This design comes from an exercise in tuning for small area, a short achievable clock period and few clock cycles on the open sky130 flow, not from production work. Where RTL was checked, it was by simulation tests only, not by an equivalence proof against the original. Some runs may be left out. An edit can pass the tests and still lose a function that they never use. Only the layout flow was run in runs 14 to 18, 24, 28 and 29; the RTL was not checked for function there. The flow treats the clock pin as an ideal source, which a real chip does not have. Power figures rest on the tool's default switching activity, not on a simulated workload.

### flow/design.v
module ks_add32(input [31:0] a, input [31:0] b, input cin, output [31:0] s, output [31:0] p, output [31:0] g0);
	genvar i;
	generate for (i = 0; i < 32; i = i + 1) begin : pg
		g_ha h(.a(a[i]), .b(b[i]), .s(p[i]), .c(g0[i]));
	end endgenerate
	wire gc0;
	g_a21o c0(.a1(p[0]), .a2(cin), .b1(g0[0]), .y(gc0));
	wire G1_1;
	g_aoi21 uG1_1(.a1(p[1]), .a2(gc0), .b1(g0[1]), .y(G1_1));
	wire G1_2;
	g_aoi21 uG1_2(.a1(p[2]), .a2(g0[1]), .b1(g0[2]), .y(G1_2));
	wire P1_2;
	g_nand2 uP1_2(.a(p[2]), .b(p[1]), .y(P1_2));
	wire G1_3;
	g_aoi21 uG1_3(.a1(p[3]), .a2(g0[2]), .b1(g0[3]), .y(G1_3));
	wire P1_3;
	g_nand2 uP1_3(.a(p[3]), .b(p[2]), .y(P1_3));
	wire G1_4;
	g_aoi21 uG1_4(.a1(p[4]), .a2(g0[3]), .b1(g0[4]), .y(G1_4));
	wire P1_4;
	g_nand2 uP1_4(.a(p[4]), .b(p[3]), .y(P1_4));
	wire G1_5;
	g_aoi21 uG1_5(.a1(p[5]), .a2(g0[4]), .b1(g0[5]), .y(G1_5));
	wire P1_5;
	g_nand2 uP1_5(.a(p[5]), .b(p[4]), .y(P1_5));
	wire G1_6;
	g_aoi21 uG1_6(.a1(p[6]), .a2(g0[5]), .b1(g0[6]), .y(G1_6));
	wire P1_6;
	g_nand2 uP1_6(.a(p[6]), .b(p[5]), .y(P1_6));
	wire G1_7;
	g_aoi21 uG1_7(.a1(p[7]), .a2(g0[6]), .b1(g0[7]), .y(G1_7));
	wire P1_7;
	g_nand2 uP1_7(.a(p[7]), .b(p[6]), .y(P1_7));
	wire G1_8;
	g_aoi21 uG1_8(.a1(p[8]), .a2(g0[7]), .b1(g0[8]), .y(G1_8));
	wire P1_8;
	g_nand2 uP1_8(.a(p[8]), .b(p[7]), .y(P1_8));
	wire G1_9;
	g_aoi21 uG1_9(.a1(p[9]), .a2(g0[8]), .b1(g0[9]), .y(G1_9));
	wire P1_9;
	g_nand2 uP1_9(.a(p[9]), .b(p[8]), .y(P1_9));
	wire G1_10;
	g_aoi21 uG1_10(.a1(p[10]), .a2(g0[9]), .b1(g0[10]), .y(G1_10));
	wire P1_10;
	g_nand2 uP1_10(.a(p[10]), .b(p[9]), .y(P1_10));
	wire G1_11;
	g_aoi21 uG1_11(.a1(p[11]), .a2(g0[10]), .b1(g0[11]), .y(G1_11));
	wire P1_11;
	g_nand2 uP1_11(.a(p[11]), .b(p[10]), .y(P1_11));
	wire G1_12;
	g_aoi21 uG1_12(.a1(p[12]), .a2(g0[11]), .b1(g0[12]), .y(G1_12));
	wire P1_12;
	g_nand2 uP1_12(.a(p[12]), .b(p[11]), .y(P1_12));
	wire G1_13;
	g_aoi21 uG1_13(.a1(p[13]), .a2(g0[12]), .b1(g0[13]), .y(G1_13));
	wire P1_13;
	g_nand2 uP1_13(.a(p[13]), .b(p[12]), .y(P1_13));
	wire G1_14;
	g_aoi21 uG1_14(.a1(p[14]), .a2(g0[13]), .b1(g0[14]), .y(G1_14));
	wire P1_14;
	g_nand2 uP1_14(.a(p[14]), .b(p[13]), .y(P1_14));
	wire G1_15;
	g_aoi21 uG1_15(.a1(p[15]), .a2(g0[14]), .b1(g0[15]), .y(G1_15));
	wire P1_15;
	g_nand2 uP1_15(.a(p[15]), .b(p[14]), .y(P1_15));
	wire G1_16;
	g_aoi21 uG1_16(.a1(p[16]), .a2(g0[15]), .b1(g0[16]), .y(G1_16));
	wire P1_16;
	g_nand2 uP1_16(.a(p[16]), .b(p[15]), .y(P1_16));
	wire G1_17;
	g_aoi21 uG1_17(.a1(p[17]), .a2(g0[16]), .b1(g0[17]), .y(G1_17));
	wire P1_17;
	g_nand2 uP1_17(.a(p[17]), .b(p[16]), .y(P1_17));
	wire G1_18;
	g_aoi21 uG1_18(.a1(p[18]), .a2(g0[17]), .b1(g0[18]), .y(G1_18));
	wire P1_18;
	g_nand2 uP1_18(.a(p[18]), .b(p[17]), .y(P1_18));
	wire G1_19;
	g_aoi21 uG1_19(.a1(p[19]), .a2(g0[18]), .b1(g0[19]), .y(G1_19));
	wire P1_19;
	g_nand2 uP1_19(.a(p[19]), .b(p[18]), .y(P1_19));
	wire G1_20;
	g_aoi21 uG1_20(.a1(p[20]), .a2(g0[19]), .b1(g0[20]), .y(G1_20));
	wire P1_20;
	g_nand2 uP1_20(.a(p[20]), .b(p[19]), .y(P1_20));
	wire G1_21;
	g_aoi21 uG1_21(.a1(p[21]), .a2(g0[20]), .b1(g0[21]), .y(G1_21));
	wire P1_21;
	g_nand2 uP1_21(.a(p[21]), .b(p[20]), .y(P1_21));
	wire G1_22;
	g_aoi21 uG1_22(.a1(p[22]), .a2(g0[21]), .b1(g0[22]), .y(G1_22));
	wire P1_22;
	g_nand2 uP1_22(.a(p[22]), .b(p[21]), .y(P1_22));
	wire G1_23;
	g_aoi21 uG1_23(.a1(p[23]), .a2(g0[22]), .b1(g0[23]), .y(G1_23));
	wire P1_23;
	g_nand2 uP1_23(.a(p[23]), .b(p[22]), .y(P1_23));
	wire G1_24;
	g_aoi21 uG1_24(.a1(p[24]), .a2(g0[23]), .b1(g0[24]), .y(G1_24));
	wire P1_24;
	g_nand2 uP1_24(.a(p[24]), .b(p[23]), .y(P1_24));
	wire G1_25;
	g_aoi21 uG1_25(.a1(p[25]), .a2(g0[24]), .b1(g0[25]), .y(G1_25));
	wire P1_25;
	g_nand2 uP1_25(.a(p[25]), .b(p[24]), .y(P1_25));
	wire G1_26;
	g_aoi21 uG1_26(.a1(p[26]), .a2(g0[25]), .b1(g0[26]), .y(G1_26));
	wire P1_26;
	g_nand2 uP1_26(.a(p[26]), .b(p[25]), .y(P1_26));
	wire G1_27;
	g_aoi21 uG1_27(.a1(p[27]), .a2(g0[26]), .b1(g0[27]), .y(G1_27));
	wire P1_27;
	g_nand2 uP1_27(.a(p[27]), .b(p[26]), .y(P1_27));
	wire G1_28;
	g_aoi21 uG1_28(.a1(p[28]), .a2(g0[27]), .b1(g0[28]), .y(G1_28));
	wire P1_28;
	g_nand2 uP1_28(.a(p[28]), .b(p[27]), .y(P1_28));
	wire G1_29;
	g_aoi21 uG1_29(.a1(p[29]), .a2(g0[28]), .b1(g0[29]), .y(G1_29));
	wire P1_29;
	g_nand2 uP1_29(.a(p[29]), .b(p[28]), .y(P1_29));
	wire G1_30;
	g_aoi21 uG1_30(.a1(p[30]), .a2(g0[29]), .b1(g0[30]), .y(G1_30));
	wire P1_30;
	g_nand2 uP1_30(.a(p[30]), .b(p[29]), .y(P1_30));
	wire G1_31;
	g_aoi21 uG1_31(.a1(p[31]), .a2(g0[30]), .b1(g0[31]), .y(G1_31));
	wire P1_31;
	g_nand2 uP1_31(.a(p[31]), .b(p[30]), .y(P1_31));
	wire n_gc0; g_inv i_n_gc0(.a(gc0), .y(n_gc0));
	wire G2_2;
	g_oai21 uG2_2(.a1(P1_2), .a2(n_gc0), .b1(G1_2), .y(G2_2));
	wire G2_3;
	g_oai21 uG2_3(.a1(P1_3), .a2(G1_1), .b1(G1_3), .y(G2_3));
	wire G2_4;
	g_oai21 uG2_4(.a1(P1_4), .a2(G1_2), .b1(G1_4), .y(G2_4));
	wire P2_4;
	g_nor2 uP2_4(.a(P1_4), .b(P1_2), .y(P2_4));
	wire G2_5;
	g_oai21 uG2_5(.a1(P1_5), .a2(G1_3), .b1(G1_5), .y(G2_5));
	wire P2_5;
	g_nor2 uP2_5(.a(P1_5), .b(P1_3), .y(P2_5));
	wire G2_6;
	g_oai21 uG2_6(.a1(P1_6), .a2(G1_4), .b1(G1_6), .y(G2_6));
	wire P2_6;
	g_nor2 uP2_6(.a(P1_6), .b(P1_4), .y(P2_6));
	wire G2_7;
	g_oai21 uG2_7(.a1(P1_7), .a2(G1_5), .b1(G1_7), .y(G2_7));
	wire P2_7;
	g_nor2 uP2_7(.a(P1_7), .b(P1_5), .y(P2_7));
	wire G2_8;
	g_oai21 uG2_8(.a1(P1_8), .a2(G1_6), .b1(G1_8), .y(G2_8));
	wire P2_8;
	g_nor2 uP2_8(.a(P1_8), .b(P1_6), .y(P2_8));
	wire G2_9;
	g_oai21 uG2_9(.a1(P1_9), .a2(G1_7), .b1(G1_9), .y(G2_9));
	wire P2_9;
	g_nor2 uP2_9(.a(P1_9), .b(P1_7), .y(P2_9));
	wire G2_10;
	g_oai21 uG2_10(.a1(P1_10), .a2(G1_8), .b1(G1_10), .y(G2_10));
	wire P2_10;
	g_nor2 uP2_10(.a(P1_10), .b(P1_8), .y(P2_10));
	wire G2_11;
	g_oai21 uG2_11(.a1(P1_11), .a2(G1_9), .b1(G1_11), .y(G2_11));
	wire P2_11;
	g_nor2 uP2_11(.a(P1_11), .b(P1_9), .y(P2_11));
	wire G2_12;
	g_oai21 uG2_12(.a1(P1_12), .a2(G1_10), .b1(G1_12), .y(G2_12));
	wire P2_12;
	g_nor2 uP2_12(.a(P1_12), .b(P1_10), .y(P2_12));
	wire G2_13;
	g_oai21 uG2_13(.a1(P1_13), .a2(G1_11), .b1(G1_13), .y(G2_13));
	wire P2_13;
	g_nor2 uP2_13(.a(P1_13), .b(P1_11), .y(P2_13));
	wire G2_14;
	g_oai21 uG2_14(.a1(P1_14), .a2(G1_12), .b1(G1_14), .y(G2_14));
	wire P2_14;
	g_nor2 uP2_14(.a(P1_14), .b(P1_12), .y(P2_14));
	wire G2_15;
	g_oai21 uG2_15(.a1(P1_15), .a2(G1_13), .b1(G1_15), .y(G2_15));
	wire P2_15;
	g_nor2 uP2_15(.a(P1_15), .b(P1_13), .y(P2_15));
	wire G2_16;
	g_oai21 uG2_16(.a1(P1_16), .a2(G1_14), .b1(G1_16), .y(G2_16));
	wire P2_16;
	g_nor2 uP2_16(.a(P1_16), .b(P1_14), .y(P2_16));
	wire G2_17;
	g_oai21 uG2_17(.a1(P1_17), .a2(G1_15), .b1(G1_17), .y(G2_17));
	wire P2_17;
	g_nor2 uP2_17(.a(P1_17), .b(P1_15), .y(P2_17));
	wire G2_18;
	g_oai21 uG2_18(.a1(P1_18), .a2(G1_16), .b1(G1_18), .y(G2_18));
	wire P2_18;
	g_nor2 uP2_18(.a(P1_18), .b(P1_16), .y(P2_18));
	wire G2_19;
	g_oai21 uG2_19(.a1(P1_19), .a2(G1_17), .b1(G1_19), .y(G2_19));
	wire P2_19;
	g_nor2 uP2_19(.a(P1_19), .b(P1_17), .y(P2_19));
	wire G2_20;
	g_oai21 uG2_20(.a1(P1_20), .a2(G1_18), .b1(G1_20), .y(G2_20));
	wire P2_20;
	g_nor2 uP2_20(.a(P1_20), .b(P1_18), .y(P2_20));
	wire G2_21;
	g_oai21 uG2_21(.a1(P1_21), .a2(G1_19), .b1(G1_21), .y(G2_21));
	wire P2_21;
	g_nor2 uP2_21(.a(P1_21), .b(P1_19), .y(P2_21));
	wire G2_22;
	g_oai21 uG2_22(.a1(P1_22), .a2(G1_20), .b1(G1_22), .y(G2_22));
	wire P2_22;
	g_nor2 uP2_22(.a(P1_22), .b(P1_20), .y(P2_22));
	wire G2_23;
	g_oai21 uG2_23(.a1(P1_23), .a2(G1_21), .b1(G1_23), .y(G2_23));
	wire P2_23;
	g_nor2 uP2_23(.a(P1_23), .b(P1_21), .y(P2_23));
	wire G2_24;
	g_oai21 uG2_24(.a1(P1_24), .a2(G1_22), .b1(G1_24), .y(G2_24));
	wire P2_24;
	g_nor2 uP2_24(.a(P1_24), .b(P1_22), .y(P2_24));
	wire G2_25;
	g_oai21 uG2_25(.a1(P1_25), .a2(G1_23), .b1(G1_25), .y(G2_25));
	wire P2_25;
	g_nor2 uP2_25(.a(P1_25), .b(P1_23), .y(P2_25));
	wire G2_26;
	g_oai21 uG2_26(.a1(P1_26), .a2(G1_24), .b1(G1_26), .y(G2_26));
	wire P2_26;
	g_nor2 uP2_26(.a(P1_26), .b(P1_24), .y(P2_26));
	wire G2_27;
	g_oai21 uG2_27(.a1(P1_27), .a2(G1_25), .b1(G1_27), .y(G2_27));
	wire P2_27;
	g_nor2 uP2_27(.a(P1_27), .b(P1_25), .y(P2_27));
	wire G2_28;
	g_oai21 uG2_28(.a1(P1_28), .a2(G1_26), .b1(G1_28), .y(G2_28));
	wire P2_28;
	g_nor2 uP2_28(.a(P1_28), .b(P1_26), .y(P2_28));
	wire G2_29;
	g_oai21 uG2_29(.a1(P1_29), .a2(G1_27), .b1(G1_29), .y(G2_29));
	wire P2_29;
	g_nor2 uP2_29(.a(P1_29), .b(P1_27), .y(P2_29));
	wire G2_30;
	g_oai21 uG2_30(.a1(P1_30), .a2(G1_28), .b1(G1_30), .y(G2_30));
	wire P2_30;
	g_nor2 uP2_30(.a(P1_30), .b(P1_28), .y(P2_30));
	wire G2_31;
	g_oai21 uG2_31(.a1(P1_31), .a2(G1_29), .b1(G1_31), .y(G2_31));
	wire P2_31;
	g_nor2 uP2_31(.a(P1_31), .b(P1_29), .y(P2_31));
	wire G3_4;
	g_aoi21 uG3_4(.a1(P2_4), .a2(gc0), .b1(G2_4), .y(G3_4));
	wire n_G1_1; g_inv i_n_G1_1(.a(G1_1), .y(n_G1_1));
	wire G3_5;
	g_aoi21 uG3_5(.a1(P2_5), .a2(n_G1_1), .b1(G2_5), .y(G3_5));
	wire G3_6;
	g_aoi21 uG3_6(.a1(P2_6), .a2(G2_2), .b1(G2_6), .y(G3_6));
	wire G3_7;
	g_aoi21 uG3_7(.a1(P2_7), .a2(G2_3), .b1(G2_7), .y(G3_7));
	wire G3_8;
	g_aoi21 uG3_8(.a1(P2_8), .a2(G2_4), .b1(G2_8), .y(G3_8));
	wire P3_8;
	g_nand2 uP3_8(.a(P2_8), .b(P2_4), .y(P3_8));
	wire G3_9;
	g_aoi21 uG3_9(.a1(P2_9), .a2(G2_5), .b1(G2_9), .y(G3_9));
	wire P3_9;
	g_nand2 uP3_9(.a(P2_9), .b(P2_5), .y(P3_9));
	wire G3_10;
	g_aoi21 uG3_10(.a1(P2_10), .a2(G2_6), .b1(G2_10), .y(G3_10));
	wire P3_10;
	g_nand2 uP3_10(.a(P2_10), .b(P2_6), .y(P3_10));
	wire G3_11;
	g_aoi21 uG3_11(.a1(P2_11), .a2(G2_7), .b1(G2_11), .y(G3_11));
	wire P3_11;
	g_nand2 uP3_11(.a(P2_11), .b(P2_7), .y(P3_11));
	wire G3_12;
	g_aoi21 uG3_12(.a1(P2_12), .a2(G2_8), .b1(G2_12), .y(G3_12));
	wire P3_12;
	g_nand2 uP3_12(.a(P2_12), .b(P2_8), .y(P3_12));
	wire G3_13;
	g_aoi21 uG3_13(.a1(P2_13), .a2(G2_9), .b1(G2_13), .y(G3_13));
	wire P3_13;
	g_nand2 uP3_13(.a(P2_13), .b(P2_9), .y(P3_13));
	wire G3_14;
	g_aoi21 uG3_14(.a1(P2_14), .a2(G2_10), .b1(G2_14), .y(G3_14));
	wire P3_14;
	g_nand2 uP3_14(.a(P2_14), .b(P2_10), .y(P3_14));
	wire G3_15;
	g_aoi21 uG3_15(.a1(P2_15), .a2(G2_11), .b1(G2_15), .y(G3_15));
	wire P3_15;
	g_nand2 uP3_15(.a(P2_15), .b(P2_11), .y(P3_15));
	wire G3_16;
	g_aoi21 uG3_16(.a1(P2_16), .a2(G2_12), .b1(G2_16), .y(G3_16));
	wire P3_16;
	g_nand2 uP3_16(.a(P2_16), .b(P2_12), .y(P3_16));
	wire G3_17;
	g_aoi21 uG3_17(.a1(P2_17), .a2(G2_13), .b1(G2_17), .y(G3_17));
	wire P3_17;
	g_nand2 uP3_17(.a(P2_17), .b(P2_13), .y(P3_17));
	wire G3_18;
	g_aoi21 uG3_18(.a1(P2_18), .a2(G2_14), .b1(G2_18), .y(G3_18));
	wire P3_18;
	g_nand2 uP3_18(.a(P2_18), .b(P2_14), .y(P3_18));
	wire G3_19;
	g_aoi21 uG3_19(.a1(P2_19), .a2(G2_15), .b1(G2_19), .y(G3_19));
	wire P3_19;
	g_nand2 uP3_19(.a(P2_19), .b(P2_15), .y(P3_19));
	wire G3_20;
	g_aoi21 uG3_20(.a1(P2_20), .a2(G2_16), .b1(G2_20), .y(G3_20));
	wire P3_20;
	g_nand2 uP3_20(.a(P2_20), .b(P2_16), .y(P3_20));
	wire G3_21;
	g_aoi21 uG3_21(.a1(P2_21), .a2(G2_17), .b1(G2_21), .y(G3_21));
	wire P3_21;
	g_nand2 uP3_21(.a(P2_21), .b(P2_17), .y(P3_21));
	wire G3_22;
	g_aoi21 uG3_22(.a1(P2_22), .a2(G2_18), .b1(G2_22), .y(G3_22));
	wire P3_22;
	g_nand2 uP3_22(.a(P2_22), .b(P2_18), .y(P3_22));
	wire G3_23;
	g_aoi21 uG3_23(.a1(P2_23), .a2(G2_19), .b1(G2_23), .y(G3_23));
	wire P3_23;
	g_nand2 uP3_23(.a(P2_23), .b(P2_19), .y(P3_23));
	wire G3_24;
	g_aoi21 uG3_24(.a1(P2_24), .a2(G2_20), .b1(G2_24), .y(G3_24));
	wire P3_24;
	g_nand2 uP3_24(.a(P2_24), .b(P2_20), .y(P3_24));
	wire G3_25;
	g_aoi21 uG3_25(.a1(P2_25), .a2(G2_21), .b1(G2_25), .y(G3_25));
	wire P3_25;
	g_nand2 uP3_25(.a(P2_25), .b(P2_21), .y(P3_25));
	wire G3_26;
	g_aoi21 uG3_26(.a1(P2_26), .a2(G2_22), .b1(G2_26), .y(G3_26));
	wire P3_26;
	g_nand2 uP3_26(.a(P2_26), .b(P2_22), .y(P3_26));
	wire G3_27;
	g_aoi21 uG3_27(.a1(P2_27), .a2(G2_23), .b1(G2_27), .y(G3_27));
	wire P3_27;
	g_nand2 uP3_27(.a(P2_27), .b(P2_23), .y(P3_27));
	wire G3_28;
	g_aoi21 uG3_28(.a1(P2_28), .a2(G2_24), .b1(G2_28), .y(G3_28));
	wire P3_28;
	g_nand2 uP3_28(.a(P2_28), .b(P2_24), .y(P3_28));
	wire G3_29;
	g_aoi21 uG3_29(.a1(P2_29), .a2(G2_25), .b1(G2_29), .y(G3_29));
	wire P3_29;
	g_nand2 uP3_29(.a(P2_29), .b(P2_25), .y(P3_29));
	wire G3_30;
	g_aoi21 uG3_30(.a1(P2_30), .a2(G2_26), .b1(G2_30), .y(G3_30));
	wire P3_30;
	g_nand2 uP3_30(.a(P2_30), .b(P2_26), .y(P3_30));
	wire G3_31;
	g_aoi21 uG3_31(.a1(P2_31), .a2(G2_27), .b1(G2_31), .y(G3_31));
	wire P3_31;
	g_nand2 uP3_31(.a(P2_31), .b(P2_27), .y(P3_31));
	wire G4_8;
	g_oai21 uG4_8(.a1(P3_8), .a2(n_gc0), .b1(G3_8), .y(G4_8));
	wire G4_9;
	g_oai21 uG4_9(.a1(P3_9), .a2(G1_1), .b1(G3_9), .y(G4_9));
	wire n_G2_2; g_inv i_n_G2_2(.a(G2_2), .y(n_G2_2));
	wire G4_10;
	g_oai21 uG4_10(.a1(P3_10), .a2(n_G2_2), .b1(G3_10), .y(G4_10));
	wire n_G2_3; g_inv i_n_G2_3(.a(G2_3), .y(n_G2_3));
	wire G4_11;
	g_oai21 uG4_11(.a1(P3_11), .a2(n_G2_3), .b1(G3_11), .y(G4_11));
	wire G4_12;
	g_oai21 uG4_12(.a1(P3_12), .a2(G3_4), .b1(G3_12), .y(G4_12));
	wire G4_13;
	g_oai21 uG4_13(.a1(P3_13), .a2(G3_5), .b1(G3_13), .y(G4_13));
	wire G4_14;
	g_oai21 uG4_14(.a1(P3_14), .a2(G3_6), .b1(G3_14), .y(G4_14));
	wire G4_15;
	g_oai21 uG4_15(.a1(P3_15), .a2(G3_7), .b1(G3_15), .y(G4_15));
	wire G4_16;
	g_oai21 uG4_16(.a1(P3_16), .a2(G3_8), .b1(G3_16), .y(G4_16));
	wire P4_16;
	g_nor2 uP4_16(.a(P3_16), .b(P3_8), .y(P4_16));
	wire G4_17;
	g_oai21 uG4_17(.a1(P3_17), .a2(G3_9), .b1(G3_17), .y(G4_17));
	wire P4_17;
	g_nor2 uP4_17(.a(P3_17), .b(P3_9), .y(P4_17));
	wire G4_18;
	g_oai21 uG4_18(.a1(P3_18), .a2(G3_10), .b1(G3_18), .y(G4_18));
	wire P4_18;
	g_nor2 uP4_18(.a(P3_18), .b(P3_10), .y(P4_18));
	wire G4_19;
	g_oai21 uG4_19(.a1(P3_19), .a2(G3_11), .b1(G3_19), .y(G4_19));
	wire P4_19;
	g_nor2 uP4_19(.a(P3_19), .b(P3_11), .y(P4_19));
	wire G4_20;
	g_oai21 uG4_20(.a1(P3_20), .a2(G3_12), .b1(G3_20), .y(G4_20));
	wire P4_20;
	g_nor2 uP4_20(.a(P3_20), .b(P3_12), .y(P4_20));
	wire G4_21;
	g_oai21 uG4_21(.a1(P3_21), .a2(G3_13), .b1(G3_21), .y(G4_21));
	wire P4_21;
	g_nor2 uP4_21(.a(P3_21), .b(P3_13), .y(P4_21));
	wire G4_22;
	g_oai21 uG4_22(.a1(P3_22), .a2(G3_14), .b1(G3_22), .y(G4_22));
	wire P4_22;
	g_nor2 uP4_22(.a(P3_22), .b(P3_14), .y(P4_22));
	wire G4_23;
	g_oai21 uG4_23(.a1(P3_23), .a2(G3_15), .b1(G3_23), .y(G4_23));
	wire P4_23;
	g_nor2 uP4_23(.a(P3_23), .b(P3_15), .y(P4_23));
	wire G4_24;
	g_oai21 uG4_24(.a1(P3_24), .a2(G3_16), .b1(G3_24), .y(G4_24));
	wire P4_24;
	g_nor2 uP4_24(.a(P3_24), .b(P3_16), .y(P4_24));
	wire G4_25;
	g_oai21 uG4_25(.a1(P3_25), .a2(G3_17), .b1(G3_25), .y(G4_25));
	wire P4_25;
	g_nor2 uP4_25(.a(P3_25), .b(P3_17), .y(P4_25));
	wire G4_26;
	g_oai21 uG4_26(.a1(P3_26), .a2(G3_18), .b1(G3_26), .y(G4_26));
	wire P4_26;
	g_nor2 uP4_26(.a(P3_26), .b(P3_18), .y(P4_26));
	wire G4_27;
	g_oai21 uG4_27(.a1(P3_27), .a2(G3_19), .b1(G3_27), .y(G4_27));
	wire P4_27;
	g_nor2 uP4_27(.a(P3_27), .b(P3_19), .y(P4_27));
	wire G4_28;
	g_oai21 uG4_28(.a1(P3_28), .a2(G3_20), .b1(G3_28), .y(G4_28));
	wire P4_28;
	g_nor2 uP4_28(.a(P3_28), .b(P3_20), .y(P4_28));
	wire G4_29;
	g_oai21 uG4_29(.a1(P3_29), .a2(G3_21), .b1(G3_29), .y(G4_29));
	wire P4_29;
	g_nor2 uP4_29(.a(P3_29), .b(P3_21), .y(P4_29));
	wire G4_30;
	g_oai21 uG4_30(.a1(P3_30), .a2(G3_22), .b1(G3_30), .y(G4_30));
	wire P4_30;
	g_nor2 uP4_30(.a(P3_30), .b(P3_22), .y(P4_30));
	wire G4_31;
	g_oai21 uG4_31(.a1(P3_31), .a2(G3_23), .b1(G3_31), .y(G4_31));
	wire P4_31;
	g_nor2 uP4_31(.a(P3_31), .b(P3_23), .y(P4_31));
	wire G5_16;
	g_aoi21 uG5_16(.a1(P4_16), .a2(gc0), .b1(G4_16), .y(G5_16));
	wire G5_17;
	g_aoi21 uG5_17(.a1(P4_17), .a2(n_G1_1), .b1(G4_17), .y(G5_17));
	wire G5_18;
	g_aoi21 uG5_18(.a1(P4_18), .a2(G2_2), .b1(G4_18), .y(G5_18));
	wire G5_19;
	g_aoi21 uG5_19(.a1(P4_19), .a2(G2_3), .b1(G4_19), .y(G5_19));
	wire n_G3_4; g_inv i_n_G3_4(.a(G3_4), .y(n_G3_4));
	wire G5_20;
	g_aoi21 uG5_20(.a1(P4_20), .a2(n_G3_4), .b1(G4_20), .y(G5_20));
	wire n_G3_5; g_inv i_n_G3_5(.a(G3_5), .y(n_G3_5));
	wire G5_21;
	g_aoi21 uG5_21(.a1(P4_21), .a2(n_G3_5), .b1(G4_21), .y(G5_21));
	wire n_G3_6; g_inv i_n_G3_6(.a(G3_6), .y(n_G3_6));
	wire G5_22;
	g_aoi21 uG5_22(.a1(P4_22), .a2(n_G3_6), .b1(G4_22), .y(G5_22));
	wire n_G3_7; g_inv i_n_G3_7(.a(G3_7), .y(n_G3_7));
	wire G5_23;
	g_aoi21 uG5_23(.a1(P4_23), .a2(n_G3_7), .b1(G4_23), .y(G5_23));
	wire G5_24;
	g_aoi21 uG5_24(.a1(P4_24), .a2(G4_8), .b1(G4_24), .y(G5_24));
	wire G5_25;
	g_aoi21 uG5_25(.a1(P4_25), .a2(G4_9), .b1(G4_25), .y(G5_25));
	wire G5_26;
	g_aoi21 uG5_26(.a1(P4_26), .a2(G4_10), .b1(G4_26), .y(G5_26));
	wire G5_27;
	g_aoi21 uG5_27(.a1(P4_27), .a2(G4_11), .b1(G4_27), .y(G5_27));
	wire G5_28;
	g_aoi21 uG5_28(.a1(P4_28), .a2(G4_12), .b1(G4_28), .y(G5_28));
	wire G5_29;
	g_aoi21 uG5_29(.a1(P4_29), .a2(G4_13), .b1(G4_29), .y(G5_29));
	wire G5_30;
	g_aoi21 uG5_30(.a1(P4_30), .a2(G4_14), .b1(G4_30), .y(G5_30));
	wire G5_31;
	g_aoi21 uG5_31(.a1(P4_31), .a2(G4_15), .b1(G4_31), .y(G5_31));
	g_xor2 sx0(.a(p[0]), .b(cin), .y(s[0]));
	g_xor2 sx1(.a(p[1]), .b(gc0), .y(s[1]));
	g_xnor2 sx2(.a(p[2]), .b(G1_1), .y(s[2]));
	g_xor2 sx3(.a(p[3]), .b(G2_2), .y(s[3]));
	g_xor2 sx4(.a(p[4]), .b(G2_3), .y(s[4]));
	g_xnor2 sx5(.a(p[5]), .b(G3_4), .y(s[5]));
	g_xnor2 sx6(.a(p[6]), .b(G3_5), .y(s[6]));
	g_xnor2 sx7(.a(p[7]), .b(G3_6), .y(s[7]));
	g_xnor2 sx8(.a(p[8]), .b(G3_7), .y(s[8]));
	g_xor2 sx9(.a(p[9]), .b(G4_8), .y(s[9]));
	g_xor2 sx10(.a(p[10]), .b(G4_9), .y(s[10]));
	g_xor2 sx11(.a(p[11]), .b(G4_10), .y(s[11]));
	g_xor2 sx12(.a(p[12]), .b(G4_11), .y(s[12]));
	g_xor2 sx13(.a(p[13]), .b(G4_12), .y(s[13]));
	g_xor2 sx14(.a(p[14]), .b(G4_13), .y(s[14]));
	g_xor2 sx15(.a(p[15]), .b(G4_14), .y(s[15]));
	g_xor2 sx16(.a(p[16]), .b(G4_15), .y(s[16]));
	g_xnor2 sx17(.a(p[17]), .b(G5_16), .y(s[17]));
	g_xnor2 sx18(.a(p[18]), .b(G5_17), .y(s[18]));
	g_xnor2 sx19(.a(p[19]), .b(G5_18), .y(s[19]));
	g_xnor2 sx20(.a(p[20]), .b(G5_19), .y(s[20]));
	g_xnor2 sx21(.a(p[21]), .b(G5_20), .y(s[21]));
	g_xnor2 sx22(.a(p[22]), .b(G5_21), .y(s[22]));
	g_xnor2 sx23(.a(p[23]), .b(G5_22), .y(s[23]));
	g_xnor2 sx24(.a(p[24]), .b(G5_23), .y(s[24]));
	g_xnor2 sx25(.a(p[25]), .b(G5_24), .y(s[25]));
	g_xnor2 sx26(.a(p[26]), .b(G5_25), .y(s[26]));
	g_xnor2 sx27(.a(p[27]), .b(G5_26), .y(s[27]));
	g_xnor2 sx28(.a(p[28]), .b(G5_27), .y(s[28]));
	g_xnor2 sx29(.a(p[29]), .b(G5_28), .y(s[29]));
	g_xnor2 sx30(.a(p[30]), .b(G5_29), .y(s[30]));
	g_xnor2 sx31(.a(p[31]), .b(G5_30), .y(s[31]));
endmodule
module ks_add16c(input [15:0] a, input [15:0] b, input cin, output [15:0] s, output co);
	wire [15:0] p, g0;
	genvar i;
	generate for (i = 0; i < 16; i = i + 1) begin : pg
		g_ha h(.a(a[i]), .b(b[i]), .s(p[i]), .c(g0[i]));
	end endgenerate
	wire gc0;
	g_a21o c0(.a1(p[0]), .a2(cin), .b1(g0[0]), .y(gc0));
	wire G1_1;
	g_aoi21 uG1_1(.a1(p[1]), .a2(gc0), .b1(g0[1]), .y(G1_1));
	wire G1_2;
	g_aoi21 uG1_2(.a1(p[2]), .a2(g0[1]), .b1(g0[2]), .y(G1_2));
	wire P1_2;
	g_nand2 uP1_2(.a(p[2]), .b(p[1]), .y(P1_2));
	wire G1_3;
	g_aoi21 uG1_3(.a1(p[3]), .a2(g0[2]), .b1(g0[3]), .y(G1_3));
	wire P1_3;
	g_nand2 uP1_3(.a(p[3]), .b(p[2]), .y(P1_3));
	wire G1_4;
	g_aoi21 uG1_4(.a1(p[4]), .a2(g0[3]), .b1(g0[4]), .y(G1_4));
	wire P1_4;
	g_nand2 uP1_4(.a(p[4]), .b(p[3]), .y(P1_4));
	wire G1_5;
	g_aoi21 uG1_5(.a1(p[5]), .a2(g0[4]), .b1(g0[5]), .y(G1_5));
	wire P1_5;
	g_nand2 uP1_5(.a(p[5]), .b(p[4]), .y(P1_5));
	wire G1_6;
	g_aoi21 uG1_6(.a1(p[6]), .a2(g0[5]), .b1(g0[6]), .y(G1_6));
	wire P1_6;
	g_nand2 uP1_6(.a(p[6]), .b(p[5]), .y(P1_6));
	wire G1_7;
	g_aoi21 uG1_7(.a1(p[7]), .a2(g0[6]), .b1(g0[7]), .y(G1_7));
	wire P1_7;
	g_nand2 uP1_7(.a(p[7]), .b(p[6]), .y(P1_7));
	wire G1_8;
	g_aoi21 uG1_8(.a1(p[8]), .a2(g0[7]), .b1(g0[8]), .y(G1_8));
	wire P1_8;
	g_nand2 uP1_8(.a(p[8]), .b(p[7]), .y(P1_8));
	wire G1_9;
	g_aoi21 uG1_9(.a1(p[9]), .a2(g0[8]), .b1(g0[9]), .y(G1_9));
	wire P1_9;
	g_nand2 uP1_9(.a(p[9]), .b(p[8]), .y(P1_9));
	wire G1_10;
	g_aoi21 uG1_10(.a1(p[10]), .a2(g0[9]), .b1(g0[10]), .y(G1_10));
	wire P1_10;
	g_nand2 uP1_10(.a(p[10]), .b(p[9]), .y(P1_10));
	wire G1_11;
	g_aoi21 uG1_11(.a1(p[11]), .a2(g0[10]), .b1(g0[11]), .y(G1_11));
	wire P1_11;
	g_nand2 uP1_11(.a(p[11]), .b(p[10]), .y(P1_11));
	wire G1_12;
	g_aoi21 uG1_12(.a1(p[12]), .a2(g0[11]), .b1(g0[12]), .y(G1_12));
	wire P1_12;
	g_nand2 uP1_12(.a(p[12]), .b(p[11]), .y(P1_12));
	wire G1_13;
	g_aoi21 uG1_13(.a1(p[13]), .a2(g0[12]), .b1(g0[13]), .y(G1_13));
	wire P1_13;
	g_nand2 uP1_13(.a(p[13]), .b(p[12]), .y(P1_13));
	wire G1_14;
	g_aoi21 uG1_14(.a1(p[14]), .a2(g0[13]), .b1(g0[14]), .y(G1_14));
	wire P1_14;
	g_nand2 uP1_14(.a(p[14]), .b(p[13]), .y(P1_14));
	wire G1_15;
	g_aoi21 uG1_15(.a1(p[15]), .a2(g0[14]), .b1(g0[15]), .y(G1_15));
	wire P1_15;
	g_nand2 uP1_15(.a(p[15]), .b(p[14]), .y(P1_15));
	wire n_gc0; g_inv i_n_gc0(.a(gc0), .y(n_gc0));
	wire G2_2;
	g_oai21 uG2_2(.a1(P1_2), .a2(n_gc0), .b1(G1_2), .y(G2_2));
	wire G2_3;
	g_oai21 uG2_3(.a1(P1_3), .a2(G1_1), .b1(G1_3), .y(G2_3));
	wire G2_4;
	g_oai21 uG2_4(.a1(P1_4), .a2(G1_2), .b1(G1_4), .y(G2_4));
	wire P2_4;
	g_nor2 uP2_4(.a(P1_4), .b(P1_2), .y(P2_4));
	wire G2_5;
	g_oai21 uG2_5(.a1(P1_5), .a2(G1_3), .b1(G1_5), .y(G2_5));
	wire P2_5;
	g_nor2 uP2_5(.a(P1_5), .b(P1_3), .y(P2_5));
	wire G2_6;
	g_oai21 uG2_6(.a1(P1_6), .a2(G1_4), .b1(G1_6), .y(G2_6));
	wire P2_6;
	g_nor2 uP2_6(.a(P1_6), .b(P1_4), .y(P2_6));
	wire G2_7;
	g_oai21 uG2_7(.a1(P1_7), .a2(G1_5), .b1(G1_7), .y(G2_7));
	wire P2_7;
	g_nor2 uP2_7(.a(P1_7), .b(P1_5), .y(P2_7));
	wire G2_8;
	g_oai21 uG2_8(.a1(P1_8), .a2(G1_6), .b1(G1_8), .y(G2_8));
	wire P2_8;
	g_nor2 uP2_8(.a(P1_8), .b(P1_6), .y(P2_8));
	wire G2_9;
	g_oai21 uG2_9(.a1(P1_9), .a2(G1_7), .b1(G1_9), .y(G2_9));
	wire P2_9;
	g_nor2 uP2_9(.a(P1_9), .b(P1_7), .y(P2_9));
	wire G2_10;
	g_oai21 uG2_10(.a1(P1_10), .a2(G1_8), .b1(G1_10), .y(G2_10));
	wire P2_10;
	g_nor2 uP2_10(.a(P1_10), .b(P1_8), .y(P2_10));
	wire G2_11;
	g_oai21 uG2_11(.a1(P1_11), .a2(G1_9), .b1(G1_11), .y(G2_11));
	wire P2_11;
	g_nor2 uP2_11(.a(P1_11), .b(P1_9), .y(P2_11));
	wire G2_12;
	g_oai21 uG2_12(.a1(P1_12), .a2(G1_10), .b1(G1_12), .y(G2_12));
	wire P2_12;
	g_nor2 uP2_12(.a(P1_12), .b(P1_10), .y(P2_12));
	wire G2_13;
	g_oai21 uG2_13(.a1(P1_13), .a2(G1_11), .b1(G1_13), .y(G2_13));
	wire P2_13;
	g_nor2 uP2_13(.a(P1_13), .b(P1_11), .y(P2_13));
	wire G2_14;
	g_oai21 uG2_14(.a1(P1_14), .a2(G1_12), .b1(G1_14), .y(G2_14));
	wire P2_14;
	g_nor2 uP2_14(.a(P1_14), .b(P1_12), .y(P2_14));
	wire G2_15;
	g_oai21 uG2_15(.a1(P1_15), .a2(G1_13), .b1(G1_15), .y(G2_15));
	wire P2_15;
	g_nor2 uP2_15(.a(P1_15), .b(P1_13), .y(P2_15));
	wire G3_4;
	g_aoi21 uG3_4(.a1(P2_4), .a2(gc0), .b1(G2_4), .y(G3_4));
	wire n_G1_1; g_inv i_n_G1_1(.a(G1_1), .y(n_G1_1));
	wire G3_5;
	g_aoi21 uG3_5(.a1(P2_5), .a2(n_G1_1), .b1(G2_5), .y(G3_5));
	wire G3_6;
	g_aoi21 uG3_6(.a1(P2_6), .a2(G2_2), .b1(G2_6), .y(G3_6));
	wire G3_7;
	g_aoi21 uG3_7(.a1(P2_7), .a2(G2_3), .b1(G2_7), .y(G3_7));
	wire G3_8;
	g_aoi21 uG3_8(.a1(P2_8), .a2(G2_4), .b1(G2_8), .y(G3_8));
	wire P3_8;
	g_nand2 uP3_8(.a(P2_8), .b(P2_4), .y(P3_8));
	wire G3_9;
	g_aoi21 uG3_9(.a1(P2_9), .a2(G2_5), .b1(G2_9), .y(G3_9));
	wire P3_9;
	g_nand2 uP3_9(.a(P2_9), .b(P2_5), .y(P3_9));
	wire G3_10;
	g_aoi21 uG3_10(.a1(P2_10), .a2(G2_6), .b1(G2_10), .y(G3_10));
	wire P3_10;
	g_nand2 uP3_10(.a(P2_10), .b(P2_6), .y(P3_10));
	wire G3_11;
	g_aoi21 uG3_11(.a1(P2_11), .a2(G2_7), .b1(G2_11), .y(G3_11));
	wire P3_11;
	g_nand2 uP3_11(.a(P2_11), .b(P2_7), .y(P3_11));
	wire G3_12;
	g_aoi21 uG3_12(.a1(P2_12), .a2(G2_8), .b1(G2_12), .y(G3_12));
	wire P3_12;
	g_nand2 uP3_12(.a(P2_12), .b(P2_8), .y(P3_12));
	wire G3_13;
	g_aoi21 uG3_13(.a1(P2_13), .a2(G2_9), .b1(G2_13), .y(G3_13));
	wire P3_13;
	g_nand2 uP3_13(.a(P2_13), .b(P2_9), .y(P3_13));
	wire G3_14;
	g_aoi21 uG3_14(.a1(P2_14), .a2(G2_10), .b1(G2_14), .y(G3_14));
	wire P3_14;
	g_nand2 uP3_14(.a(P2_14), .b(P2_10), .y(P3_14));
	wire G3_15;
	g_aoi21 uG3_15(.a1(P2_15), .a2(G2_11), .b1(G2_15), .y(G3_15));
	wire P3_15;
	g_nand2 uP3_15(.a(P2_15), .b(P2_11), .y(P3_15));
	wire G4_8;
	g_oai21 uG4_8(.a1(P3_8), .a2(n_gc0), .b1(G3_8), .y(G4_8));
	wire G4_9;
	g_oai21 uG4_9(.a1(P3_9), .a2(G1_1), .b1(G3_9), .y(G4_9));
	wire n_G2_2; g_inv i_n_G2_2(.a(G2_2), .y(n_G2_2));
	wire G4_10;
	g_oai21 uG4_10(.a1(P3_10), .a2(n_G2_2), .b1(G3_10), .y(G4_10));
	wire n_G2_3; g_inv i_n_G2_3(.a(G2_3), .y(n_G2_3));
	wire G4_11;
	g_oai21 uG4_11(.a1(P3_11), .a2(n_G2_3), .b1(G3_11), .y(G4_11));
	wire G4_12;
	g_oai21 uG4_12(.a1(P3_12), .a2(G3_4), .b1(G3_12), .y(G4_12));
	wire G4_13;
	g_oai21 uG4_13(.a1(P3_13), .a2(G3_5), .b1(G3_13), .y(G4_13));
	wire G4_14;
	g_oai21 uG4_14(.a1(P3_14), .a2(G3_6), .b1(G3_14), .y(G4_14));
	wire G4_15;
	g_oai21 uG4_15(.a1(P3_15), .a2(G3_7), .b1(G3_15), .y(G4_15));
	g_xor2 sx0(.a(p[0]), .b(cin), .y(s[0]));
	g_xor2 sx1(.a(p[1]), .b(gc0), .y(s[1]));
	g_xnor2 sx2(.a(p[2]), .b(G1_1), .y(s[2]));
	g_xor2 sx3(.a(p[3]), .b(G2_2), .y(s[3]));
	g_xor2 sx4(.a(p[4]), .b(G2_3), .y(s[4]));
	g_xnor2 sx5(.a(p[5]), .b(G3_4), .y(s[5]));
	g_xnor2 sx6(.a(p[6]), .b(G3_5), .y(s[6]));
	g_xnor2 sx7(.a(p[7]), .b(G3_6), .y(s[7]));
	g_xnor2 sx8(.a(p[8]), .b(G3_7), .y(s[8]));
	g_xor2 sx9(.a(p[9]), .b(G4_8), .y(s[9]));
	g_xor2 sx10(.a(p[10]), .b(G4_9), .y(s[10]));
	g_xor2 sx11(.a(p[11]), .b(G4_10), .y(s[11]));
	g_xor2 sx12(.a(p[12]), .b(G4_11), .y(s[12]));
	g_xor2 sx13(.a(p[13]), .b(G4_12), .y(s[13]));
	g_xor2 sx14(.a(p[14]), .b(G4_13), .y(s[14]));
	g_xor2 sx15(.a(p[15]), .b(G4_14), .y(s[15]));
	assign co = G4_15;
endmodule
module g_a222oi(input a1, a2, b1, b2, c1, c2, output y);
	assign y = ~((a1 & a2) | (b1 & b2) | (c1 & c2));
endmodule
module g_a22oi(input a1, a2, b1, b2, output y);
	assign y = ~((a1 & a2) | (b1 & b2));
endmodule
module g_a22o(input a1, a2, b1, b2, output y);
	assign y = (a1 & a2) | (b1 & b2);
endmodule
module g_a21o(input a1, a2, b1, output y);
	assign y = (a1 & a2) | b1;
endmodule
module g_aoi21(input a1, a2, b1, output y);
	assign y = ~((a1 & a2) | b1);
endmodule
module g_oai21(input a1, a2, b1, output y);
	assign y = ~((a1 | a2) & b1);
endmodule
module g_nand4(input a, b, c, d, output y);
	assign y = ~(a & b & c & d);
endmodule
module g_nand3(input a, b, c, output y);
	assign y = ~(a & b & c);
endmodule
module g_nand2(input a, b, output y);
	assign y = ~(a & b);
endmodule
module g_nor2(input a, b, output y);
	assign y = ~(a | b);
endmodule
module g_or3(input a, b, c, output y);
	assign y = a | b | c;
endmodule
module g_inv(input a, output y);
	assign y = ~a;
endmodule
module g_xor2(input a, b, output y);
	assign y = a ^ b;
endmodule
module g_xnor2(input a, b, output y);
	assign y = ~(a ^ b);
endmodule
module g_ha(input a, b, output s, c);
	assign s = a ^ b;
	assign c = a & b;
endmodule
module g_and3(input a, b, c, output y);
	assign y = a & b & c;
endmodule
module g_mux2(input a0, a1, s, output y);
	assign y = s ? a1 : a0;
endmodule
module g_a221o(input a1, a2, b1, b2, c1, output y);
	assign y = (a1 & a2) | (b1 & b2) | c1;
endmodule
module g_buf(input a, output y);
	assign y = a;
endmodule
module g_rd32f(input [31:0] s, input [31:0] d, output q);
	wire [15:0] y;
	wire [3:0] z;
	wire [1:0] u;
	genvar i;
	generate for (i = 0; i < 16; i = i + 1) begin : g
		g_a22oi a(.a1(s[2*i]), .a2(d[2*i]), .b1(s[2*i+1]), .b2(d[2*i+1]), .y(y[i]));
	end
	for (i = 0; i < 4; i = i + 1) begin : h
		g_nand4 n(.a(y[4*i]), .b(y[4*i+1]), .c(y[4*i+2]), .d(y[4*i+3]), .y(z[i]));
	end endgenerate
	g_nor2 o0(.a(z[0]), .b(z[1]), .y(u[0]));
	g_nor2 o1(.a(z[2]), .b(z[3]), .y(u[1]));
	g_nand2 o2(.a(u[0]), .b(u[1]), .y(q));
endmodule
module g_rd32(input [31:0] s, input [31:0] d, output q);
	wire [10:0] y;
	wire z0, z1, z2;
	genvar i;
	generate for (i = 0; i < 10; i = i + 1) begin : g
		g_a222oi u(.a1(s[3*i]), .a2(d[3*i]), .b1(s[3*i+1]), .b2(d[3*i+1]),
		           .c1(s[3*i+2]), .c2(d[3*i+2]), .y(y[i]));
	end endgenerate
	g_a22oi u10(.a1(s[30]), .a2(d[30]), .b1(s[31]), .b2(d[31]), .y(y[10]));
	g_nand4 n0(.a(y[0]), .b(y[1]), .c(y[2]), .d(y[3]), .y(z0));
	g_nand4 n1(.a(y[4]), .b(y[5]), .c(y[6]), .d(y[7]), .y(z1));
	g_nand3 n2(.a(y[8]), .b(y[9]), .c(y[10]), .y(z2));
	g_or3 o(.a(z0), .b(z1), .c(z2), .y(q));
endmodule
`timescale 1ns/1ns
module mips(
	input wire clk,
	input wire rst,
	output wire [31:0] INST_ADDR,
	input wire [31:0] INST_DATA,
	output wire [31:0] DMEM_ADDR,
	output wire DMEM_WE,
	output wire [31:0] DMEM_WDATA,
	input wire [31:0] DMEM_RDATA
	);
	genvar gk, gb;
	reg  [31:0] pc;
	reg  [31:0] ras;
	reg         e_ld, e_st, e_br, e_bx, e_jr;      
	reg         e_cst;                   
	reg  [4:0]  e_rd;                    
	reg         e_fa_lo, e_fa_hi;
	reg         c_ab, c_mb, c_am, c_mm;
	reg         j_a, j_m;                
	reg         e_fb;                    
	reg         x_b, x_bn, x_m, x_mn, x_i, x_in;
	reg         h_b, h_br, h_m, h_mr;
	reg         e_sub;                   
	reg         s_m, s_a, s_c;
	reg         r_add, r_slt, r_and, r_or, r_xor, r_nor, r_srl, r_sll, r_b;
	reg         e_sra;
	reg  [4:0]  e_sa;
	reg  [31:0] e_a, e_b;
	reg  [31:0] e_x;
	reg         m_we, m_ld;
	reg  [4:0]  m_rd;
	reg  [31:0] m_res, m_wd;
	reg  [31:0] rf [1:31];
	reg  [31:1] rf_v;
	wire [31:0] fa = {{16{e_fa_hi}}, {16{e_fa_lo}}};
	wire [31:0] a = (fa & m_res) | (~fa & e_a);
	wire [31:0] bx = ({32{x_b}} & e_b) | ({32{x_bn}} & ~e_b)
	               | ({32{x_m}} & m_res) | ({32{x_mn}} & ~m_res)
	               | ({32{x_i}} & e_x) | ({32{x_in}} & ~e_x);
	wire [4:0]  sa;
	generate for (gb = 0; gb < 5; gb = gb + 1) begin : sam
		wire n0, n1, n2;
		g_nand2 u0(.a(s_m), .b(m_res[gb]), .y(n0));
		g_nand2 u1(.a(s_a), .b(e_a[gb]), .y(n1));
		g_nand2 u2(.a(s_c), .b(e_sa[gb]), .y(n2));
		g_nand3 u3(.a(n0), .b(n1), .c(n2), .y(sa[gb]));
	end endgenerate
	wire [31:0] sum, p, g;
	ks_add32 add(.a(a), .b(bx), .cin(e_sub), .s(sum), .p(p), .g0(g));
	wire [31:0] pg = p | g;                           
	function automatic [31:0] rev32(input [31:0] x);
		integer k;
		for (k = 0; k < 32; k = k + 1) rev32[k] = x[31-k];
	endfunction
	wire [31:0] sh_in = ({32{h_b}} & e_b) | ({32{h_br}} & rev32(e_b))
	                  | ({32{h_m}} & m_res) | ({32{h_mr}} & rev32(m_res));
	wire        sh_fill = e_sra & bx[31];
	wire [32:0] sh_ext = $signed({sh_fill, sh_in}) >>> sa;
	wire [31:0] sr = sh_ext[31:0];
	wire [31:0] oth = ({32{r_and}} & g)
	                | ({32{r_or}}  & pg)
	                | ({32{r_xor}} & p)
	                | ({32{r_nor}} & ~pg)
	                | ({32{r_srl}} & sr)
	                | ({32{r_sll}} & rev32(sr))
	                | ({32{r_b}}   & bx);
	wire [31:0] alu;
	g_a221o r0(.a1(r_add), .a2(sum[0]), .b1(r_slt), .b2(sum[31]), .c1(oth[0]), .y(alu[0]));
	generate for (gb = 1; gb < 32; gb = gb + 1) begin : res
		g_a21o r(.a1(r_add), .a2(sum[gb]), .b1(oth[gb]), .y(alu[gb]));
	end endgenerate
	wire eq = (c_ab & (e_a == e_b)) | (c_mb & (m_res == e_b))
	        | (c_am & (e_a == m_res)) | c_mm;
	wire mis_br = e_br & (eq ^ e_bx);
	wire mis_jr = e_jr & ((j_a & (e_a != pc)) | (j_m & (m_res != pc)));
	wire mis    = mis_br | mis_jr;
	wire [31:0] redirect = e_jr ? a : e_x;
	wire [31:0] m_val = m_ld ? DMEM_RDATA : m_res;
	wire m_w = (m_rd != 5'd0);
	assign DMEM_ADDR  = m_res;
	assign DMEM_WE    = m_we;
	assign DMEM_WDATA = m_wd;
	wire [31:0] ins = INST_DATA;
	assign INST_ADDR = pc;
	wire [5:0]  op  = ins[31:26];
	wire [4:0]  rs  = ins[25:21];
	wire [4:0]  rt  = ins[20:16];
	wire [4:0]  rdf = ins[15:11];
	wire [4:0]  shamt = ins[10:6];
	wire [5:0]  fn  = ins[5:0];
	wire [15:0] imm = ins[15:0];
	wire is_r    = (op == 6'd0);
	wire is_jr   = is_r & (fn == 6'b001000);
	wire is_jalr = is_r & (fn == 6'b001001);
	wire is_j    = (op == 6'd2);
	wire is_jal  = (op == 6'd3);
	wire is_beq  = (op == 6'd4);
	wire is_bne  = (op == 6'd5);
	wire is_br   = is_beq | is_bne;
	wire is_lw   = (op == 6'b100011);
	wire is_sw   = (op == 6'b101011);
	wire is_ia   = (op[5:3] == 3'b001);           
	wire is_lui  = (op == 6'b001111);
	wire sh_const = is_r & (fn == 6'd0 || fn == 6'd2 || fn == 6'd3);
	wire sh_var   = is_r & (fn == 6'd4 || fn == 6'd6 || fn == 6'd7);
	wire uses_rs = (is_r & ~sh_const) | (is_ia & ~is_lui) | is_lw | is_sw | is_br;
	wire uses_rt = (is_r & ~is_jalr) | is_sw | is_br;
	reg  [4:0] dst;
	always @(*) begin
		if (is_r) dst = is_jalr ? 5'd31 : rdf;
		else if (is_ia | is_lw) dst = rt;
		else if (is_jal) dst = 5'd31;
		else dst = 5'd0;
	end
	reg f_sub, f_add, f_slt, f_and, f_or, f_xor, f_nor, f_srl, f_sll, f_sra, f_b;
	always @(*) begin
		{f_sub, f_add, f_slt, f_and, f_or, f_xor, f_nor, f_srl, f_sll, f_sra, f_b} = 11'b0;
		if (is_r) begin
			case (fn)
				6'b100000, 6'b100001: f_add = 1'b1;
				6'b100010, 6'b100011: begin f_add = 1'b1; f_sub = 1'b1; end
				6'b101010, 6'b101011: begin f_slt = 1'b1; f_sub = 1'b1; end
				6'b100100: f_and = 1'b1;
				6'b100101: f_or = 1'b1;
				6'b100110: f_xor = 1'b1;
				6'b100111: f_nor = 1'b1;
				6'b000000, 6'b000100: f_sll = 1'b1;
				6'b000010, 6'b000110: f_srl = 1'b1;
				6'b000011, 6'b000111: begin f_srl = 1'b1; f_sra = 1'b1; end
				6'b001001: f_b = 1'b1;                  
				default: f_and = 1'b1;                  
			endcase
		end else begin
			case (op)
				6'b001000, 6'b001001, 6'b100011, 6'b101011: f_add = 1'b1;
				6'b001010, 6'b001011: begin f_slt = 1'b1; f_sub = 1'b1; end
				6'b001100: f_and = 1'b1;
				6'b001101: f_or = 1'b1;
				6'b001110: f_xor = 1'b1;
				default: f_b = 1'b1;                    
			endcase
		end
	end
	wire f_cst = is_lui | (((op == 6'b001000) | (op == 6'b001001) | (op == 6'b001101) |
	                        (op == 6'b001110)) & (rs == 5'd0));
	wire sext = (op == 6'b001000) | (op == 6'b001010) | is_lw | is_sw | is_br;
	wire [31:0] pc4 = pc + 32'd4;
	wire [31:0] immv = is_lui ? {imm, 16'b0} :
	                   (is_jal | is_jalr) ? pc4 :
	                   {{16{sext & imm[15]}}, imm};
	wire ui = ~((is_r & ~is_jalr) | is_br);
	wire rs_m = m_w & (rs == m_rd);
	wire rt_m = m_w & (rt == m_rd);
	wire [31:1] rf_en;
	generate for (gk = 1; gk < 32; gk = gk + 1) begin : en
		assign rf_en[gk] = rf_v[gk] & (m_rd != gk);
	end endgenerate
	wire [3:0] rs_h = 4'b1 << rs[4:3], rt_h = 4'b1 << rt[4:3];
	wire [7:0] rs_l = 8'b1 << rs[2:0], rt_l = 8'b1 << rt[2:0];
	wire [31:0] sel_a, sel_b;
	generate for (gk = 1; gk < 32; gk = gk + 1) begin : sel
		g_and3 da(.a(rs_h[gk/8]), .b(rs_l[gk%8]), .c(rf_en[gk]), .y(sel_a[gk-1]));
		g_and3 db(.a(rt_h[gk/8]), .b(rt_l[gk%8]), .c(rf_en[gk]), .y(sel_b[gk-1]));
	end endgenerate
	assign sel_a[31] = rs_m;
	assign sel_b[31] = rt_m;
	wire [31:0] rs_val, rt_val;
	generate for (gb = 0; gb < 32; gb = gb + 1) begin : rdp
		wire [31:0] d;
		for (gk = 1; gk < 32; gk = gk + 1) begin : c
			assign d[gk-1] = rf[gk][gb];
		end
		assign d[31] = m_val[gb];
		g_rd32f ua(.s(sel_a), .d(d), .q(rs_val[gb]));
		g_rd32f ub(.s(sel_b), .d(d), .q(rt_val[gb]));
	end endgenerate
	wire e_w = (e_rd != 5'd0);
	wire rs_e = e_w & (rs == e_rd);
	wire rt_e = e_w & (rt == e_rd);
	wire rs_e2;
	g_buf fab(.a(rs_e), .y(rs_e2));       
	wire stall = e_ld & ((uses_rs & rs_e) | (uses_rt & rt_e));
	wire adv = ~stall & ~mis;         
	wire pred_t = is_bne | (is_beq & imm[15]);
	wire [15:0] blo;
	wire        bco;
	ks_add16c badd(.a(pc[17:2]), .b(imm), .cin(1'b1), .s(blo), .co(bco));
	wire [13:0] hi = pc[31:18];
	wire [13:0] hi_p = hi + 14'd1;
	wire [13:0] hi_m = hi - 14'd1;
	wire [13:0] bx0 = imm[15] ? hi : hi_p;        
	wire [13:0] bx1 = imm[15] ? hi_m : hi;        
	wire [13:0] bhi;
	generate for (gb = 0; gb < 14; gb = gb + 1) begin : bsel
		g_mux2 m(.a0(bx1[gb]), .a1(bx0[gb]), .s(bco), .y(bhi[gb]));
	end endgenerate
	wire [31:0] btgt = {bhi, blo, pc[1:0]};
	wire cst_hit = rs_e & e_cst;
	reg [31:0] npc;
	always @(*) begin
		if (is_j | is_jal) npc = {pc4[31:28], ins[25:0], 2'b00};
		else if (is_br & pred_t) npc = btgt;
		else if ((is_jr | is_jalr) & cst_hit) npc = e_x;
		else if (is_jr) npc = ras;
		else npc = pc4;
	end
	always @(posedge clk or posedge rst) begin
		if (rst) begin
			pc <= 32'b0;
			ras <= 32'b0;
		end else begin
			if (mis) pc <= redirect;
			else if (~stall) pc <= npc;
			if (is_jal | is_jalr) ras <= pc4;
		end
	end
	always @(posedge clk or posedge rst) begin
		if (rst) begin
			{e_ld, e_st, e_br, e_bx, e_jr} <= 5'b0;
			e_rd <= 5'd0;
			m_we <= 1'b0;
			m_ld <= 1'b0;
			m_rd <= 5'd0;
		end else begin
			if (adv) begin
				e_ld <= is_lw;
				e_st <= is_sw;
				e_br <= is_br;
				e_bx <= is_bne ^ pred_t;
				e_jr <= is_jr | is_jalr;
				e_rd <= dst;
			end else begin
				{e_ld, e_st, e_br, e_bx, e_jr} <= 5'b0;
				e_rd <= 5'd0;
			end
			m_we <= e_st;
			m_ld <= e_ld;
			m_rd <= e_rd;
		end
	end
	always @(posedge clk) begin
		e_fa_lo <= rs_e;
		e_fa_hi <= rs_e2;
		j_a   <= ~rs_e;
		j_m   <= rs_e;
		e_cst <= f_cst;
		c_ab  <= ~rs_e & ~rt_e;
		c_mb  <= rs_e & ~rt_e;
		c_am  <= ~rs_e & rt_e;
		c_mm  <= rs_e & rt_e;
		e_fb  <= rt_e;
		x_b   <= ~ui & ~rt_e & ~f_sub;
		x_bn  <= ~ui & ~rt_e & f_sub;
		x_m   <= ~ui & rt_e & ~f_sub;
		x_mn  <= ~ui & rt_e & f_sub;
		x_i   <= ui & ~f_sub;
		x_in  <= ui & f_sub;
		h_b   <= ~rt_e & ~f_sll;
		h_br  <= ~rt_e & f_sll;
		h_m   <= rt_e & ~f_sll;
		h_mr  <= rt_e & f_sll;
		e_sub <= f_sub;
		s_m   <= sh_var & rs_e;
		s_a   <= sh_var & ~rs_e;
		s_c   <= ~sh_var;
		e_sa  <= shamt;
		r_add <= f_add;
		r_slt <= f_slt;
		r_and <= f_and;
		r_or  <= f_or;
		r_xor <= f_xor;
		r_nor <= f_nor;
		r_srl <= f_srl;
		r_sll <= f_sll;
		e_sra <= f_sra;
		r_b   <= f_b;
		e_a   <= rs_val;
		e_b   <= rt_val;
		e_x   <= is_br ? (pred_t ? pc4 : btgt) : immv;
		m_res <= alu;
		m_wd  <= e_fb ? m_res : e_b;
	end
	always @(posedge clk or posedge rst) begin
		if (rst) rf_v <= 31'b0;
		else if (m_w) rf_v[m_rd] <= 1'b1;
	end
	generate for (gk = 1; gk < 32; gk = gk + 1) begin : wr
		wire we = (m_rd == gk);
		wire wen = ~we;
		for (gb = 0; gb < 32; gb = gb + 1) begin : b
			wire nx;
			g_a22o m(.a1(we), .a2(m_val[gb]), .b1(wen), .b2(rf[gk][gb]), .y(nx));
			always @(posedge clk) rf[gk][gb] <= nx;
		end
	end endgenerate
endmodule
### flow/flow/run.sh
#!/bin/bash
set -euo pipefail
MARGIN=6.5
bash standard.sh synth > synth.log 2>&1
SYNTH_ODB=orfs/results/sky130hd/mips/base/1_synth.odb openroad -no_init -exit flow/downsize.tcl > downsize.log 2>&1
bash standard.sh SETUP_SLACK_MARGIN=$MARGIN "CTS_ARGS=-sink_clustering_enable -repair_clock_nets -dont_use_dummy_load -buf_list sky130_fd_sc_hd__clkbuf_8 -sink_clustering_size 20" finish > layout.log 2>&1
### flow/flow/downsize.tcl
# Set every combinational cell that synthesis mapped to a larger drive
# strength back to its smallest variant; the timing repair later in the flow
# sizes up the cells that need it.
set odb $::env(SYNTH_ODB)
read_db $odb
set db [ord::get_db]
set n 0
foreach inst [[ord::get_db_block] getInsts] {
  set m [$inst getMaster]
  set name [$m getName]
  if {[regexp {^sky130_fd_sc_hd__(df|edf|sdf|dl|sdl|conb|tap|fill|decap|diode)} $name]} { continue }
  if {[regexp {^(sky130_fd_sc_hd__[a-z0-9]+)_([0-9]+)$} $name -> base size] && $size > 1} {
    foreach s {1 0} {
      set nm [$db findMaster ${base}_$s]
      if {$nm ne "NULL" && $nm ne ""} {
        $inst swapMaster $nm
        incr n
        break
      }
    }
  }
}
puts "downsized $n cells"
write_db $odb
### flow/standard.sh
#!/bin/bash
# synth_recipe.tcl (not shown) runs the flow's synth.tcl, then flattens the netlist and writes it again
# the make line also repeats each setting of config.mk as NAME=value (left out here)
make -C /OpenROAD-flow-scripts/flow DESIGN_CONFIG=/design/flow/config.mk WORK_HOME=/design/flow/orfs CLKGATE_MAP_FILE= SYNTH_SCRIPT=/design/flow/synth_recipe.tcl "${@:-finish}"
### flow/config.mk
export PLATFORM = sky130hd
export DESIGN_NAME = mips
export DESIGN_NICKNAME = mips
export VERILOG_FILES = /design/flow/design.v
export SDC_FILE = /design/flow/constraint.sdc
export NUM_CORES = 8
export LEC_CHECK = 0
export CAP_MARGIN = 20
export CORE_MARGIN = 2
export CORE_UTILIZATION = 40
export PLACE_DENSITY = 0.7
export SLEW_MARGIN = 20
export SYNTH_HIERARCHICAL = 1
export SYNTH_MINIMUM_KEEP_SIZE = 0
### flow/constraint.sdc
create_clock -name core_clock -period 10.0 [get_ports {clk}]
set_input_delay 2.0000 -clock core_clock [delete_from_list [all_inputs] [get_ports {clk}]]
set_output_delay 2.0000 -clock core_clock [all_outputs]
set_load 0.01 [all_outputs]
==> results_dict.tcl, run 1 <==
set metrics [dict create \
    seq_share 0.362 \
    placed_cells 8726 \
    worst-r2r-cell-count 10 \
    timing.max_slew.rel_slack 0.191 \
    starting_drt_drc_count 13100 \
    fin_crit_sh 0.365 \
    dominant-cell-class "multi-input gates" \
    overflow 0 \
    grt_pass1_vias 62600 \
    timing.critical_path.slowest_cell_delay_ns 0.55 \
    io_pins 163 \
    cts_made_buffers 214 \
    remaining_drc_errors 0 \
    gp_congestion 1.03 \
    buf_share 0.0563 \
    hp-class "register to register" \
    tapCellCount 2072 \
    worst_setup_path_startpoint "pc[10]" \
    area_growth_pct 16.6 \
    leakage_dissipation_nw 29.0 \
    status "finished clean" \
    post-layout-total-power_mw 13.7 \
    worstSetupEndpoint "INST_ADDR[10]" \
    detail-route-antenna-nets 0 \
    full_die_area_sq_mm 0.162 \
    syn-instance-count 6564 \
    critical_path_peak_fanout 2 \
    grt_pass1_wl_um 462000 \
    path_delay_family "flip-flops" \
    cp_data_arrival_time_ns 1.65 \
    row_count 146 \
    number_of_flip_flops_and_latches 1302 \
    timing.final.hold_violations 0 \
    clock_tree_area_fraction 0.0397 \
    clock_latency_ns 1.02 \
    synth_area_per_cell_sq_um 9.70 \
    drv_slew 0 \
    setup_total_negative_slack_ns 0 \
    place_worst_setup_slack_ns 4.33 \
    cts_setup_buffers 91 \
    report.final.setup_viol 0 \
    dp_hpwl_um 202000 \
    detail_route.vias_per_cell 7.49 \
    cts_repair_resizes 848 \
    minimum_setup_slack_in_the_final_design_ns 6.35 \
    multi_input_area_sq_mm 0.0373 \
    n_all_buffers 487 \
    drt_pass_1_iters 12 \
    postRouteWirelength_um 332000 \
    io_buffer_count 162 \
    power_density_mw_per_mm2 184 \
    chipWidth_um 403 \
    vias 67900 \
    clock_pin_slew_of_the_registers_on_the_worst_case_setup_and_hold_paths_ns 0.05 \
    initial_core_util 0.402 \
    core_area_sq_mm 0.158 \
    reg2reg_setup_slack_ns 6.45 \
    dpl_cell_area_sq_mm 0.0691 \
    worstPathBufferInverterCount 1 \
]
Testbench counts for the RTL of run 1, summed over its fixed seeds: cycles 74,576.
## run 1: power breakdown
group	switching, mW	leakage [nW]	internal [mW]	total (mW)
sequential	0.548	11.1	5.79	6.33
combinational	2.06	16.3	1.36	3.42
clock	2.06	1.54	1.87	3.93
## run 1: worst register-to-register path, cell delays in order, from the launching register on
cell and delay, ns:
dfxtp_2 0.54, mux2i_1 0.50, nand3_1 0.17, ha_1 0.43
a21oi_1 0.34, o21ai_1 0.15, a21oi_1 0.36, o21ai_1 0.22
a21oi_1 0.39, xnor2_1 0.15, a21o_1 0.17
## run 1: sequential cells by signal, summed over array words and instances (netlist names), 5 cells and up
| register | cells |
|---|---|
| e_a | 32 |
| e_b | 32 |
| e_rd | 5 |
| e_sa | 5 |
| e_x | 32 |
| m_rd | 5 |
| m_res | 32 |
| m_wd | 32 |
| pc | 32 |
| ras | 32 |
| rf | 992 |
| rf_v | 31 |
## run 1: per-layer routing
| layer | global-route usage | vias to the layer above | wire length, um |
|---|---|---|---|
| met5 | 0.000595 | - | 483 |
| met4 | 0.282 | 20 | 30700 |
| met3 | 0.151 | 1682 | 51400 |
| met2 | 0.555 | 6548 | 134000 |
| met1 | 0.472 | 32600 | 116000 |
| li1 | - | 27100 | - |
**Run 1: logic cells by family**

Scale: 1.5 px per um.
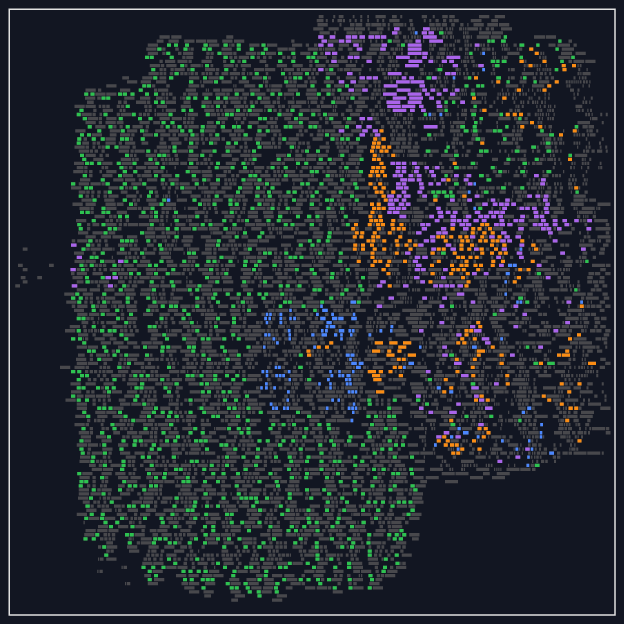
legend:
  xor and xnor cells:
    color: orange
    cells: 287
  non-inverting ao/oa cells:
    color: green
    cells: 1108
  mux cells:
    color: purple
    cells: 334
  and/or cells:
    color: blue
    cells: 146
multi-input combinational area share: 0.503
most frequent standard cell in the layout excluding fill and tap cells: dfxtp_1
final non-filler cell total: 9070

**Run 1: register map, names as in the netlist**

Scale: 1 px per um. Other sequential cells in the stronger gray, the rest of the logic in the fainter gray.
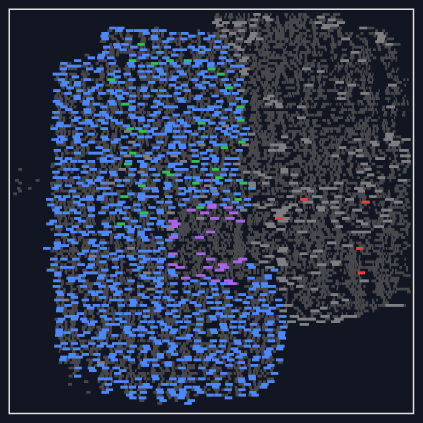
legend:
  e_b:
    color: green
    sequential_cells: 32
  e_sa:
    color: red
    sequential_cells: 5
    where: right middle
  rf_v:
    color: purple
    sequential_cells: 31
    where: middle
  rf:
    color: blue
    sequential_cells: 992
not colored: 242
Seq. cell area: 0.0268 sq mm
final cell utilization of the core: 0.469

**Run 1: congestion heat map**

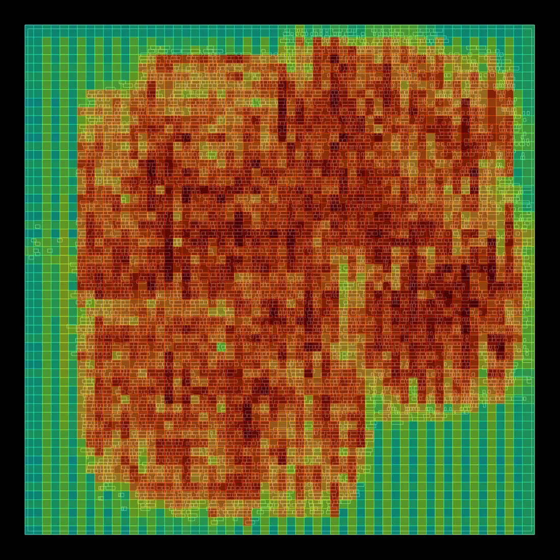
most utilized layer in the global route result: met2
GRT Overall Usage: 0.388
met2 track utilization from global routing: 0.555
met3 Usage GRT: 0.151
average wire per standard cell: 36.6 um

**Run 1: placed cells, one color a class**

Scale: 1 px per um. Fill, decap, tap and diode cells in gray.
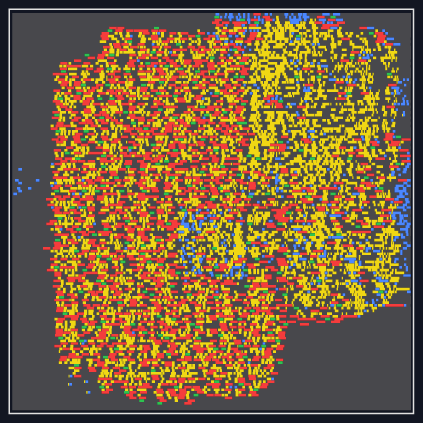

--- run 2 (diff from run 1) ---
--- a/flow/flow/run.sh
+++ b/flow/flow/run.sh
@@ -1,5 +1,5 @@
 #!/bin/bash
 set -euo pipefail
-MARGIN=6.5
+MARGIN=6.7
 bash standard.sh synth > synth.log 2>&1
 SYNTH_ODB=orfs/results/sky130hd/mips/base/1_synth.odb openroad -no_init -exit flow/downsize.tcl > downsize.log 2>&1
**Run 2: placed cells, one color a class**

Scale: 1 px per um. Fill, decap, tap and diode cells in gray.
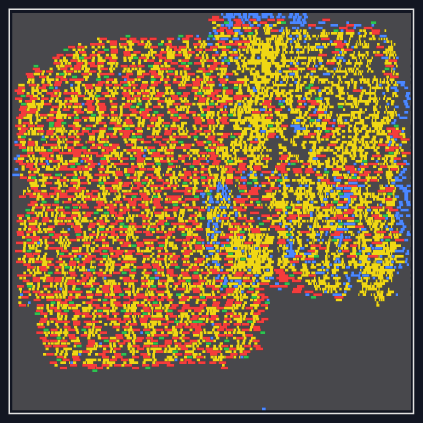
legend:
  remaining buffers and delay cells:
    color: blue
    cells: 520
    share_of_their_area: 6.7%
  sequential cells:
    color: red
    cells: 1302
    share_of_their_area: 37%
  clock drivers:
    color: green
    cells: 210
    share_of_their_area: 3.9%
  combinational and other logic:
    color: yellow
    cells: 4989
    share_of_their_area: 53%
final cell utilization of the core: 0.481
sequential share of cell area: 0.354
post-route cell area: 0.0761 sq mm

==> results_dict.tcl, run 2 <==
set metrics [dict create \
    setup_total_negative_slack_ns 0 \
    leakage_dissipation_nw 29.6 \
    timing.final.hold_violations 0 \
    grt_pass1_wl_um 457000 \
    seq_area_sq_mm 0.0269 \
    starting_drt_drc_count 13300 \
    status "finished clean" \
    largest_register "rf" \
    hp-class "register to register" \
    syn-instance-count 6564 \
    gp_congestion 1.08 \
    detail_route.wl_per_cell_um 36.0 \
    cp_data_arrival_time_ns 1.62 \
    postRouteWirelength_um 327000 \
    io_pins 163 \
    synth_area_per_cell_sq_um 9.70 \
    report.final.setup_viol 0 \
    worst_setup_path_startpoint "pc[28]" \
    critical_path_peak_fanout 2 \
    area_growth_pct 19.6 \
    timing.critical_path.slowest_cell_delay_ns 0.53 \
    row_count 146 \
    remaining_drc_errors 0 \
    multi_input_area_sq_mm 0.0384 \
    worst-r2r-cell-count 10 \
    timing.max_slew.rel_slack 0.194 \
    core_area_sq_mm 0.158 \
    place_worst_setup_slack_ns 4.31 \
    globalRouteTotalUtil 0.380 \
    io_buffer_count 162 \
    full_die_area_sq_mm 0.162 \
    number_of_flip_flops_in_the_largest_register 992 \
    cts_made_buffers 210 \
    minimum_setup_slack_in_the_final_design_ns 6.38 \
    fin_crit_sh 0.362 \
    vias 68000 \
    initial_core_util 0.402 \
    clock_latency_ns 1.00 \
    drt_pass_1_iters 17 \
    dp_hpwl_um 199000 \
    path_delay_family "flip-flops" \
    overflow 0 \
]
**Run 2: logic cells by family**

Scale: 1.5 px per um.
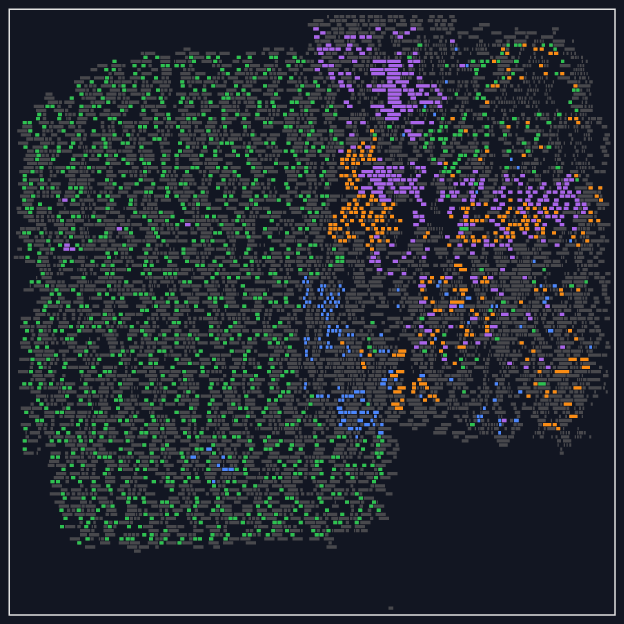
legend:
  mux cells:
    color: purple
    cells: 334
  and/or cells:
    color: blue
    cells: 152
    where: middle
  non-inverting ao/oa cells:
    color: green
    cells: 1108
  xor and xnor cells:
    color: orange
    cells: 287
multi-input combinational area share: 0.504
final non-filler cell total: 9105

[run 2: through the flow]
stage           util  total power, mW  cell area (sq um)  std cells
6_report       0.481             13.8              76100       9105
2_1_floorplan      -             8.05              64700       6565
4_1_cts        0.472             13.4              74600       9050
3_3_place_gp   0.436             9.12              69000       8704
3_5_place_dp   0.436             9.16              69000       8704
5_1_grt        0.481             14.1              76100       9098
[run 2: final cells by class]
cell class,count,share of cell area
Clock buffer,210,0.0380
Timing Repair Buffer,520,0.0651
Timing Repair inverter,1,0.0000658
Sequential cell,1302,0.354
Multi-Input combinational cell,4917,0.504
Tap cell,2072,0.0341
Inverter,71,0.00404
Antenna cell,12,0.000395
[run 2: report_power, final]
part	internal [mW]	total [mW]	switching (mW)
registers	5.78	6.34	0.556
clock network	1.83	3.88	2.05
logic	1.49	3.59	2.10
[run 2: metal layers]
layer,wire length (um),up-vias,GRT usage
met4,29700,38,0.272
met3,51100,1700,0.151
li1,-,27200,-
met1,114000,32500,0.465
met5,744,-,0.0265
met2,132000,6578,0.538
[run 2: what timing repair did]
action / CTS / global route
pin swaps: 52 / 75
buffers inserted: 124 / 38
endpoints found under the setup margin: 399 / 277
cloned: 12 / 5
gates resized for setup: 1121 / 268
**Run 2: congestion heat map**

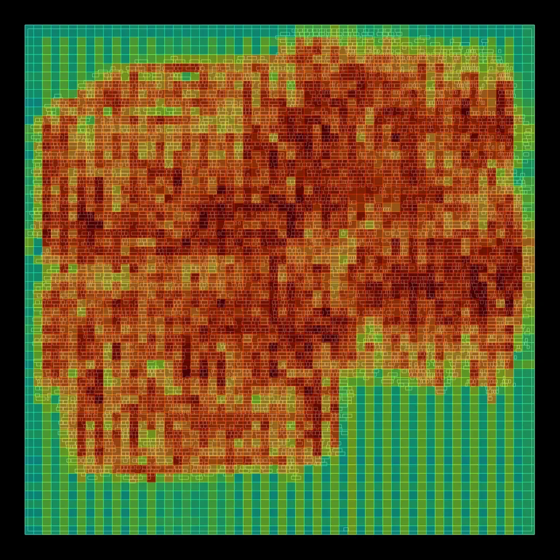

--- run 3 (diff from run 2) ---
--- a/flow/flow/run.sh
+++ b/flow/flow/run.sh
@@ -1,5 +1,5 @@
 #!/bin/bash
 set -euo pipefail
-MARGIN=6.7
+MARGIN=6.6
 bash standard.sh synth > synth.log 2>&1
 SYNTH_ODB=orfs/results/sky130hd/mips/base/1_synth.odb openroad -no_init -exit flow/downsize.tcl > downsize.log 2>&1
**Run 3: congestion heat map**

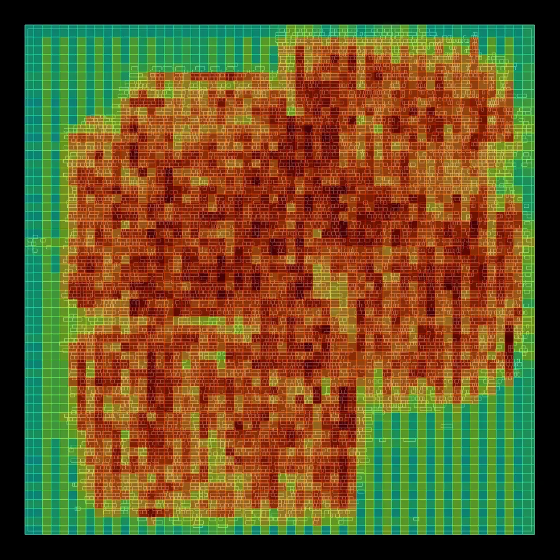
met2 track utilization from global routing: 0.550
average wire per standard cell: 36.3 um
final cell utilization of the core: 0.475

**Run 3: placed cells, one color a class**

Scale: 1 px per um. Fill, decap, tap and diode cells in gray.
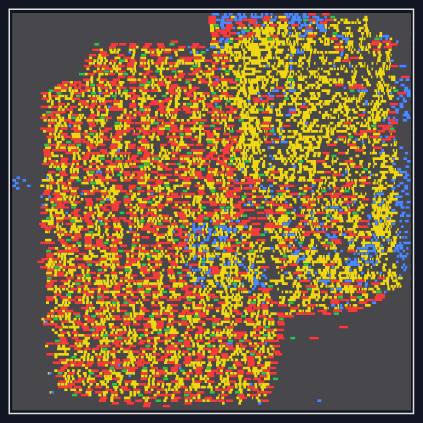
post-route cell area: 0.0751 sq mm
sequential share of cell area: 0.357
# rows: 146
Placeable Area: 0.158 sq mm

==> results_dict.tcl, run 3 <==
set metrics [dict create \
    seqPwrFrac 0.461 \
    cts_setup_buffers 106 \
    remaining_drc_errors 0 \
    starting_drt_drc_count 13200 \
    cts_made_buffers 209 \
    gp_congestion 1.04 \
    dr_wl_met3_um 48700 \
    grt_pass1_vias 63000 \
    status "finished clean" \
    chipWidth_um 403 \
    globalRouteTotalUtil 0.387 \
    hp-class "register to register" \
    m1WireLength_um 117000 \
    grtUsageMet3 0.138 \
    area_growth_pct 18.1 \
    minimum_setup_slack_in_the_final_design_ns 6.38 \
    combinationalPowerShare 0.257 \
    synth_area_per_cell_sq_um 9.70 \
    grt_use_met1 0.477 \
    placed_cells 8728 \
    worst-r2r-cell-count 12 \
    path_delay_family "flip-flops" \
    post-layout-total-power_mw 13.7 \
    io_pins 163 \
    io_buffer_count 162 \
]
## run 3: changes by cell type in the layout (fill, tap and decap cells not counted), sizes merged, moves of 3 or more
cell / delta
buf: -9
and3: -7
clkdlybuf4s15: +3
clkinv: -3
diode: -3
## run 3: final cells by class
type	count	area share
diodes	9	0.000300
clock buffers	209	0.0383
inverters	71	0.00396
multi-input cells	4911	0.502
flip-flops and latches	1302	0.357
well taps	2072	0.0345
repair buffers	513	0.0638
repair inverters	1	0.0000666
## run 3: power by group through the flow
stage	Clock [mW]	Combinational, mW	Sequential, mW
finish	3.85	3.51	6.31
global route	4.06	3.63	6.35
CTS	3.84	3.26	6.27
detailed placement	0	2.65	6.60
global placement	0	2.63	6.58
floorplan	0	1.86	6.23
## run 3: worst max path at each step
stage,from,end,slack [ns],cells past startpoint
6_report,pc[30],INST_ADDR[30],6.38,1
2_1_floorplan,INST_DATA[0],pc[21],5.81,11
4_1_cts,pc[30],INST_ADDR[30],6.36,1
3_5_place_dp,INST_DATA[16],pc[26],4.23,10
3_3_place_gp,INST_DATA[20],pc[25],4.19,10
5_1_grt,pc[30],INST_ADDR[30],6.36,1
**Run 3: logic cells by family**

Scale: 1.5 px per um.
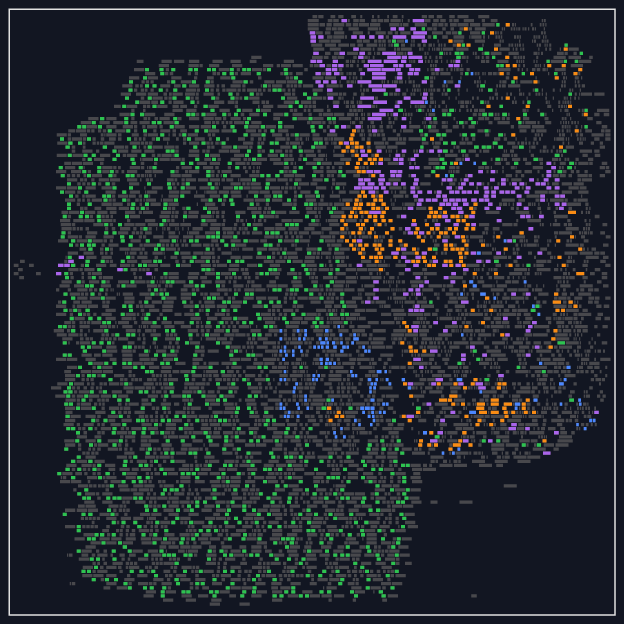

--- run 4 (diff from run 3) ---
--- a/flow/flow/run.sh
+++ b/flow/flow/run.sh
@@ -1,5 +1,5 @@
 #!/bin/bash
 set -euo pipefail
-MARGIN=6.6
+MARGIN=6.55
 bash standard.sh synth > synth.log 2>&1
 SYNTH_ODB=orfs/results/sky130hd/mips/base/1_synth.odb openroad -no_init -exit flow/downsize.tcl > downsize.log 2>&1
**Run 4: logic cells by family**

Scale: 1.5 px per um.
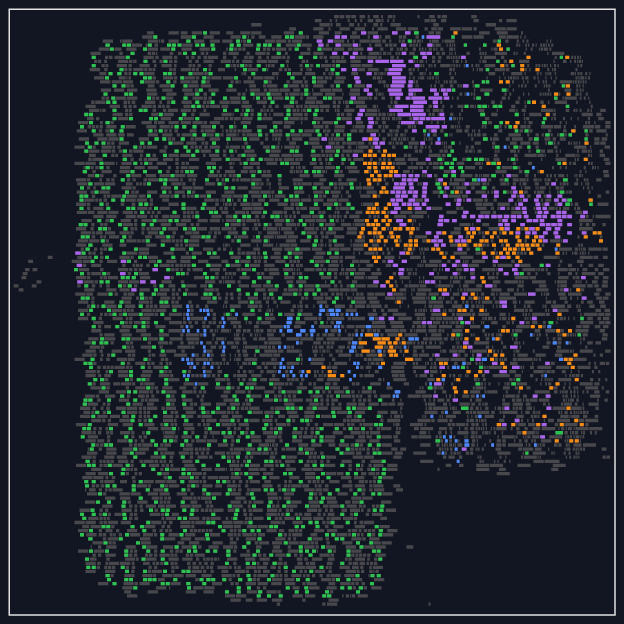
final non-filler cell total: 9088
multi-input combinational area share: 0.503

==> results_dict.tcl, run 4 <==
set metrics [dict create \
    detail-route-antenna-nets 0 \
    detail_route.wl_per_cell_um 36.1 \
    leakage_dissipation_nw 29.2 \
    vias 67200 \
    core_area_sq_mm 0.158 \
    row_count 146 \
    multi_input_area_sq_mm 0.0376 \
    report.final.setup_viol 0 \
    io_buffer_count 162 \
    fin_crit_sh 0.364 \
    syn-instance-count 6564 \
    overflow 0 \
    timing.critical_path.slowest_cell_delay_ns 0.53 \
    status "finished clean" \
    io_pins 163 \
    clock_latency_ns 0.96 \
    dp_hpwl_um 203000 \
    powerComb_mw 3.45 \
    worstPathBufferInverterCount 2 \
    clkbuf_count 212 \
    postRouteWirelength_um 328000 \
    n_all_buffers 502 \
    power_leader "sequential cells" \
    drv_slew 0 \
    seqPwrFrac 0.463 \
    globalRouteTotalUtil 0.383 \
    hp-class "register to register" \
    synth_area_per_cell_sq_um 9.70 \
    p_int_mw 9.01 \
    clock_tree_area_fraction 0.0390 \
    number_of_flip_flops_and_latches 1302 \
    num-nonclk-inverters 72 \
    tapCellCount 2072 \
    path_delay_family "simple AND/OR/NAND/NOR gates" \
    seq_area_sq_mm 0.0269 \
    remaining_drc_errors 0 \
    setup_total_negative_slack_ns 0 \
    area_growth_pct 17.4 \
    full_die_area_sq_mm 0.162 \
    critical_path_peak_fanout 32 \
    drt_pass_1_iters 7 \
    most_frequent_standard_cell_in_the_layout_excluding_fill_and_tap_cells "dfxtp_1" \
    clock_pin_slew_of_the_registers_on_the_worst_case_setup_and_hold_paths_ns 0.06 \
    grt_pass1_wl_um 456000 \
    antenna-diode-count 17 \
    detail_route.vias_per_cell 7.40 \
    buf_share 0.0596 \
    sequentialPower_mw 6.33 \
    initial_core_util 0.402 \
    starting_drt_drc_count 13100 \
    number_of_flip_flops_in_the_largest_register 992 \
    power_density_mw_per_mm2 183 \
    cts_made_buffers 212 \
    timing.final.hold_violations 0 \
    swShare 0.341 \
    share_clk_of_total_power 0.285 \
    combinationalPowerShare 0.252 \
]
**Run 4: M1 wires**

Scale: 2 px per um. Supply wires on this layer in gray.
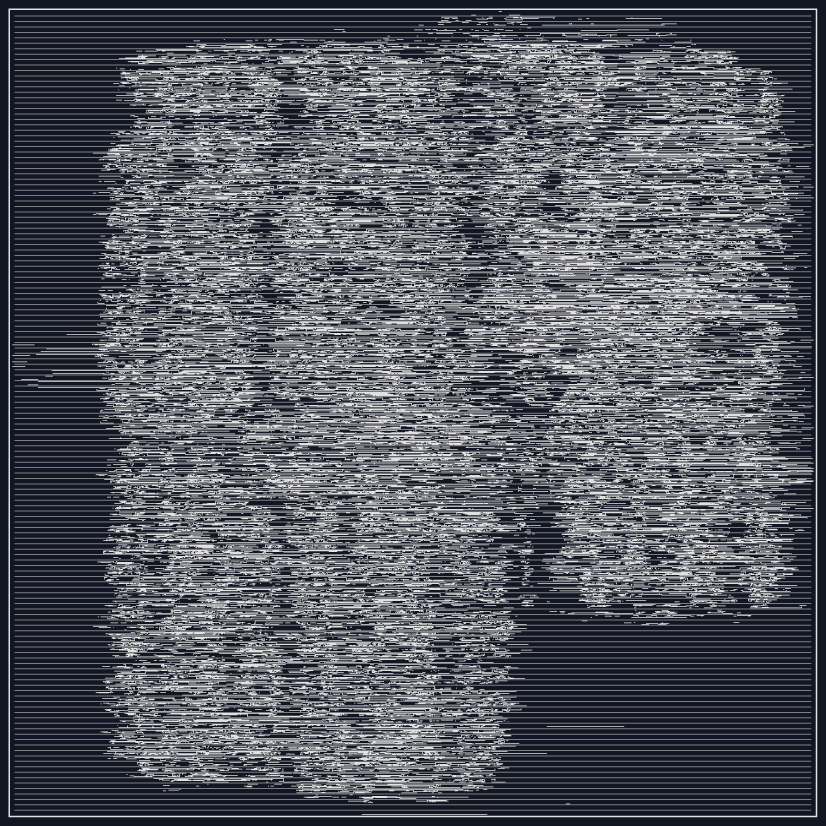
nets with wire on the layer: 6813
wire length on this layer: 114 mm
longest straight run: 108 um

==> run 4: worst max path at each step <==
stage                  start             to  slack (ns)  depth (start not counted)
3_3_place_gp    INST_DATA[3]          pc[0]        4.30                         10
6_report       INST_DATA[18]        e_b[21]        6.36                          8
5_1_grt               pc[25]  INST_ADDR[25]        6.36                          1
3_5_place_dp    INST_DATA[3]          pc[0]        4.27                         10
2_1_floorplan   INST_DATA[0]         pc[21]        5.81                         11
4_1_cts               pc[30]  INST_ADDR[30]        6.33                          1
==> run 4: stage by stage <==
step,std cells,setup WS [ns],utilization,cell area [sq um]
floorplan,6565,5.81,-,64600
global placement,8725,4.30,0.437,69100
detailed placement,8725,4.27,0.437,69100
CTS,9034,6.33,0.466,73800
global route,9075,6.36,0.472,74700
finish,9088,6.36,0.472,74700
==> run 4: what timing repair did <==
item | 4_1_cts | 5_1_grt
setup buffers | 94 | 36
cloned | 3 | 1
gates resized for setup | 926 | 231
pin swaps | 18 | 44
setup endpoints to repair | 386 | 242
==> run 4: layer usage <==
metal  up-vias  track usage  wire [um]
met5         -      0.00208        161
met4        22        0.275      29800
met3      1432        0.152      50500
met2      6250        0.549     134000
met1     32400        0.464     114000
li1      27100            -          -
**Run 4: congestion heat map**

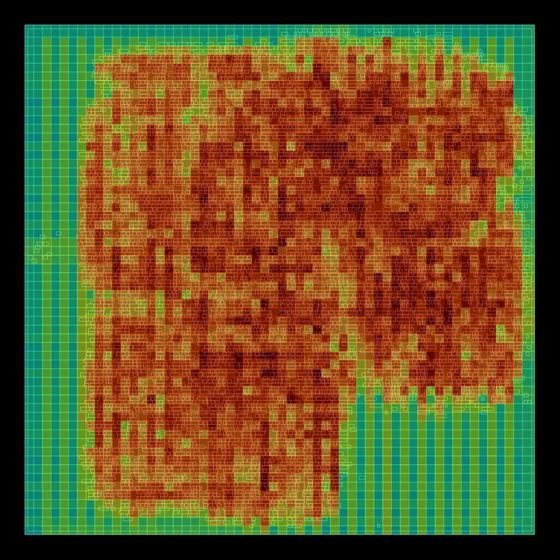

--- run 5 (diff from run 4) ---
--- a/flow/flow/run.sh
+++ b/flow/flow/run.sh
@@ -1,5 +1,5 @@
 #!/bin/bash
 set -euo pipefail
-MARGIN=6.55
+MARGIN=6.5
 bash standard.sh synth > synth.log 2>&1
 SYNTH_ODB=orfs/results/sky130hd/mips/base/1_synth.odb openroad -no_init -exit flow/downsize.tcl > downsize.log 2>&1
--- a/flow/config.mk
+++ b/flow/config.mk
@@ -9,4 +9,5 @@
 export CORE_MARGIN = 2
 export CORE_UTILIZATION = 40
+export GPL_ROUTABILITY_DRIVEN = 0
 export PLACE_DENSITY = 0.7
 export SLEW_MARGIN = 20
**Run 5: congestion heat map**

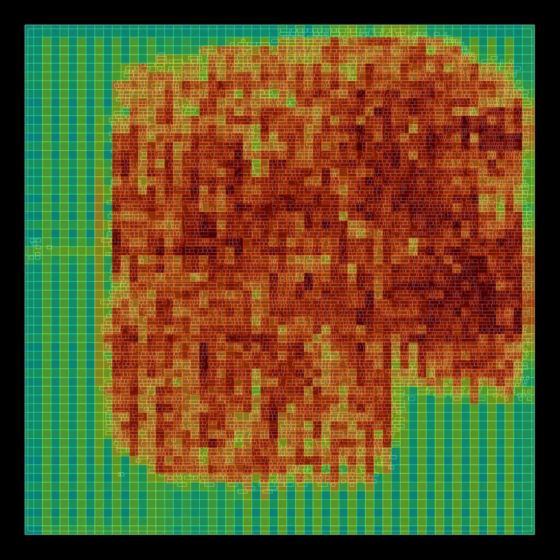
final cell utilization of the core: 0.468
average wire per standard cell: 35.1 um

**Run 5: placed cells, one color a class**

Scale: 1 px per um. Fill, decap, tap and diode cells in gray.
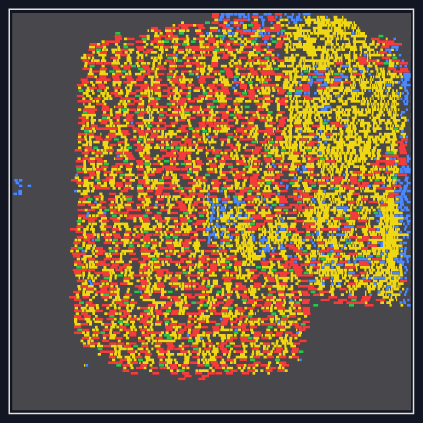
sequential share of cell area: 0.363
post-route cell area: 0.0740 sq mm

==> results_dict.tcl, run 5 <==
set metrics [dict create \
    grt_pass1_vias 62100 \
    grtUsageMet3 0.167 \
    p_int_mw 8.96 \
    minimum_setup_slack_in_the_final_design_ns 6.31 \
    synth_area_per_cell_sq_um 9.70 \
    vias 68500 \
    dr_wl_met3_um 54000 \
    detail_route.vias_per_cell 7.55 \
    hp-class "register to register" \
    row_count 146 \
    setup_total_negative_slack_ns 0 \
    clock_latency_ns 0.99 \
    worstPathBufferInverterCount 1 \
    io_buffer_count 162 \
    grt_busiest_layer "met2" \
    dp_hpwl_um 188000 \
    powerComb_mw 3.38 \
    grt_use_met1 0.438 \
    starting_drt_drc_count 14300 \
    report.final.setup_viol 0 \
    core_area_sq_mm 0.158 \
    leakage_dissipation_nw 28.9 \
    m1WireLength_um 108000 \
    combinationalPowerShare 0.250 \
    full_die_area_sq_mm 0.162 \
    sequentialPower_mw 6.32 \
    fin_crit_sh 0.369 \
    power_density_mw_per_mm2 182 \
    cts_made_buffers 205 \
    number_of_flip_flops_in_the_largest_register 992 \
    status "finished clean" \
    seqPwrFrac 0.468 \
    place_worst_setup_slack_ns 4.48 \
    timing.final.hold_violations 0 \
    drt_pass_1_iters 15 \
    swShare 0.336 \
    placed_cells 8711 \
    globalRouteTotalUtil 0.368 \
    grt_pass1_wl_um 443000 \
    groute.layer.met2.usage 0.512 \
    largest_register "rf" \
    detail-route-antenna-nets 0 \
    cp_data_arrival_time_ns 4.63 \
    reg2reg_setup_slack_ns 6.43 \
    power_leader "sequential cells" \
]
run 5: what timing repair did:
action	CTS	global route
setup endpoints to repair	365	209
cloned	3	3
buffers inserted	99	22
pin swaps	20	30
gates resized for setup	796	193
run 5: stage by stage:
step | area (sq um) | power [mW]
2_1_floorplan | 64500 | 8.06
3_3_place_gp | 69000 | 9.03
3_5_place_dp | 69000 | 9.11
4_1_cts | 73300 | 13.1
5_1_grt | 74000 | 13.8
6_report | 74000 | 13.5
run 5: final timing paths:
check                      cells after the start      end           from
setup / recovery                               7  e_b[13]  INST_DATA[18]
min in group asynchronous                      3     m_we            rst
hold reg to reg                                0     m_we           e_st
setup reg to reg                              12  e_a[31]        m_rd[1]
hold / removal                                 0     m_we           e_st
max in group asynchronous                      4   pc[28]            rst
run 5: area by class of cell:
class / count / area, sq um / area share
inverters: 71 / 288 / 0.00389
multi-input cells: 4911 / 37200 / 0.503
repair inverters: 1 / 5.00 / 0.0000676
well taps: 2072 / 2590 / 0.0350
repair buffers: 482 / 4180 / 0.0565
diodes: 19 / 47.5 / 0.000643
flip-flops and latches: 1302 / 26800 / 0.363
clock buffers: 205 / 2820 / 0.0381
**Run 5: M1 wires**

Scale: 2 px per um. Supply wires on this layer in gray.
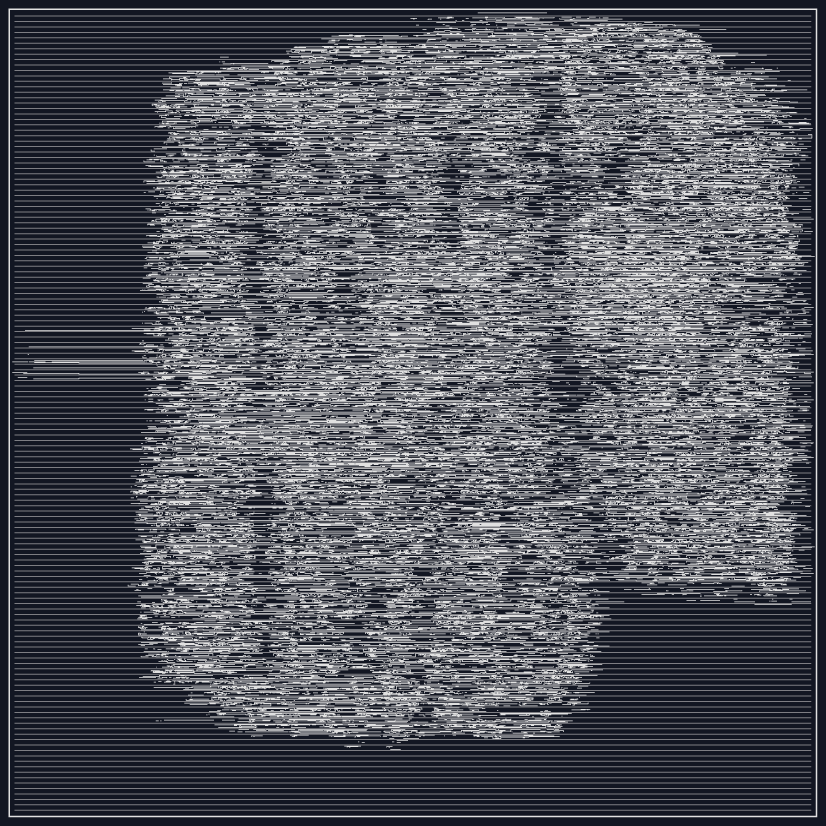

--- run 6 (diff from run 5) ---
--- a/flow/config.mk
+++ b/flow/config.mk
@@ -9,7 +9,6 @@
 export CORE_MARGIN = 2
 export CORE_UTILIZATION = 40
-export GPL_ROUTABILITY_DRIVEN = 0
 export PLACE_DENSITY = 0.7
-export SLEW_MARGIN = 20
+export SLEW_MARGIN = 60
 export SYNTH_HIERARCHICAL = 1
 export SYNTH_MINIMUM_KEEP_SIZE = 0
**Run 6: M1 wires**

Scale: 2 px per um. Supply wires on this layer in gray.
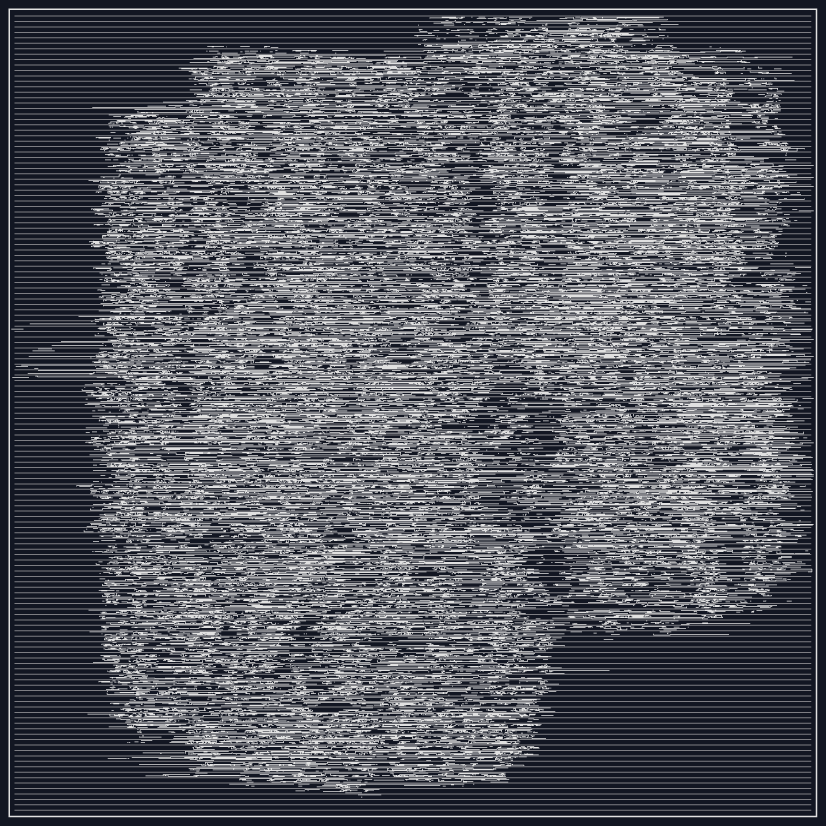
total vias in the final route: 68.1k
met1 Resource Use GR: 0.472

**Run 6: placed cells, one color a class**

Scale: 1 px per um. Fill, decap, tap and diode cells in gray.
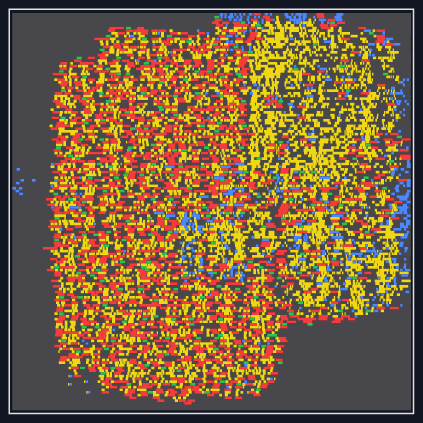
legend:
  sequential cells:
    color: red
    cells: 1302
    share_of_their_area: 37%
  combinational and other logic:
    color: yellow
    cells: 4981
    share_of_their_area: 52%
  clock drivers:
    color: green
    cells: 214
    share_of_their_area: 4.1%
  remaining buffers and delay cells:
    color: blue
    cells: 517
    share_of_their_area: 6.6%

==> results_dict.tcl, run 6 <==
set metrics [dict create \
    core_area_sq_mm 0.158 \
    full_die_area_sq_mm 0.162 \
    finalNonFillerCells 9094 \
    number_of_flip_flops_in_the_largest_register 992 \
    largest_register "rf" \
    path_delay_family "flip-flops" \
    synth_area_per_cell_sq_um 9.70 \
    cts_made_buffers 214 \
    worst-r2r-cell-count 12 \
    report.final.setup_viol 0 \
    grt_pass1_vias 62500 \
    dpl_cell_area_sq_mm 0.0697 \
    worst_ir_drop_vdd_mv 0.110 \
    detail-route-antenna-nets 0 \
    timing.final.hold_violations 0 \
    detail_route.wl_per_cell_um 36.5 \
    final_cell_utilization_of_the_core 0.474 \
    post_route_cell_area_sq_mm 0.0749 \
    initial_core_util 0.402 \
    io_pins 163 \
    worst_setup_path_startpoint "pc[10]" \
    status "finished clean" \
    syn-instance-count 6564 \
    post-layout-total-power_mw 13.7 \
    row_count 146 \
    detail_route.vias_per_cell 7.49 \
    hp-class "register to register" \
    worstSetupPathDepth 1 \
    leakage_dissipation_nw 29.3 \
    whs_path_depth 0 \
    chipWidth_um 403 \
    critical_path.reg2reg.startpoint "m_rd[0]" \
    postRouteWirelength_um 332000 \
    gp_congestion 1.03 \
    cp_data_arrival_time_ns 1.63 \
    fin_crit_sh 0.363 \
    placed_cells 8741 \
    timing.max_slew.rel_slack 0.543 \
    io_buffer_count 162 \
    critical_path_peak_fanout 2 \
    grt_pass1_wl_um 462000 \
    reg2reg_setup_slack_ns 6.45 \
    grtUsageMet3 0.146 \
    drt_pass_1_iters 13 \
    clock_pin_slew_of_the_registers_on_the_worst_case_setup_and_hold_paths_ns 0.06 \
    worstSetupEndpoint "INST_ADDR[10]" \
    remaining_drc_errors 0 \
    most_frequent_standard_cell_in_the_layout_excluding_fill_and_tap_cells "dfxtp_1" \
    starting_drt_drc_count 12700 \
    place_worst_setup_slack_ns 4.47 \
    setup_total_negative_slack_ns 0 \
    timing.critical_path.slowest_cell_delay_ns 0.54 \
    clock_latency_ns 1.01 \
    groute.layer.met2.usage 0.558 \
    overflow 0 \
    dp_hpwl_um 204000 \
    drv_slew 0 \
    worstPathBufferInverterCount 1 \
    power_density_mw_per_mm2 183 \
]
run 6: how the worst min path moves through the flow:
| stage | startpoint | end |
|---|---|---|
| after detailed placement | e_st | m_we |
| after CTS | e_st | m_we |
| after global placement | e_st | m_we |
| after global routing | e_st | m_we |
| final | e_st | m_we |
| after floorplan | e_st | m_we |
run 6: repair_timing:
action / CTS / global route
gates resized for setup: 743 / 167
hold buffers: 0 / 0
pin swaps: 16 / 32
setup buffers: 84 / 34
cloned: 3 / 1
setup endpoints to repair: 310 / 192
run 6: final cells by class:
cell class | count | area, sq um
Sequential cell | 1302 | 26900
Antenna cell | 8 | 20.0
Timing Repair Buffer | 517 | 4760
Fill cell | 14800 | 83300
Multi-Input combinational cell | 4910 | 37400
Clock buffer | 214 | 2950
Inverter | 71 | 323
Tap cell | 2072 | 2590
run 6: power by group:
group,internal [mW],switching (mW)
combinational,1.40,2.08
clock,1.87,2.06
sequential,5.78,0.548
total,9.05,4.70
run 6: per-layer routing:
layer  up-vias  routed length (um)
li1      27200                   -
met1     32500              115000
met2      6670              134000
met3      1719               51000
met4        14               31100
met5         -                  97
**Run 6: congestion heat map**

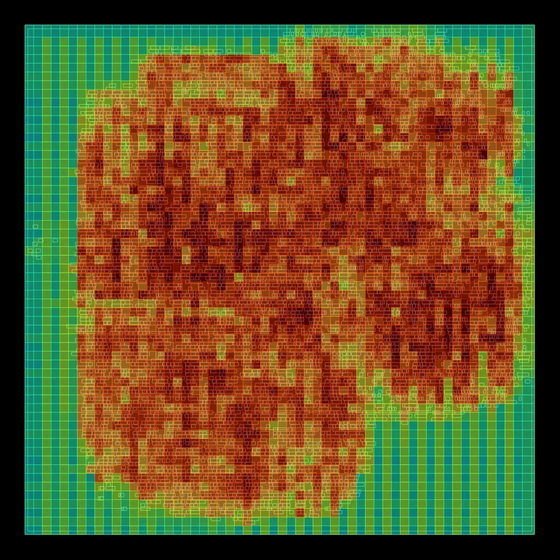

--- run 7 (diff from run 6) ---
--- a/flow/config.mk
+++ b/flow/config.mk
@@ -10,5 +10,5 @@
 export CORE_UTILIZATION = 40
 export PLACE_DENSITY = 0.7
-export SLEW_MARGIN = 60
+export SLEW_MARGIN = 75
 export SYNTH_HIERARCHICAL = 1
 export SYNTH_MINIMUM_KEEP_SIZE = 0
**Run 7: congestion heat map**

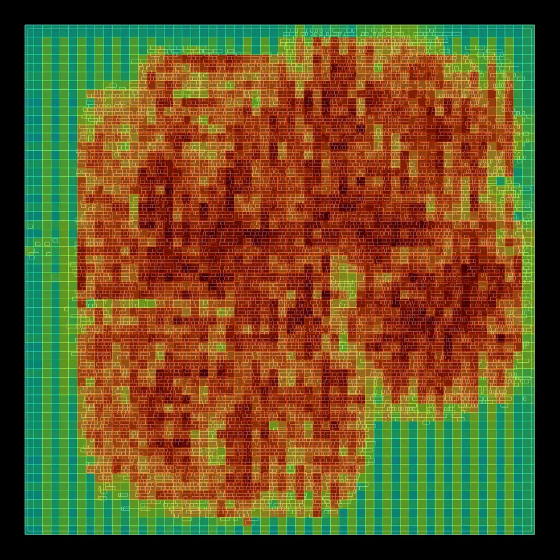
met3 Usage GRT: 0.150
final cell utilization of the core: 0.490
GRT Overall Usage: 0.391

==> results_dict.tcl, run 7 <==
set metrics [dict create \
    minimum_setup_slack_in_the_final_design_ns 6.35 \
    power_density_mw_per_mm2 179 \
    status "finished clean" \
    starting_drt_drc_count 13400 \
    setup_total_negative_slack_ns 0 \
    post-layout-total-power_mw 13.9 \
    swShare 0.344 \
    path_delay_family "flip-flops" \
    place_worst_setup_slack_ns 4.71 \
    p_int_mw 9.10 \
    worstPathBufferInverterCount 1 \
    overflow 0 \
    critical_path_peak_fanout 2 \
    detail_route.vias_per_cell 7.50 \
    num-fill-cells 14600 \
    hold_path_startpoint "e_st" \
    cts_made_buffers 214 \
    timing.final.hold_violations 0 \
    grt_pass1_vias 63100 \
    power_leader "sequential cells" \
    seqPwrFrac 0.457 \
    hp-class "register to register" \
    clock_latency_ns 1.01 \
    cp_data_arrival_time_ns 1.65 \
    share_clk_of_total_power 0.284 \
    post_route_cell_area_sq_mm 0.0774 \
    grt_pass1_wl_um 465000 \
    finalNonFillerCells 9160 \
    worst-r2r-cell-count 12 \
    drt_pass_1_iters 13 \
    number_of_flip_flops_in_the_largest_register 992 \
    initial_core_util 0.402 \
    powerComb_mw 3.59 \
    leakage_dissipation_nw 30.1 \
    whs_path_depth 0 \
    switchingPower_mw 4.76 \
    postRouteWirelength_um 334000 \
    detail-route-antenna-nets 0 \
    area_growth_pct 21.7 \
    full_die_area_sq_mm 0.162 \
    largest_register "rf" \
    cts_setup_buffers 79 \
    postCtsHoldBufs 0 \
    most_frequent_standard_cell_in_the_layout_excluding_fill_and_tap_cells "a22oi_1" \
    worstSetupPathDepth 1 \
    timing.critical_path.slowest_cell_delay_ns 0.53 \
]
**Run 7: logic cells by family**

Scale: 1.5 px per um.
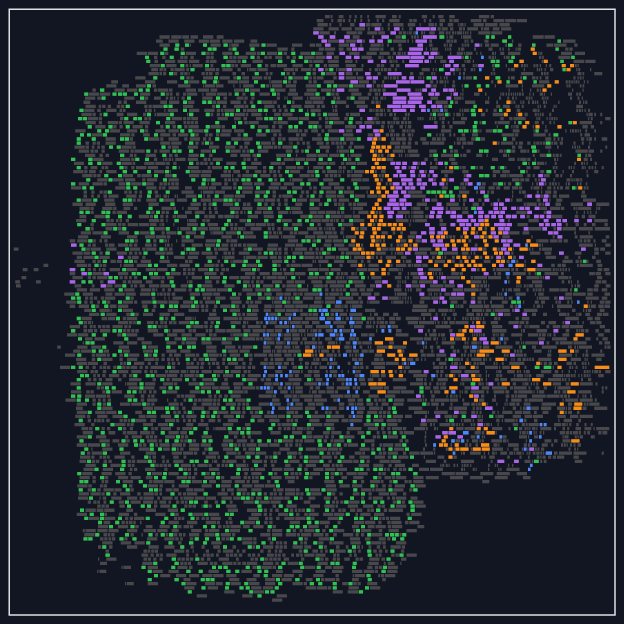
legend:
  and/or cells:
    color: blue
    cells: 145
  xor and xnor cells:
    color: orange
    cells: 287
  non-inverting ao/oa cells:
    color: green
    cells: 1108
  mux cells:
    color: purple
    cells: 334

## run 7: per-layer routing
layer / routed length (um) / GRT usage / share of wire / vias up
li1: - / - / - / 27200
met1: 117000 / 0.475 / 0.35 / 33000
met2: 135000 / 0.561 / 0.40 / 6717
met3: 50400 / 0.150 / 0.15 / 1730
met4: 31500 / 0.282 / 0.094 / 14
met5: 249 / 0 / 0.00075 / -
## run 7: layout make-up
| type | instances | area, sq um | share of cell area |
|---|---|---|---|
| multi-input cells | 4910 | 38200 | 0.493 |
| flip-flops and latches | 1302 | 27000 | 0.348 |
| repair buffers | 579 | 6360 | 0.0821 |
| clock buffers | 214 | 2950 | 0.0380 |
| well taps | 2072 | 2590 | 0.0335 |
| inverters | 71 | 365 | 0.00472 |
| diodes | 12 | 30.0 | 0.000388 |
## run 7: worst reg2reg max path, cell delays in order, from the launching register on
cell and delay, ns:
dfrtp_2 0.47, inv_1 0.14, ha_1 0.34, nor2b_1 0.34
nand3_2 0.13, buf_8 0.24, and2_1 0.21, and3_1 0.18
clkbuf_8 0.27, a22oi_1 0.26, nand4_1 0.22, nor2_2 0.40
nand2_1 0.23
**Run 7: M1 wires**

Scale: 2 px per um. Supply wires on this layer in gray.
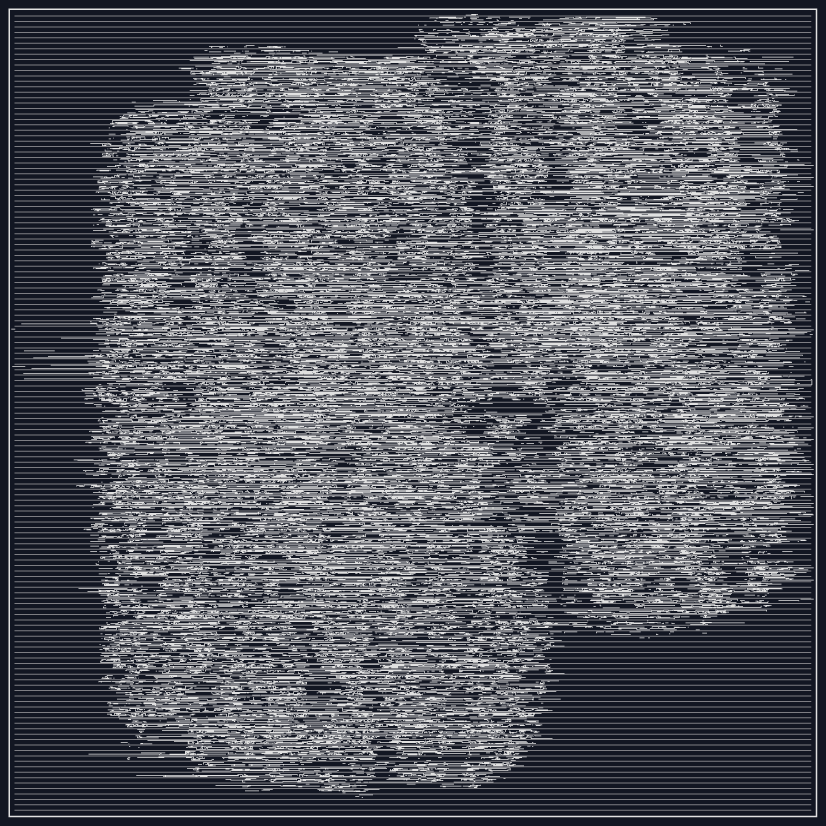

--- run 8 (diff from run 7) ---
--- a/flow/flow/run.sh
+++ b/flow/flow/run.sh
@@ -1,5 +1,5 @@
 #!/bin/bash
 set -euo pipefail
-MARGIN=6.5
+MARGIN=6.6
 bash standard.sh synth > synth.log 2>&1
 SYNTH_ODB=orfs/results/sky130hd/mips/base/1_synth.odb openroad -no_init -exit flow/downsize.tcl > downsize.log 2>&1
--- a/flow/config.mk
+++ b/flow/config.mk
@@ -10,5 +10,5 @@
 export CORE_UTILIZATION = 40
 export PLACE_DENSITY = 0.7
-export SLEW_MARGIN = 75
+export SLEW_MARGIN = 50
 export SYNTH_HIERARCHICAL = 1
 export SYNTH_MINIMUM_KEEP_SIZE = 0
**Run 8: M1 wires**

Scale: 2 px per um. Supply wires on this layer in gray.
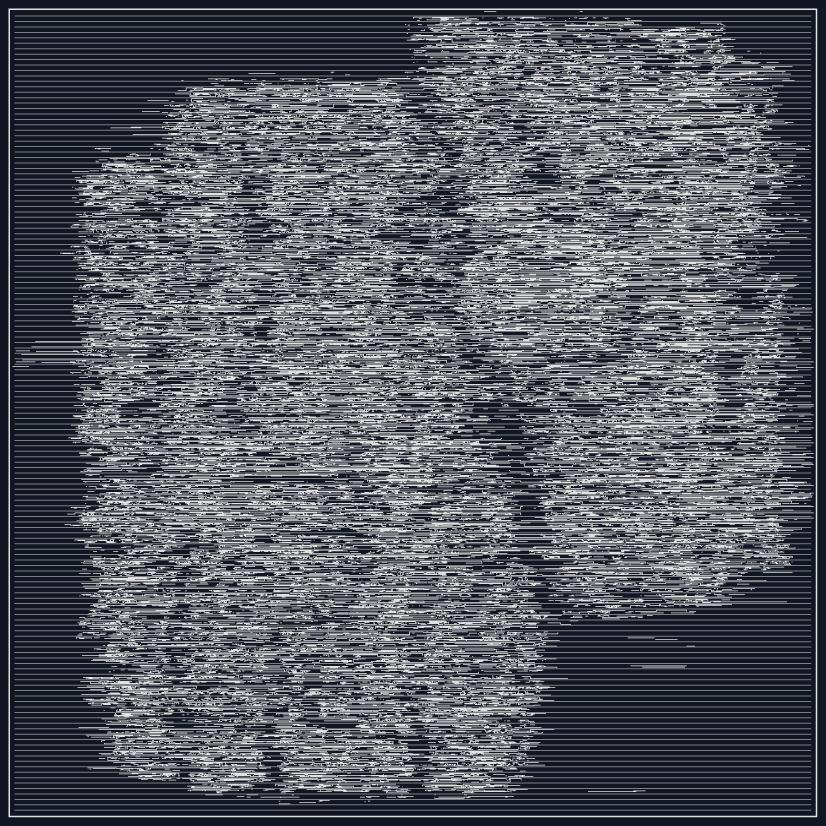
main direction: horizontal
share of all routed wire: 35%
nets with wire on the layer: 6863
longest straight run: 105 um

**Run 8: congestion heat map**

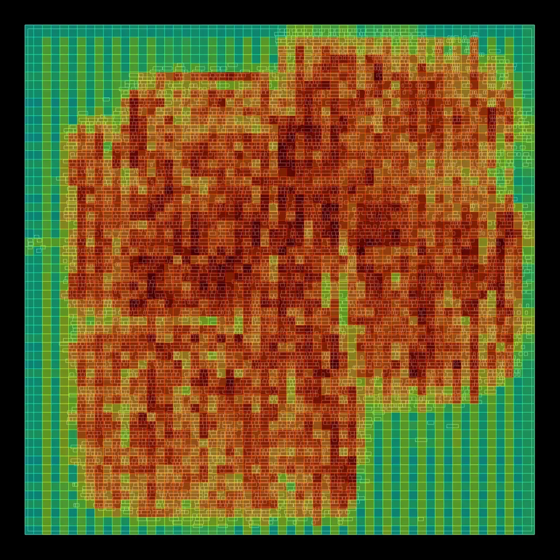
met2 track utilization from global routing: 0.552
met1 Resource Use GR: 0.473
final cell utilization of the core: 0.475
average wire per standard cell: 36.3 um

==> results_dict.tcl, run 8 <==
set metrics [dict create \
    worst_ir_drop_vdd_mv 0.138 \
    critical_path_peak_fanout 2 \
    detail-route-antenna-nets 0 \
    syn-instance-count 6564 \
    full_die_area_sq_mm 0.162 \
    worstPathBufferInverterCount 1 \
    minimum_setup_slack_in_the_final_design_ns 6.37 \
    finalNonFillerCells 9091 \
    met2WireLength_um 134000 \
    chipWidth_um 403 \
    timing.critical_path.slowest_cell_delay_ns 0.53 \
    post_route_cell_area_sq_mm 0.0752 \
    multi_input_combinational_area_share 0.500 \
    hp-class "register to register" \
    status "finished clean" \
    timing.max_slew.rel_slack 0.492 \
    seq_share 0.357 \
    grt_pass1_vias 62400 \
    clock_tree_area_fraction 0.0384 \
    combinationalPowerShare 0.256 \
    dp_hpwl_um 200000 \
    number_of_flip_flops_and_latches 1302 \
    m1WireLength_um 116000 \
    swShare 0.338 \
    drv_slew 0 \
    p_int_mw 9.06 \
    power_density_mw_per_mm2 182 \
]
==> run 8: cell types whose count changed in the layout (fill, tap and decap cells not counted), sizes merged, moves of 3 or more <==
cell,delta
clkinv,-8
clkbuf,-26
inv,+5
clkinvlp,+3
buf,-36
diode,-5
==> run 8: final timing paths <==
check	start	to	depth (start not counted)
min in group asynchronous	rst	ras[23]	3
hold reg to reg	e_st	m_we	0
hold / removal	e_st	m_we	0
max in group asynchronous	rst	pc[11]	4
setup / recovery	pc[29]	INST_ADDR[29]	1
setup reg to reg	m_rd[4]	e_a[28]	11
==> run 8: repair_timing <==
item	4_1_cts	5_1_grt
pin swaps	20	40
buffers inserted	100	37
endpoints found under the hold margin	0	0
cloned	3	1
endpoints found under the setup margin	361	266
resized for setup	928	225
==> run 8: power by group through the flow <==
stage               clock, mW  combinational (mW)  sequential [mW]
CTS                      3.86                3.24             6.28
detailed placement          0                2.66             6.60
global route             4.07                3.61             6.35
global placement            0                2.63             6.58
floorplan                   0                1.86             6.23
finish                   3.87                3.50             6.32
**Run 8: logic cells by family**

Scale: 1.5 px per um.
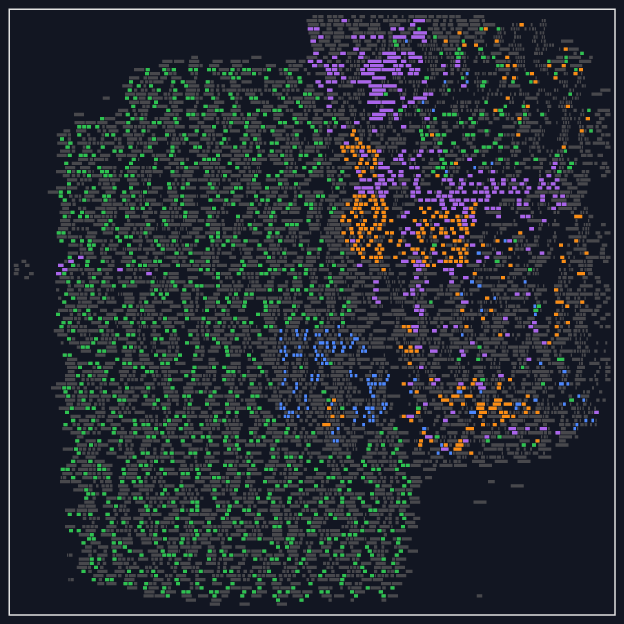

--- run 9 (diff from run 8) ---
--- a/flow/config.mk
+++ b/flow/config.mk
@@ -10,5 +10,5 @@
 export CORE_UTILIZATION = 40
 export PLACE_DENSITY = 0.7
-export SLEW_MARGIN = 50
+export SLEW_MARGIN = 30
 export SYNTH_HIERARCHICAL = 1
 export SYNTH_MINIMUM_KEEP_SIZE = 0
**Run 9: logic cells by family**

Scale: 1.5 px per um.
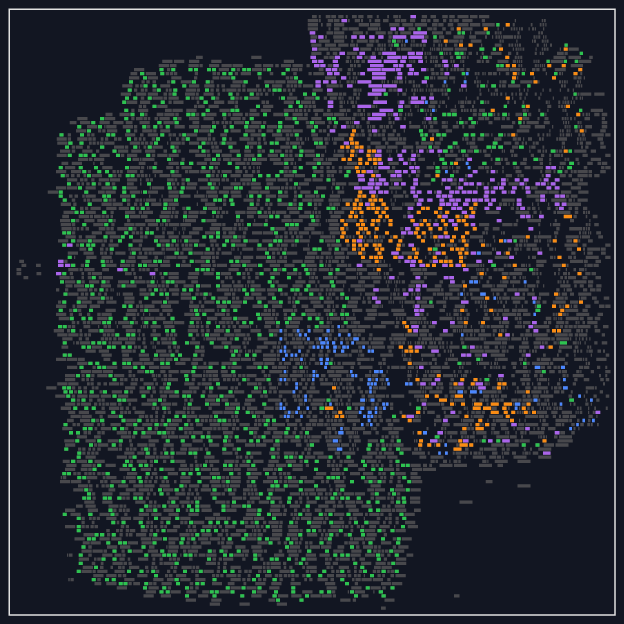
legend:
  xor and xnor cells:
    color: orange
    cells: 287
  and/or cells:
    color: blue
    cells: 145
  non-inverting ao/oa cells:
    color: green
    cells: 1108
  mux cells:
    color: purple
    cells: 334

**Run 9: M1 wires**

Scale: 2 px per um. Supply wires on this layer in gray.
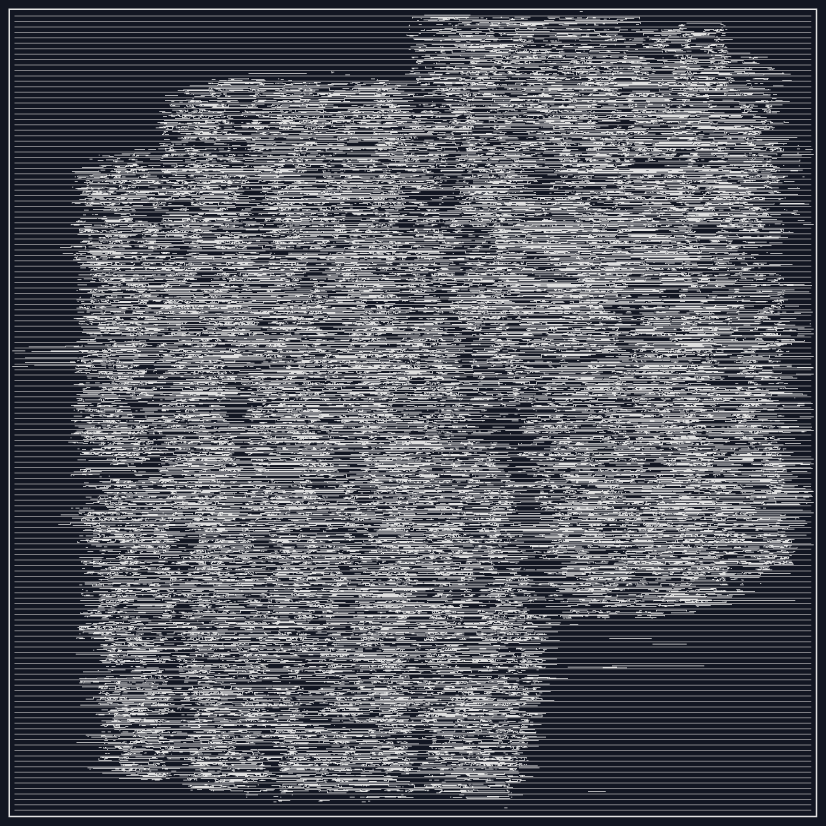
wire length on this layer: 117 mm
main direction: horizontal
longest straight run: 128 um
share of all routed wire: 35%
total vias in the final route: 67.8k
final wirelength: 331000 um
met1 Resource Use GR: 0.476

==> results_dict.tcl, run 9 <==
set metrics [dict create \
    status "finished clean" \
    place_worst_setup_slack_ns 4.24 \
    m1WireLength_um 117000 \
    synth_area_per_cell_sq_um 9.70 \
    timing.max_slew.rel_slack 0.254 \
    post-layout-total-power_mw 13.7 \
    cts_made_buffers 209 \
    detail_route.vias_per_cell 7.46 \
    leakage_dissipation_nw 29.3 \
    post_route_cell_area_sq_mm 0.0752 \
    path_delay_family "flip-flops" \
    gp_congestion 1.04 \
    timing.critical_path.slowest_cell_delay_ns 0.53 \
    most_frequent_standard_cell_in_the_layout_excluding_fill_and_tap_cells "dfxtp_1" \
    drt_pass_1_iters 8 \
    hp-class "register to register" \
    overflow 0 \
    setup_total_negative_slack_ns 0 \
    core_area_sq_mm 0.158 \
    row_count 146 \
    grt_busiest_layer "met2" \
    cts_repair_resizes 956 \
    largest_register "rf" \
    starting_drt_drc_count 12800 \
    io_buffer_count 162 \
    power_density_mw_per_mm2 182 \
    finalNonFillerCells 9092 \
    dpl_cell_area_sq_mm 0.0692 \
]
==> run 9: cell types whose count changed in the layout (fill, tap and decap cells not counted), sizes merged, moves of 2 or more <==
cell / previous run / this run
clkbuf: 219 / 217
inv: 59 / 56
clkinvlp: 4 / 7
clkdlybuf4s15: 0 / 2
==> run 9: power breakdown <==
group / internal (mW) / switching (mW) / total [mW]
combinational: 1.44 / 2.09 / 3.53
sequential: 5.78 / 0.527 / 6.31
clock: 1.83 / 2.04 / 3.86
==> run 9: layout make-up <==
cell class	instances	area [sq um]
clock buffer	209	2880
multi-input combinational	4911	37800
fill	14800	83000
antenna	8	20.0
timing repair buffer	518	4750
sequential	1302	26900
tap	2072	2590
timing repair inverter	1	5.00
inverter	71	299
==> run 9: final timing paths <==
| kind | from | endpoint | slack, ns | cells past startpoint |
|---|---|---|---|---|
| hold / removal | e_st | m_we | 0.39 | 0 |
| min in group asynchronous | rst | ras[23] | 1.82 | 3 |
| setup / recovery | pc[29] | INST_ADDR[29] | 6.40 | 1 |
| setup reg to reg | m_rd[0] | e_a[17] | 6.48 | 12 |
| hold reg to reg | e_st | m_we | 0.39 | 0 |
| max in group asynchronous | rst | pc[16] | 6.97 | 4 |
**Run 9: placed cells, one color a class**

Scale: 1 px per um. Fill, decap, tap and diode cells in gray.
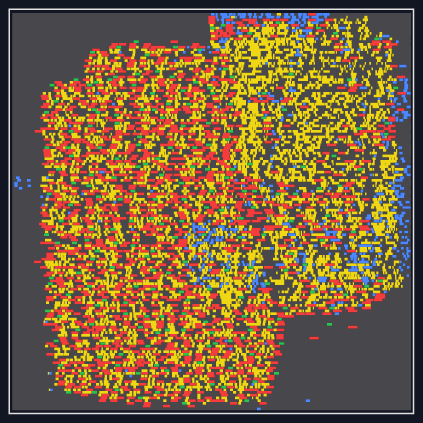

--- run 10 (diff from run 9) ---
--- a/flow/config.mk
+++ b/flow/config.mk
@@ -10,5 +10,5 @@
 export CORE_UTILIZATION = 40
 export PLACE_DENSITY = 0.7
-export SLEW_MARGIN = 30
+export SLEW_MARGIN = 40
 export SYNTH_HIERARCHICAL = 1
 export SYNTH_MINIMUM_KEEP_SIZE = 0
**Run 10: placed cells, one color a class**

Scale: 1 px per um. Fill, decap, tap and diode cells in gray.
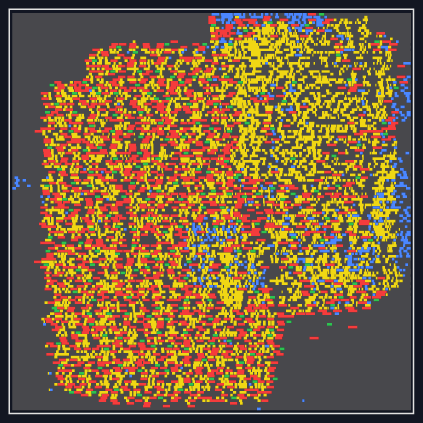
sequential share of cell area: 0.357
final cell utilization of the core: 0.476
post-route cell area: 0.0753 sq mm

**Run 10: register map, names as in the netlist**

Scale: 1 px per um. Other sequential cells in the stronger gray, the rest of the logic in the fainter gray.
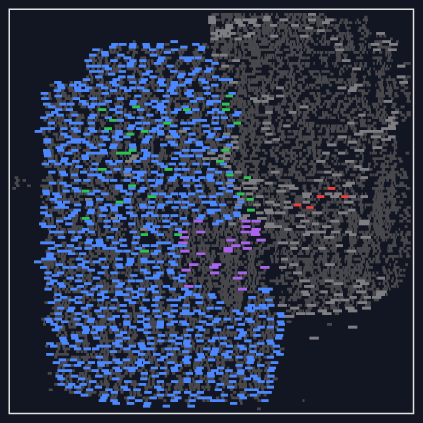
legend:
  rf_v:
    color: purple
    sequential_cells: 31
    where: middle
  rf:
    color: blue
    sequential_cells: 992
  e_b:
    color: green
    sequential_cells: 32
  e_sa:
    color: red
    sequential_cells: 5
    where: right middle
not colored: 242

==> results_dict.tcl, run 10 <==
set metrics [dict create \
    starting_drt_drc_count 13200 \
    finalNonFillerCells 9094 \
    dominant-cell-class "multi-input gates" \
    timing.final.hold_violations 0 \
    worstSetupEndpoint "INST_ADDR[29]" \
    worst_setup_path_startpoint "pc[29]" \
    core_area_sq_mm 0.158 \
    worst-r2r-cell-count 12 \
    largest_register "rf" \
    overflow 0 \
    worstSetupPathDepth 1 \
    switchingPower_mw 4.66 \
    cp_data_arrival_time_ns 1.63 \
    report.final.setup_viol 0 \
    number_of_flip_flops_and_latches 1302 \
    synth_area_per_cell_sq_um 9.70 \
    multi_input_area_sq_mm 0.0377 \
    tapCellCount 2072 \
    gp_congestion 1.04 \
    most_frequent_standard_cell_in_the_layout_excluding_fill_and_tap_cells "dfxtp_1" \
    vias 67800 \
    grt_use_met1 0.475 \
    hold_path_startpoint "e_st" \
    drv_slew 0 \
    grt_pass1_wl_um 462000 \
    remaining_drc_errors 0 \
    status "finished clean" \
    num-nonclk-inverters 72 \
    buf_share 0.0646 \
    row_count 146 \
    n_all_buffers 518 \
    dr_wl_met3_um 49700 \
    timing.critical_path.slowest_cell_delay_ns 0.53 \
    fin_crit_sh 0.363 \
    dpl_cell_area_sq_mm 0.0693 \
    critical_path_peak_fanout 2 \
    top_layer_used "met5" \
    swShare 0.338 \
    initial_core_util 0.402 \
    hp-class "register to register" \
    clock_pin_slew_of_the_registers_on_the_worst_case_setup_and_hold_paths_ns 0.05 \
    combinationalPowerShare 0.259 \
    io_buffer_count 162 \
    number_of_flip_flops_in_the_largest_register 992 \
    critical_path.reg2reg.startpoint "m_rd[1]" \
    io_pins 163 \
    detail_route.wl_per_cell_um 36.4 \
    num-fill-cells 14800 \
    hold_path_end "m_we" \
    antenna-diode-count 6 \
    groute.layer.met2.usage 0.549 \
    place_worst_setup_slack_ns 4.22 \
    worst_ir_drop_vdd_mv 0.155 \
    grt_pass1_vias 62900 \
]
-- run 10: cell types whose count changed in the layout (fill, tap and decap cells not counted), sizes merged --
cell | before | now
buf | 473 | 477
bufbuf | 2 | 4
clkbuf | 217 | 215
clkinv | 9 | 11
clkinvlp | 7 | 6
diode | 8 | 6
inv | 56 | 55
-- run 10: power by group through the flow --
stage | registers (mW) | clock network, mW | logic [mW]
floorplan | 6.23 | 0 | 1.86
global placement | 6.58 | 0 | 2.63
detailed placement | 6.60 | 0 | 2.65
CTS | 6.27 | 3.90 | 3.30
global route | 6.35 | 4.11 | 3.69
finish | 6.31 | 3.90 | 3.58
-- run 10: what timing repair did --
action                                  4_1_cts  5_1_grt
cloned                                        6        1
gates resized for setup                     958      246
buffers inserted                            111       28
pin swaps                                    26       52
hold buffers                                  0        0
endpoints found under the setup margin      374      264
-- run 10: per-stage QoR --
step                utilization  power [mW]  hold WS, ns
CTS                       0.469        13.5        0.424
finish                    0.476        13.8        0.390
global route              0.476        14.2        0.435
global placement          0.438        9.21        0.411
floorplan                     -        8.08        0.331
detailed placement        0.438        9.24        0.394
**Run 10: congestion heat map**

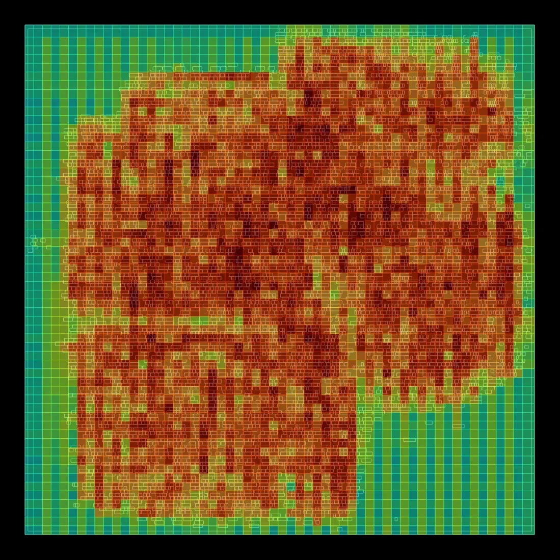

--- run 11 (diff from run 10) ---
--- a/flow/flow/run.sh
+++ b/flow/flow/run.sh
@@ -1,5 +1,5 @@
 #!/bin/bash
 set -euo pipefail
-MARGIN=6.6
+MARGIN=6.7
 bash standard.sh synth > synth.log 2>&1
 SYNTH_ODB=orfs/results/sky130hd/mips/base/1_synth.odb openroad -no_init -exit flow/downsize.tcl > downsize.log 2>&1
**Run 11: congestion heat map**

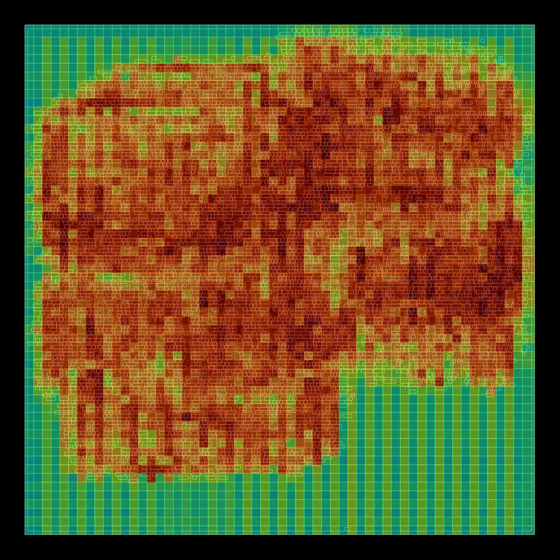
met3 Usage GRT: 0.152
average wire per standard cell: 35.8 um

==> results_dict.tcl, run 11 <==
set metrics [dict create \
    whs_path_depth 0 \
    clock_pin_slew_of_the_registers_on_the_worst_case_setup_and_hold_paths_ns 0.05 \
    seqPwrFrac 0.460 \
    buf_share 0.0653 \
    number_of_flip_flops_in_the_largest_register 992 \
    p_int_mw 9.10 \
    share_clk_of_total_power 0.279 \
    io_buffer_count 162 \
    io_pins 163 \
    worst-r2r-cell-count 9 \
    grt_pass1_vias 62600 \
    hold_path_end "m_we" \
    drv_slew 0 \
    met2WireLength_um 130000 \
    area_growth_pct 19.4 \
    status "finished clean" \
    rr_endpoint "e_x[29]" \
    leakage_dissipation_nw 29.5 \
    multiInputCombCellCount 4915 \
    drt_pass_1_iters 10 \
    grt_use_met1 0.464 \
    setup_total_negative_slack_ns 0 \
    clkbuf_count 208 \
    overflow 0 \
    core_area_sq_mm 0.158 \
    cts_made_buffers 208 \
    num-nonclk-inverters 72 \
    remaining_drc_errors 0 \
    post-layout-total-power_mw 13.8 \
    switchingPower_mw 4.66 \
    grt_pass1_wl_um 456000 \
    syn-instance-count 6564 \
    number_of_flip_flops_and_latches 1302 \
    hp-class "register to register" \
    gp_congestion 1.08 \
    row_count 146 \
    worst_ir_drop_vdd_mv 0.127 \
    multi_input_area_sq_mm 0.0382 \
    final_cell_utilization_of_the_core 0.480 \
    timing.final.hold_violations 0 \
    grt_busiest_layer "met2" \
    antenna-diode-count 7 \
    tapCellCount 2072 \
]
**Run 11: logic cells by family**

Scale: 1.5 px per um.
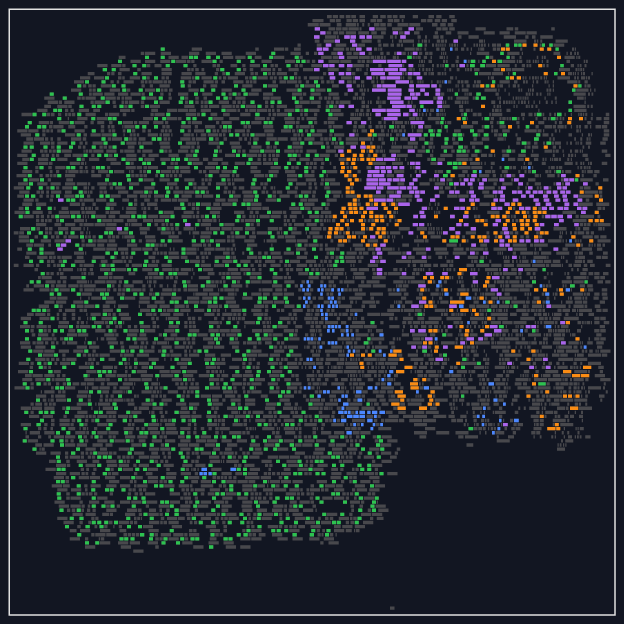
legend:
  non-inverting ao/oa cells:
    color: green
    cells: 1108
  and/or cells:
    color: blue
    cells: 150
    where: middle
  mux cells:
    color: purple
    cells: 334
  xor and xnor cells:
    color: orange
    cells: 287
multi-input combinational area share: 0.503
final non-filler cell total: 9097
most frequent standard cell in the layout excluding fill and tap cells: a22oi_1

==> run 11: repair_timing <==
action,CTS,global route
buffers inserted,127,34
pin swaps,60,47
setup endpoints to repair,354,273
gates cloned,12,2
resized for setup,1091,266
==> run 11: worst max path at each step <==
stage                        startpoint  slack [ns]            end
after detailed placement  INST_DATA[30]        4.30         pc[21]
after global placement     INST_DATA[0]        4.32         pc[21]
final                      INST_DATA[0]        6.37         pc[25]
after floorplan            INST_DATA[0]        5.82         pc[21]
after global routing       INST_DATA[0]        6.32         pc[25]
after CTS                        pc[28]        6.38  INST_ADDR[28]
==> run 11: power groups by stage <==
stage	Clock, mW	Sequential (mW)	Combinational, mW
finish	3.85	6.33	3.59
global route	4.05	6.36	3.69
CTS	3.83	6.29	3.27
detailed placement	0	6.64	2.52
global placement	0	6.62	2.49
floorplan	0	6.22	1.83
==> run 11: critical path, cell delays in order <==
cell	delay [ns]
buf_12	0.10
ha_4	0.21
a21o_4	0.22
a21oi_4	0.18
o21ai_4	0.09
a21oi_4	0.19
o21ai_4	0.08
buf_12	0.15
buf_6	0.12
mux2_4	0.30
o32a_1	0.15
o21ai_1	0.10
a2111oi_2	0.05
a221oi_1	0.28
mux2i_1	0.15
**Run 11: placed cells, one color a class**

Scale: 1 px per um. Fill, decap, tap and diode cells in gray.
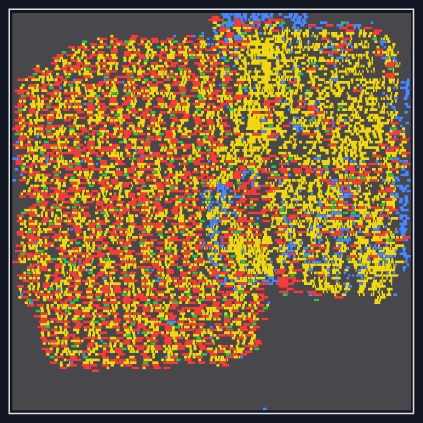

--- run 12 (diff from run 11) ---
--- a/flow/flow/run.sh
+++ b/flow/flow/run.sh
@@ -1,5 +1,5 @@
 #!/bin/bash
 set -euo pipefail
-MARGIN=6.7
+MARGIN=6.5
 bash standard.sh synth > synth.log 2>&1
 SYNTH_ODB=orfs/results/sky130hd/mips/base/1_synth.odb openroad -no_init -exit flow/downsize.tcl > downsize.log 2>&1
--- a/flow/config.mk
+++ b/flow/config.mk
@@ -9,6 +9,6 @@
 export CORE_MARGIN = 2
 export CORE_UTILIZATION = 40
-export PLACE_DENSITY = 0.7
-export SLEW_MARGIN = 40
+export PLACE_DENSITY = 0.75
+export SLEW_MARGIN = 20
 export SYNTH_HIERARCHICAL = 1
 export SYNTH_MINIMUM_KEEP_SIZE = 0
**Run 12: placed cells, one color a class**

Scale: 1 px per um. Fill, decap, tap and diode cells in gray.
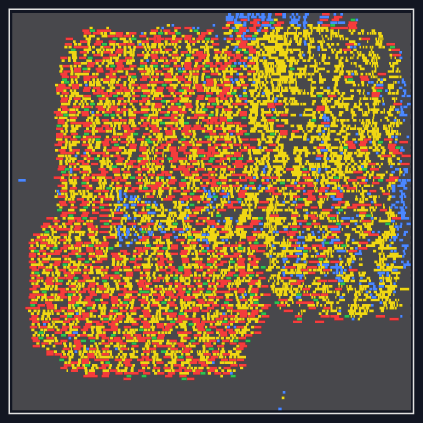
legend:
  remaining buffers and delay cells:
    color: blue
    cells: 505
    share_of_their_area: 6.1%
  combinational and other logic:
    color: yellow
    cells: 4983
    share_of_their_area: 52%
  clock drivers:
    color: green
    cells: 211
    share_of_their_area: 4.0%
  sequential cells:
    color: red
    cells: 1302
    share_of_their_area: 37%

**Run 12: congestion heat map**

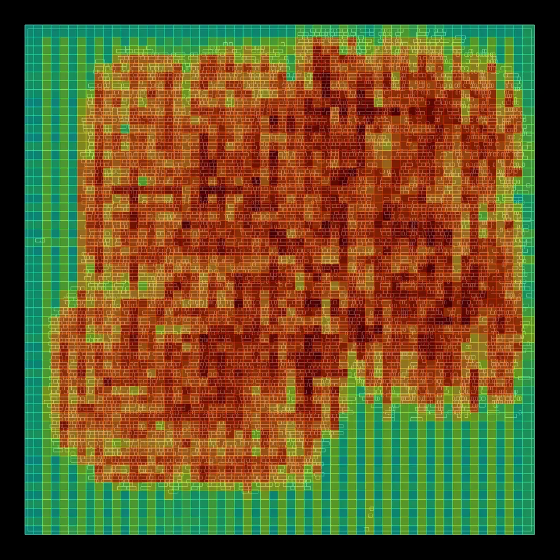
met1 Resource Use GR: 0.464
met3 Usage GRT: 0.141
GRT Overall Usage: 0.374
final cell utilization of the core: 0.471

==> results_dict.tcl, run 12 <==
set metrics [dict create \
    status "finished clean" \
    placed_cells 8714 \
    row_count 146 \
    reg2reg_setup_slack_ns 6.44 \
    hold-worst-slack_ns 0.357 \
    io_buffer_count 162 \
    timing.critical_path.slowest_cell_delay_ns 0.78 \
    minimum_setup_slack_in_the_final_design_ns 6.32 \
    cp_data_arrival_time_ns 4.57 \
    gp_congestion 1.06 \
    grt_busiest_layer "met2" \
    starting_drt_drc_count 13300 \
    vias 67000 \
    remaining_drc_errors 0 \
    timing.max_slew.rel_slack 0.105 \
    worstPathBufferInverterCount 1 \
    hp-class "register to register" \
    clock_pin_slew_of_the_registers_on_the_worst_case_setup_and_hold_paths_ns 0.06 \
    area_growth_pct 17.0 \
    post_route_cell_area_sq_mm 0.0745 \
    grt_pass1_vias 61200 \
    core_area_sq_mm 0.158 \
    synth_area_per_cell_sq_um 9.70 \
    syn-instance-count 6564 \
    detail_route.vias_per_cell 7.37 \
    postCtsHoldBufs 0 \
    worst-r2r-cell-count 12 \
    critical_path.reg2reg.startpoint "m_rd[1]" \
    clock_latency_ns 0.98 \
    initial_core_util 0.402 \
    detail_route.wl_per_cell_um 35.5 \
    hold_path_startpoint "e_st" \
    io_pins 163 \
    chipWidth_um 403 \
    fin_crit_sh 0.368 \
    dr_wl_met3_um 50200 \
    cts_made_buffers 211 \
    largest_register "rf" \
    post-layout-total-power_mw 13.6 \
    path_cells "clkbuf_4 > nor3_2 > and3_2 > a22oi_1 > nand4_1 > nor2_1 > nand2_1" \
    drt_pass_1_iters 10 \
    drv_slew 0 \
    grt_pass1_wl_um 450000 \
    dp_hpwl_um 200000 \
    power_density_mw_per_mm2 183 \
]
run 12: timing repair:
action,4_1_cts,5_1_grt
setup endpoints to repair,352,194
gates resized for setup,801,188
pin swaps,25,47
buffers inserted,100,40
gates cloned,3,5
run 12: final cells by class:
type | instances | area, sq um | area share
diodes | 15 | 37.5 | 0.000504
clock buffers | 211 | 2900 | 0.0390
inverters | 71 | 300 | 0.00403
multi-input cells | 4911 | 37400 | 0.502
flip-flops and latches | 1302 | 26900 | 0.361
well taps | 2072 | 2590 | 0.0348
repair buffers | 505 | 4380 | 0.0588
repair inverters | 1 | 5.00 | 0.0000672
run 12: worst max path at each step:
stage / start / end / cells after the start
global route: pc[30] / INST_ADDR[30] / 1
CTS: pc[30] / INST_ADDR[30] / 1
floorplan: INST_DATA[0] / pc[21] / 11
detailed placement: INST_DATA[0] / pc[21] / 12
finish: INST_DATA[17] / e_b[25] / 7
global placement: INST_DATA[0] / pc[21] / 12
run 12: power breakdown:
| group | switching (mW) | total [mW] | internal [mW] |
|---|---|---|---|
| Sequential | 0.539 | 6.32 | 5.79 |
| Clock | 2.02 | 3.87 | 1.84 |
| Combinational | 2.08 | 3.46 | 1.37 |
| Total | 4.65 | 13.6 | 9.00 |
**Run 12: logic cells by family**

Scale: 1.5 px per um.
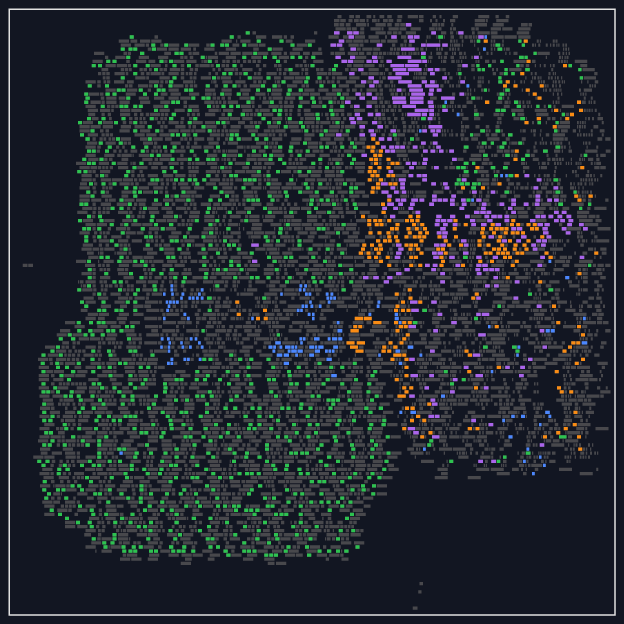

--- run 13 (diff from run 12) ---
--- a/flow/config.mk
+++ b/flow/config.mk
@@ -9,5 +9,5 @@
 export CORE_MARGIN = 2
 export CORE_UTILIZATION = 40
-export PLACE_DENSITY = 0.75
+export PLACE_DENSITY = 0.65
 export SLEW_MARGIN = 20
 export SYNTH_HIERARCHICAL = 1
**Run 13: logic cells by family**

Scale: 1.5 px per um.
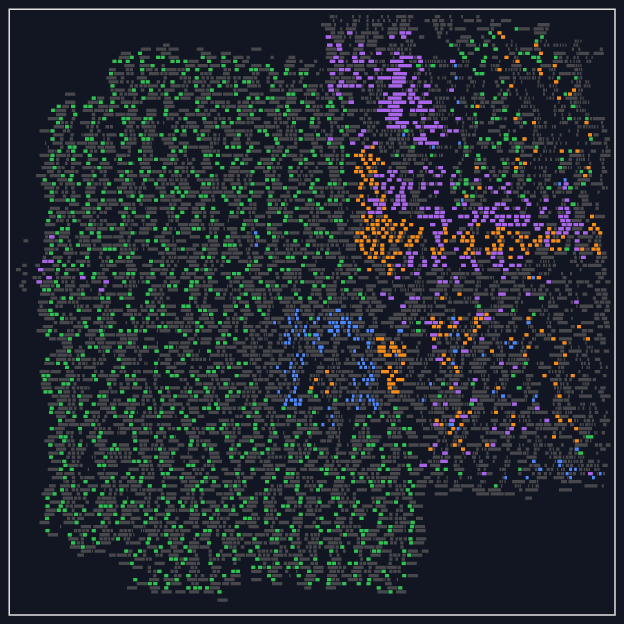
legend:
  non-inverting ao/oa cells:
    color: green
    cells: 1108
  and/or cells:
    color: blue
    cells: 147
  mux cells:
    color: purple
    cells: 334
  xor and xnor cells:
    color: orange
    cells: 287
final non-filler cell total: 9070
multi-input combinational area share: 0.502

==> results_dict.tcl, run 13 <==
set metrics [dict create \
    area_growth_pct 16.6 \
    vias 67700 \
    grtUsageMet3 0.144 \
    dpl_cell_area_sq_mm 0.0690 \
    p_int_mw 9.07 \
    chipWidth_um 403 \
    dp_hpwl_um 206000 \
    detail_route.wl_per_cell_um 37.6 \
    m1WireLength_um 122000 \
    detail_route.vias_per_cell 7.46 \
    placed_cells 8715 \
    drv_slew 0 \
    grt_pass1_vias 62700 \
    postCtsHoldBufs 0 \
    status "finished clean" \
    path_delay_family "simple AND/OR/NAND/NOR gates" \
    worst_ir_drop_vdd_mv 0.150 \
    drt_pass_1_iters 9 \
    full_die_area_sq_mm 0.162 \
    io_pins 163 \
    syn-instance-count 6564 \
    most_frequent_standard_cell_in_the_layout_excluding_fill_and_tap_cells "dfxtp_1" \
    met2WireLength_um 138000 \
    remaining_drc_errors 0 \
    hp-class "register to register" \
    dr_wl_met3_um 48600 \
    groute.layer.met2.usage 0.569 \
    globalRouteTotalUtil 0.400 \
    overflow 0 \
    post_route_cell_area_sq_mm 0.0742 \
    path_cells "buf_2 > and3b_1 > and3_1 > buf_4 > a22oi_1 > nand4_1 > nor2_1 > nand2_1" \
    worstPathBufferInverterCount 2 \
    detail-route-antenna-nets 0 \
]
**Run 13: register map, names as in the netlist**

Scale: 1 px per um. Other sequential cells in the stronger gray, the rest of the logic in the fainter gray.
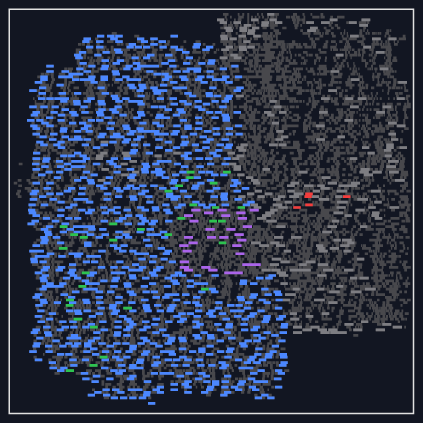
final cell utilization of the core: 0.469
flip-flop and latch power: 6.33 mW
sequential share of cell area: 0.362
Seq. cell area: 0.0269 sq mm

## run 13: timing repair
action,CTS,global route
buffers inserted,101,17
hold endpoints to repair,0,0
cloned,8,1
pin swaps,16,26
setup endpoints to repair,357,222
resized for setup,852,160
## run 13: layout make-up
cell class              count  area [sq um]  share of cell area
multi-input cells        4914         37200               0.502
flip-flops and latches   1302         26900               0.362
repair buffers            483          4240              0.0571
clock buffers             217          2990              0.0402
well taps                2072          2590              0.0349
inverters                  71           282             0.00379
diodes                     10          25.0            0.000337
repair inverters            1          5.00           0.0000674
## run 13: power by group through the flow
stage | clock network [mW] | logic, mW | registers (mW)
after floorplan | 0 | 1.83 | 6.22
after global placement | 0 | 2.58 | 6.62
after detailed placement | 0 | 2.61 | 6.63
after CTS | 3.96 | 3.21 | 6.29
after global routing | 4.18 | 3.53 | 6.36
final | 3.97 | 3.43 | 6.33
## run 13: path summary, 6_finish.rpt
kind	cells after the start	from	slack (ns)	endpoint
worst min-delay path	0	e_st	0.34	m_we
max in group asynchronous	4	rst	6.86	pc[25]
worst max register to register	9	e_b[30]	6.39	e_jr
worst max-delay path	8	INST_DATA[22]	6.36	e_a[6]
worst min register to register	0	e_st	0.34	m_we
min in group asynchronous	3	rst	1.69	m_we
**Run 13: congestion heat map**

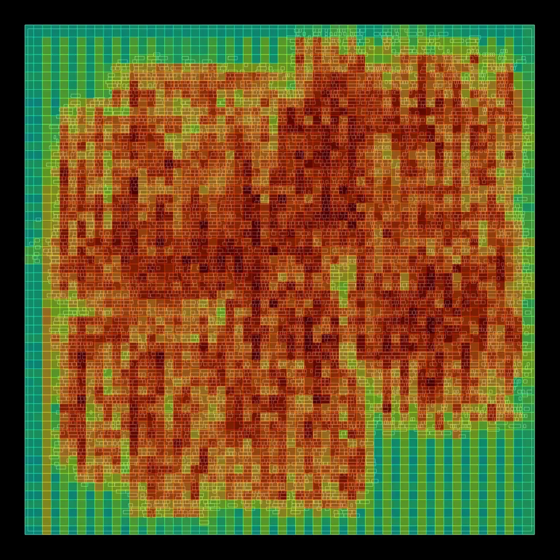

--- run 14 (diff from run 13) ---
--- a/flow/design.v
+++ b/flow/design.v
@@ -863,4 +863,8 @@
 	wire [31:0] redirect = e_jr ? a : e_x;
 	wire [31:0] m_val = m_ld ? DMEM_RDATA : m_res;
+	wire [31:0] m_valr;
+	generate for (gb = 0; gb < 32; gb = gb + 1) begin : mvr
+		g_mux2 m(.a0(m_res[gb]), .a1(DMEM_RDATA[gb]), .s(m_ld), .y(m_valr[gb]));
+	end endgenerate
 	wire m_w = (m_rd != 5'd0);
 	assign DMEM_ADDR  = m_res;
@@ -957,5 +961,5 @@
 			assign d[gk-1] = rf[gk][gb];
 		end
-		assign d[31] = m_val[gb];
+		assign d[31] = m_valr[gb];
 		g_rd32f ua(.s(sel_a), .d(d), .q(rs_val[gb]));
 		g_rd32f ub(.s(sel_b), .d(d), .q(rt_val[gb]));
--- a/flow/config.mk
+++ b/flow/config.mk
@@ -9,5 +9,4 @@
 export CORE_MARGIN = 2
 export CORE_UTILIZATION = 40
-export PLACE_DENSITY = 0.65
 export SLEW_MARGIN = 20
 export SYNTH_HIERARCHICAL = 1
**Run 14: congestion heat map**

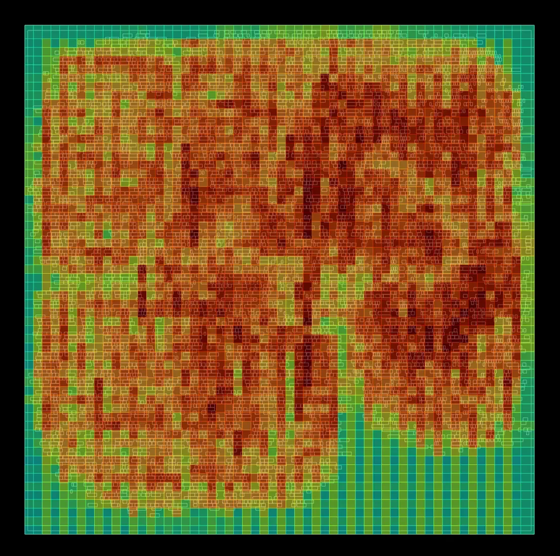
met2 track utilization from global routing: 0.568
met3 Usage GRT: 0.139
final cell utilization of the core: 0.476
met1 Resource Use GR: 0.507

==> results_dict.tcl, run 14 <==
set metrics [dict create \
    status "finished clean" \
    most_frequent_standard_cell_in_the_layout_excluding_fill_and_tap_cells "dfxtp_1" \
    drv_slew 0 \
    full_die_area_sq_mm 0.163 \
    remaining_drc_errors 0 \
    post_route_cell_area_sq_mm 0.0755 \
    top_layer_used "met5" \
    cts_setup_buffers 110 \
    slowest_stage "dfrtp_4" \
    path_cells "buf_6" \
    syn-instance-count 6596 \
    hold-worst-slack_ns 0.345 \
    timing.max_slew.rel_slack 0.247 \
    critical_path_peak_fanout 2 \
    clock_latency_ns 1.01 \
    post-layout-total-power_mw 13.8 \
    starting_drt_drc_count 11700 \
    met2WireLength_um 140000 \
    clockNetworkPower_mw 3.97 \
    dpl_cell_area_sq_mm 0.0695 \
    timing.final.hold_violations 0 \
    vias 66500 \
    swShare 0.343 \
    cts_repair_resizes 889 \
    power_density_mw_per_mm2 183 \
    io_pins 163 \
    dr_wl_met3_um 47300 \
    m1WireLength_um 128000 \
    globalRouteTotalUtil 0.396 \
]
**Run 14: register map, names as in the netlist**

Scale: 1 px per um. Other sequential cells in the stronger gray, the rest of the logic in the fainter gray.
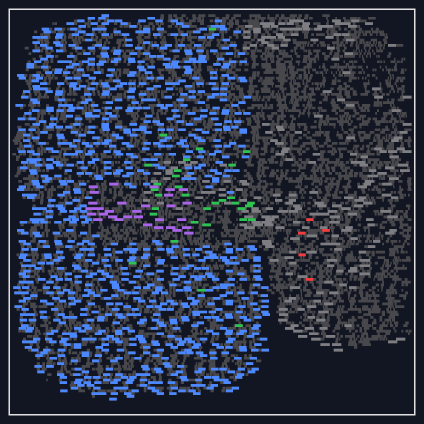
Seq. cell area: 0.0268 sq mm
sequential share of cell area: 0.356

[run 14: cell count changes in the layout (fill, tap and decap cells not counted), moves of 7 or more]
cell	change
dfxtp_1	+8
mux2_1	+32
dfxtp_4	-9
buf_2	-30
buf_4	+41
clkbuf_2	-7
inv_2	-15
clkinv_1	+8
clkdlybuf4s15_1	+26
buf_12	+10
nor2_1	-36
nor2_2	+21
clkbuf_4	+7
nor2_4	+14
[run 14: final timing paths]
path                       startpoint       endpoint  slack [ns]  depth (start not counted)
max in group asynchronous         rst        m_rd[0]        6.83                          4
min                              e_st           m_we        0.35                          0
min reg2reg                      e_st           m_we        0.35                          0
max reg2reg                   m_rd[2]        e_b[10]        6.41                         11
max                            pc[10]  INST_ADDR[10]        6.40                          1
min in group asynchronous         rst         pc[10]        1.77                          3
[run 14: final cells by class]
| type | count | area share |
|---|---|---|
| Antenna cell | 11 | 0.000365 |
| Clock buffer | 216 | 0.0394 |
| Inverter | 71 | 0.00405 |
| Multi-Input combinational cell | 4942 | 0.502 |
| Sequential cell | 1302 | 0.356 |
| Tap cell | 2072 | 0.0344 |
| Timing Repair Buffer | 533 | 0.0643 |
| Timing Repair inverter | 1 | 0.0000663 |
**Run 14: logic cells by family**

Scale: 1.5 px per um.
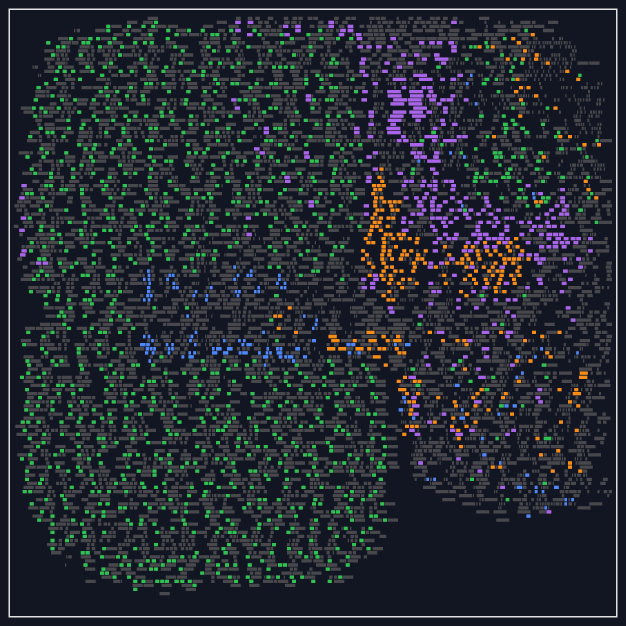

--- run 15 (diff from run 14) ---
--- a/flow/config.mk
+++ b/flow/config.mk
@@ -9,4 +9,5 @@
 export CORE_MARGIN = 2
 export CORE_UTILIZATION = 40
+export PLACE_DENSITY = 0.7
 export SLEW_MARGIN = 20
 export SYNTH_HIERARCHICAL = 1
**Run 15: logic cells by family**

Scale: 1.5 px per um.
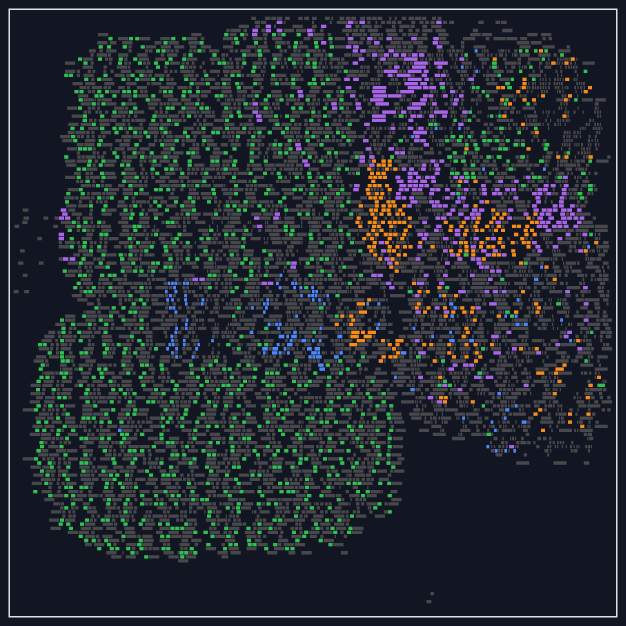
legend:
  non-inverting ao/oa cells:
    color: green
    cells: 1108
  and/or cells:
    color: blue
    cells: 146
  mux cells:
    color: purple
    cells: 366
  xor and xnor cells:
    color: orange
    cells: 287
multi-input combinational area share: 0.503
most frequent standard cell in the layout excluding fill and tap cells: dfxtp_1
final non-filler cell total: 9132

==> results_dict.tcl, run 15 <==
set metrics [dict create \
    row_count 146 \
    drv_slew 0 \
    cts_repair_resizes 800 \
    clockNetworkPower_mw 3.89 \
    worst_ir_drop_vdd_mv 0.144 \
    power_density_mw_per_mm2 182 \
    cts_setup_buffers 103 \
    drt_pass_1_iters 13 \
    grtUsageMet3 0.157 \
    post-layout-total-power_mw 13.7 \
    seqPwrFrac 0.464 \
    power_leader "sequential cells" \
    num-fill-cells 14800 \
    postRouteWirelength_um 324000 \
    gp_congestion 1.03 \
    powerComb_mw 3.43 \
    sequentialPower_mw 6.33 \
    timing.max_slew.rel_slack 0.146 \
    critical_path_peak_fanout 7 \
    grt_pass1_vias 61800 \
    m1WireLength_um 116000 \
    status "finished clean" \
    largest_register "rf" \
    postCtsHoldBufs 0 \
    cts_made_buffers 211 \
    fin_crit_sh 0.366 \
    chipWidth_um 404 \
    starting_drt_drc_count 12600 \
    setup_total_negative_slack_ns 0 \
    grt_busiest_layer "met2" \
    io_buffer_count 162 \
]
**Run 15: placed cells, one color a class**

Scale: 1 px per um. Fill, decap, tap and diode cells in gray.
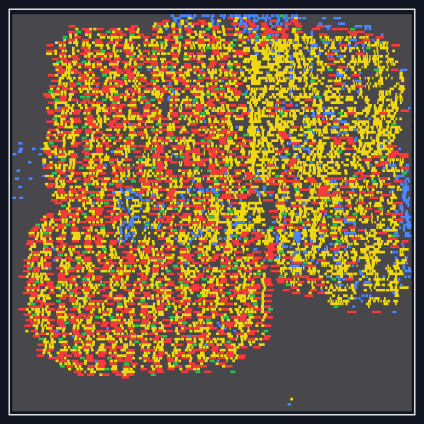
sequential share of cell area: 0.358
Placeable Area: 0.159 sq mm
final cell utilization of the core: 0.473
post-route cell area: 0.0750 sq mm

run 15: path summary, 6_finish.rpt:
kind	startpoint	to	slack, ns	cells past startpoint
worst min-delay path	e_st	m_we	0.37	0
worst min register to register	e_st	m_we	0.37	0
worst max-delay path	e_b[9]	m_res[28]	6.34	10
worst max register to register	e_b[9]	m_res[28]	6.34	10
min in group asynchronous	rst	m_rd[4]	1.56	2
max in group asynchronous	rst	pc[16]	7.25	3
run 15: layout make-up:
cell class | instances | area [sq um] | share of cell area
sequential | 1302 | 26900 | 0.358
antenna | 12 | 30.0 | 0.000401
tap | 2072 | 2590 | 0.0346
timing repair buffer | 520 | 4610 | 0.0614
inverter | 71 | 294 | 0.00392
clock buffer | 211 | 2900 | 0.0387
multi-input combinational | 4943 | 37700 | 0.503
timing repair inverter | 1 | 5.00 | 0.0000668
run 15: critical path, cell delays in order (launching register included):
cell     delay, ns
dfxtp_1       0.86
mux2i_1       0.42
nand3_1       0.31
ha_1          0.51
a21oi_1       0.36
o21ai_1       0.16
a21oi_1       0.21
o21ai_1       0.14
a21oi_1       0.28
xnor2_1       0.15
a21o_1        0.17
**Run 15: register map, names as in the netlist**

Scale: 1 px per um. Other sequential cells in the stronger gray, the rest of the logic in the fainter gray.
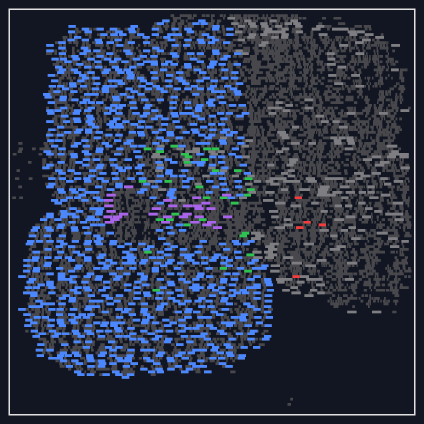

--- run 16 (diff from run 15) ---
--- a/flow/flow/run.sh
+++ b/flow/flow/run.sh
@@ -1,5 +1,5 @@
 #!/bin/bash
 set -euo pipefail
-MARGIN=6.5
+MARGIN=6.6
 bash standard.sh synth > synth.log 2>&1
 SYNTH_ODB=orfs/results/sky130hd/mips/base/1_synth.odb openroad -no_init -exit flow/downsize.tcl > downsize.log 2>&1
**Run 16: register map, names as in the netlist**

Scale: 1 px per um. Other sequential cells in the stronger gray, the rest of the logic in the fainter gray.
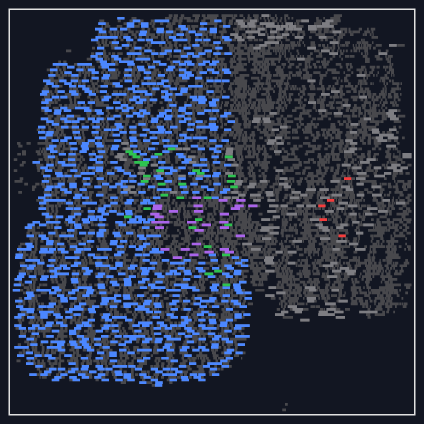
legend:
  rf:
    color: blue
    sequential_cells: 992
  e_sa:
    color: red
    sequential_cells: 5
    where: right middle
  e_b:
    color: green
    sequential_cells: 32
    where: middle
  rf_v:
    color: purple
    sequential_cells: 31
    where: middle

**Run 16: congestion heat map**

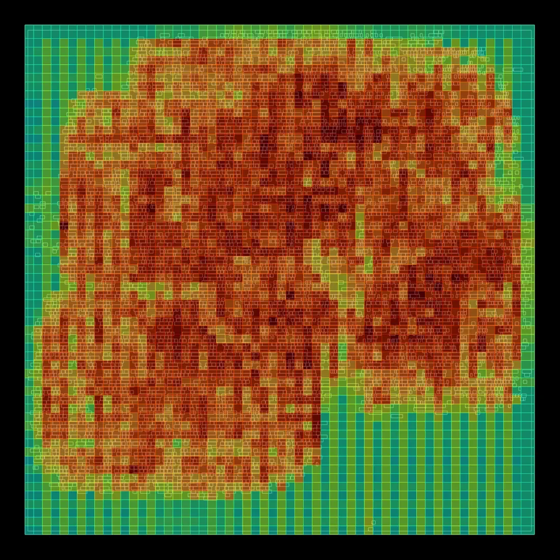
average wire per standard cell: 37.0 um
met1 Resource Use GR: 0.492
final cell utilization of the core: 0.479
met2 track utilization from global routing: 0.550

==> results_dict.tcl, run 16 <==
set metrics [dict create \
    status "finished clean" \
    detail-route-antenna-nets 0 \
    grt_pass1_wl_um 467000 \
    row_count 146 \
    cts_repair_resizes 1001 \
    reg2reg_setup_slack_ns 6.44 \
    cp_data_arrival_time_ns 4.32 \
    post_route_cell_area_sq_mm 0.0760 \
    gp_congestion 1.05 \
    worstPathBufferInverterCount 2 \
    grt_pass1_vias 62100 \
    rr_endpoint "e_a[17]" \
    met2WireLength_um 134000 \
    worstSetupEndpoint "pc[21]" \
    largest_register "rf" \
    most_frequent_standard_cell_in_the_layout_excluding_fill_and_tap_cells "dfxtp_1" \
    dpl_cell_area_sq_mm 0.0695 \
    place_worst_setup_slack_ns 4.42 \
    num-fill-cells 14700 \
    worstSetupPathDepth 13 \
    post-layout-total-power_mw 13.9 \
    worst_ir_drop_vdd_mv 0.125 \
    m1WireLength_um 121000 \
    path_cells "buf_12 > ha_4 > a21o_4 > a21oi_4 > o21ai_4 > a21oi_4 > o21ai_4 > buf_12 > mux2_4 > a221o_1 > o22ai_1 > a21oi_1 > mux2_4" \
    vias 68500 \
    full_die_area_sq_mm 0.163 \
    finalNonFillerCells 9145 \
    dr_wl_met3_um 54200 \
    power_density_mw_per_mm2 183 \
    clock_latency_ns 1.02 \
    remaining_drc_errors 0 \
    number_of_flip_flops_in_the_largest_register 992 \
    initial_core_util 0.404 \
    slowest_stage "mux2_4" \
    timing.final.hold_violations 0 \
    syn-instance-count 6596 \
    globalRouteTotalUtil 0.392 \
    hp-class "register to register" \
    critical_path_peak_fanout 5 \
    report.final.setup_viol 0 \
    io_buffer_count 162 \
    drt_pass_1_iters 9 \
    cts_setup_buffers 134 \
]
==> run 16: layer usage <==
metal	GRT usage	up-vias
met5	0	-
met1	0.492	32900
li1	-	27300
met2	0.550	6767
met4	0.257	24
met3	0.160	1458
==> run 16: worst min path at each step <==
stage / start / to / slack, ns / cells after the start
global route: e_st / m_we / 0.37 / 0
CTS: e_st / m_we / 0.35 / 0
global placement: e_st / m_we / 0.33 / 0
floorplan: e_st / m_we / 0.33 / 0
finish: e_st / m_we / 0.35 / 0
detailed placement: e_st / m_we / 0.33 / 0
==> run 16: where the power goes <==
part	switching, mW	total (mW)	internal, mW
Combinational	2.16	3.67	1.51
Clock	2.05	3.91	1.86
Sequential	0.545	6.33	5.79
==> run 16: area by class of cell <==
class	count	area (sq um)	share of cell area
Multi-Input combinational cell	4943	38300	0.504
Sequential cell	1302	26800	0.353
Timing Repair inverter	3	17.5	0.000230
Timing Repair Buffer	534	4980	0.0656
Inverter	71	310	0.00408
Clock buffer	213	2930	0.0386
Antenna cell	7	17.5	0.000230
Tap cell	2072	2590	0.0341
**Run 16: M1 wires**

Scale: 2 px per um. Supply wires on this layer in gray.
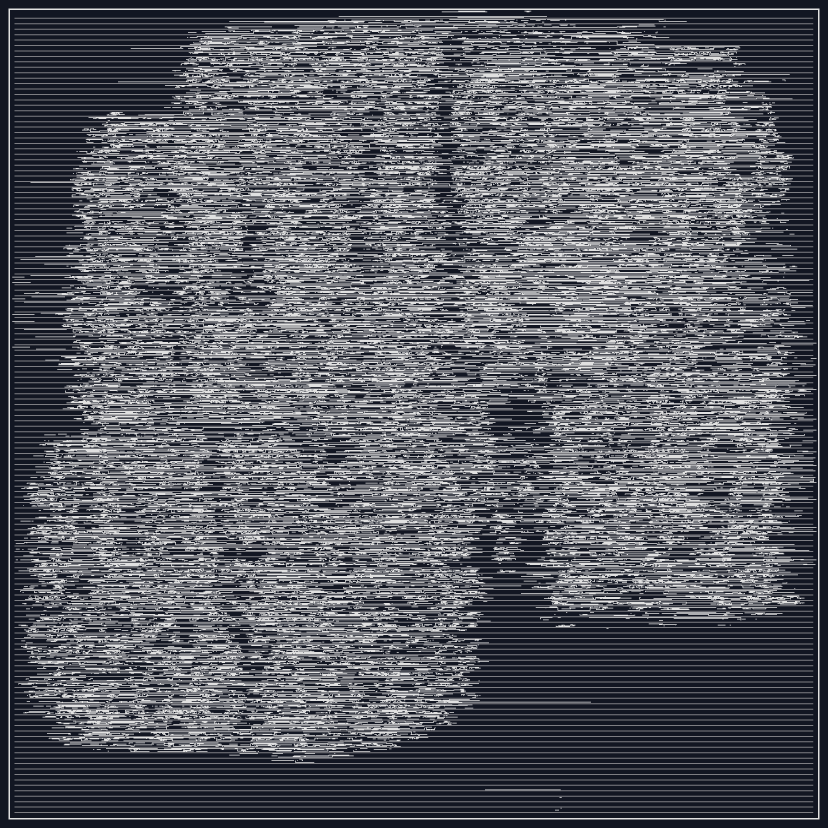

--- run 17 (diff from run 16) ---
--- a/flow/config.mk
+++ b/flow/config.mk
@@ -10,5 +10,5 @@
 export CORE_UTILIZATION = 40
 export PLACE_DENSITY = 0.7
-export SLEW_MARGIN = 20
+export SLEW_MARGIN = 40
 export SYNTH_HIERARCHICAL = 1
 export SYNTH_MINIMUM_KEEP_SIZE = 0
**Run 17: M1 wires**

Scale: 2 px per um. Supply wires on this layer in gray.
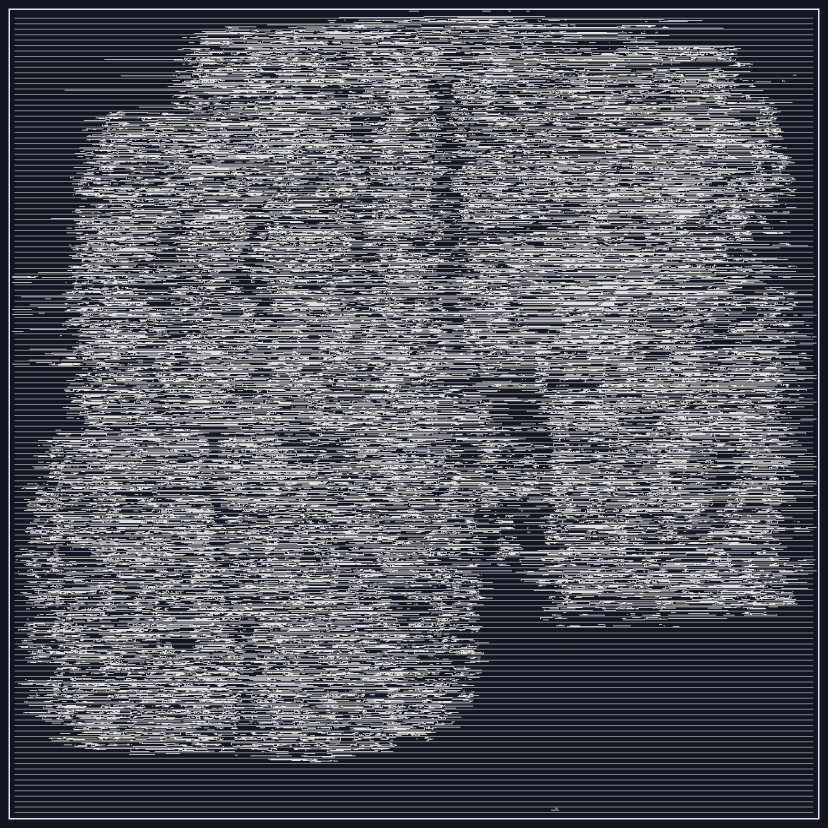
main direction: horizontal
wire length on this layer: 121 mm
nets with wire on the layer: 6866
met1 Resource Use GR: 0.492
final wirelength: 338000 um
total vias in the final route: 68.4k

**Run 17: congestion heat map**

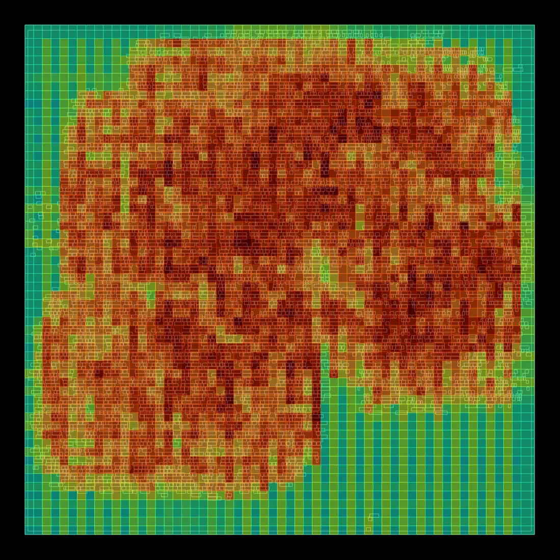
met2 track utilization from global routing: 0.549
met3 Usage GRT: 0.156
average wire per standard cell: 37.0 um

==> results_dict.tcl, run 17 <==
set metrics [dict create \
    most_frequent_standard_cell_in_the_layout_excluding_fill_and_tap_cells "dfxtp_1" \
    worstPathBufferInverterCount 1 \
    slowest_stage "dfrtp_4" \
    post_route_cell_area_sq_mm 0.0757 \
    drv_slew 0 \
    syn-instance-count 6596 \
    report.final.setup_viol 0 \
    cp_data_arrival_time_ns 1.61 \
    tapCellCount 2072 \
    status "finished clean" \
    cts_made_buffers 213 \
    antenna-diode-count 12 \
    number_of_flip_flops_and_latches 1302 \
    path_cells "buf_6" \
    grt_pass1_wl_um 467000 \
    full_die_area_sq_mm 0.163 \
    initial_core_util 0.404 \
    path_delay_family "flip-flops" \
    seq_area_sq_mm 0.0268 \
    io_pins 163 \
    area_growth_pct 18.3 \
    rr_endpoint "m_res[30]" \
    seq_share 0.355 \
    drt_pass_1_iters 10 \
    met2WireLength_um 133000 \
    clock_pin_slew_of_the_registers_on_the_worst_case_setup_and_hold_paths_ns 0.06 \
    io_buffer_count 162 \
    setup_total_negative_slack_ns 0 \
    critical_path_peak_fanout 2 \
    multiInputCombCellCount 4943 \
    fin_crit_sh 0.361 \
    num-fill-cells 14800 \
    globalRouteTotalUtil 0.392 \
    postCtsHoldBufs 0 \
    chipWidth_um 404 \
    number_of_flip_flops_in_the_largest_register 992 \
    timing.final.hold_violations 0 \
    largest_register "rf" \
    worstSetupEndpoint "INST_ADDR[30]" \
    detail_route.vias_per_cell 7.49 \
    dominant-cell-class "multi-input gates" \
    critical_path.reg2reg.startpoint "e_b[3]" \
]
==> run 17: cell types whose count changed in the layout (fill, tap and decap cells not counted), moves of 5 or more <==
cell	before	now
buf_6	104	94
diode_2	7	12
ha_4	25	20
inv_2	14	3
inv_4	0	10
mux2i_1	173	168
==> run 17: what timing repair did <==
| action | CTS | global route |
|---|---|---|
| resized for setup | 952 | 206 |
| pin swaps | 31 | 44 |
| gates cloned | 6 | 1 |
| buffers inserted | 123 | 32 |
| endpoints found under the setup margin | 353 | 235 |
==> run 17: how the worst min path moves through the flow <==
stage	cells after the start	start	endpoint	slack (ns)
2_1_floorplan	0	e_st	m_we	0.33
3_3_place_gp	0	e_st	m_we	0.33
3_5_place_dp	0	e_st	m_we	0.33
4_1_cts	0	e_st	m_we	0.35
5_1_grt	0	e_st	m_we	0.37
6_report	0	e_st	m_we	0.35
==> run 17: metal layers <==
layer	vias to the layer above	global-route usage
met1	32900	0.492
met2	6617	0.549
met3	1586	0.156
met4	24	0.259
li1	27300	-
met5	-	0.00833
==> run 17: power by group <==
part | leakage, nW | internal, mW | switching [mW]
Clock | 1.53 | 1.86 | 2.07
Sequential | 11.1 | 5.79 | 0.551
Combinational | 16.9 | 1.45 | 2.12
**Run 17: register map, names as in the netlist**

Scale: 1 px per um. Other sequential cells in the stronger gray, the rest of the logic in the fainter gray.
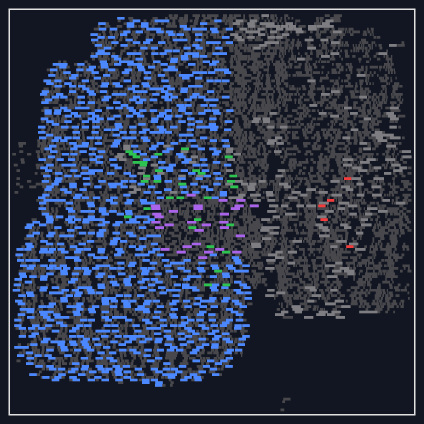

--- run 18 (diff from run 17) ---
--- a/flow/design.v
+++ b/flow/design.v
@@ -859,12 +859,8 @@
 	        | (c_am & (e_a == m_res)) | c_mm;
 	wire mis_br = e_br & (eq ^ e_bx);
-	wire mis_jr = e_jr & ((j_a & (e_a != pc)) | (j_m & (m_res != pc)));
+	wire mis_jr = (j_a & (e_a != pc)) | (j_m & (m_res != pc));
 	wire mis    = mis_br | mis_jr;
 	wire [31:0] redirect = e_jr ? a : e_x;
 	wire [31:0] m_val = m_ld ? DMEM_RDATA : m_res;
-	wire [31:0] m_valr;
-	generate for (gb = 0; gb < 32; gb = gb + 1) begin : mvr
-		g_mux2 m(.a0(m_res[gb]), .a1(DMEM_RDATA[gb]), .s(m_ld), .y(m_valr[gb]));
-	end endgenerate
 	wire m_w = (m_rd != 5'd0);
 	assign DMEM_ADDR  = m_res;
@@ -961,5 +957,5 @@
 			assign d[gk-1] = rf[gk][gb];
 		end
-		assign d[31] = m_valr[gb];
+		assign d[31] = m_val[gb];
 		g_rd32f ua(.s(sel_a), .d(d), .q(rs_val[gb]));
 		g_rd32f ub(.s(sel_b), .d(d), .q(rt_val[gb]));
@@ -1007,5 +1003,6 @@
 	always @(posedge clk or posedge rst) begin
 		if (rst) begin
-			{e_ld, e_st, e_br, e_bx, e_jr} <= 5'b0;
+			{e_ld, e_st, e_br, e_bx, e_jr, e_cst} <= 6'b0;
+			{j_a, j_m} <= 2'b0;
 			e_rd <= 5'd0;
 			m_we <= 1'b0;
@@ -1019,7 +1016,12 @@
 				e_bx <= is_bne ^ pred_t;
 				e_jr <= is_jr | is_jalr;
+				j_a <= (is_jr | is_jalr) & ~rs_e;
+				j_m <= (is_jr | is_jalr) & rs_e;
 				e_rd <= dst;
+				e_cst <= f_cst;
 			end else begin
+				e_cst <= 1'b0;
 				{e_ld, e_st, e_br, e_bx, e_jr} <= 5'b0;
+				{j_a, j_m} <= 2'b0;
 				e_rd <= 5'd0;
 			end
@@ -1032,7 +1034,4 @@
 		e_fa_lo <= rs_e;
 		e_fa_hi <= rs_e2;
-		j_a   <= ~rs_e;
-		j_m   <= rs_e;
-		e_cst <= f_cst;
 		c_ab  <= ~rs_e & ~rt_e;
 		c_mb  <= rs_e & ~rt_e;
--- a/flow/config.mk
+++ b/flow/config.mk
@@ -10,5 +10,5 @@
 export CORE_UTILIZATION = 40
 export PLACE_DENSITY = 0.7
-export SLEW_MARGIN = 40
+export SLEW_MARGIN = 20
 export SYNTH_HIERARCHICAL = 1
 export SYNTH_MINIMUM_KEEP_SIZE = 0
**Run 18: register map, names as in the netlist**

Scale: 1 px per um. Other sequential cells in the stronger gray, the rest of the logic in the fainter gray.
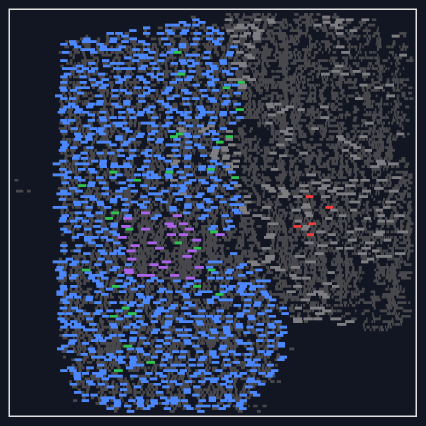
legend:
  rf:
    color: blue
    sequential_cells: 992
  e_b:
    color: green
    sequential_cells: 32
  e_sa:
    color: red
    sequential_cells: 5
    where: right middle
  rf_v:
    color: purple
    sequential_cells: 31
not colored: 243

**Run 18: congestion heat map**

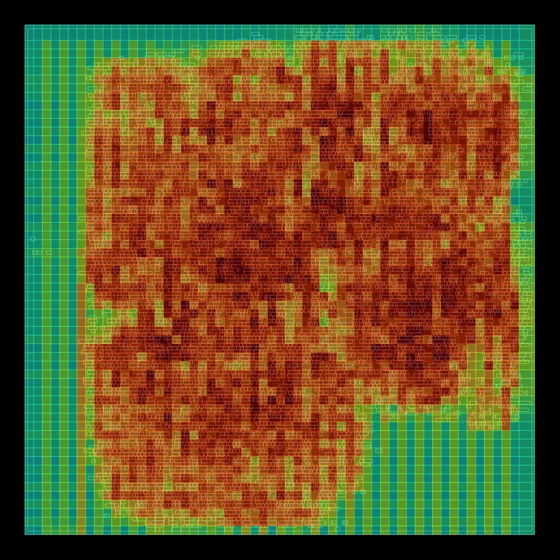
met3 Usage GRT: 0.147
met2 track utilization from global routing: 0.556
GRT Overall Usage: 0.393
final cell utilization of the core: 0.483
met1 Resource Use GR: 0.479

==> results_dict.tcl, run 18 <==
set metrics [dict create \
    status "finished clean" \
    multi_input_area_sq_mm 0.0386 \
    remaining_drc_errors 0 \
    drv_slew 0 \
    postCtsHoldBufs 0 \
    starting_drt_drc_count 13400 \
    io_buffer_count 162 \
    seq_area_sq_mm 0.0269 \
    dpl_cell_area_sq_mm 0.0701 \
    chipWidth_um 406 \
    post-layout-total-power_mw 13.8 \
    largest_register "rf" \
    initial_core_util 0.402 \
    worstPathBufferInverterCount 1 \
    num-fill-cells 14800 \
    swShare 0.346 \
    grt_pass1_vias 62800 \
    timing.max_slew.rel_slack 0.210 \
    worstSetupPathDepth 1 \
    slowest_stage "dfrtp_4" \
    path_cells "buf_6" \
    combinationalPowerShare 0.264 \
    syn-instance-count 6664 \
    whs_path_depth 0 \
    seqPwrFrac 0.458 \
    hp-class "register to register" \
    minimum_setup_slack_in_the_final_design_ns 6.34 \
    met2WireLength_um 138000 \
    cts_made_buffers 206 \
    place_worst_setup_slack_ns 4.16 \
    post_route_cell_area_sq_mm 0.0775 \
    cp_data_arrival_time_ns 1.66 \
    row_count 147 \
    full_die_area_sq_mm 0.164 \
    fin_crit_sh 0.366 \
    critical_path_peak_fanout 2 \
    switchingPower_mw 4.77 \
    m1WireLength_um 120000 \
    postRouteWirelength_um 345000 \
    worst_ir_drop_vdd_mv 0.133 \
    detail_route.wl_per_cell_um 36.8 \
    top_layer_used "met5" \
    reg2reg_setup_slack_ns 6.50 \
    placed_cells 8927 \
    dp_hpwl_um 211000 \
    finalNonFillerCells 9362 \
    drt_pass_1_iters 7 \
    path_delay_family "flip-flops" \
    dr_wl_met3_um 51900 \
    leakage_dissipation_nw 30.5 \
    overflow 0 \
    io_pins 163 \
]
==> run 18: path summary, 6_finish.rpt <==
kind                               from            to
worst max-delay path              pc[8]  INST_ADDR[8]
worst min-delay path               e_st          m_we
worst max register to register  m_rd[0]       e_b[20]
worst min register to register     e_st          m_we
max in group asynchronous           rst        pc[12]
min in group asynchronous           rst       ras[25]
==> run 18: area by class of cell <==
type                       instances  share of cell area
multi-input combinational       5011               0.498
sequential                      1303               0.347
timing repair buffer             597              0.0787
clock buffer                     206              0.0366
tap                             2160              0.0349
inverter                          76             0.00392
antenna                            8            0.000258
timing repair inverter             1           0.0000646
==> run 18: power by group through the flow <==
stage               Sequential, mW  Clock (mW)  Combinational (mW)
detailed placement            6.62           0                2.75
floorplan                     6.22           0                1.86
global route                  6.36        4.04                3.73
CTS                           6.28        3.82                3.35
global placement              6.60           0                2.73
finish                        6.33        3.84                3.64
==> run 18: repair_timing <==
item	in CTS	in global routing
setup buffers	115	79
cloned	10	17
gates resized for setup	1046	352
setup endpoints to repair	388	274
pin swaps	46	92
==> run 18: layer usage <==
metal,GRT usage,up-vias
met3,0.147,1617
met5,0,-
met2,0.556,6506
met1,0.479,33500
li1,-,27800
met4,0.301,14
**Run 18: M1 wires**

Scale: 2 px per um. Supply wires on this layer in gray.
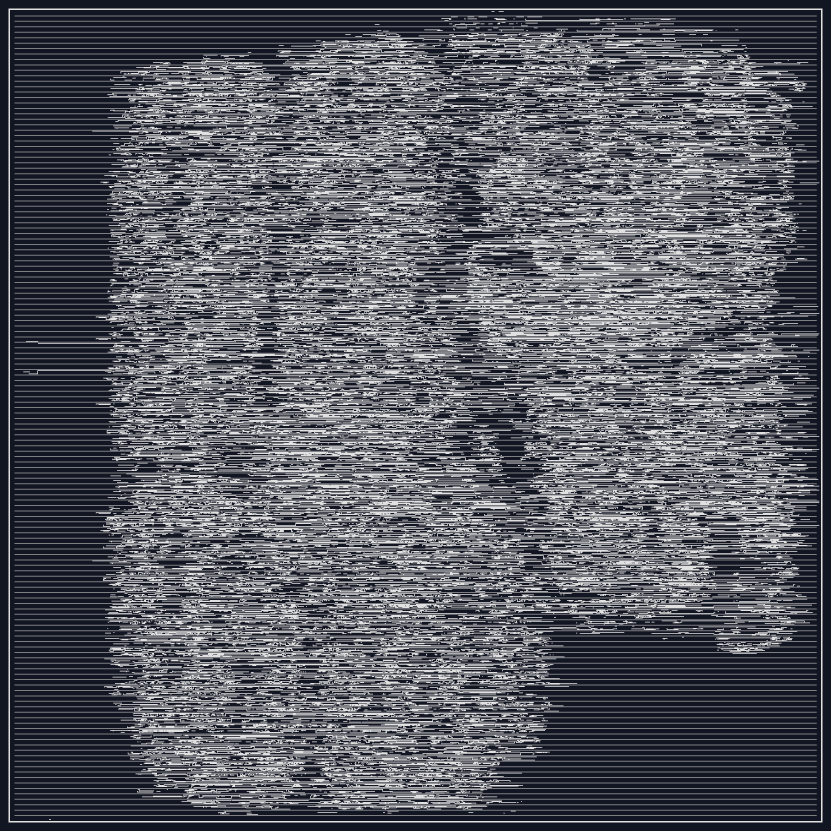

--- run 19 (diff from run 18) ---
--- a/flow/design.v
+++ b/flow/design.v
@@ -859,5 +859,5 @@
 	        | (c_am & (e_a == m_res)) | c_mm;
 	wire mis_br = e_br & (eq ^ e_bx);
-	wire mis_jr = (j_a & (e_a != pc)) | (j_m & (m_res != pc));
+	wire mis_jr = e_jr & ((j_a & (e_a != pc)) | (j_m & (m_res != pc)));
 	wire mis    = mis_br | mis_jr;
 	wire [31:0] redirect = e_jr ? a : e_x;
@@ -1003,6 +1003,5 @@
 	always @(posedge clk or posedge rst) begin
 		if (rst) begin
-			{e_ld, e_st, e_br, e_bx, e_jr, e_cst} <= 6'b0;
-			{j_a, j_m} <= 2'b0;
+			{e_ld, e_st, e_br, e_bx, e_jr} <= 5'b0;
 			e_rd <= 5'd0;
 			m_we <= 1'b0;
@@ -1016,12 +1015,7 @@
 				e_bx <= is_bne ^ pred_t;
 				e_jr <= is_jr | is_jalr;
-				j_a <= (is_jr | is_jalr) & ~rs_e;
-				j_m <= (is_jr | is_jalr) & rs_e;
 				e_rd <= dst;
-				e_cst <= f_cst;
 			end else begin
-				e_cst <= 1'b0;
 				{e_ld, e_st, e_br, e_bx, e_jr} <= 5'b0;
-				{j_a, j_m} <= 2'b0;
 				e_rd <= 5'd0;
 			end
@@ -1034,4 +1028,7 @@
 		e_fa_lo <= rs_e;
 		e_fa_hi <= rs_e2;
+		j_a   <= ~rs_e;
+		j_m   <= rs_e;
+		e_cst <= f_cst;
 		c_ab  <= ~rs_e & ~rt_e;
 		c_mb  <= rs_e & ~rt_e;
==> flow/flow/run.sh (replaced) <==
#!/bin/bash
set -euo pipefail
MARGIN=6.6
bash standard.sh synth > synth.log 2>&1
SYNTH_ODB=orfs/results/sky130hd/mips/base/1_synth.odb openroad -no_init -exit flow/downsize.tcl > downsize.log 2>&1
bash standard.sh SETUP_SLACK_MARGIN=$MARGIN "CTS_ARGS=-sink_clustering_enable -repair_clock_nets -dont_use_dummy_load -buf_list sky130_fd_sc_hd__clkbuf_16 -sink_clustering_size 30 -sink_clustering_max_diameter 80" finish > layout.log 2>&1
**Run 19: M1 wires**

Scale: 2 px per um. Supply wires on this layer in gray.
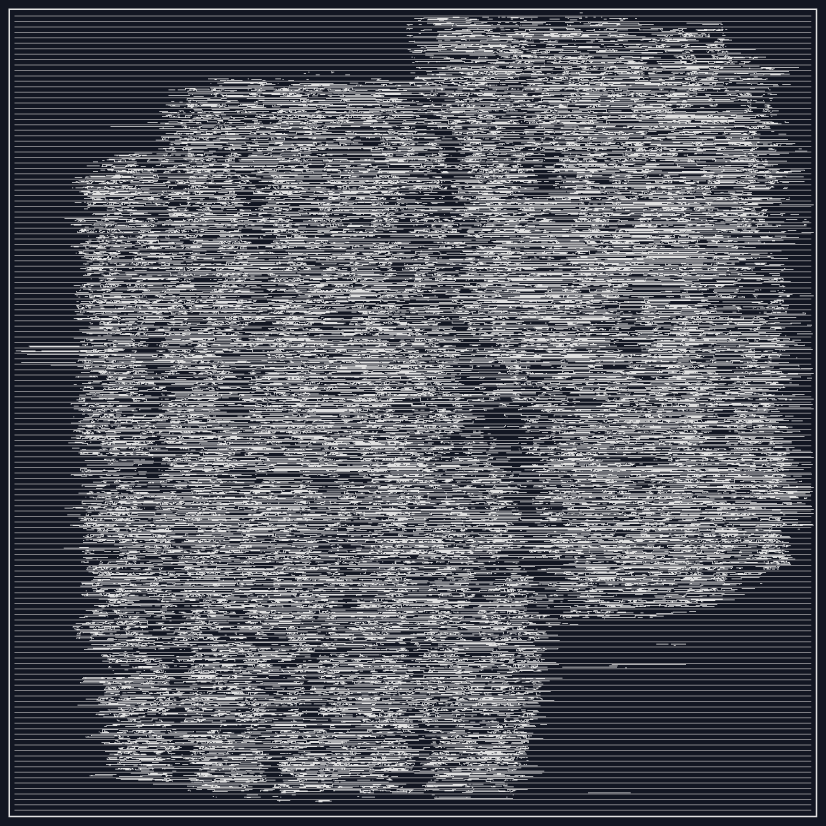
share of all routed wire: 35%
main direction: horizontal
nets with wire on the layer: 6762
wire length on this layer: 118 mm
longest straight run: 96.1 um

**Run 19: placed cells, one color a class**

Scale: 1 px per um. Fill, decap, tap and diode cells in gray.
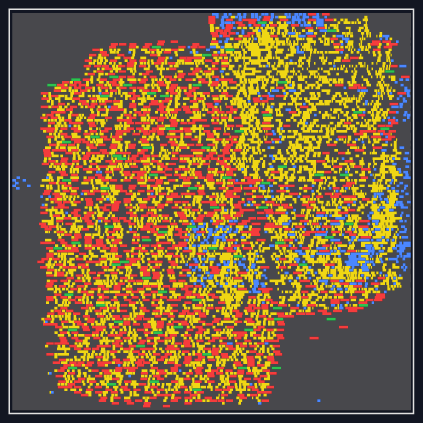
sequential share of cell area: 0.355
final cell utilization of the core: 0.477
post-route cell area: 0.0755 sq mm
Placeable Area: 0.158 sq mm

==> results_dict.tcl, run 19 <==
set metrics [dict create \
    worstSetupEndpoint "pc[25]" \
    seqPwrFrac 0.479 \
    grtUsageMet3 0.128 \
    area_growth_pct 18.6 \
    num-fill-cells 14700 \
    globalRouteTotalUtil 0.385 \
    detail_route.wl_per_cell_um 36.8 \
    top_layer_used "met5" \
    grt_pass1_vias 62300 \
    cp_data_arrival_time_ns 4.34 \
    overflow 0 \
    reg2reg_setup_slack_ns 6.47 \
    combinationalPowerShare 0.285 \
    critical_path_peak_fanout 7 \
    gp_congestion 1.04 \
    p_int_mw 8.62 \
    timing.max_slew.rel_slack 0.162 \
    switchingPower_mw 4.51 \
    starting_drt_drc_count 13300 \
    m1WireLength_um 118000 \
    report.final.setup_viol 0 \
    grt_pass1_wl_um 462000 \
    swShare 0.344 \
    worst_ir_drop_vdd_mv 0.137 \
    path_delay_family "compound AO/OA/AOI/OAI gates" \
    postCtsHoldBufs 0 \
    io_pins 163 \
    met2WireLength_um 133000 \
    rr_endpoint "e_x[30]" \
    status "finished clean" \
    chipWidth_um 403 \
    groute.layer.met2.usage 0.550 \
    cts_made_buffers 73 \
]
Testbench counts for the RTL of run 19, summed over its fixed seeds: cycles 74,576.
==> run 19: how the worst min path moves through the flow <==
stage                     start  slack [ns]  cells past startpoint   end
final                      e_st        0.40                      0  m_we
after global routing       e_st        0.42                      0  m_we
after CTS                  e_st        0.41                      0  m_we
after detailed placement   e_st        0.39                      0  m_we
after global placement     e_st        0.41                      0  m_we
after floorplan            e_st        0.33                      0  m_we
==> run 19: through the flow <==
stage | power [mW] | util | setup slack, ns | instances | hold WS, ns
2_1_floorplan | 8.08 | - | 5.81 | 6565 | 0.331
3_3_place_gp | 9.21 | 0.438 | 4.19 | 8728 | 0.411
3_5_place_dp | 9.24 | 0.438 | 4.23 | 8728 | 0.389
4_1_cts | 12.7 | 0.466 | 6.27 | 8946 | 0.412
5_1_grt | 13.5 | 0.477 | 6.08 | 8999 | 0.420
6_report | 13.1 | 0.477 | 6.17 | 9008 | 0.403
==> run 19: area by class of cell <==
type	count	area, sq um	share of cell area
Antenna cell	10	25.0	0.000331
Tap cell	2072	2590	0.0343
Clock buffer	73	1830	0.0242
Inverter	71	295	0.00391
Timing Repair Buffer	567	5470	0.0724
Sequential cell	1302	26800	0.355
Multi-Input combinational cell	4912	38400	0.509
Timing Repair inverter	1	5.00	0.0000663
**Run 19: congestion heat map**

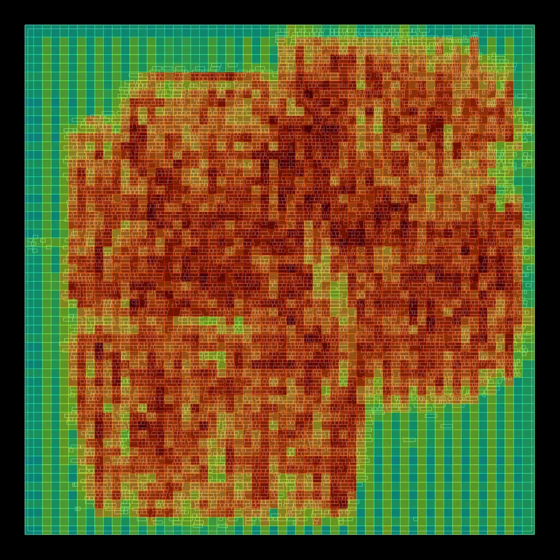

--- run 20 (diff from run 19) ---
==> flow/flow/run.sh (replaced) <==
#!/bin/bash
set -euo pipefail
MARGIN=6.5
bash standard.sh synth > synth.log 2>&1
SYNTH_ODB=orfs/results/sky130hd/mips/base/1_synth.odb openroad -no_init -exit flow/downsize.tcl > downsize.log 2>&1
bash standard.sh SETUP_SLACK_MARGIN=$MARGIN "CTS_ARGS=-sink_clustering_enable -repair_clock_nets -dont_use_dummy_load -buf_list sky130_fd_sc_hd__clkbuf_8 -sink_clustering_size 20" "BUFFER_PORTS_ARGS=-buffer_cell sky130_fd_sc_hd__buf_4" finish > layout.log 2>&1
--- a/flow/config.mk
+++ b/flow/config.mk
@@ -9,5 +9,4 @@
 export CORE_MARGIN = 2
 export CORE_UTILIZATION = 40
-export PLACE_DENSITY = 0.7
 export SLEW_MARGIN = 20
 export SYNTH_HIERARCHICAL = 1
**Run 20: congestion heat map**

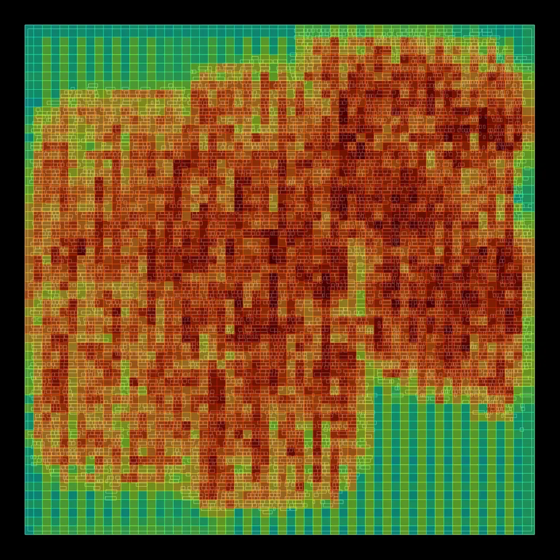
met1 Resource Use GR: 0.478
average wire per standard cell: 37.3 um
met2 track utilization from global routing: 0.564
met3 Usage GRT: 0.139

==> results_dict.tcl, run 20 <==
set metrics [dict create \
    cts_made_buffers 219 \
    antenna-diode-count 10 \
    buf_share 0.0590 \
    switchingPower_mw 4.69 \
    io_buffer_count 162 \
    path_cells "buf_4 > nand2_1 > nor2_1 > and3_1 > buf_4 > a22oi_1 > nand4_1 > nor2_2 > nand2_1" \
    critical_path_peak_fanout 32 \
    initial_core_util 0.402 \
    sequentialPower_mw 6.33 \
    starting_drt_drc_count 11900 \
    seq_area_sq_mm 0.0269 \
    timing.critical_path.slowest_cell_delay_ns 0.62 \
    drt_pass_1_iters 9 \
    status "finished clean" \
    postRouteWirelength_um 338000 \
    timing.final.hold_violations 0 \
    worstPathBufferInverterCount 2 \
    combinationalPowerShare 0.251 \
    syn-instance-count 6564 \
    clock_latency_ns 1.02 \
    m1WireLength_um 119000 \
    area_growth_pct 17.0 \
    num-nonclk-inverters 72 \
    core_area_sq_mm 0.158 \
    remaining_drc_errors 0 \
]
**Run 20: register map, names as in the netlist**

Scale: 1 px per um. Other sequential cells in the stronger gray, the rest of the logic in the fainter gray.
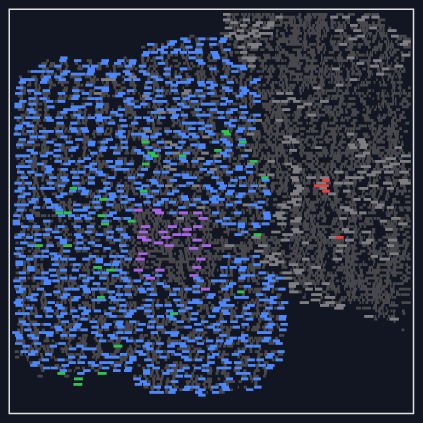
legend:
  rf:
    color: blue
    sequential_cells: 992
  e_b:
    color: green
    sequential_cells: 32
  e_sa:
    color: red
    sequential_cells: 5
    where: right middle
  rf_v:
    color: purple
    sequential_cells: 31
    where: middle
not colored: 242
sequential share of cell area: 0.361
final cell utilization of the core: 0.470

run 20: cell count changes in the layout (fill, tap and decap cells not counted), moves of 28 or more:
cell           delta
a21oi_2          -28
dlygate4sd2_1    -52
clkbuf_8        +220
a21oi_1          +35
clkbuf_16        -73
nor2_4           -47
nor2_1           +39
buf_4            +86
run 20: path summary, 6_finish.rpt:
path | slack (ns) | cells past startpoint | endpoint | from
worst max-delay path | 6.31 | 9 | e_b[14] | INST_DATA[17]
worst min-delay path | 0.37 | 0 | m_we | e_st
worst max register to register | 6.38 | 11 | e_b[14] | m_rd[2]
worst min register to register | 0.37 | 0 | m_we | e_st
max in group asynchronous | 7.62 | 3 | pc[5] | rst
min in group asynchronous | 1.18 | 2 | ras[4] | rst
run 20: through the flow:
stage / instance area (sq um) / cells / setup WS (ns) / hold WS, ns / power (mW)
6_report: 74400 / 9079 / 6.31 / 0.373 / 13.8
5_1_grt: 74400 / 9073 / 6.34 / 0.384 / 14.1
4_1_cts: 73400 / 9018 / 6.32 / 0.374 / 13.5
3_5_place_dp: 68600 / 8711 / 4.78 / 0.363 / 9.24
3_3_place_gp: 68600 / 8711 / 4.74 / 0.374 / 9.21
2_1_floorplan: 64500 / 6565 / 5.81 / 0.331 / 8.06
**Run 20: M1 wires**

Scale: 2 px per um. Supply wires on this layer in gray.
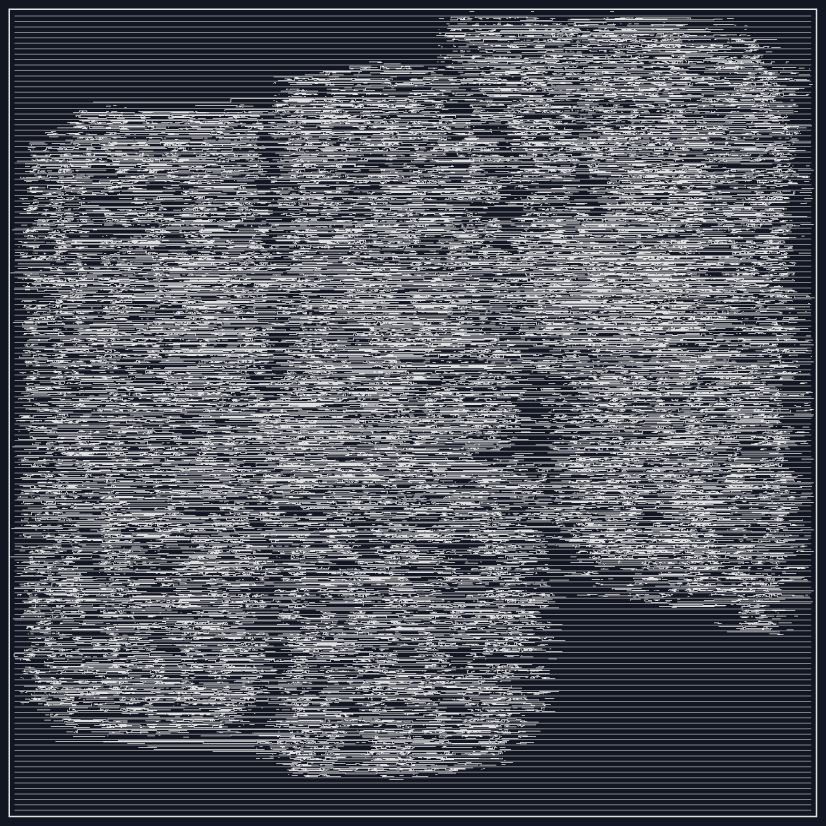

--- run 21 (diff from run 20) ---
==> flow/flow/run.sh (replaced) <==
#!/bin/bash
set -euo pipefail
MARGIN=7
bash standard.sh synth > synth.log 2>&1
SYNTH_ODB=orfs/results/sky130hd/mips/base/1_synth.odb openroad -no_init -exit flow/downsize.tcl > downsize.log 2>&1
bash standard.sh SETUP_SLACK_MARGIN=$MARGIN "CTS_ARGS=-sink_clustering_enable -repair_clock_nets -dont_use_dummy_load -buf_list sky130_fd_sc_hd__clkbuf_8 -sink_clustering_size 20" "BUFFER_PORTS_ARGS=-buffer_cell sky130_fd_sc_hd__buf_2" \
  MATCH_CELL_FOOTPRINT=0 "SETUP_MOVE_SEQUENCE=unbuffer,sizeup,swap" finish > layout.log 2>&1
**Run 21: M1 wires**

Scale: 2 px per um. Supply wires on this layer in gray.
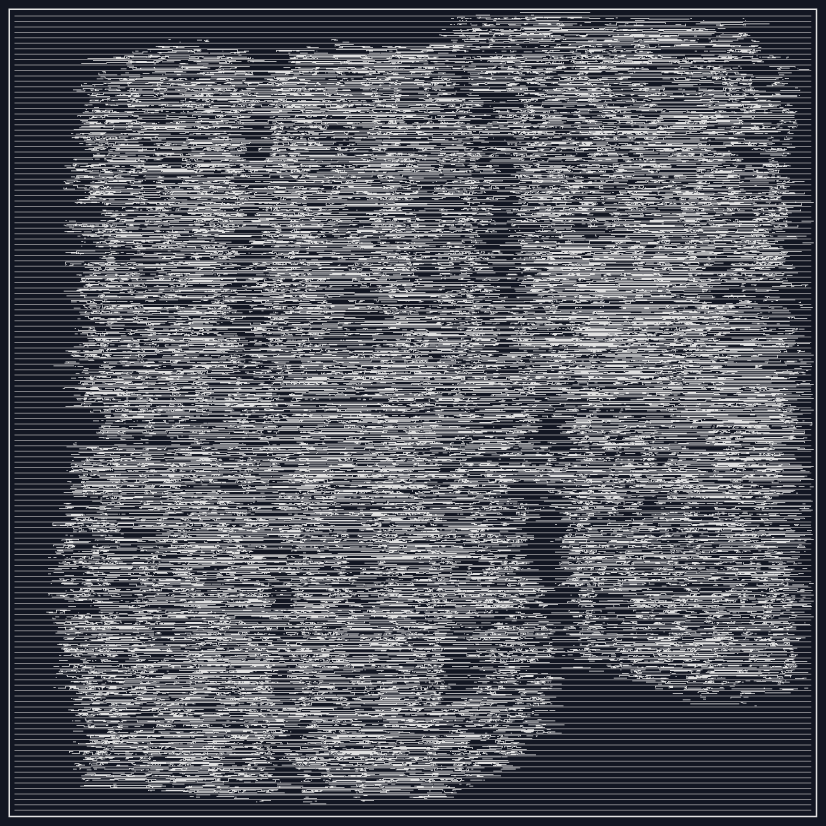
met1 Resource Use GR: 0.489
final wirelength: 331000 um
total vias in the final route: 64.9k

**Run 21: logic cells by family**

Scale: 1.5 px per um.
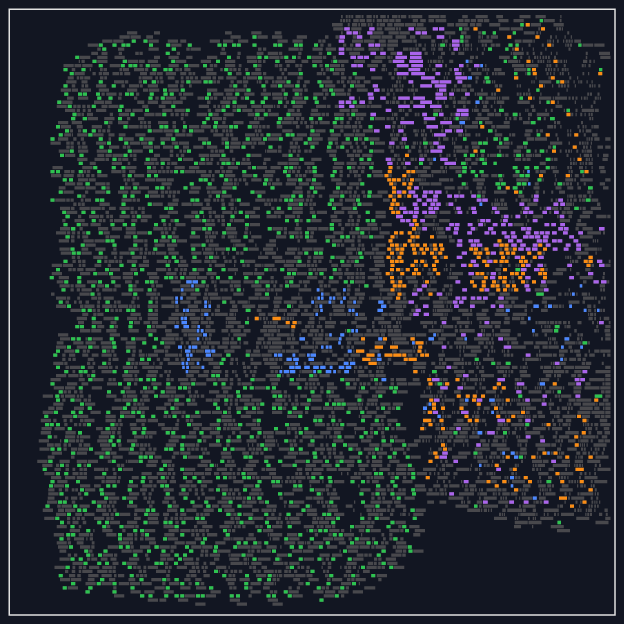
multi-input combinational area share: 0.519
final non-filler cell total: 8925

==> results_dict.tcl, run 21 <==
set metrics [dict create \
    synth_area_per_cell_sq_um 9.70 \
    swShare 0.340 \
    postCtsHoldBufs 0 \
    clock_pin_slew_of_the_registers_on_the_worst_case_setup_and_hold_paths_ns 0.06 \
    grtUsageMet3 0.123 \
    sequentialPower_mw 6.73 \
    share_clk_of_total_power 0.293 \
    minimum_setup_slack_in_the_final_design_ns 6.21 \
    timing.max_slew.rel_slack 0.317 \
    most_frequent_standard_cell_in_the_layout_excluding_fill_and_tap_cells "dfxtp_1" \
    critical_path_peak_fanout 14 \
    hold-worst-slack_ns 0.360 \
    power_leader "sequential cells" \
    hp-class "register to register" \
    initial_core_util 0.402 \
    chipWidth_um 403 \
    row_count 146 \
    status "finished clean" \
    powerComb_mw 2.86 \
    detail_route.vias_per_cell 7.27 \
    p_int_mw 8.95 \
    fin_crit_sh 0.379 \
    final_cell_utilization_of_the_core 0.481 \
    seqPwrFrac 0.496 \
    setup_total_negative_slack_ns 0 \
    clockNetworkPower_mw 3.98 \
    area_growth_pct 19.5 \
    post_route_cell_area_sq_mm 0.0760 \
    io_pins 163 \
    io_buffer_count 162 \
    grt_busiest_layer "met2" \
    top_layer_used "met5" \
    power_density_mw_per_mm2 178 \
    groute.layer.met2.usage 0.567 \
    place_worst_setup_slack_ns 4.84 \
    worst_ir_drop_vdd_mv 0.143 \
    cp_data_arrival_time_ns 4.63 \
    leakage_dissipation_nw 28.9 \
    dp_hpwl_um 209000 \
    detail_route.wl_per_cell_um 37.1 \
    number_of_flip_flops_in_the_largest_register 992 \
    core_area_sq_mm 0.158 \
    report.final.setup_viol 0 \
    full_die_area_sq_mm 0.162 \
    placed_cells 8697 \
]
## run 21: critical path, stage by stage
cell and delay, ns:
buf_12 0.13, ha_4 0.27, a21o_4 0.15, a21oi_4 0.08, o21ai_4 0.19, a21oi_4 0.09, o21ai_4 0.58, mux2_4 0.36
a221o_1 0.29, o22ai_1 0.11, a21oi_1 0.08, mux2_4 0.27
## run 21: layout make-up
class,count,area (sq um)
flip-flops and latches,1302,27000
diodes,10,25.0
fillers,14800,82200
repair buffers,342,3660
inverters,71,324
clock buffers,218,3000
multi-input cells,4910,39500
well taps,2072,2590
## run 21: final timing paths
| check | startpoint | cells past startpoint | slack (ns) | end |
|---|---|---|---|---|
| worst min register to register | e_st | 0 | 0.36 | m_we |
| max in group asynchronous | rst | 4 | 7.48 | rf_v[4] |
| worst max register to register | m_res[2] | 9 | 6.31 | m_res[0] |
| worst max-delay path | INST_DATA[0] | 12 | 6.21 | pc[21] |
| min in group asynchronous | rst | 3 | 1.33 | pc[7] |
| worst min-delay path | e_st | 0 | 0.36 | m_we |
## run 21: repair_timing
item                                    in CTS  in global routing
resized for setup                         1124                230
endpoints found under the hold margin        0                  0
endpoints found under the setup margin     832                314
cloned                                       0                  0
pin swaps                                  315                198
**Run 21: congestion heat map**

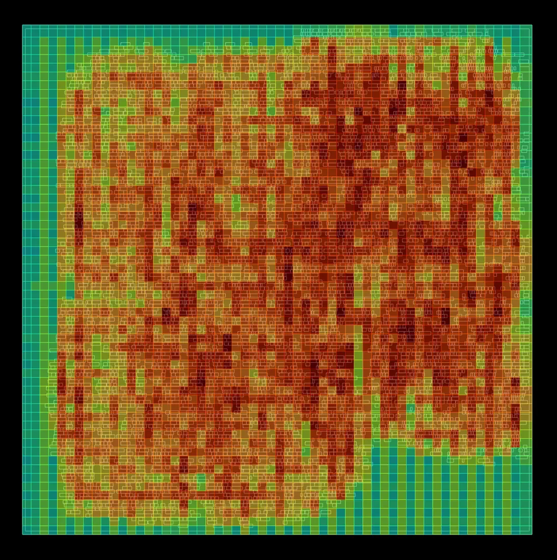

--- run 22 (diff from run 21) ---
--- a/flow/flow/run.sh
+++ b/flow/flow/run.sh
@@ -1,5 +1,5 @@
 #!/bin/bash
 set -euo pipefail
-MARGIN=7
+MARGIN=6.75
 bash standard.sh synth > synth.log 2>&1
 SYNTH_ODB=orfs/results/sky130hd/mips/base/1_synth.odb openroad -no_init -exit flow/downsize.tcl > downsize.log 2>&1
**Run 22: congestion heat map**

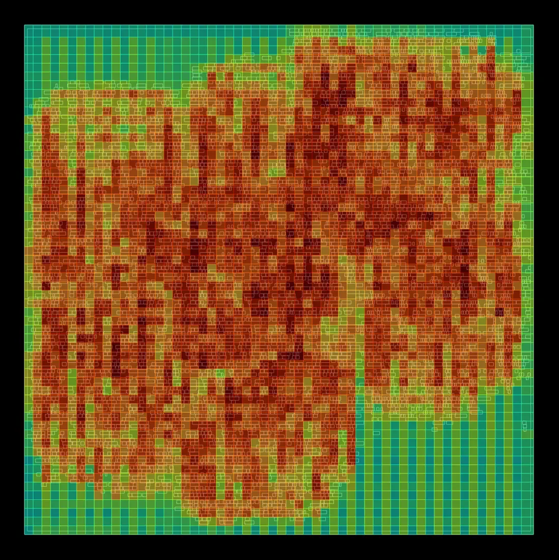
final cell utilization of the core: 0.474
met3 Usage GRT: 0.119

**Run 22: M1 wires**

Scale: 2 px per um. Supply wires on this layer in gray.
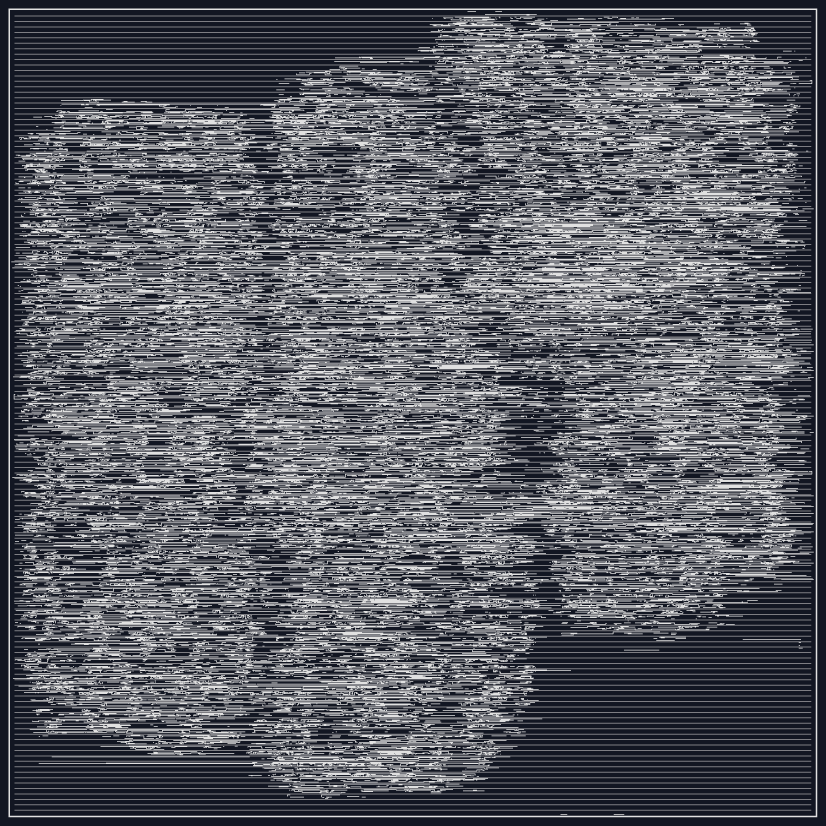
total vias in the final route: 65.5k
final wirelength: 336000 um
met1 Resource Use GR: 0.493

==> results_dict.tcl, run 22 <==
set metrics [dict create \
    worst_setup_path_startpoint "INST_DATA[4]" \
    detail-route-antenna-nets 0 \
    remaining_drc_errors 0 \
    reg2reg_setup_slack_ns 6.34 \
    cts_made_buffers 219 \
    clock_latency_ns 1.01 \
    initial_core_util 0.402 \
    clock_pin_slew_of_the_registers_on_the_worst_case_setup_and_hold_paths_ns 0.06 \
    hold-worst-slack_ns 0.368 \
    starting_drt_drc_count 11600 \
    timing.max_slew.rel_slack 0.279 \
    path_cells "buf_2 > nor4b_4 > nand3b_1 > nor3_4 > buf_12 > a221o_1 > o221ai_2 > a21boi_2 > mux2i_1" \
    drv_slew 0 \
    slowest_stage "nor3_4" \
    status "finished clean" \
    seq_area_sq_mm 0.0269 \
    powerComb_mw 2.89 \
    post_route_cell_area_sq_mm 0.0750 \
    most_frequent_standard_cell_in_the_layout_excluding_fill_and_tap_cells "dfxtp_1" \
    share_clk_of_total_power 0.295 \
    power_density_mw_per_mm2 181 \
    swShare 0.338 \
    full_die_area_sq_mm 0.162 \
    timing.critical_path.slowest_cell_delay_ns 0.78 \
    p_int_mw 8.97 \
    hold_path_end "m_we" \
    number_of_flip_flops_in_the_largest_register 992 \
]
-- run 22: worst max path at each step --
stage	slack (ns)	depth (start not counted)	to
floorplan	5.82	11	pc[21]
global placement	4.79	9	m_res[29]
detailed placement	4.76	9	m_res[29]
CTS	6.15	12	pc[21]
global route	5.94	10	pc[12]
finish	6.00	9	pc[12]
-- run 22: cell type report --
| type | count | share of cell area |
|---|---|---|
| clock buffers | 219 | 0.0402 |
| repair buffers | 366 | 0.0504 |
| inverters | 71 | 0.00397 |
| multi-input cells | 4910 | 0.511 |
| diodes | 5 | 0.000167 |
| flip-flops and latches | 1302 | 0.359 |
| well taps | 2072 | 0.0346 |
-- run 22: per-layer routing --
| layer | vias up | global-route usage | wire length [um] | share of wire |
|---|---|---|---|---|
| met3 | 1239 | 0.119 | 45200 | 0.13 |
| met5 | - | 0 | 39 | 0.00012 |
| met4 | 4 | 0.303 | 32300 | 0.096 |
| li1 | 26800 | - | - | - |
| met2 | 5463 | 0.562 | 136000 | 0.41 |
| met1 | 32000 | 0.493 | 122000 | 0.36 |
-- run 22: timing repair --
action                                  in CTS  in global routing
hold buffers                                 0                  0
pin swaps                                   93                114
gates resized for setup                    720                319
endpoints found under the setup margin     416                320
buffers inserted                             0                  0
**Run 22: register map, names as in the netlist**

Scale: 1 px per um. Other sequential cells in the stronger gray, the rest of the logic in the fainter gray.
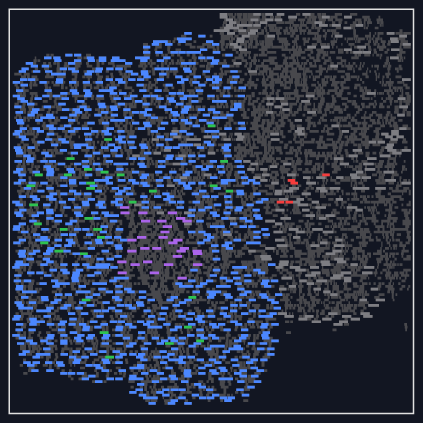

--- run 23 (diff from run 22) ---
==> flow/flow/run.sh (replaced) <==
#!/bin/bash
set -euo pipefail
MARGIN=6.4
bash standard.sh synth > synth.log 2>&1
SYNTH_ODB=orfs/results/sky130hd/mips/base/1_synth.odb openroad -no_init -exit flow/downsize.tcl > downsize.log 2>&1
export RC_SCALE=1.1
H=$PWD/flow/rcscale.tcl
bash standard.sh SETUP_SLACK_MARGIN=$MARGIN "CTS_ARGS=-sink_clustering_enable -repair_clock_nets -dont_use_dummy_load -buf_list sky130_fd_sc_hd__clkbuf_8 -sink_clustering_size 20" \
  PRE_FLOORPLAN_TCL=$H PRE_GLOBAL_PLACE_TCL=$H PRE_RESIZE_TCL=$H PRE_CTS_TCL=$H PRE_GLOBAL_ROUTE_TCL=$H \
  finish > layout.log 2>&1
==> flow/flow/rcscale.tcl (new file) <==
set k $::env(RC_SCALE)
foreach {layer c r} {
  li1  1.499e-04   7.176e-02
  met1 1.72375e-04 8.929e-04
  met2 1.36233e-04 8.929e-04
  met3 2.14962e-04 1.567e-04
  met4 1.48128e-04 1.567e-04
  met5 1.54087e-04 1.781e-05
} {
  set_layer_rc -layer $layer -capacitance [expr {$c * $k}] -resistance [expr {$r * $k}]
}
set_wire_rc -signal -layer met1
set_wire_rc -clock -layer met3
**Run 23: register map, names as in the netlist**

Scale: 1 px per um. Other sequential cells in the stronger gray, the rest of the logic in the fainter gray.
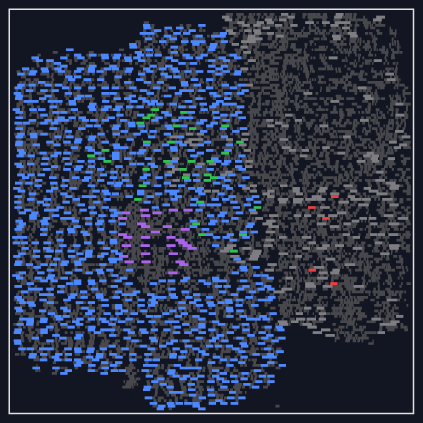
legend:
  e_sa:
    color: red
    sequential_cells: 5
    where: right middle
  e_b:
    color: green
    sequential_cells: 32
  rf:
    color: blue
    sequential_cells: 992
  rf_v:
    color: purple
    sequential_cells: 31
Seq. cell area: 0.0269 sq mm
sequential share of cell area: 0.358
flip-flop and latch power: 6.34 mW
final cell utilization of the core: 0.474

==> results_dict.tcl, run 23 <==
set metrics [dict create \
    cp_data_arrival_time_ns 4.65 \
    hp-class "register to register" \
    combinationalPowerShare 0.250 \
    grt_pass1_vias 60800 \
    timing.max_slew.rel_slack 0.187 \
    initial_core_util 0.402 \
    gp_congestion 1.09 \
    overflow 0 \
    p_int_mw 9.19 \
    core_area_sq_mm 0.158 \
    power_leader "sequential cells" \
    detail_route.wl_per_cell_um 37.8 \
    number_of_flip_flops_in_the_largest_register 992 \
    power_density_mw_per_mm2 186 \
    seqPwrFrac 0.455 \
    cts_made_buffers 231 \
    status "finished clean" \
    report.final.setup_viol 0 \
    most_frequent_standard_cell_in_the_layout_excluding_fill_and_tap_cells "dfxtp_1" \
    syn-instance-count 6564 \
    dpl_cell_area_sq_mm 0.0690 \
    post-layout-total-power_mw 13.9 \
    switchingPower_mw 4.75 \
    minimum_setup_slack_in_the_final_design_ns 6.23 \
    timing.final.hold_violations 0 \
    grt_pass1_wl_um 472000 \
    io_pins 163 \
    post_route_cell_area_sq_mm 0.0749 \
    clock_latency_ns 1.03 \
    drv_slew 0 \
]
**Run 23: logic cells by family**

Scale: 1.5 px per um.
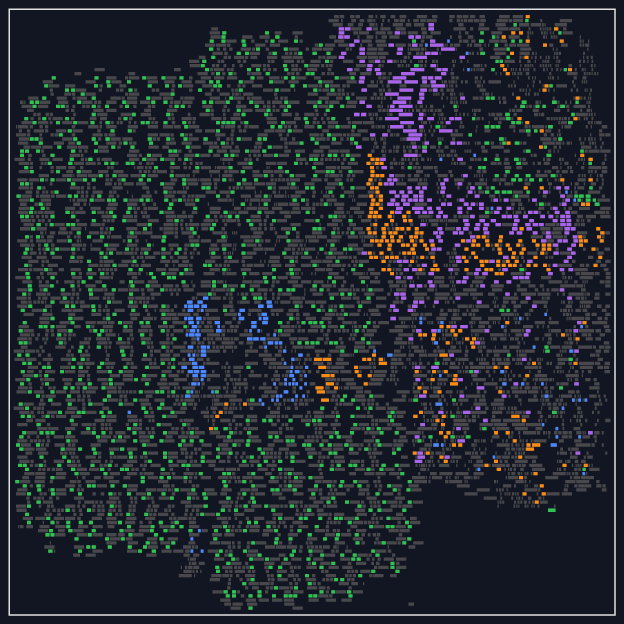
legend:
  mux cells:
    color: purple
    cells: 334
  and/or cells:
    color: blue
    cells: 146
  non-inverting ao/oa cells:
    color: green
    cells: 1108
  xor and xnor cells:
    color: orange
    cells: 287
multi-input combinational area share: 0.500
final non-filler cell total: 9094

[run 23: cell type report]
class                      count  area, sq um
fill                       15100        83300
multi-input combinational   4911        37400
sequential                  1302        26900
timing repair buffer         502         4540
clock buffer                 231         3180
tap                         2072         2590
inverter                      71          287
antenna                        4         10.0
timing repair inverter         1         5.00
[run 23: critical path, cell delays in order]
cell and delay [ns]:
clkdlybuf4s15_2 0.38, and2_2 0.34, and3_1 0.19, buf_4 0.30, a22oi_1 0.27, nand4_1 0.69
nor2_2 0.37, nand2_1 0.07
[run 23: worst max-delay path by stage]
stage / start / to / slack [ns]
CTS: pc[3] / INST_ADDR[3] / 6.21
floorplan: INST_DATA[0] / pc[21] / 5.81
global placement: INST_DATA[17] / pc[20] / 4.23
finish: INST_DATA[20] / e_b[26] / 6.23
global route: m_rd[1] / e_b[26] / 6.21
detailed placement: INST_DATA[0] / pc[21] / 4.35
[run 23: per-layer routing]
metal	global-route usage	part of all wire	vias up
met3	0.126	0.13	1259
met5	0	0.00035	-
met4	0.320	0.097	16
met2	0.582	0.41	5448
met1	0.492	0.36	32400
li1	-	-	27100
**Run 23: congestion heat map**

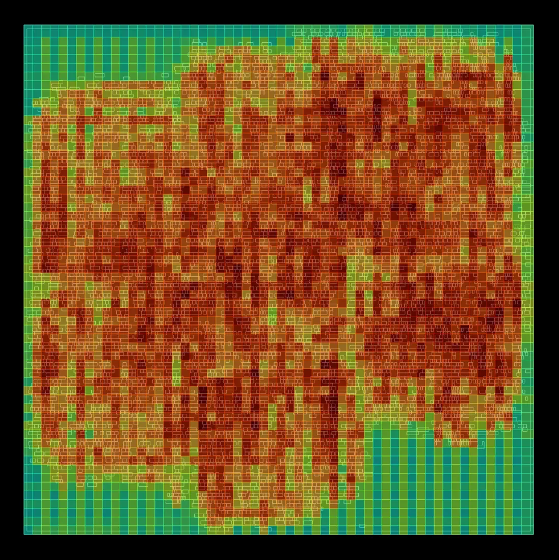

--- run 24 (diff from run 23) ---
--- a/flow/design.v
+++ b/flow/design.v
@@ -799,5 +799,4 @@
 	reg  [31:0] ras;
 	reg         e_ld, e_st, e_br, e_bx, e_jr;      
-	reg         e_cst;                   
 	reg  [4:0]  e_rd;                    
 	reg         e_fa_lo, e_fa_hi;
@@ -824,12 +823,5 @@
 	               | ({32{x_m}} & m_res) | ({32{x_mn}} & ~m_res)
 	               | ({32{x_i}} & e_x) | ({32{x_in}} & ~e_x);
-	wire [4:0]  sa;
-	generate for (gb = 0; gb < 5; gb = gb + 1) begin : sam
-		wire n0, n1, n2;
-		g_nand2 u0(.a(s_m), .b(m_res[gb]), .y(n0));
-		g_nand2 u1(.a(s_a), .b(e_a[gb]), .y(n1));
-		g_nand2 u2(.a(s_c), .b(e_sa[gb]), .y(n2));
-		g_nand3 u3(.a(n0), .b(n1), .c(n2), .y(sa[gb]));
-	end endgenerate
+	wire [4:0]  sa = ({5{s_m}} & m_res[4:0]) | ({5{s_a}} & e_a[4:0]) | ({5{s_c}} & e_sa);
 	wire [31:0] sum, p, g;
 	ks_add32 add(.a(a), .b(bx), .cin(e_sub), .s(sum), .p(p), .g0(g));
@@ -859,5 +851,5 @@
 	        | (c_am & (e_a == m_res)) | c_mm;
 	wire mis_br = e_br & (eq ^ e_bx);
-	wire mis_jr = e_jr & ((j_a & (e_a != pc)) | (j_m & (m_res != pc)));
+	wire mis_jr = (j_a & (e_a != pc)) | (j_m & (m_res != pc));
 	wire mis    = mis_br | mis_jr;
 	wire [31:0] redirect = e_jr ? a : e_x;
@@ -928,6 +920,4 @@
 		end
 	end
-	wire f_cst = is_lui | (((op == 6'b001000) | (op == 6'b001001) | (op == 6'b001101) |
-	                        (op == 6'b001110)) & (rs == 5'd0));
 	wire sext = (op == 6'b001000) | (op == 6'b001010) | is_lw | is_sw | is_br;
 	wire [31:0] pc4 = pc + 32'd4;
@@ -982,10 +972,8 @@
 	end endgenerate
 	wire [31:0] btgt = {bhi, blo, pc[1:0]};
-	wire cst_hit = rs_e & e_cst;
 	reg [31:0] npc;
 	always @(*) begin
 		if (is_j | is_jal) npc = {pc4[31:28], ins[25:0], 2'b00};
 		else if (is_br & pred_t) npc = btgt;
-		else if ((is_jr | is_jalr) & cst_hit) npc = e_x;
 		else if (is_jr) npc = ras;
 		else npc = pc4;
@@ -1004,4 +992,5 @@
 		if (rst) begin
 			{e_ld, e_st, e_br, e_bx, e_jr} <= 5'b0;
+			{j_a, j_m} <= 2'b0;
 			e_rd <= 5'd0;
 			m_we <= 1'b0;
@@ -1015,7 +1004,10 @@
 				e_bx <= is_bne ^ pred_t;
 				e_jr <= is_jr | is_jalr;
+				j_a <= (is_jr | is_jalr) & ~rs_e;
+				j_m <= (is_jr | is_jalr) & rs_e;
 				e_rd <= dst;
 			end else begin
 				{e_ld, e_st, e_br, e_bx, e_jr} <= 5'b0;
+				{j_a, j_m} <= 2'b0;
 				e_rd <= 5'd0;
 			end
@@ -1028,7 +1020,4 @@
 		e_fa_lo <= rs_e;
 		e_fa_hi <= rs_e2;
-		j_a   <= ~rs_e;
-		j_m   <= rs_e;
-		e_cst <= f_cst;
 		c_ab  <= ~rs_e & ~rt_e;
 		c_mb  <= rs_e & ~rt_e;
--- a/flow/flow/run.sh
+++ b/flow/flow/run.sh
@@ -1,8 +1,8 @@
 #!/bin/bash
 set -euo pipefail
-MARGIN=6.4
+MARGIN=6.5
 bash standard.sh synth > synth.log 2>&1
 SYNTH_ODB=orfs/results/sky130hd/mips/base/1_synth.odb openroad -no_init -exit flow/downsize.tcl > downsize.log 2>&1
-export RC_SCALE=1.1
+export RC_SCALE=1.2
 H=$PWD/flow/rcscale.tcl
 bash standard.sh SETUP_SLACK_MARGIN=$MARGIN "CTS_ARGS=-sink_clustering_enable -repair_clock_nets -dont_use_dummy_load -buf_list sky130_fd_sc_hd__clkbuf_8 -sink_clustering_size 20" \
**Run 24: congestion heat map**

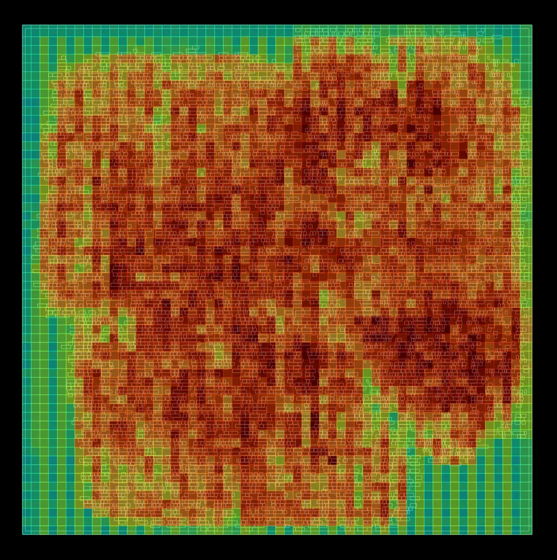
met1 Resource Use GR: 0.530
average wire per standard cell: 39.7 um

**Run 24: placed cells, one color a class**

Scale: 1 px per um. Fill, decap, tap and diode cells in gray.
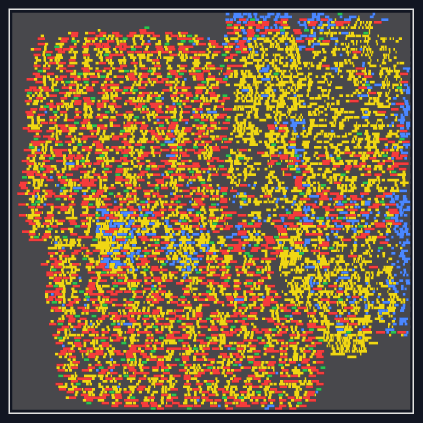
legend:
  sequential cells:
    color: red
    cells: 1302
    share_of_their_area: 36%
  remaining buffers and delay cells:
    color: blue
    cells: 619
    share_of_their_area: 8.4%
  combinational and other logic:
    color: yellow
    cells: 5004
    share_of_their_area: 52%
  clock drivers:
    color: green
    cells: 239
    share_of_their_area: 4.4%
final cell utilization of the core: 0.494
Placeable Area: 0.158 sq mm
sequential share of cell area: 0.344
post-route cell area: 0.0781 sq mm

==> results_dict.tcl, run 24 <==
set metrics [dict create \
    dpl_cell_area_sq_mm 0.0691 \
    cts_repair_resizes 1169 \
    critical_path_peak_fanout 2 \
    status "finished clean" \
    remaining_drc_errors 0 \
    grtUsageMet3 0.142 \
    path_delay_family "flip-flops" \
    most_frequent_standard_cell_in_the_layout_excluding_fill_and_tap_cells "a22oi_1" \
    overflow 0 \
    post-layout-total-power_mw 14.2 \
    postCtsHoldBufs 0 \
    switchingPower_mw 4.82 \
    share_clk_of_total_power 0.297 \
    clock_pin_slew_of_the_registers_on_the_worst_case_setup_and_hold_paths_ns 0.06 \
    top_layer_used "met5" \
    worst-r2r-cell-count 13 \
    timing.max_slew.rel_slack 0.249 \
    largest_register "rf" \
    place_worst_setup_slack_ns 4.24 \
    minimum_setup_slack_in_the_final_design_ns 6.27 \
    detail_route.vias_per_cell 7.45 \
    full_die_area_sq_mm 0.162 \
    initial_core_util 0.402 \
    groute.layer.met2.usage 0.598 \
    cts_setup_buffers 128 \
    whs_path_depth 1 \
    worstPathBufferInverterCount 2 \
    drt_pass_1_iters 13 \
    grt_pass1_vias 61800 \
    placed_cells 8728 \
    fin_crit_sh 0.373 \
    hold-worst-slack_ns 0.446 \
    chipWidth_um 403 \
    worstSetupPathDepth 2 \
    finalNonFillerCells 9252 \
    combinationalPowerShare 0.260 \
    path_cells "buf_12 > buf_6" \
    vias 69000 \
]
==> run 24: area by class of cell <==
class                   count  area (sq um)
well taps                2072          2590
repair buffers            619          6310
inverters                  71           279
fillers                 14600         79900
clock buffers             239          3290
flip-flops and latches   1302         26900
diodes                     16          40.0
multi-input cells        4933         38700
==> run 24: power by group through the flow <==
stage               clock [mW]  combinational [mW]  sequential (mW)
CTS                       4.40                3.54             6.26
floorplan                    0                1.75             6.19
detailed placement           0                2.70             6.49
global placement             0                2.84             6.54
global route              4.66                4.01             6.35
finish                    4.20                3.67             6.27
==> run 24: worst register-to-register path, cell delays in order (launching register included) <==
cell	delay [ns]
dfrtp_1	0.40
buf_12	0.16
clkinvlp_4	0.17
ha_4	0.19
buf_12	0.12
buf_4	0.11
nand3_2	0.06
buf_6	0.24
and2_2	0.32
and3_4	0.31
a22oi_2	0.22
nand4_1	0.31
nor2_4	0.51
nand2_1	0.13
==> run 24: path summary, 6_finish.rpt <==
kind / endpoint / startpoint
max in group asynchronous: pc[9] / rst
min in group asynchronous: ras[11] / rst
worst min-delay path: rf_v[8] / rf_v[8]
worst min register to register: rf_v[8] / rf_v[8]
worst max-delay path: INST_ADDR[23] / pc[23]
worst max register to register: e_a[26] / m_rd[0]
**Run 24: M1 wires**

Scale: 2 px per um. Supply wires on this layer in gray.
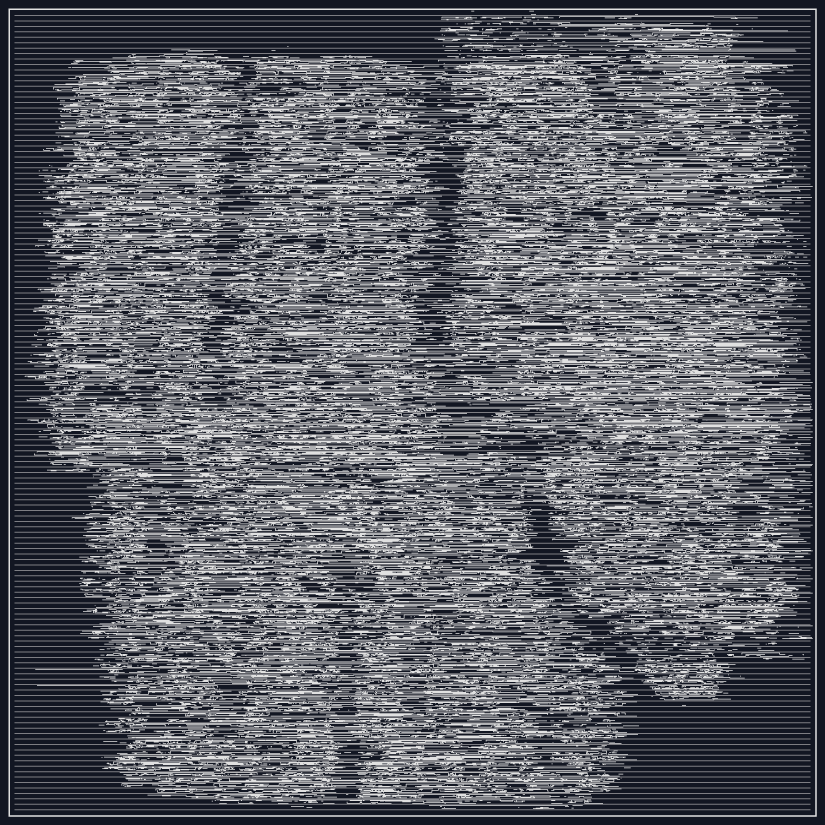

--- run 25 (diff from run 24) ---
--- a/flow/design.v
+++ b/flow/design.v
@@ -749,7 +749,4 @@
 	assign y = s ? a1 : a0;
 endmodule
-module g_a221o(input a1, a2, b1, b2, c1, output y);
-	assign y = (a1 & a2) | (b1 & b2) | c1;
-endmodule
 module g_buf(input a, output y);
 	assign y = a;
@@ -836,5 +833,6 @@
 	wire [32:0] sh_ext = $signed({sh_fill, sh_in}) >>> sa;
 	wire [31:0] sr = sh_ext[31:0];
-	wire [31:0] oth = ({32{r_and}} & g)
+	wire [31:0] oth = ({32{r_slt}} & {31'b0, sum[31]})
+	                | ({32{r_and}} & g)
 	                | ({32{r_or}}  & pg)
 	                | ({32{r_xor}} & p)
@@ -844,6 +842,5 @@
 	                | ({32{r_b}}   & bx);
 	wire [31:0] alu;
-	g_a221o r0(.a1(r_add), .a2(sum[0]), .b1(r_slt), .b2(sum[31]), .c1(oth[0]), .y(alu[0]));
-	generate for (gb = 1; gb < 32; gb = gb + 1) begin : res
+	generate for (gb = 0; gb < 32; gb = gb + 1) begin : res
 		g_a21o r(.a1(r_add), .a2(sum[gb]), .b1(oth[gb]), .y(alu[gb]));
 	end endgenerate
**Run 25: M1 wires**

Scale: 2 px per um. Supply wires on this layer in gray.
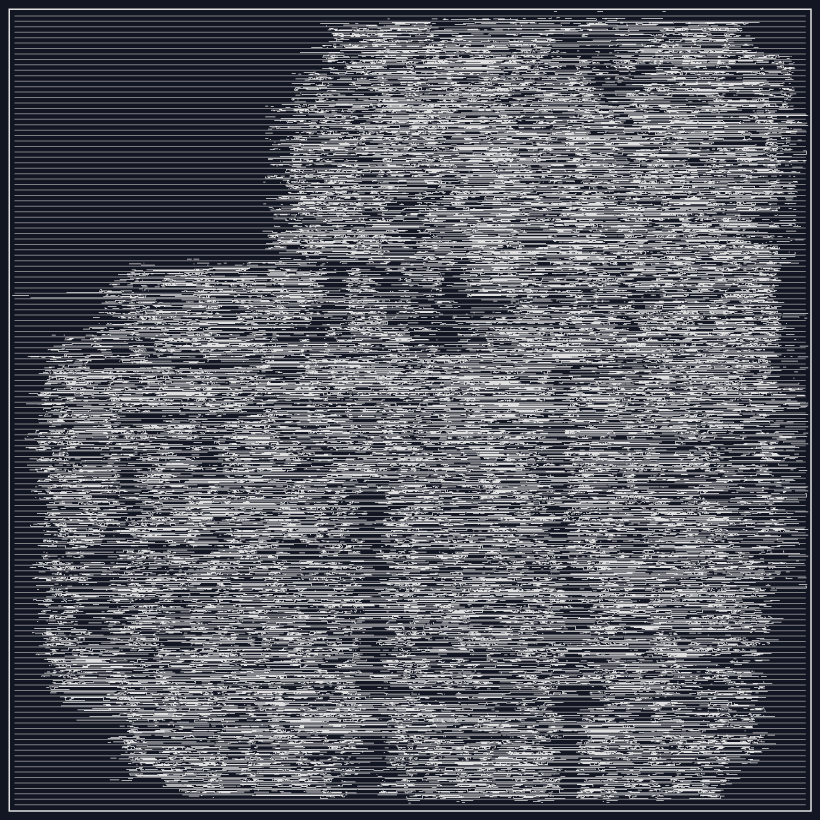
nets with wire on the layer: 6783
share of all routed wire: 38%
main direction: horizontal

==> results_dict.tcl, run 25 <==
set metrics [dict create \
    status "finished clean" \
    vias 65900 \
    chipWidth_um 400 \
    worstPathBufferInverterCount 1 \
    largest_register "rf" \
    io_pins 163 \
    hp-class "register to register" \
    io_buffer_count 162 \
    post-layout-total-power_mw 13.9 \
    placed_cells 8606 \
    remaining_drc_errors 0 \
    fin_crit_sh 0.359 \
    report.final.setup_viol 0 \
    finalNonFillerCells 9035 \
    detail-route-antenna-nets 0 \
    path_delay_family "flip-flops" \
    globalRouteTotalUtil 0.382 \
    hold_path_end "m_we" \
    critical_path_peak_fanout 2 \
    dpl_cell_area_sq_mm 0.0685 \
    worstSetupEndpoint "INST_ADDR[10]" \
    overflow 0 \
    minimum_setup_slack_in_the_final_design_ns 6.41 \
    timing.critical_path.slowest_cell_delay_ns 0.53 \
    critical_path.reg2reg.startpoint "m_res[0]" \
    slowest_stage "dfrtp_4" \
    detail_route.vias_per_cell 7.30 \
    row_count 145 \
    worstSetupPathDepth 1 \
    postCtsHoldBufs 0 \
    core_area_sq_mm 0.156 \
    postRouteWirelength_um 325000 \
    worst-r2r-cell-count 10 \
    whs_path_depth 0 \
    cts_made_buffers 236 \
    number_of_flip_flops_in_the_largest_register 992 \
    dp_hpwl_um 197000 \
    clock_pin_slew_of_the_registers_on_the_worst_case_setup_and_hold_paths_ns 0.06 \
    timing.max_slew.rel_slack 0.310 \
    hold-worst-slack_ns 0.355 \
    rr_endpoint "m_res[19]" \
    cp_data_arrival_time_ns 1.59 \
]
Testbench counts for the RTL of run 25, summed over its fixed seeds: cycles 75,343.
**Run 25: congestion heat map**

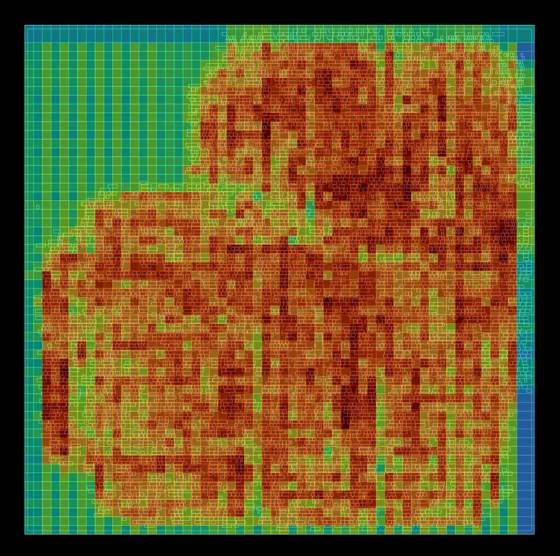
average wire per standard cell: 36.0 um
met3 Usage GRT: 0.144
final cell utilization of the core: 0.489
met2 track utilization from global routing: 0.539
met1 Resource Use GR: 0.502

run 25: cell count changes in the layout (fill, tap and decap cells not counted), sizes merged, moves of 16 or more:
cell | before | now
buf | 560 | 497
nor3 | 66 | 34
nand2 | 291 | 321
o21bai | 1 | 31
xnor2 | 99 | 128
xor2 | 187 | 158
a21o | 64 | 37
o21ai | 158 | 183
mux2 | 125 | 144
nand3 | 122 | 103
nor4 | 63 | 45
and3 | 95 | 79
run 25: cell type report:
| class | instances | area [sq um] |
|---|---|---|
| Fill cell | 14500 | 79700 |
| Multi-Input combinational cell | 4811 | 37700 |
| Sequential cell | 1302 | 26900 |
| Timing Repair Buffer | 557 | 5560 |
| Clock buffer | 236 | 3250 |
| Tap cell | 2058 | 2570 |
| Inverter | 61 | 233 |
| Antenna cell | 10 | 25.0 |
run 25: where the power goes:
group | total [mW] | switching [mW] | internal [mW]
combinational | 3.43 | 1.98 | 1.44
sequential | 6.30 | 0.526 | 5.77
clock | 4.18 | 2.13 | 2.05
total | 13.9 | 4.64 | 9.26
run 25: layer usage:
metal  vias up  global-route usage  routed length, um
met5         -                   0                115
met4        18               0.202              20800
met3      1220               0.144              49100
met2      5725               0.539             132000
met1     32100               0.502             124000
li1      26800                   -                  -
**Run 25: placed cells, one color a class**

Scale: 1 px per um. Fill, decap, tap and diode cells in gray.
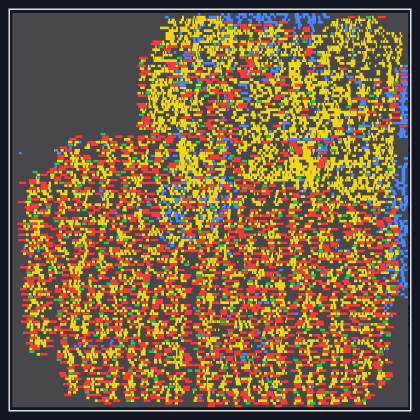

--- run 26 (diff from run 25) ---
--- a/flow/flow/run.sh
+++ b/flow/flow/run.sh
@@ -1,5 +1,5 @@
 #!/bin/bash
 set -euo pipefail
-MARGIN=6.5
+MARGIN=6.4
 bash standard.sh synth > synth.log 2>&1
 SYNTH_ODB=orfs/results/sky130hd/mips/base/1_synth.odb openroad -no_init -exit flow/downsize.tcl > downsize.log 2>&1
**Run 26: placed cells, one color a class**

Scale: 1 px per um. Fill, decap, tap and diode cells in gray.
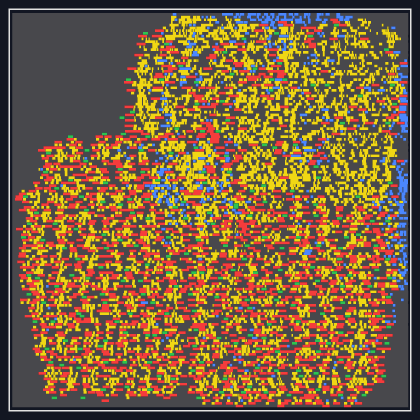
legend:
  remaining buffers and delay cells:
    color: blue
    cells: 526
    share_of_their_area: 6.9%
  clock drivers:
    color: green
    cells: 234
    share_of_their_area: 4.5%
  sequential cells:
    color: red
    cells: 1302
    share_of_their_area: 37%
  combinational and other logic:
    color: yellow
    cells: 4869
    share_of_their_area: 51%
post-route cell area: 0.0748 sq mm
# rows: 145
final cell utilization of the core: 0.479
Placeable Area: 0.156 sq mm

**Run 26: congestion heat map**

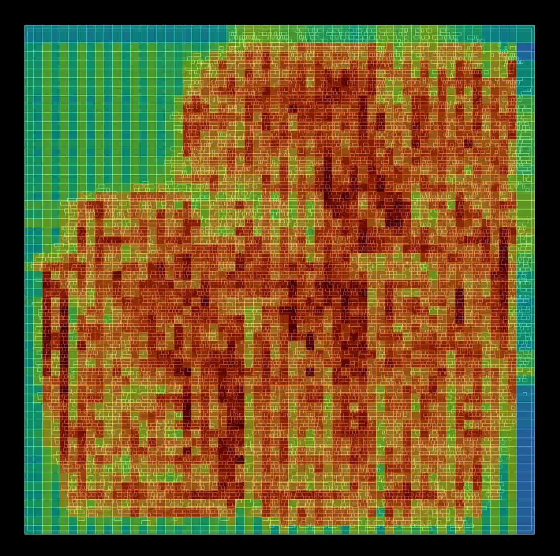
met1 Resource Use GR: 0.518
GRT Overall Usage: 0.390
met2 track utilization from global routing: 0.546
average wire per standard cell: 36.6 um

==> results_dict.tcl, run 26 <==
set metrics [dict create \
    status "finished clean" \
    timing.final.hold_violations 0 \
    leakage_dissipation_nw 29.1 \
    starting_drt_drc_count 12200 \
    overflow 0 \
    hold_path_end "m_we" \
    worstPathBufferInverterCount 1 \
    drt_pass_1_iters 10 \
    timing.max_slew.rel_slack 0.281 \
    critical_path.reg2reg.startpoint "e_b[9]" \
    timing.critical_path.slowest_cell_delay_ns 0.54 \
    minimum_setup_slack_in_the_final_design_ns 6.38 \
    hp-class "register to register" \
    power_density_mw_per_mm2 184 \
    seqPwrFrac 0.458 \
    vias 65800 \
    drv_slew 0 \
    top_layer_used "met5" \
    grt_pass1_wl_um 452000 \
    most_frequent_standard_cell_in_the_layout_excluding_fill_and_tap_cells "dfxtp_1" \
    setup_total_negative_slack_ns 0 \
    p_int_mw 9.21 \
    whs_path_depth 0 \
    power_leader "sequential cells" \
    hold-worst-slack_ns 0.347 \
    chipWidth_um 400 \
    sequentialPower_mw 6.31 \
    worst_setup_path_startpoint "pc[20]" \
    reg2reg_setup_slack_ns 6.48 \
    number_of_flip_flops_in_the_largest_register 992 \
    syn-instance-count 6435 \
    place_worst_setup_slack_ns 4.41 \
    initial_core_util 0.402 \
    combinationalPowerShare 0.242 \
    postRouteWirelength_um 330000 \
    report.final.setup_viol 0 \
    io_pins 163 \
    cp_data_arrival_time_ns 1.62 \
    detail-route-antenna-nets 0 \
    largest_register "rf" \
    worst_ir_drop_vdd_mv 0.136 \
    critical_path_peak_fanout 2 \
    remaining_drc_errors 0 \
    worst-r2r-cell-count 13 \
    clock_pin_slew_of_the_registers_on_the_worst_case_setup_and_hold_paths_ns 0.06 \
]
[run 26: final cells by class]
class | instances | area, sq um
Antenna cell | 4 | 10.0
Clock buffer | 234 | 3220
Fill cell | 14600 | 81200
Inverter | 61 | 233
Multi-Input combinational cell | 4808 | 36900
Sequential cell | 1302 | 26900
Tap cell | 2058 | 2570
Timing Repair Buffer | 526 | 5010
[run 26: worst max-delay path by stage]
stage,endpoint,slack [ns],cells after the start
2_1_floorplan,pc[19],5.87,10
3_3_place_gp,pc[25],4.23,10
3_5_place_dp,pc[19],4.41,11
4_1_cts,INST_ADDR[31],6.21,1
5_1_grt,INST_ADDR[31],6.24,1
6_report,INST_ADDR[20],6.38,1
[run 26: timing repair]
item	CTS	global route
resized for setup	980	191
endpoints found under the setup margin	397	217
gates cloned	5	4
buffers inserted	97	41
hold buffers	0	0
pin swaps	14	28
[run 26: stage by stage]
stage               total power [mW]  area, sq um  cells
finish                          13.8        74800   8993
global route                    14.7        74800   8990
CTS                             13.9        73900   8944
detailed placement              9.10        68400   8608
global placement                9.25        68400   8608
floorplan                       7.97        63600   6436
**Run 26: M1 wires**

Scale: 2 px per um. Supply wires on this layer in gray.
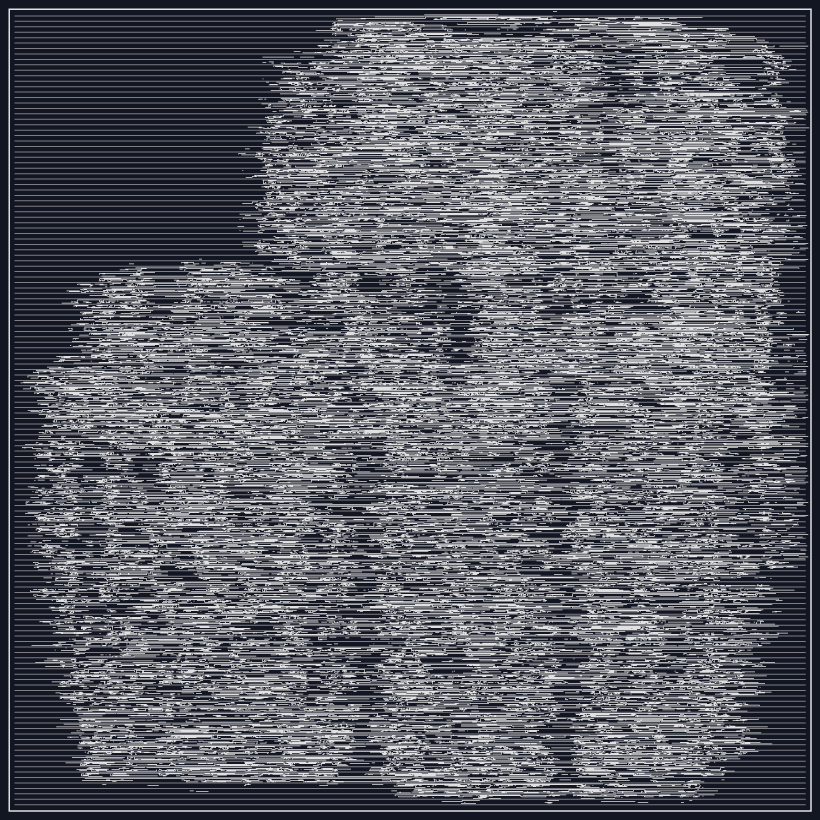

--- run 27 (diff from run 26) ---
--- a/flow/flow/run.sh
+++ b/flow/flow/run.sh
@@ -1,8 +1,8 @@
 #!/bin/bash
 set -euo pipefail
-MARGIN=6.4
+MARGIN=6.5
 bash standard.sh synth > synth.log 2>&1
 SYNTH_ODB=orfs/results/sky130hd/mips/base/1_synth.odb openroad -no_init -exit flow/downsize.tcl > downsize.log 2>&1
-export RC_SCALE=1.2
+export RC_SCALE=1.4
 H=$PWD/flow/rcscale.tcl
 bash standard.sh SETUP_SLACK_MARGIN=$MARGIN "CTS_ARGS=-sink_clustering_enable -repair_clock_nets -dont_use_dummy_load -buf_list sky130_fd_sc_hd__clkbuf_8 -sink_clustering_size 20" \
**Run 27: M1 wires**

Scale: 2 px per um. Supply wires on this layer in gray.
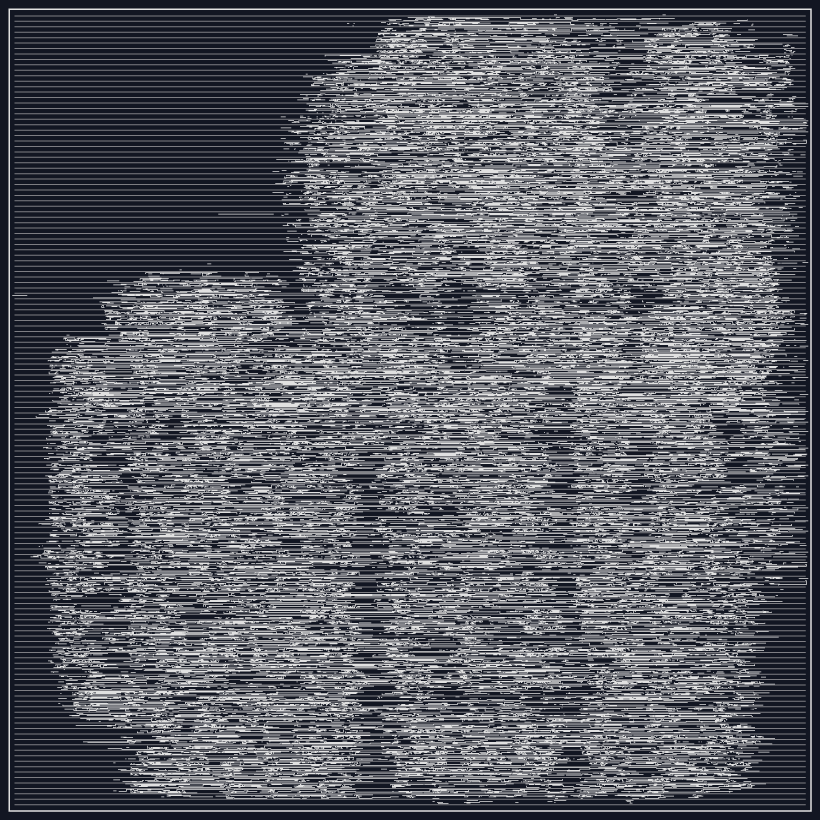
main direction: horizontal
longest straight run: 114 um
nets with wire on the layer: 6807
share of all routed wire: 38%
wire length on this layer: 123 mm

==> results_dict.tcl, run 27 <==
set metrics [dict create \
    reg2reg_setup_slack_ns 6.46 \
    rr_endpoint "m_res[0]" \
    postRouteWirelength_um 323000 \
    grt_pass1_wl_um 445000 \
    starting_drt_drc_count 12000 \
    worstSetupPathDepth 1 \
    status "finished clean" \
    io_pins 163 \
    worstSetupEndpoint "INST_ADDR[3]" \
    io_buffer_count 162 \
    remaining_drc_errors 0 \
    report.final.setup_viol 0 \
    postCtsHoldBufs 0 \
    finalNonFillerCells 9086 \
    clock_latency_ns 1.04 \
    timing.final.hold_violations 0 \
    place_worst_setup_slack_ns 4.36 \
    post_route_cell_area_sq_mm 0.0770 \
    row_count 145 \
    setup_total_negative_slack_ns 0 \
    post-layout-total-power_mw 14.5 \
    leakage_dissipation_nw 29.9 \
    combinationalPowerShare 0.240 \
    share_clk_of_total_power 0.325 \
    detail-route-antenna-nets 0 \
    grt_pass1_vias 60100 \
    fin_crit_sh 0.364 \
]
**Run 27: placed cells, one color a class**

Scale: 1 px per um. Fill, decap, tap and diode cells in gray.
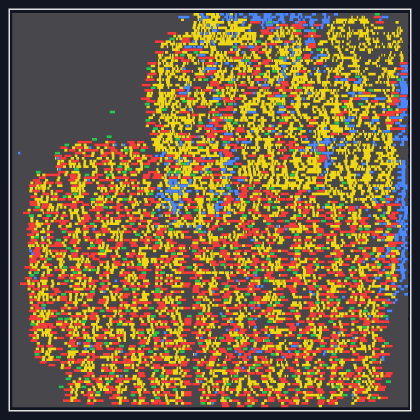
legend:
  combinational and other logic:
    color: yellow
    cells: 4864
    share_of_their_area: 51%
  sequential cells:
    color: red
    cells: 1302
    share_of_their_area: 36%
  clock drivers:
    color: green
    cells: 282
    share_of_their_area: 5.2%
  remaining buffers and delay cells:
    color: blue
    cells: 572
    share_of_their_area: 7.8%

-- run 27: power by group through the flow --
stage               sequential, mW  clock (mW)  combinational [mW]
detailed placement            6.46           0                2.68
CTS                           6.33        5.17                3.47
finish                        6.30        4.70                3.48
global placement              6.54           0                2.92
floorplan                     6.20           0                1.79
global route                  6.43        5.50                4.03
-- run 27: what timing repair did --
item                                     CTS  global route
pin swaps                                 23            73
cloned                                     3             6
buffers inserted                          93            48
endpoints found under the setup margin   414           332
resized for setup                       1020           383
-- run 27: cell type report --
type / instances / area, sq um / share of cell area
clock buffers: 282 / 3880 / 0.0504
repair buffers: 572 / 5810 / 0.0755
well taps: 2058 / 2570 / 0.0335
flip-flops and latches: 1302 / 26900 / 0.349
multi-input cells: 4803 / 37600 / 0.488
inverters: 61 / 240 / 0.00312
diodes: 8 / 20.0 / 0.000260
-- run 27: metal layers --
metal / wire length (um) / part of all wire / vias to the layer above / GRT usage
met5: 239 / 0.00074 / - / 0.0115
met4: 20300 / 0.063 / 10 / 0.197
met3: 47700 / 0.15 / 1189 / 0.137
met2: 132000 / 0.41 / 5767 / 0.537
met1: 123000 / 0.38 / 32100 / 0.504
li1: - / - / 26900 / -
**Run 27: congestion heat map**

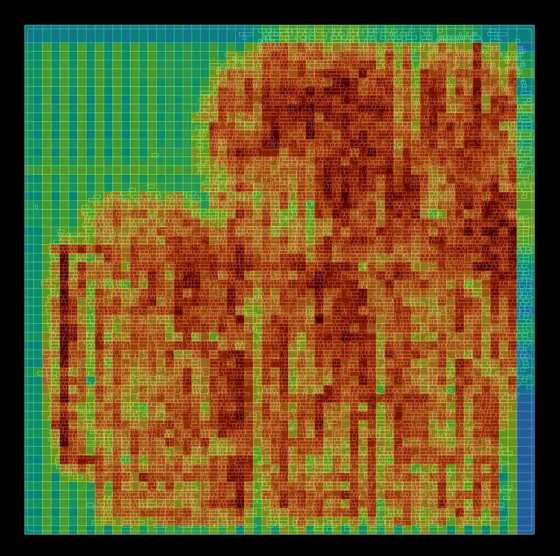

--- run 28 (diff from run 27) ---
--- a/flow/design.v
+++ b/flow/design.v
@@ -796,4 +796,5 @@
 	reg  [31:0] ras;
 	reg         e_ld, e_st, e_br, e_bx, e_jr;      
+	reg         e_cst;                   
 	reg  [4:0]  e_rd;                    
 	reg         e_fa_lo, e_fa_hi;
@@ -917,4 +918,6 @@
 		end
 	end
+	wire f_cst = is_lui | (((op == 6'b001000) | (op == 6'b001001) | (op == 6'b001101) |
+	                        (op == 6'b001110)) & (rs == 5'd0));
 	wire sext = (op == 6'b001000) | (op == 6'b001010) | is_lw | is_sw | is_br;
 	wire [31:0] pc4 = pc + 32'd4;
@@ -969,8 +972,10 @@
 	end endgenerate
 	wire [31:0] btgt = {bhi, blo, pc[1:0]};
+	wire cst_hit = rs_e & e_cst;
 	reg [31:0] npc;
 	always @(*) begin
 		if (is_j | is_jal) npc = {pc4[31:28], ins[25:0], 2'b00};
 		else if (is_br & pred_t) npc = btgt;
+		else if ((is_jr | is_jalr) & cst_hit) npc = e_x;
 		else if (is_jr) npc = ras;
 		else npc = pc4;
@@ -988,5 +993,5 @@
 	always @(posedge clk or posedge rst) begin
 		if (rst) begin
-			{e_ld, e_st, e_br, e_bx, e_jr} <= 5'b0;
+			{e_ld, e_st, e_br, e_bx, e_jr, e_cst} <= 6'b0;
 			{j_a, j_m} <= 2'b0;
 			e_rd <= 5'd0;
@@ -1004,5 +1009,7 @@
 				j_m <= (is_jr | is_jalr) & rs_e;
 				e_rd <= dst;
+				e_cst <= f_cst;
 			end else begin
+				e_cst <= 1'b0;
 				{e_ld, e_st, e_br, e_bx, e_jr} <= 5'b0;
 				{j_a, j_m} <= 2'b0;
--- a/flow/flow/run.sh
+++ b/flow/flow/run.sh
@@ -4,5 +4,5 @@
 bash standard.sh synth > synth.log 2>&1
 SYNTH_ODB=orfs/results/sky130hd/mips/base/1_synth.odb openroad -no_init -exit flow/downsize.tcl > downsize.log 2>&1
-export RC_SCALE=1.4
+export RC_SCALE=1.2
 H=$PWD/flow/rcscale.tcl
 bash standard.sh SETUP_SLACK_MARGIN=$MARGIN "CTS_ARGS=-sink_clustering_enable -repair_clock_nets -dont_use_dummy_load -buf_list sky130_fd_sc_hd__clkbuf_8 -sink_clustering_size 20" \
**Run 28: congestion heat map**

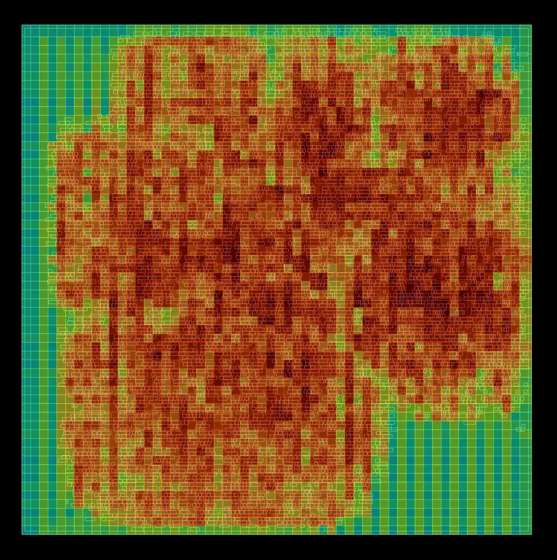
met3 Usage GRT: 0.135
met2 track utilization from global routing: 0.580
final cell utilization of the core: 0.499
GRT Overall Usage: 0.406

**Run 28: M1 wires**

Scale: 2 px per um. Supply wires on this layer in gray.
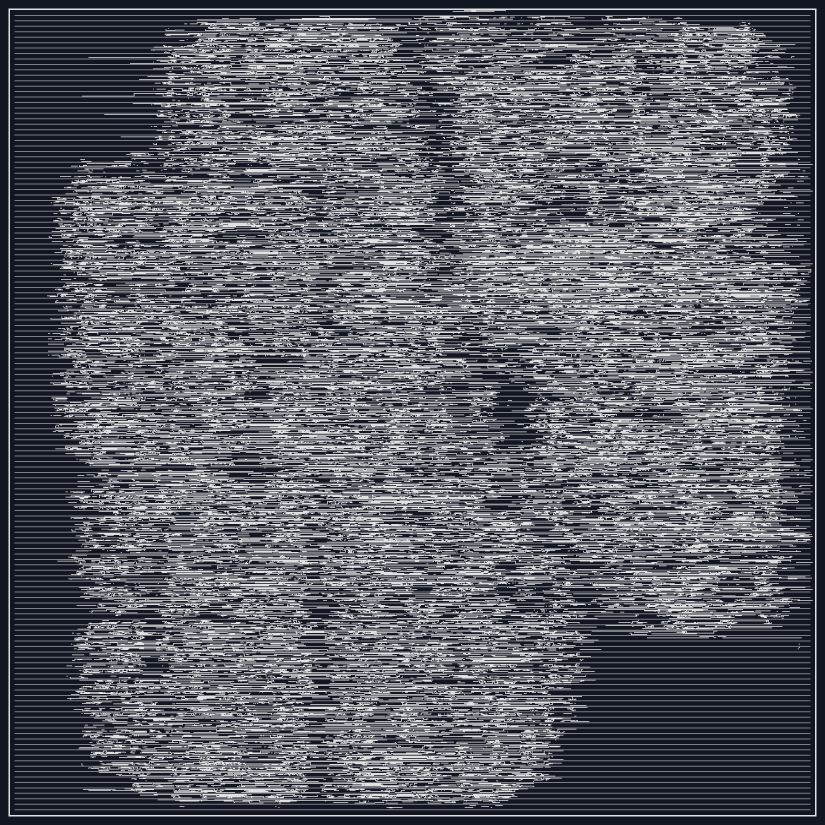
nets with wire on the layer: 7058
wire length on this layer: 129 mm
main direction: horizontal
longest straight run: 111 um
total vias in the final route: 68.2k
final wirelength: 353000 um
met1 Resource Use GR: 0.517

==> results_dict.tcl, run 28 <==
set metrics [dict create \
    detail_route.wl_per_cell_um 38.0 \
    clock_tree_area_fraction 0.0419 \
    number_of_flip_flops_and_latches 1303 \
    switchingPower_mw 4.87 \
    row_count 146 \
    swShare 0.338 \
    finalNonFillerCells 9308 \
    detail_route.vias_per_cell 7.33 \
    hold_path_startpoint "rf_v[21]" \
    postCtsHoldBufs 0 \
    initial_core_util 0.402 \
    seqPwrFrac 0.438 \
    worstSetupEndpoint "INST_ADDR[22]" \
    multi_input_combinational_area_share 0.491 \
    worst_ir_drop_vdd_mv 0.148 \
    report.final.setup_viol 0 \
    sequentialPower_mw 6.31 \
    reg2reg_setup_slack_ns 6.56 \
    chipWidth_um 403 \
    hold_path_end "rf_v[21]" \
    remaining_drc_errors 0 \
    tapCellCount 2072 \
    grt_pass1_wl_um 477000 \
    powerComb_mw 3.88 \
    buf_share 0.0888 \
    whs_path_depth 1 \
    critical_path_peak_fanout 2 \
    io_buffer_count 162 \
    placed_cells 8765 \
    io_pins 163 \
    timing.final.hold_violations 0 \
    seq_area_sq_mm 0.0270 \
    timing.max_slew.rel_slack 0.279 \
    seq_share 0.342 \
    grt_pass1_vias 61600 \
    share_clk_of_total_power 0.293 \
    clkbuf_count 240 \
    core_area_sq_mm 0.158 \
    syn-instance-count 6585 \
    clock_latency_ns 1.03 \
    detail-route-antenna-nets 0 \
    most_frequent_standard_cell_in_the_layout_excluding_fill_and_tap_cells "a22oi_1" \
    drv_slew 0 \
    clockNetworkPower_mw 4.23 \
    antenna-diode-count 5 \
    number_of_flip_flops_in_the_largest_register 992 \
    critical_path.reg2reg.startpoint "m_rd[0]" \
    worst_setup_path_startpoint "pc[22]" \
    combinationalPowerShare 0.269 \
    rr_endpoint "e_b[6]" \
    num-fill-cells 14500 \
    status "finished clean" \
    drt_pass_1_iters 8 \
    overflow 0 \
    gp_congestion 1.06 \
    power_leader "sequential cells" \
    multiInputCombCellCount 4940 \
]
-- run 28: cell count changes in the layout (fill, tap and decap cells not counted), moves of 30 or more --
cell,delta
a21o_1,+31
xnor2_1,-59
clkbuf_8,-44
xor2_1,+63
nand2_1,+46
buf_4,+85
dfxtp_1,-30
o21bai_1,-30
-- run 28: through the flow --
step	hold WS (ns)	setup slack, ns	power (mW)	area, sq um
2_1_floorplan	0.331	5.69	8.09	64400
3_3_place_gp	0.432	3.92	9.47	69300
3_5_place_dp	0.437	4.15	9.30	69300
4_1_cts	0.452	6.14	14.4	76300
5_1_grt	0.466	6.11	15.3	78900
6_report	0.447	6.27	14.4	78900
-- run 28: repair_timing --
item | CTS | global route
resized for setup | 1280 | 367
pin swaps | 53 | 106
setup endpoints to repair | 585 | 263
cloned | 12 | 17
buffers inserted | 157 | 111
-- run 28: routing by layer --
layer / wire length [um] / GRT usage
met1: 129000 / 0.517
met4: 31100 / 0.277
met2: 143000 / 0.580
met3: 49700 / 0.135
met5: 103 / 0
-- run 28: worst max-delay path: stages, from the launching register on --
cell	delay, ns
dfrtp_1	0.43
buf_12	0.16
buf_6	0.11
**Run 28: logic cells by family**

Scale: 1.5 px per um.
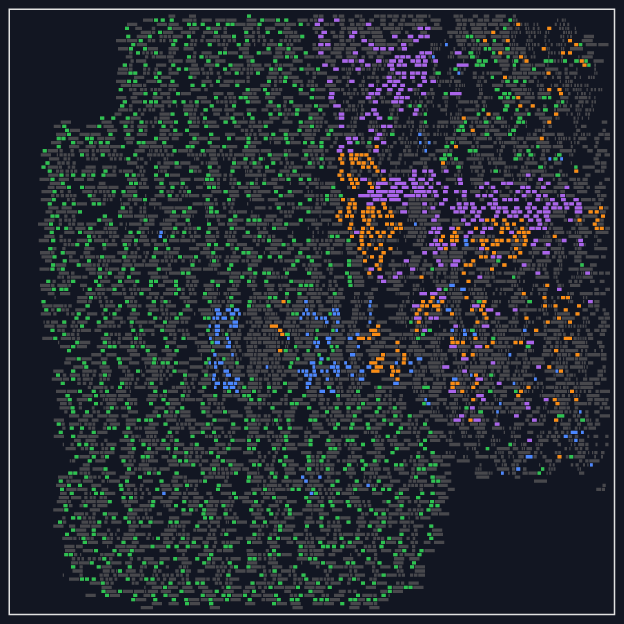

--- run 29 (diff from run 28) ---
--- a/flow/design.v
+++ b/flow/design.v
@@ -796,9 +796,6 @@
 	reg  [31:0] ras;
 	reg         e_ld, e_st, e_br, e_bx, e_jr;      
-	reg         e_cst;                   
 	reg  [4:0]  e_rd;                    
 	reg         e_fa_lo, e_fa_hi;
-	reg         c_ab, c_mb, c_am, c_mm;
-	reg         j_a, j_m;                
 	reg         e_fb;                    
 	reg         x_b, x_bn, x_m, x_mn, x_i, x_in;
@@ -846,8 +843,8 @@
 		g_a21o r(.a1(r_add), .a2(sum[gb]), .b1(oth[gb]), .y(alu[gb]));
 	end endgenerate
-	wire eq = (c_ab & (e_a == e_b)) | (c_mb & (m_res == e_b))
-	        | (c_am & (e_a == m_res)) | c_mm;
+	wire [31:0] bf = e_fb ? m_res : e_b;             
+	wire eq = (a == bf);
 	wire mis_br = e_br & (eq ^ e_bx);
-	wire mis_jr = (j_a & (e_a != pc)) | (j_m & (m_res != pc));
+	wire mis_jr = e_jr & (a != pc);
 	wire mis    = mis_br | mis_jr;
 	wire [31:0] redirect = e_jr ? a : e_x;
@@ -918,6 +915,4 @@
 		end
 	end
-	wire f_cst = is_lui | (((op == 6'b001000) | (op == 6'b001001) | (op == 6'b001101) |
-	                        (op == 6'b001110)) & (rs == 5'd0));
 	wire sext = (op == 6'b001000) | (op == 6'b001010) | is_lw | is_sw | is_br;
 	wire [31:0] pc4 = pc + 32'd4;
@@ -972,10 +967,8 @@
 	end endgenerate
 	wire [31:0] btgt = {bhi, blo, pc[1:0]};
-	wire cst_hit = rs_e & e_cst;
 	reg [31:0] npc;
 	always @(*) begin
 		if (is_j | is_jal) npc = {pc4[31:28], ins[25:0], 2'b00};
 		else if (is_br & pred_t) npc = btgt;
-		else if ((is_jr | is_jalr) & cst_hit) npc = e_x;
 		else if (is_jr) npc = ras;
 		else npc = pc4;
@@ -993,6 +986,5 @@
 	always @(posedge clk or posedge rst) begin
 		if (rst) begin
-			{e_ld, e_st, e_br, e_bx, e_jr, e_cst} <= 6'b0;
-			{j_a, j_m} <= 2'b0;
+			{e_ld, e_st, e_br, e_bx, e_jr} <= 5'b0;
 			e_rd <= 5'd0;
 			m_we <= 1'b0;
@@ -1006,13 +998,8 @@
 				e_bx <= is_bne ^ pred_t;
 				e_jr <= is_jr | is_jalr;
-				j_a <= (is_jr | is_jalr) & ~rs_e;
-				j_m <= (is_jr | is_jalr) & rs_e;
 				e_rd <= dst;
-				e_cst <= f_cst;
 			end else begin
-				e_cst <= 1'b0;
 				{e_ld, e_st, e_br, e_bx, e_jr} <= 5'b0;
-				{j_a, j_m} <= 2'b0;
-				e_rd <= 5'd0;
+					e_rd <= 5'd0;
 			end
 			m_we <= e_st;
@@ -1024,8 +1011,4 @@
 		e_fa_lo <= rs_e;
 		e_fa_hi <= rs_e2;
-		c_ab  <= ~rs_e & ~rt_e;
-		c_mb  <= rs_e & ~rt_e;
-		c_am  <= ~rs_e & rt_e;
-		c_mm  <= rs_e & rt_e;
 		e_fb  <= rt_e;
 		x_b   <= ~ui & ~rt_e & ~f_sub;
@@ -1058,5 +1041,5 @@
 		e_x   <= is_br ? (pred_t ? pc4 : btgt) : immv;
 		m_res <= alu;
-		m_wd  <= e_fb ? m_res : e_b;
+		m_wd  <= bf;
 	end
 	always @(posedge clk or posedge rst) begin
**Run 29: logic cells by family**

Scale: 1.5 px per um.
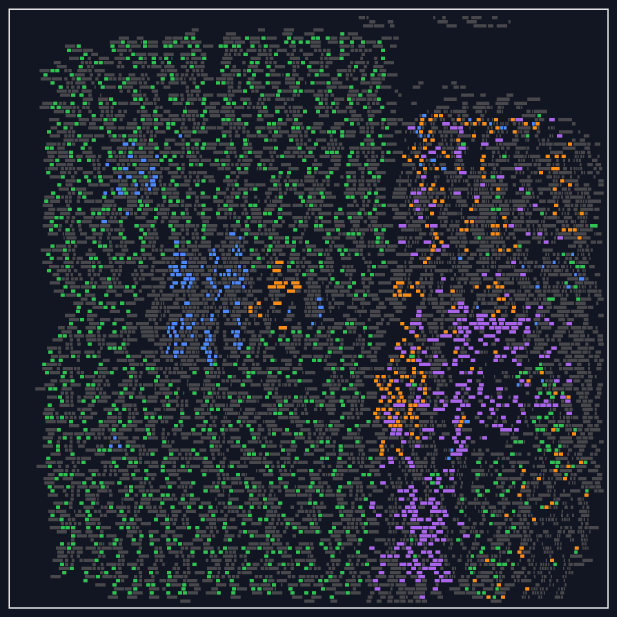
legend:
  and/or cells:
    color: blue
    cells: 160
  xor and xnor cells:
    color: orange
    cells: 234
  non-inverting ao/oa cells:
    color: green
    cells: 1105
  mux cells:
    color: purple
    cells: 328

==> results_dict.tcl, run 29 <==
set metrics [dict create \
    status "finished clean" \
    clock_pin_slew_of_the_registers_on_the_worst_case_setup_and_hold_paths_ns 0.06 \
    cts_made_buffers 233 \
    swShare 0.333 \
    timing.critical_path.slowest_cell_delay_ns 0.39 \
    seqPwrFrac 0.452 \
    clock_latency_ns 1.05 \
    critical_path_peak_fanout 2 \
    share_clk_of_total_power 0.298 \
    num-fill-cells 14300 \
    number_of_flip_flops_in_the_largest_register 992 \
    power_density_mw_per_mm2 177 \
    powerComb_mw 3.47 \
    dp_hpwl_um 201000 \
    overflow 0 \
    critical_path.reg2reg.startpoint "m_rd[0]" \
    io_buffer_count 162 \
    syn-instance-count 6415 \
    leakage_dissipation_nw 30.6 \
    dpl_cell_area_sq_mm 0.0680 \
]
**Run 29: M1 wires**

Scale: 2 px per um. Supply wires on this layer in gray.
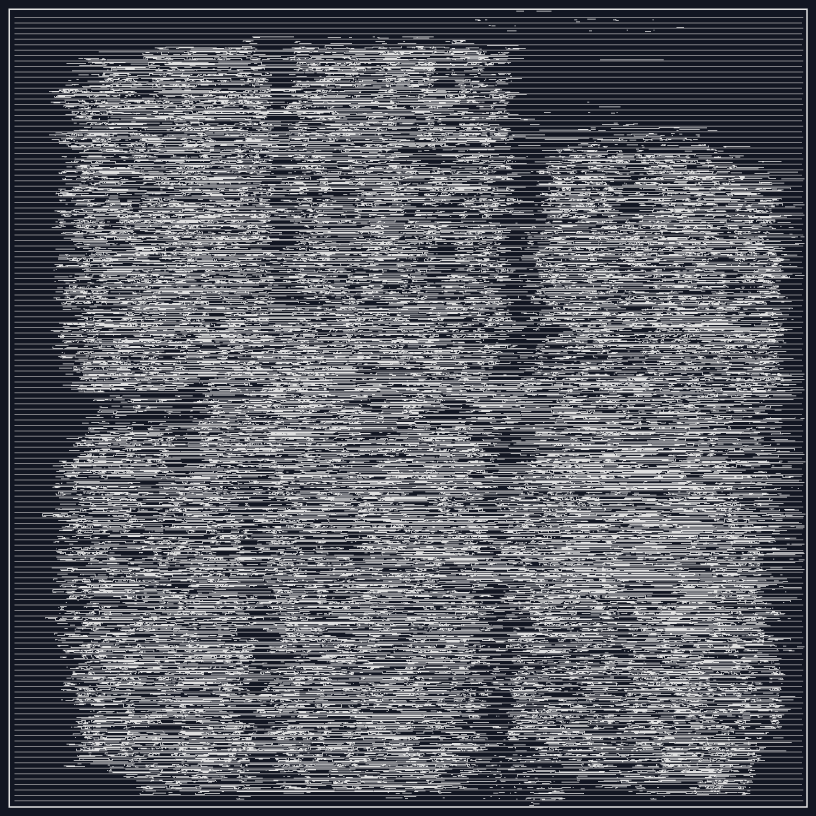
met1 Resource Use GR: 0.510
total vias in the final route: 67.2k
final wirelength: 345000 um

-- run 29: routing by layer --
metal  vias up  track usage  part of all wire
met1     32700        0.510              0.37
met3      1400        0.134              0.14
met4        10        0.265             0.086
met2      5935        0.574              0.41
li1      27200            -                 -
met5         -            0           0.00018
-- run 29: final cells by class --
cell class              instances  area share
inverters                      95     0.00468
multi-input cells            4814       0.485
well taps                    2044      0.0326
flip-flops and latches       1296       0.341
diodes                          4    0.000128
repair buffers                714      0.0964
clock buffers                 233      0.0409
-- run 29: worst min path at each step --
stage / start / to / slack [ns] / cells past startpoint
6_report: e_st / m_we / 0.35 / 0
2_1_floorplan: e_st / m_we / 0.33 / 0
4_1_cts: e_st / m_we / 0.35 / 0
5_1_grt: e_st / m_we / 0.36 / 0
3_5_place_dp: e_st / m_we / 0.33 / 0
3_3_place_gp: e_st / m_we / 0.34 / 0

Re-timed with assumed drivers on the ports (clkbuf_16 on the clock, buf_2 on other inputs), run 29 has 6.295 ns of setup slack against 6.376 ns with ideal ports, and 5.392 ns once port delays also move by the mid clock arrival of 1.054 ns.
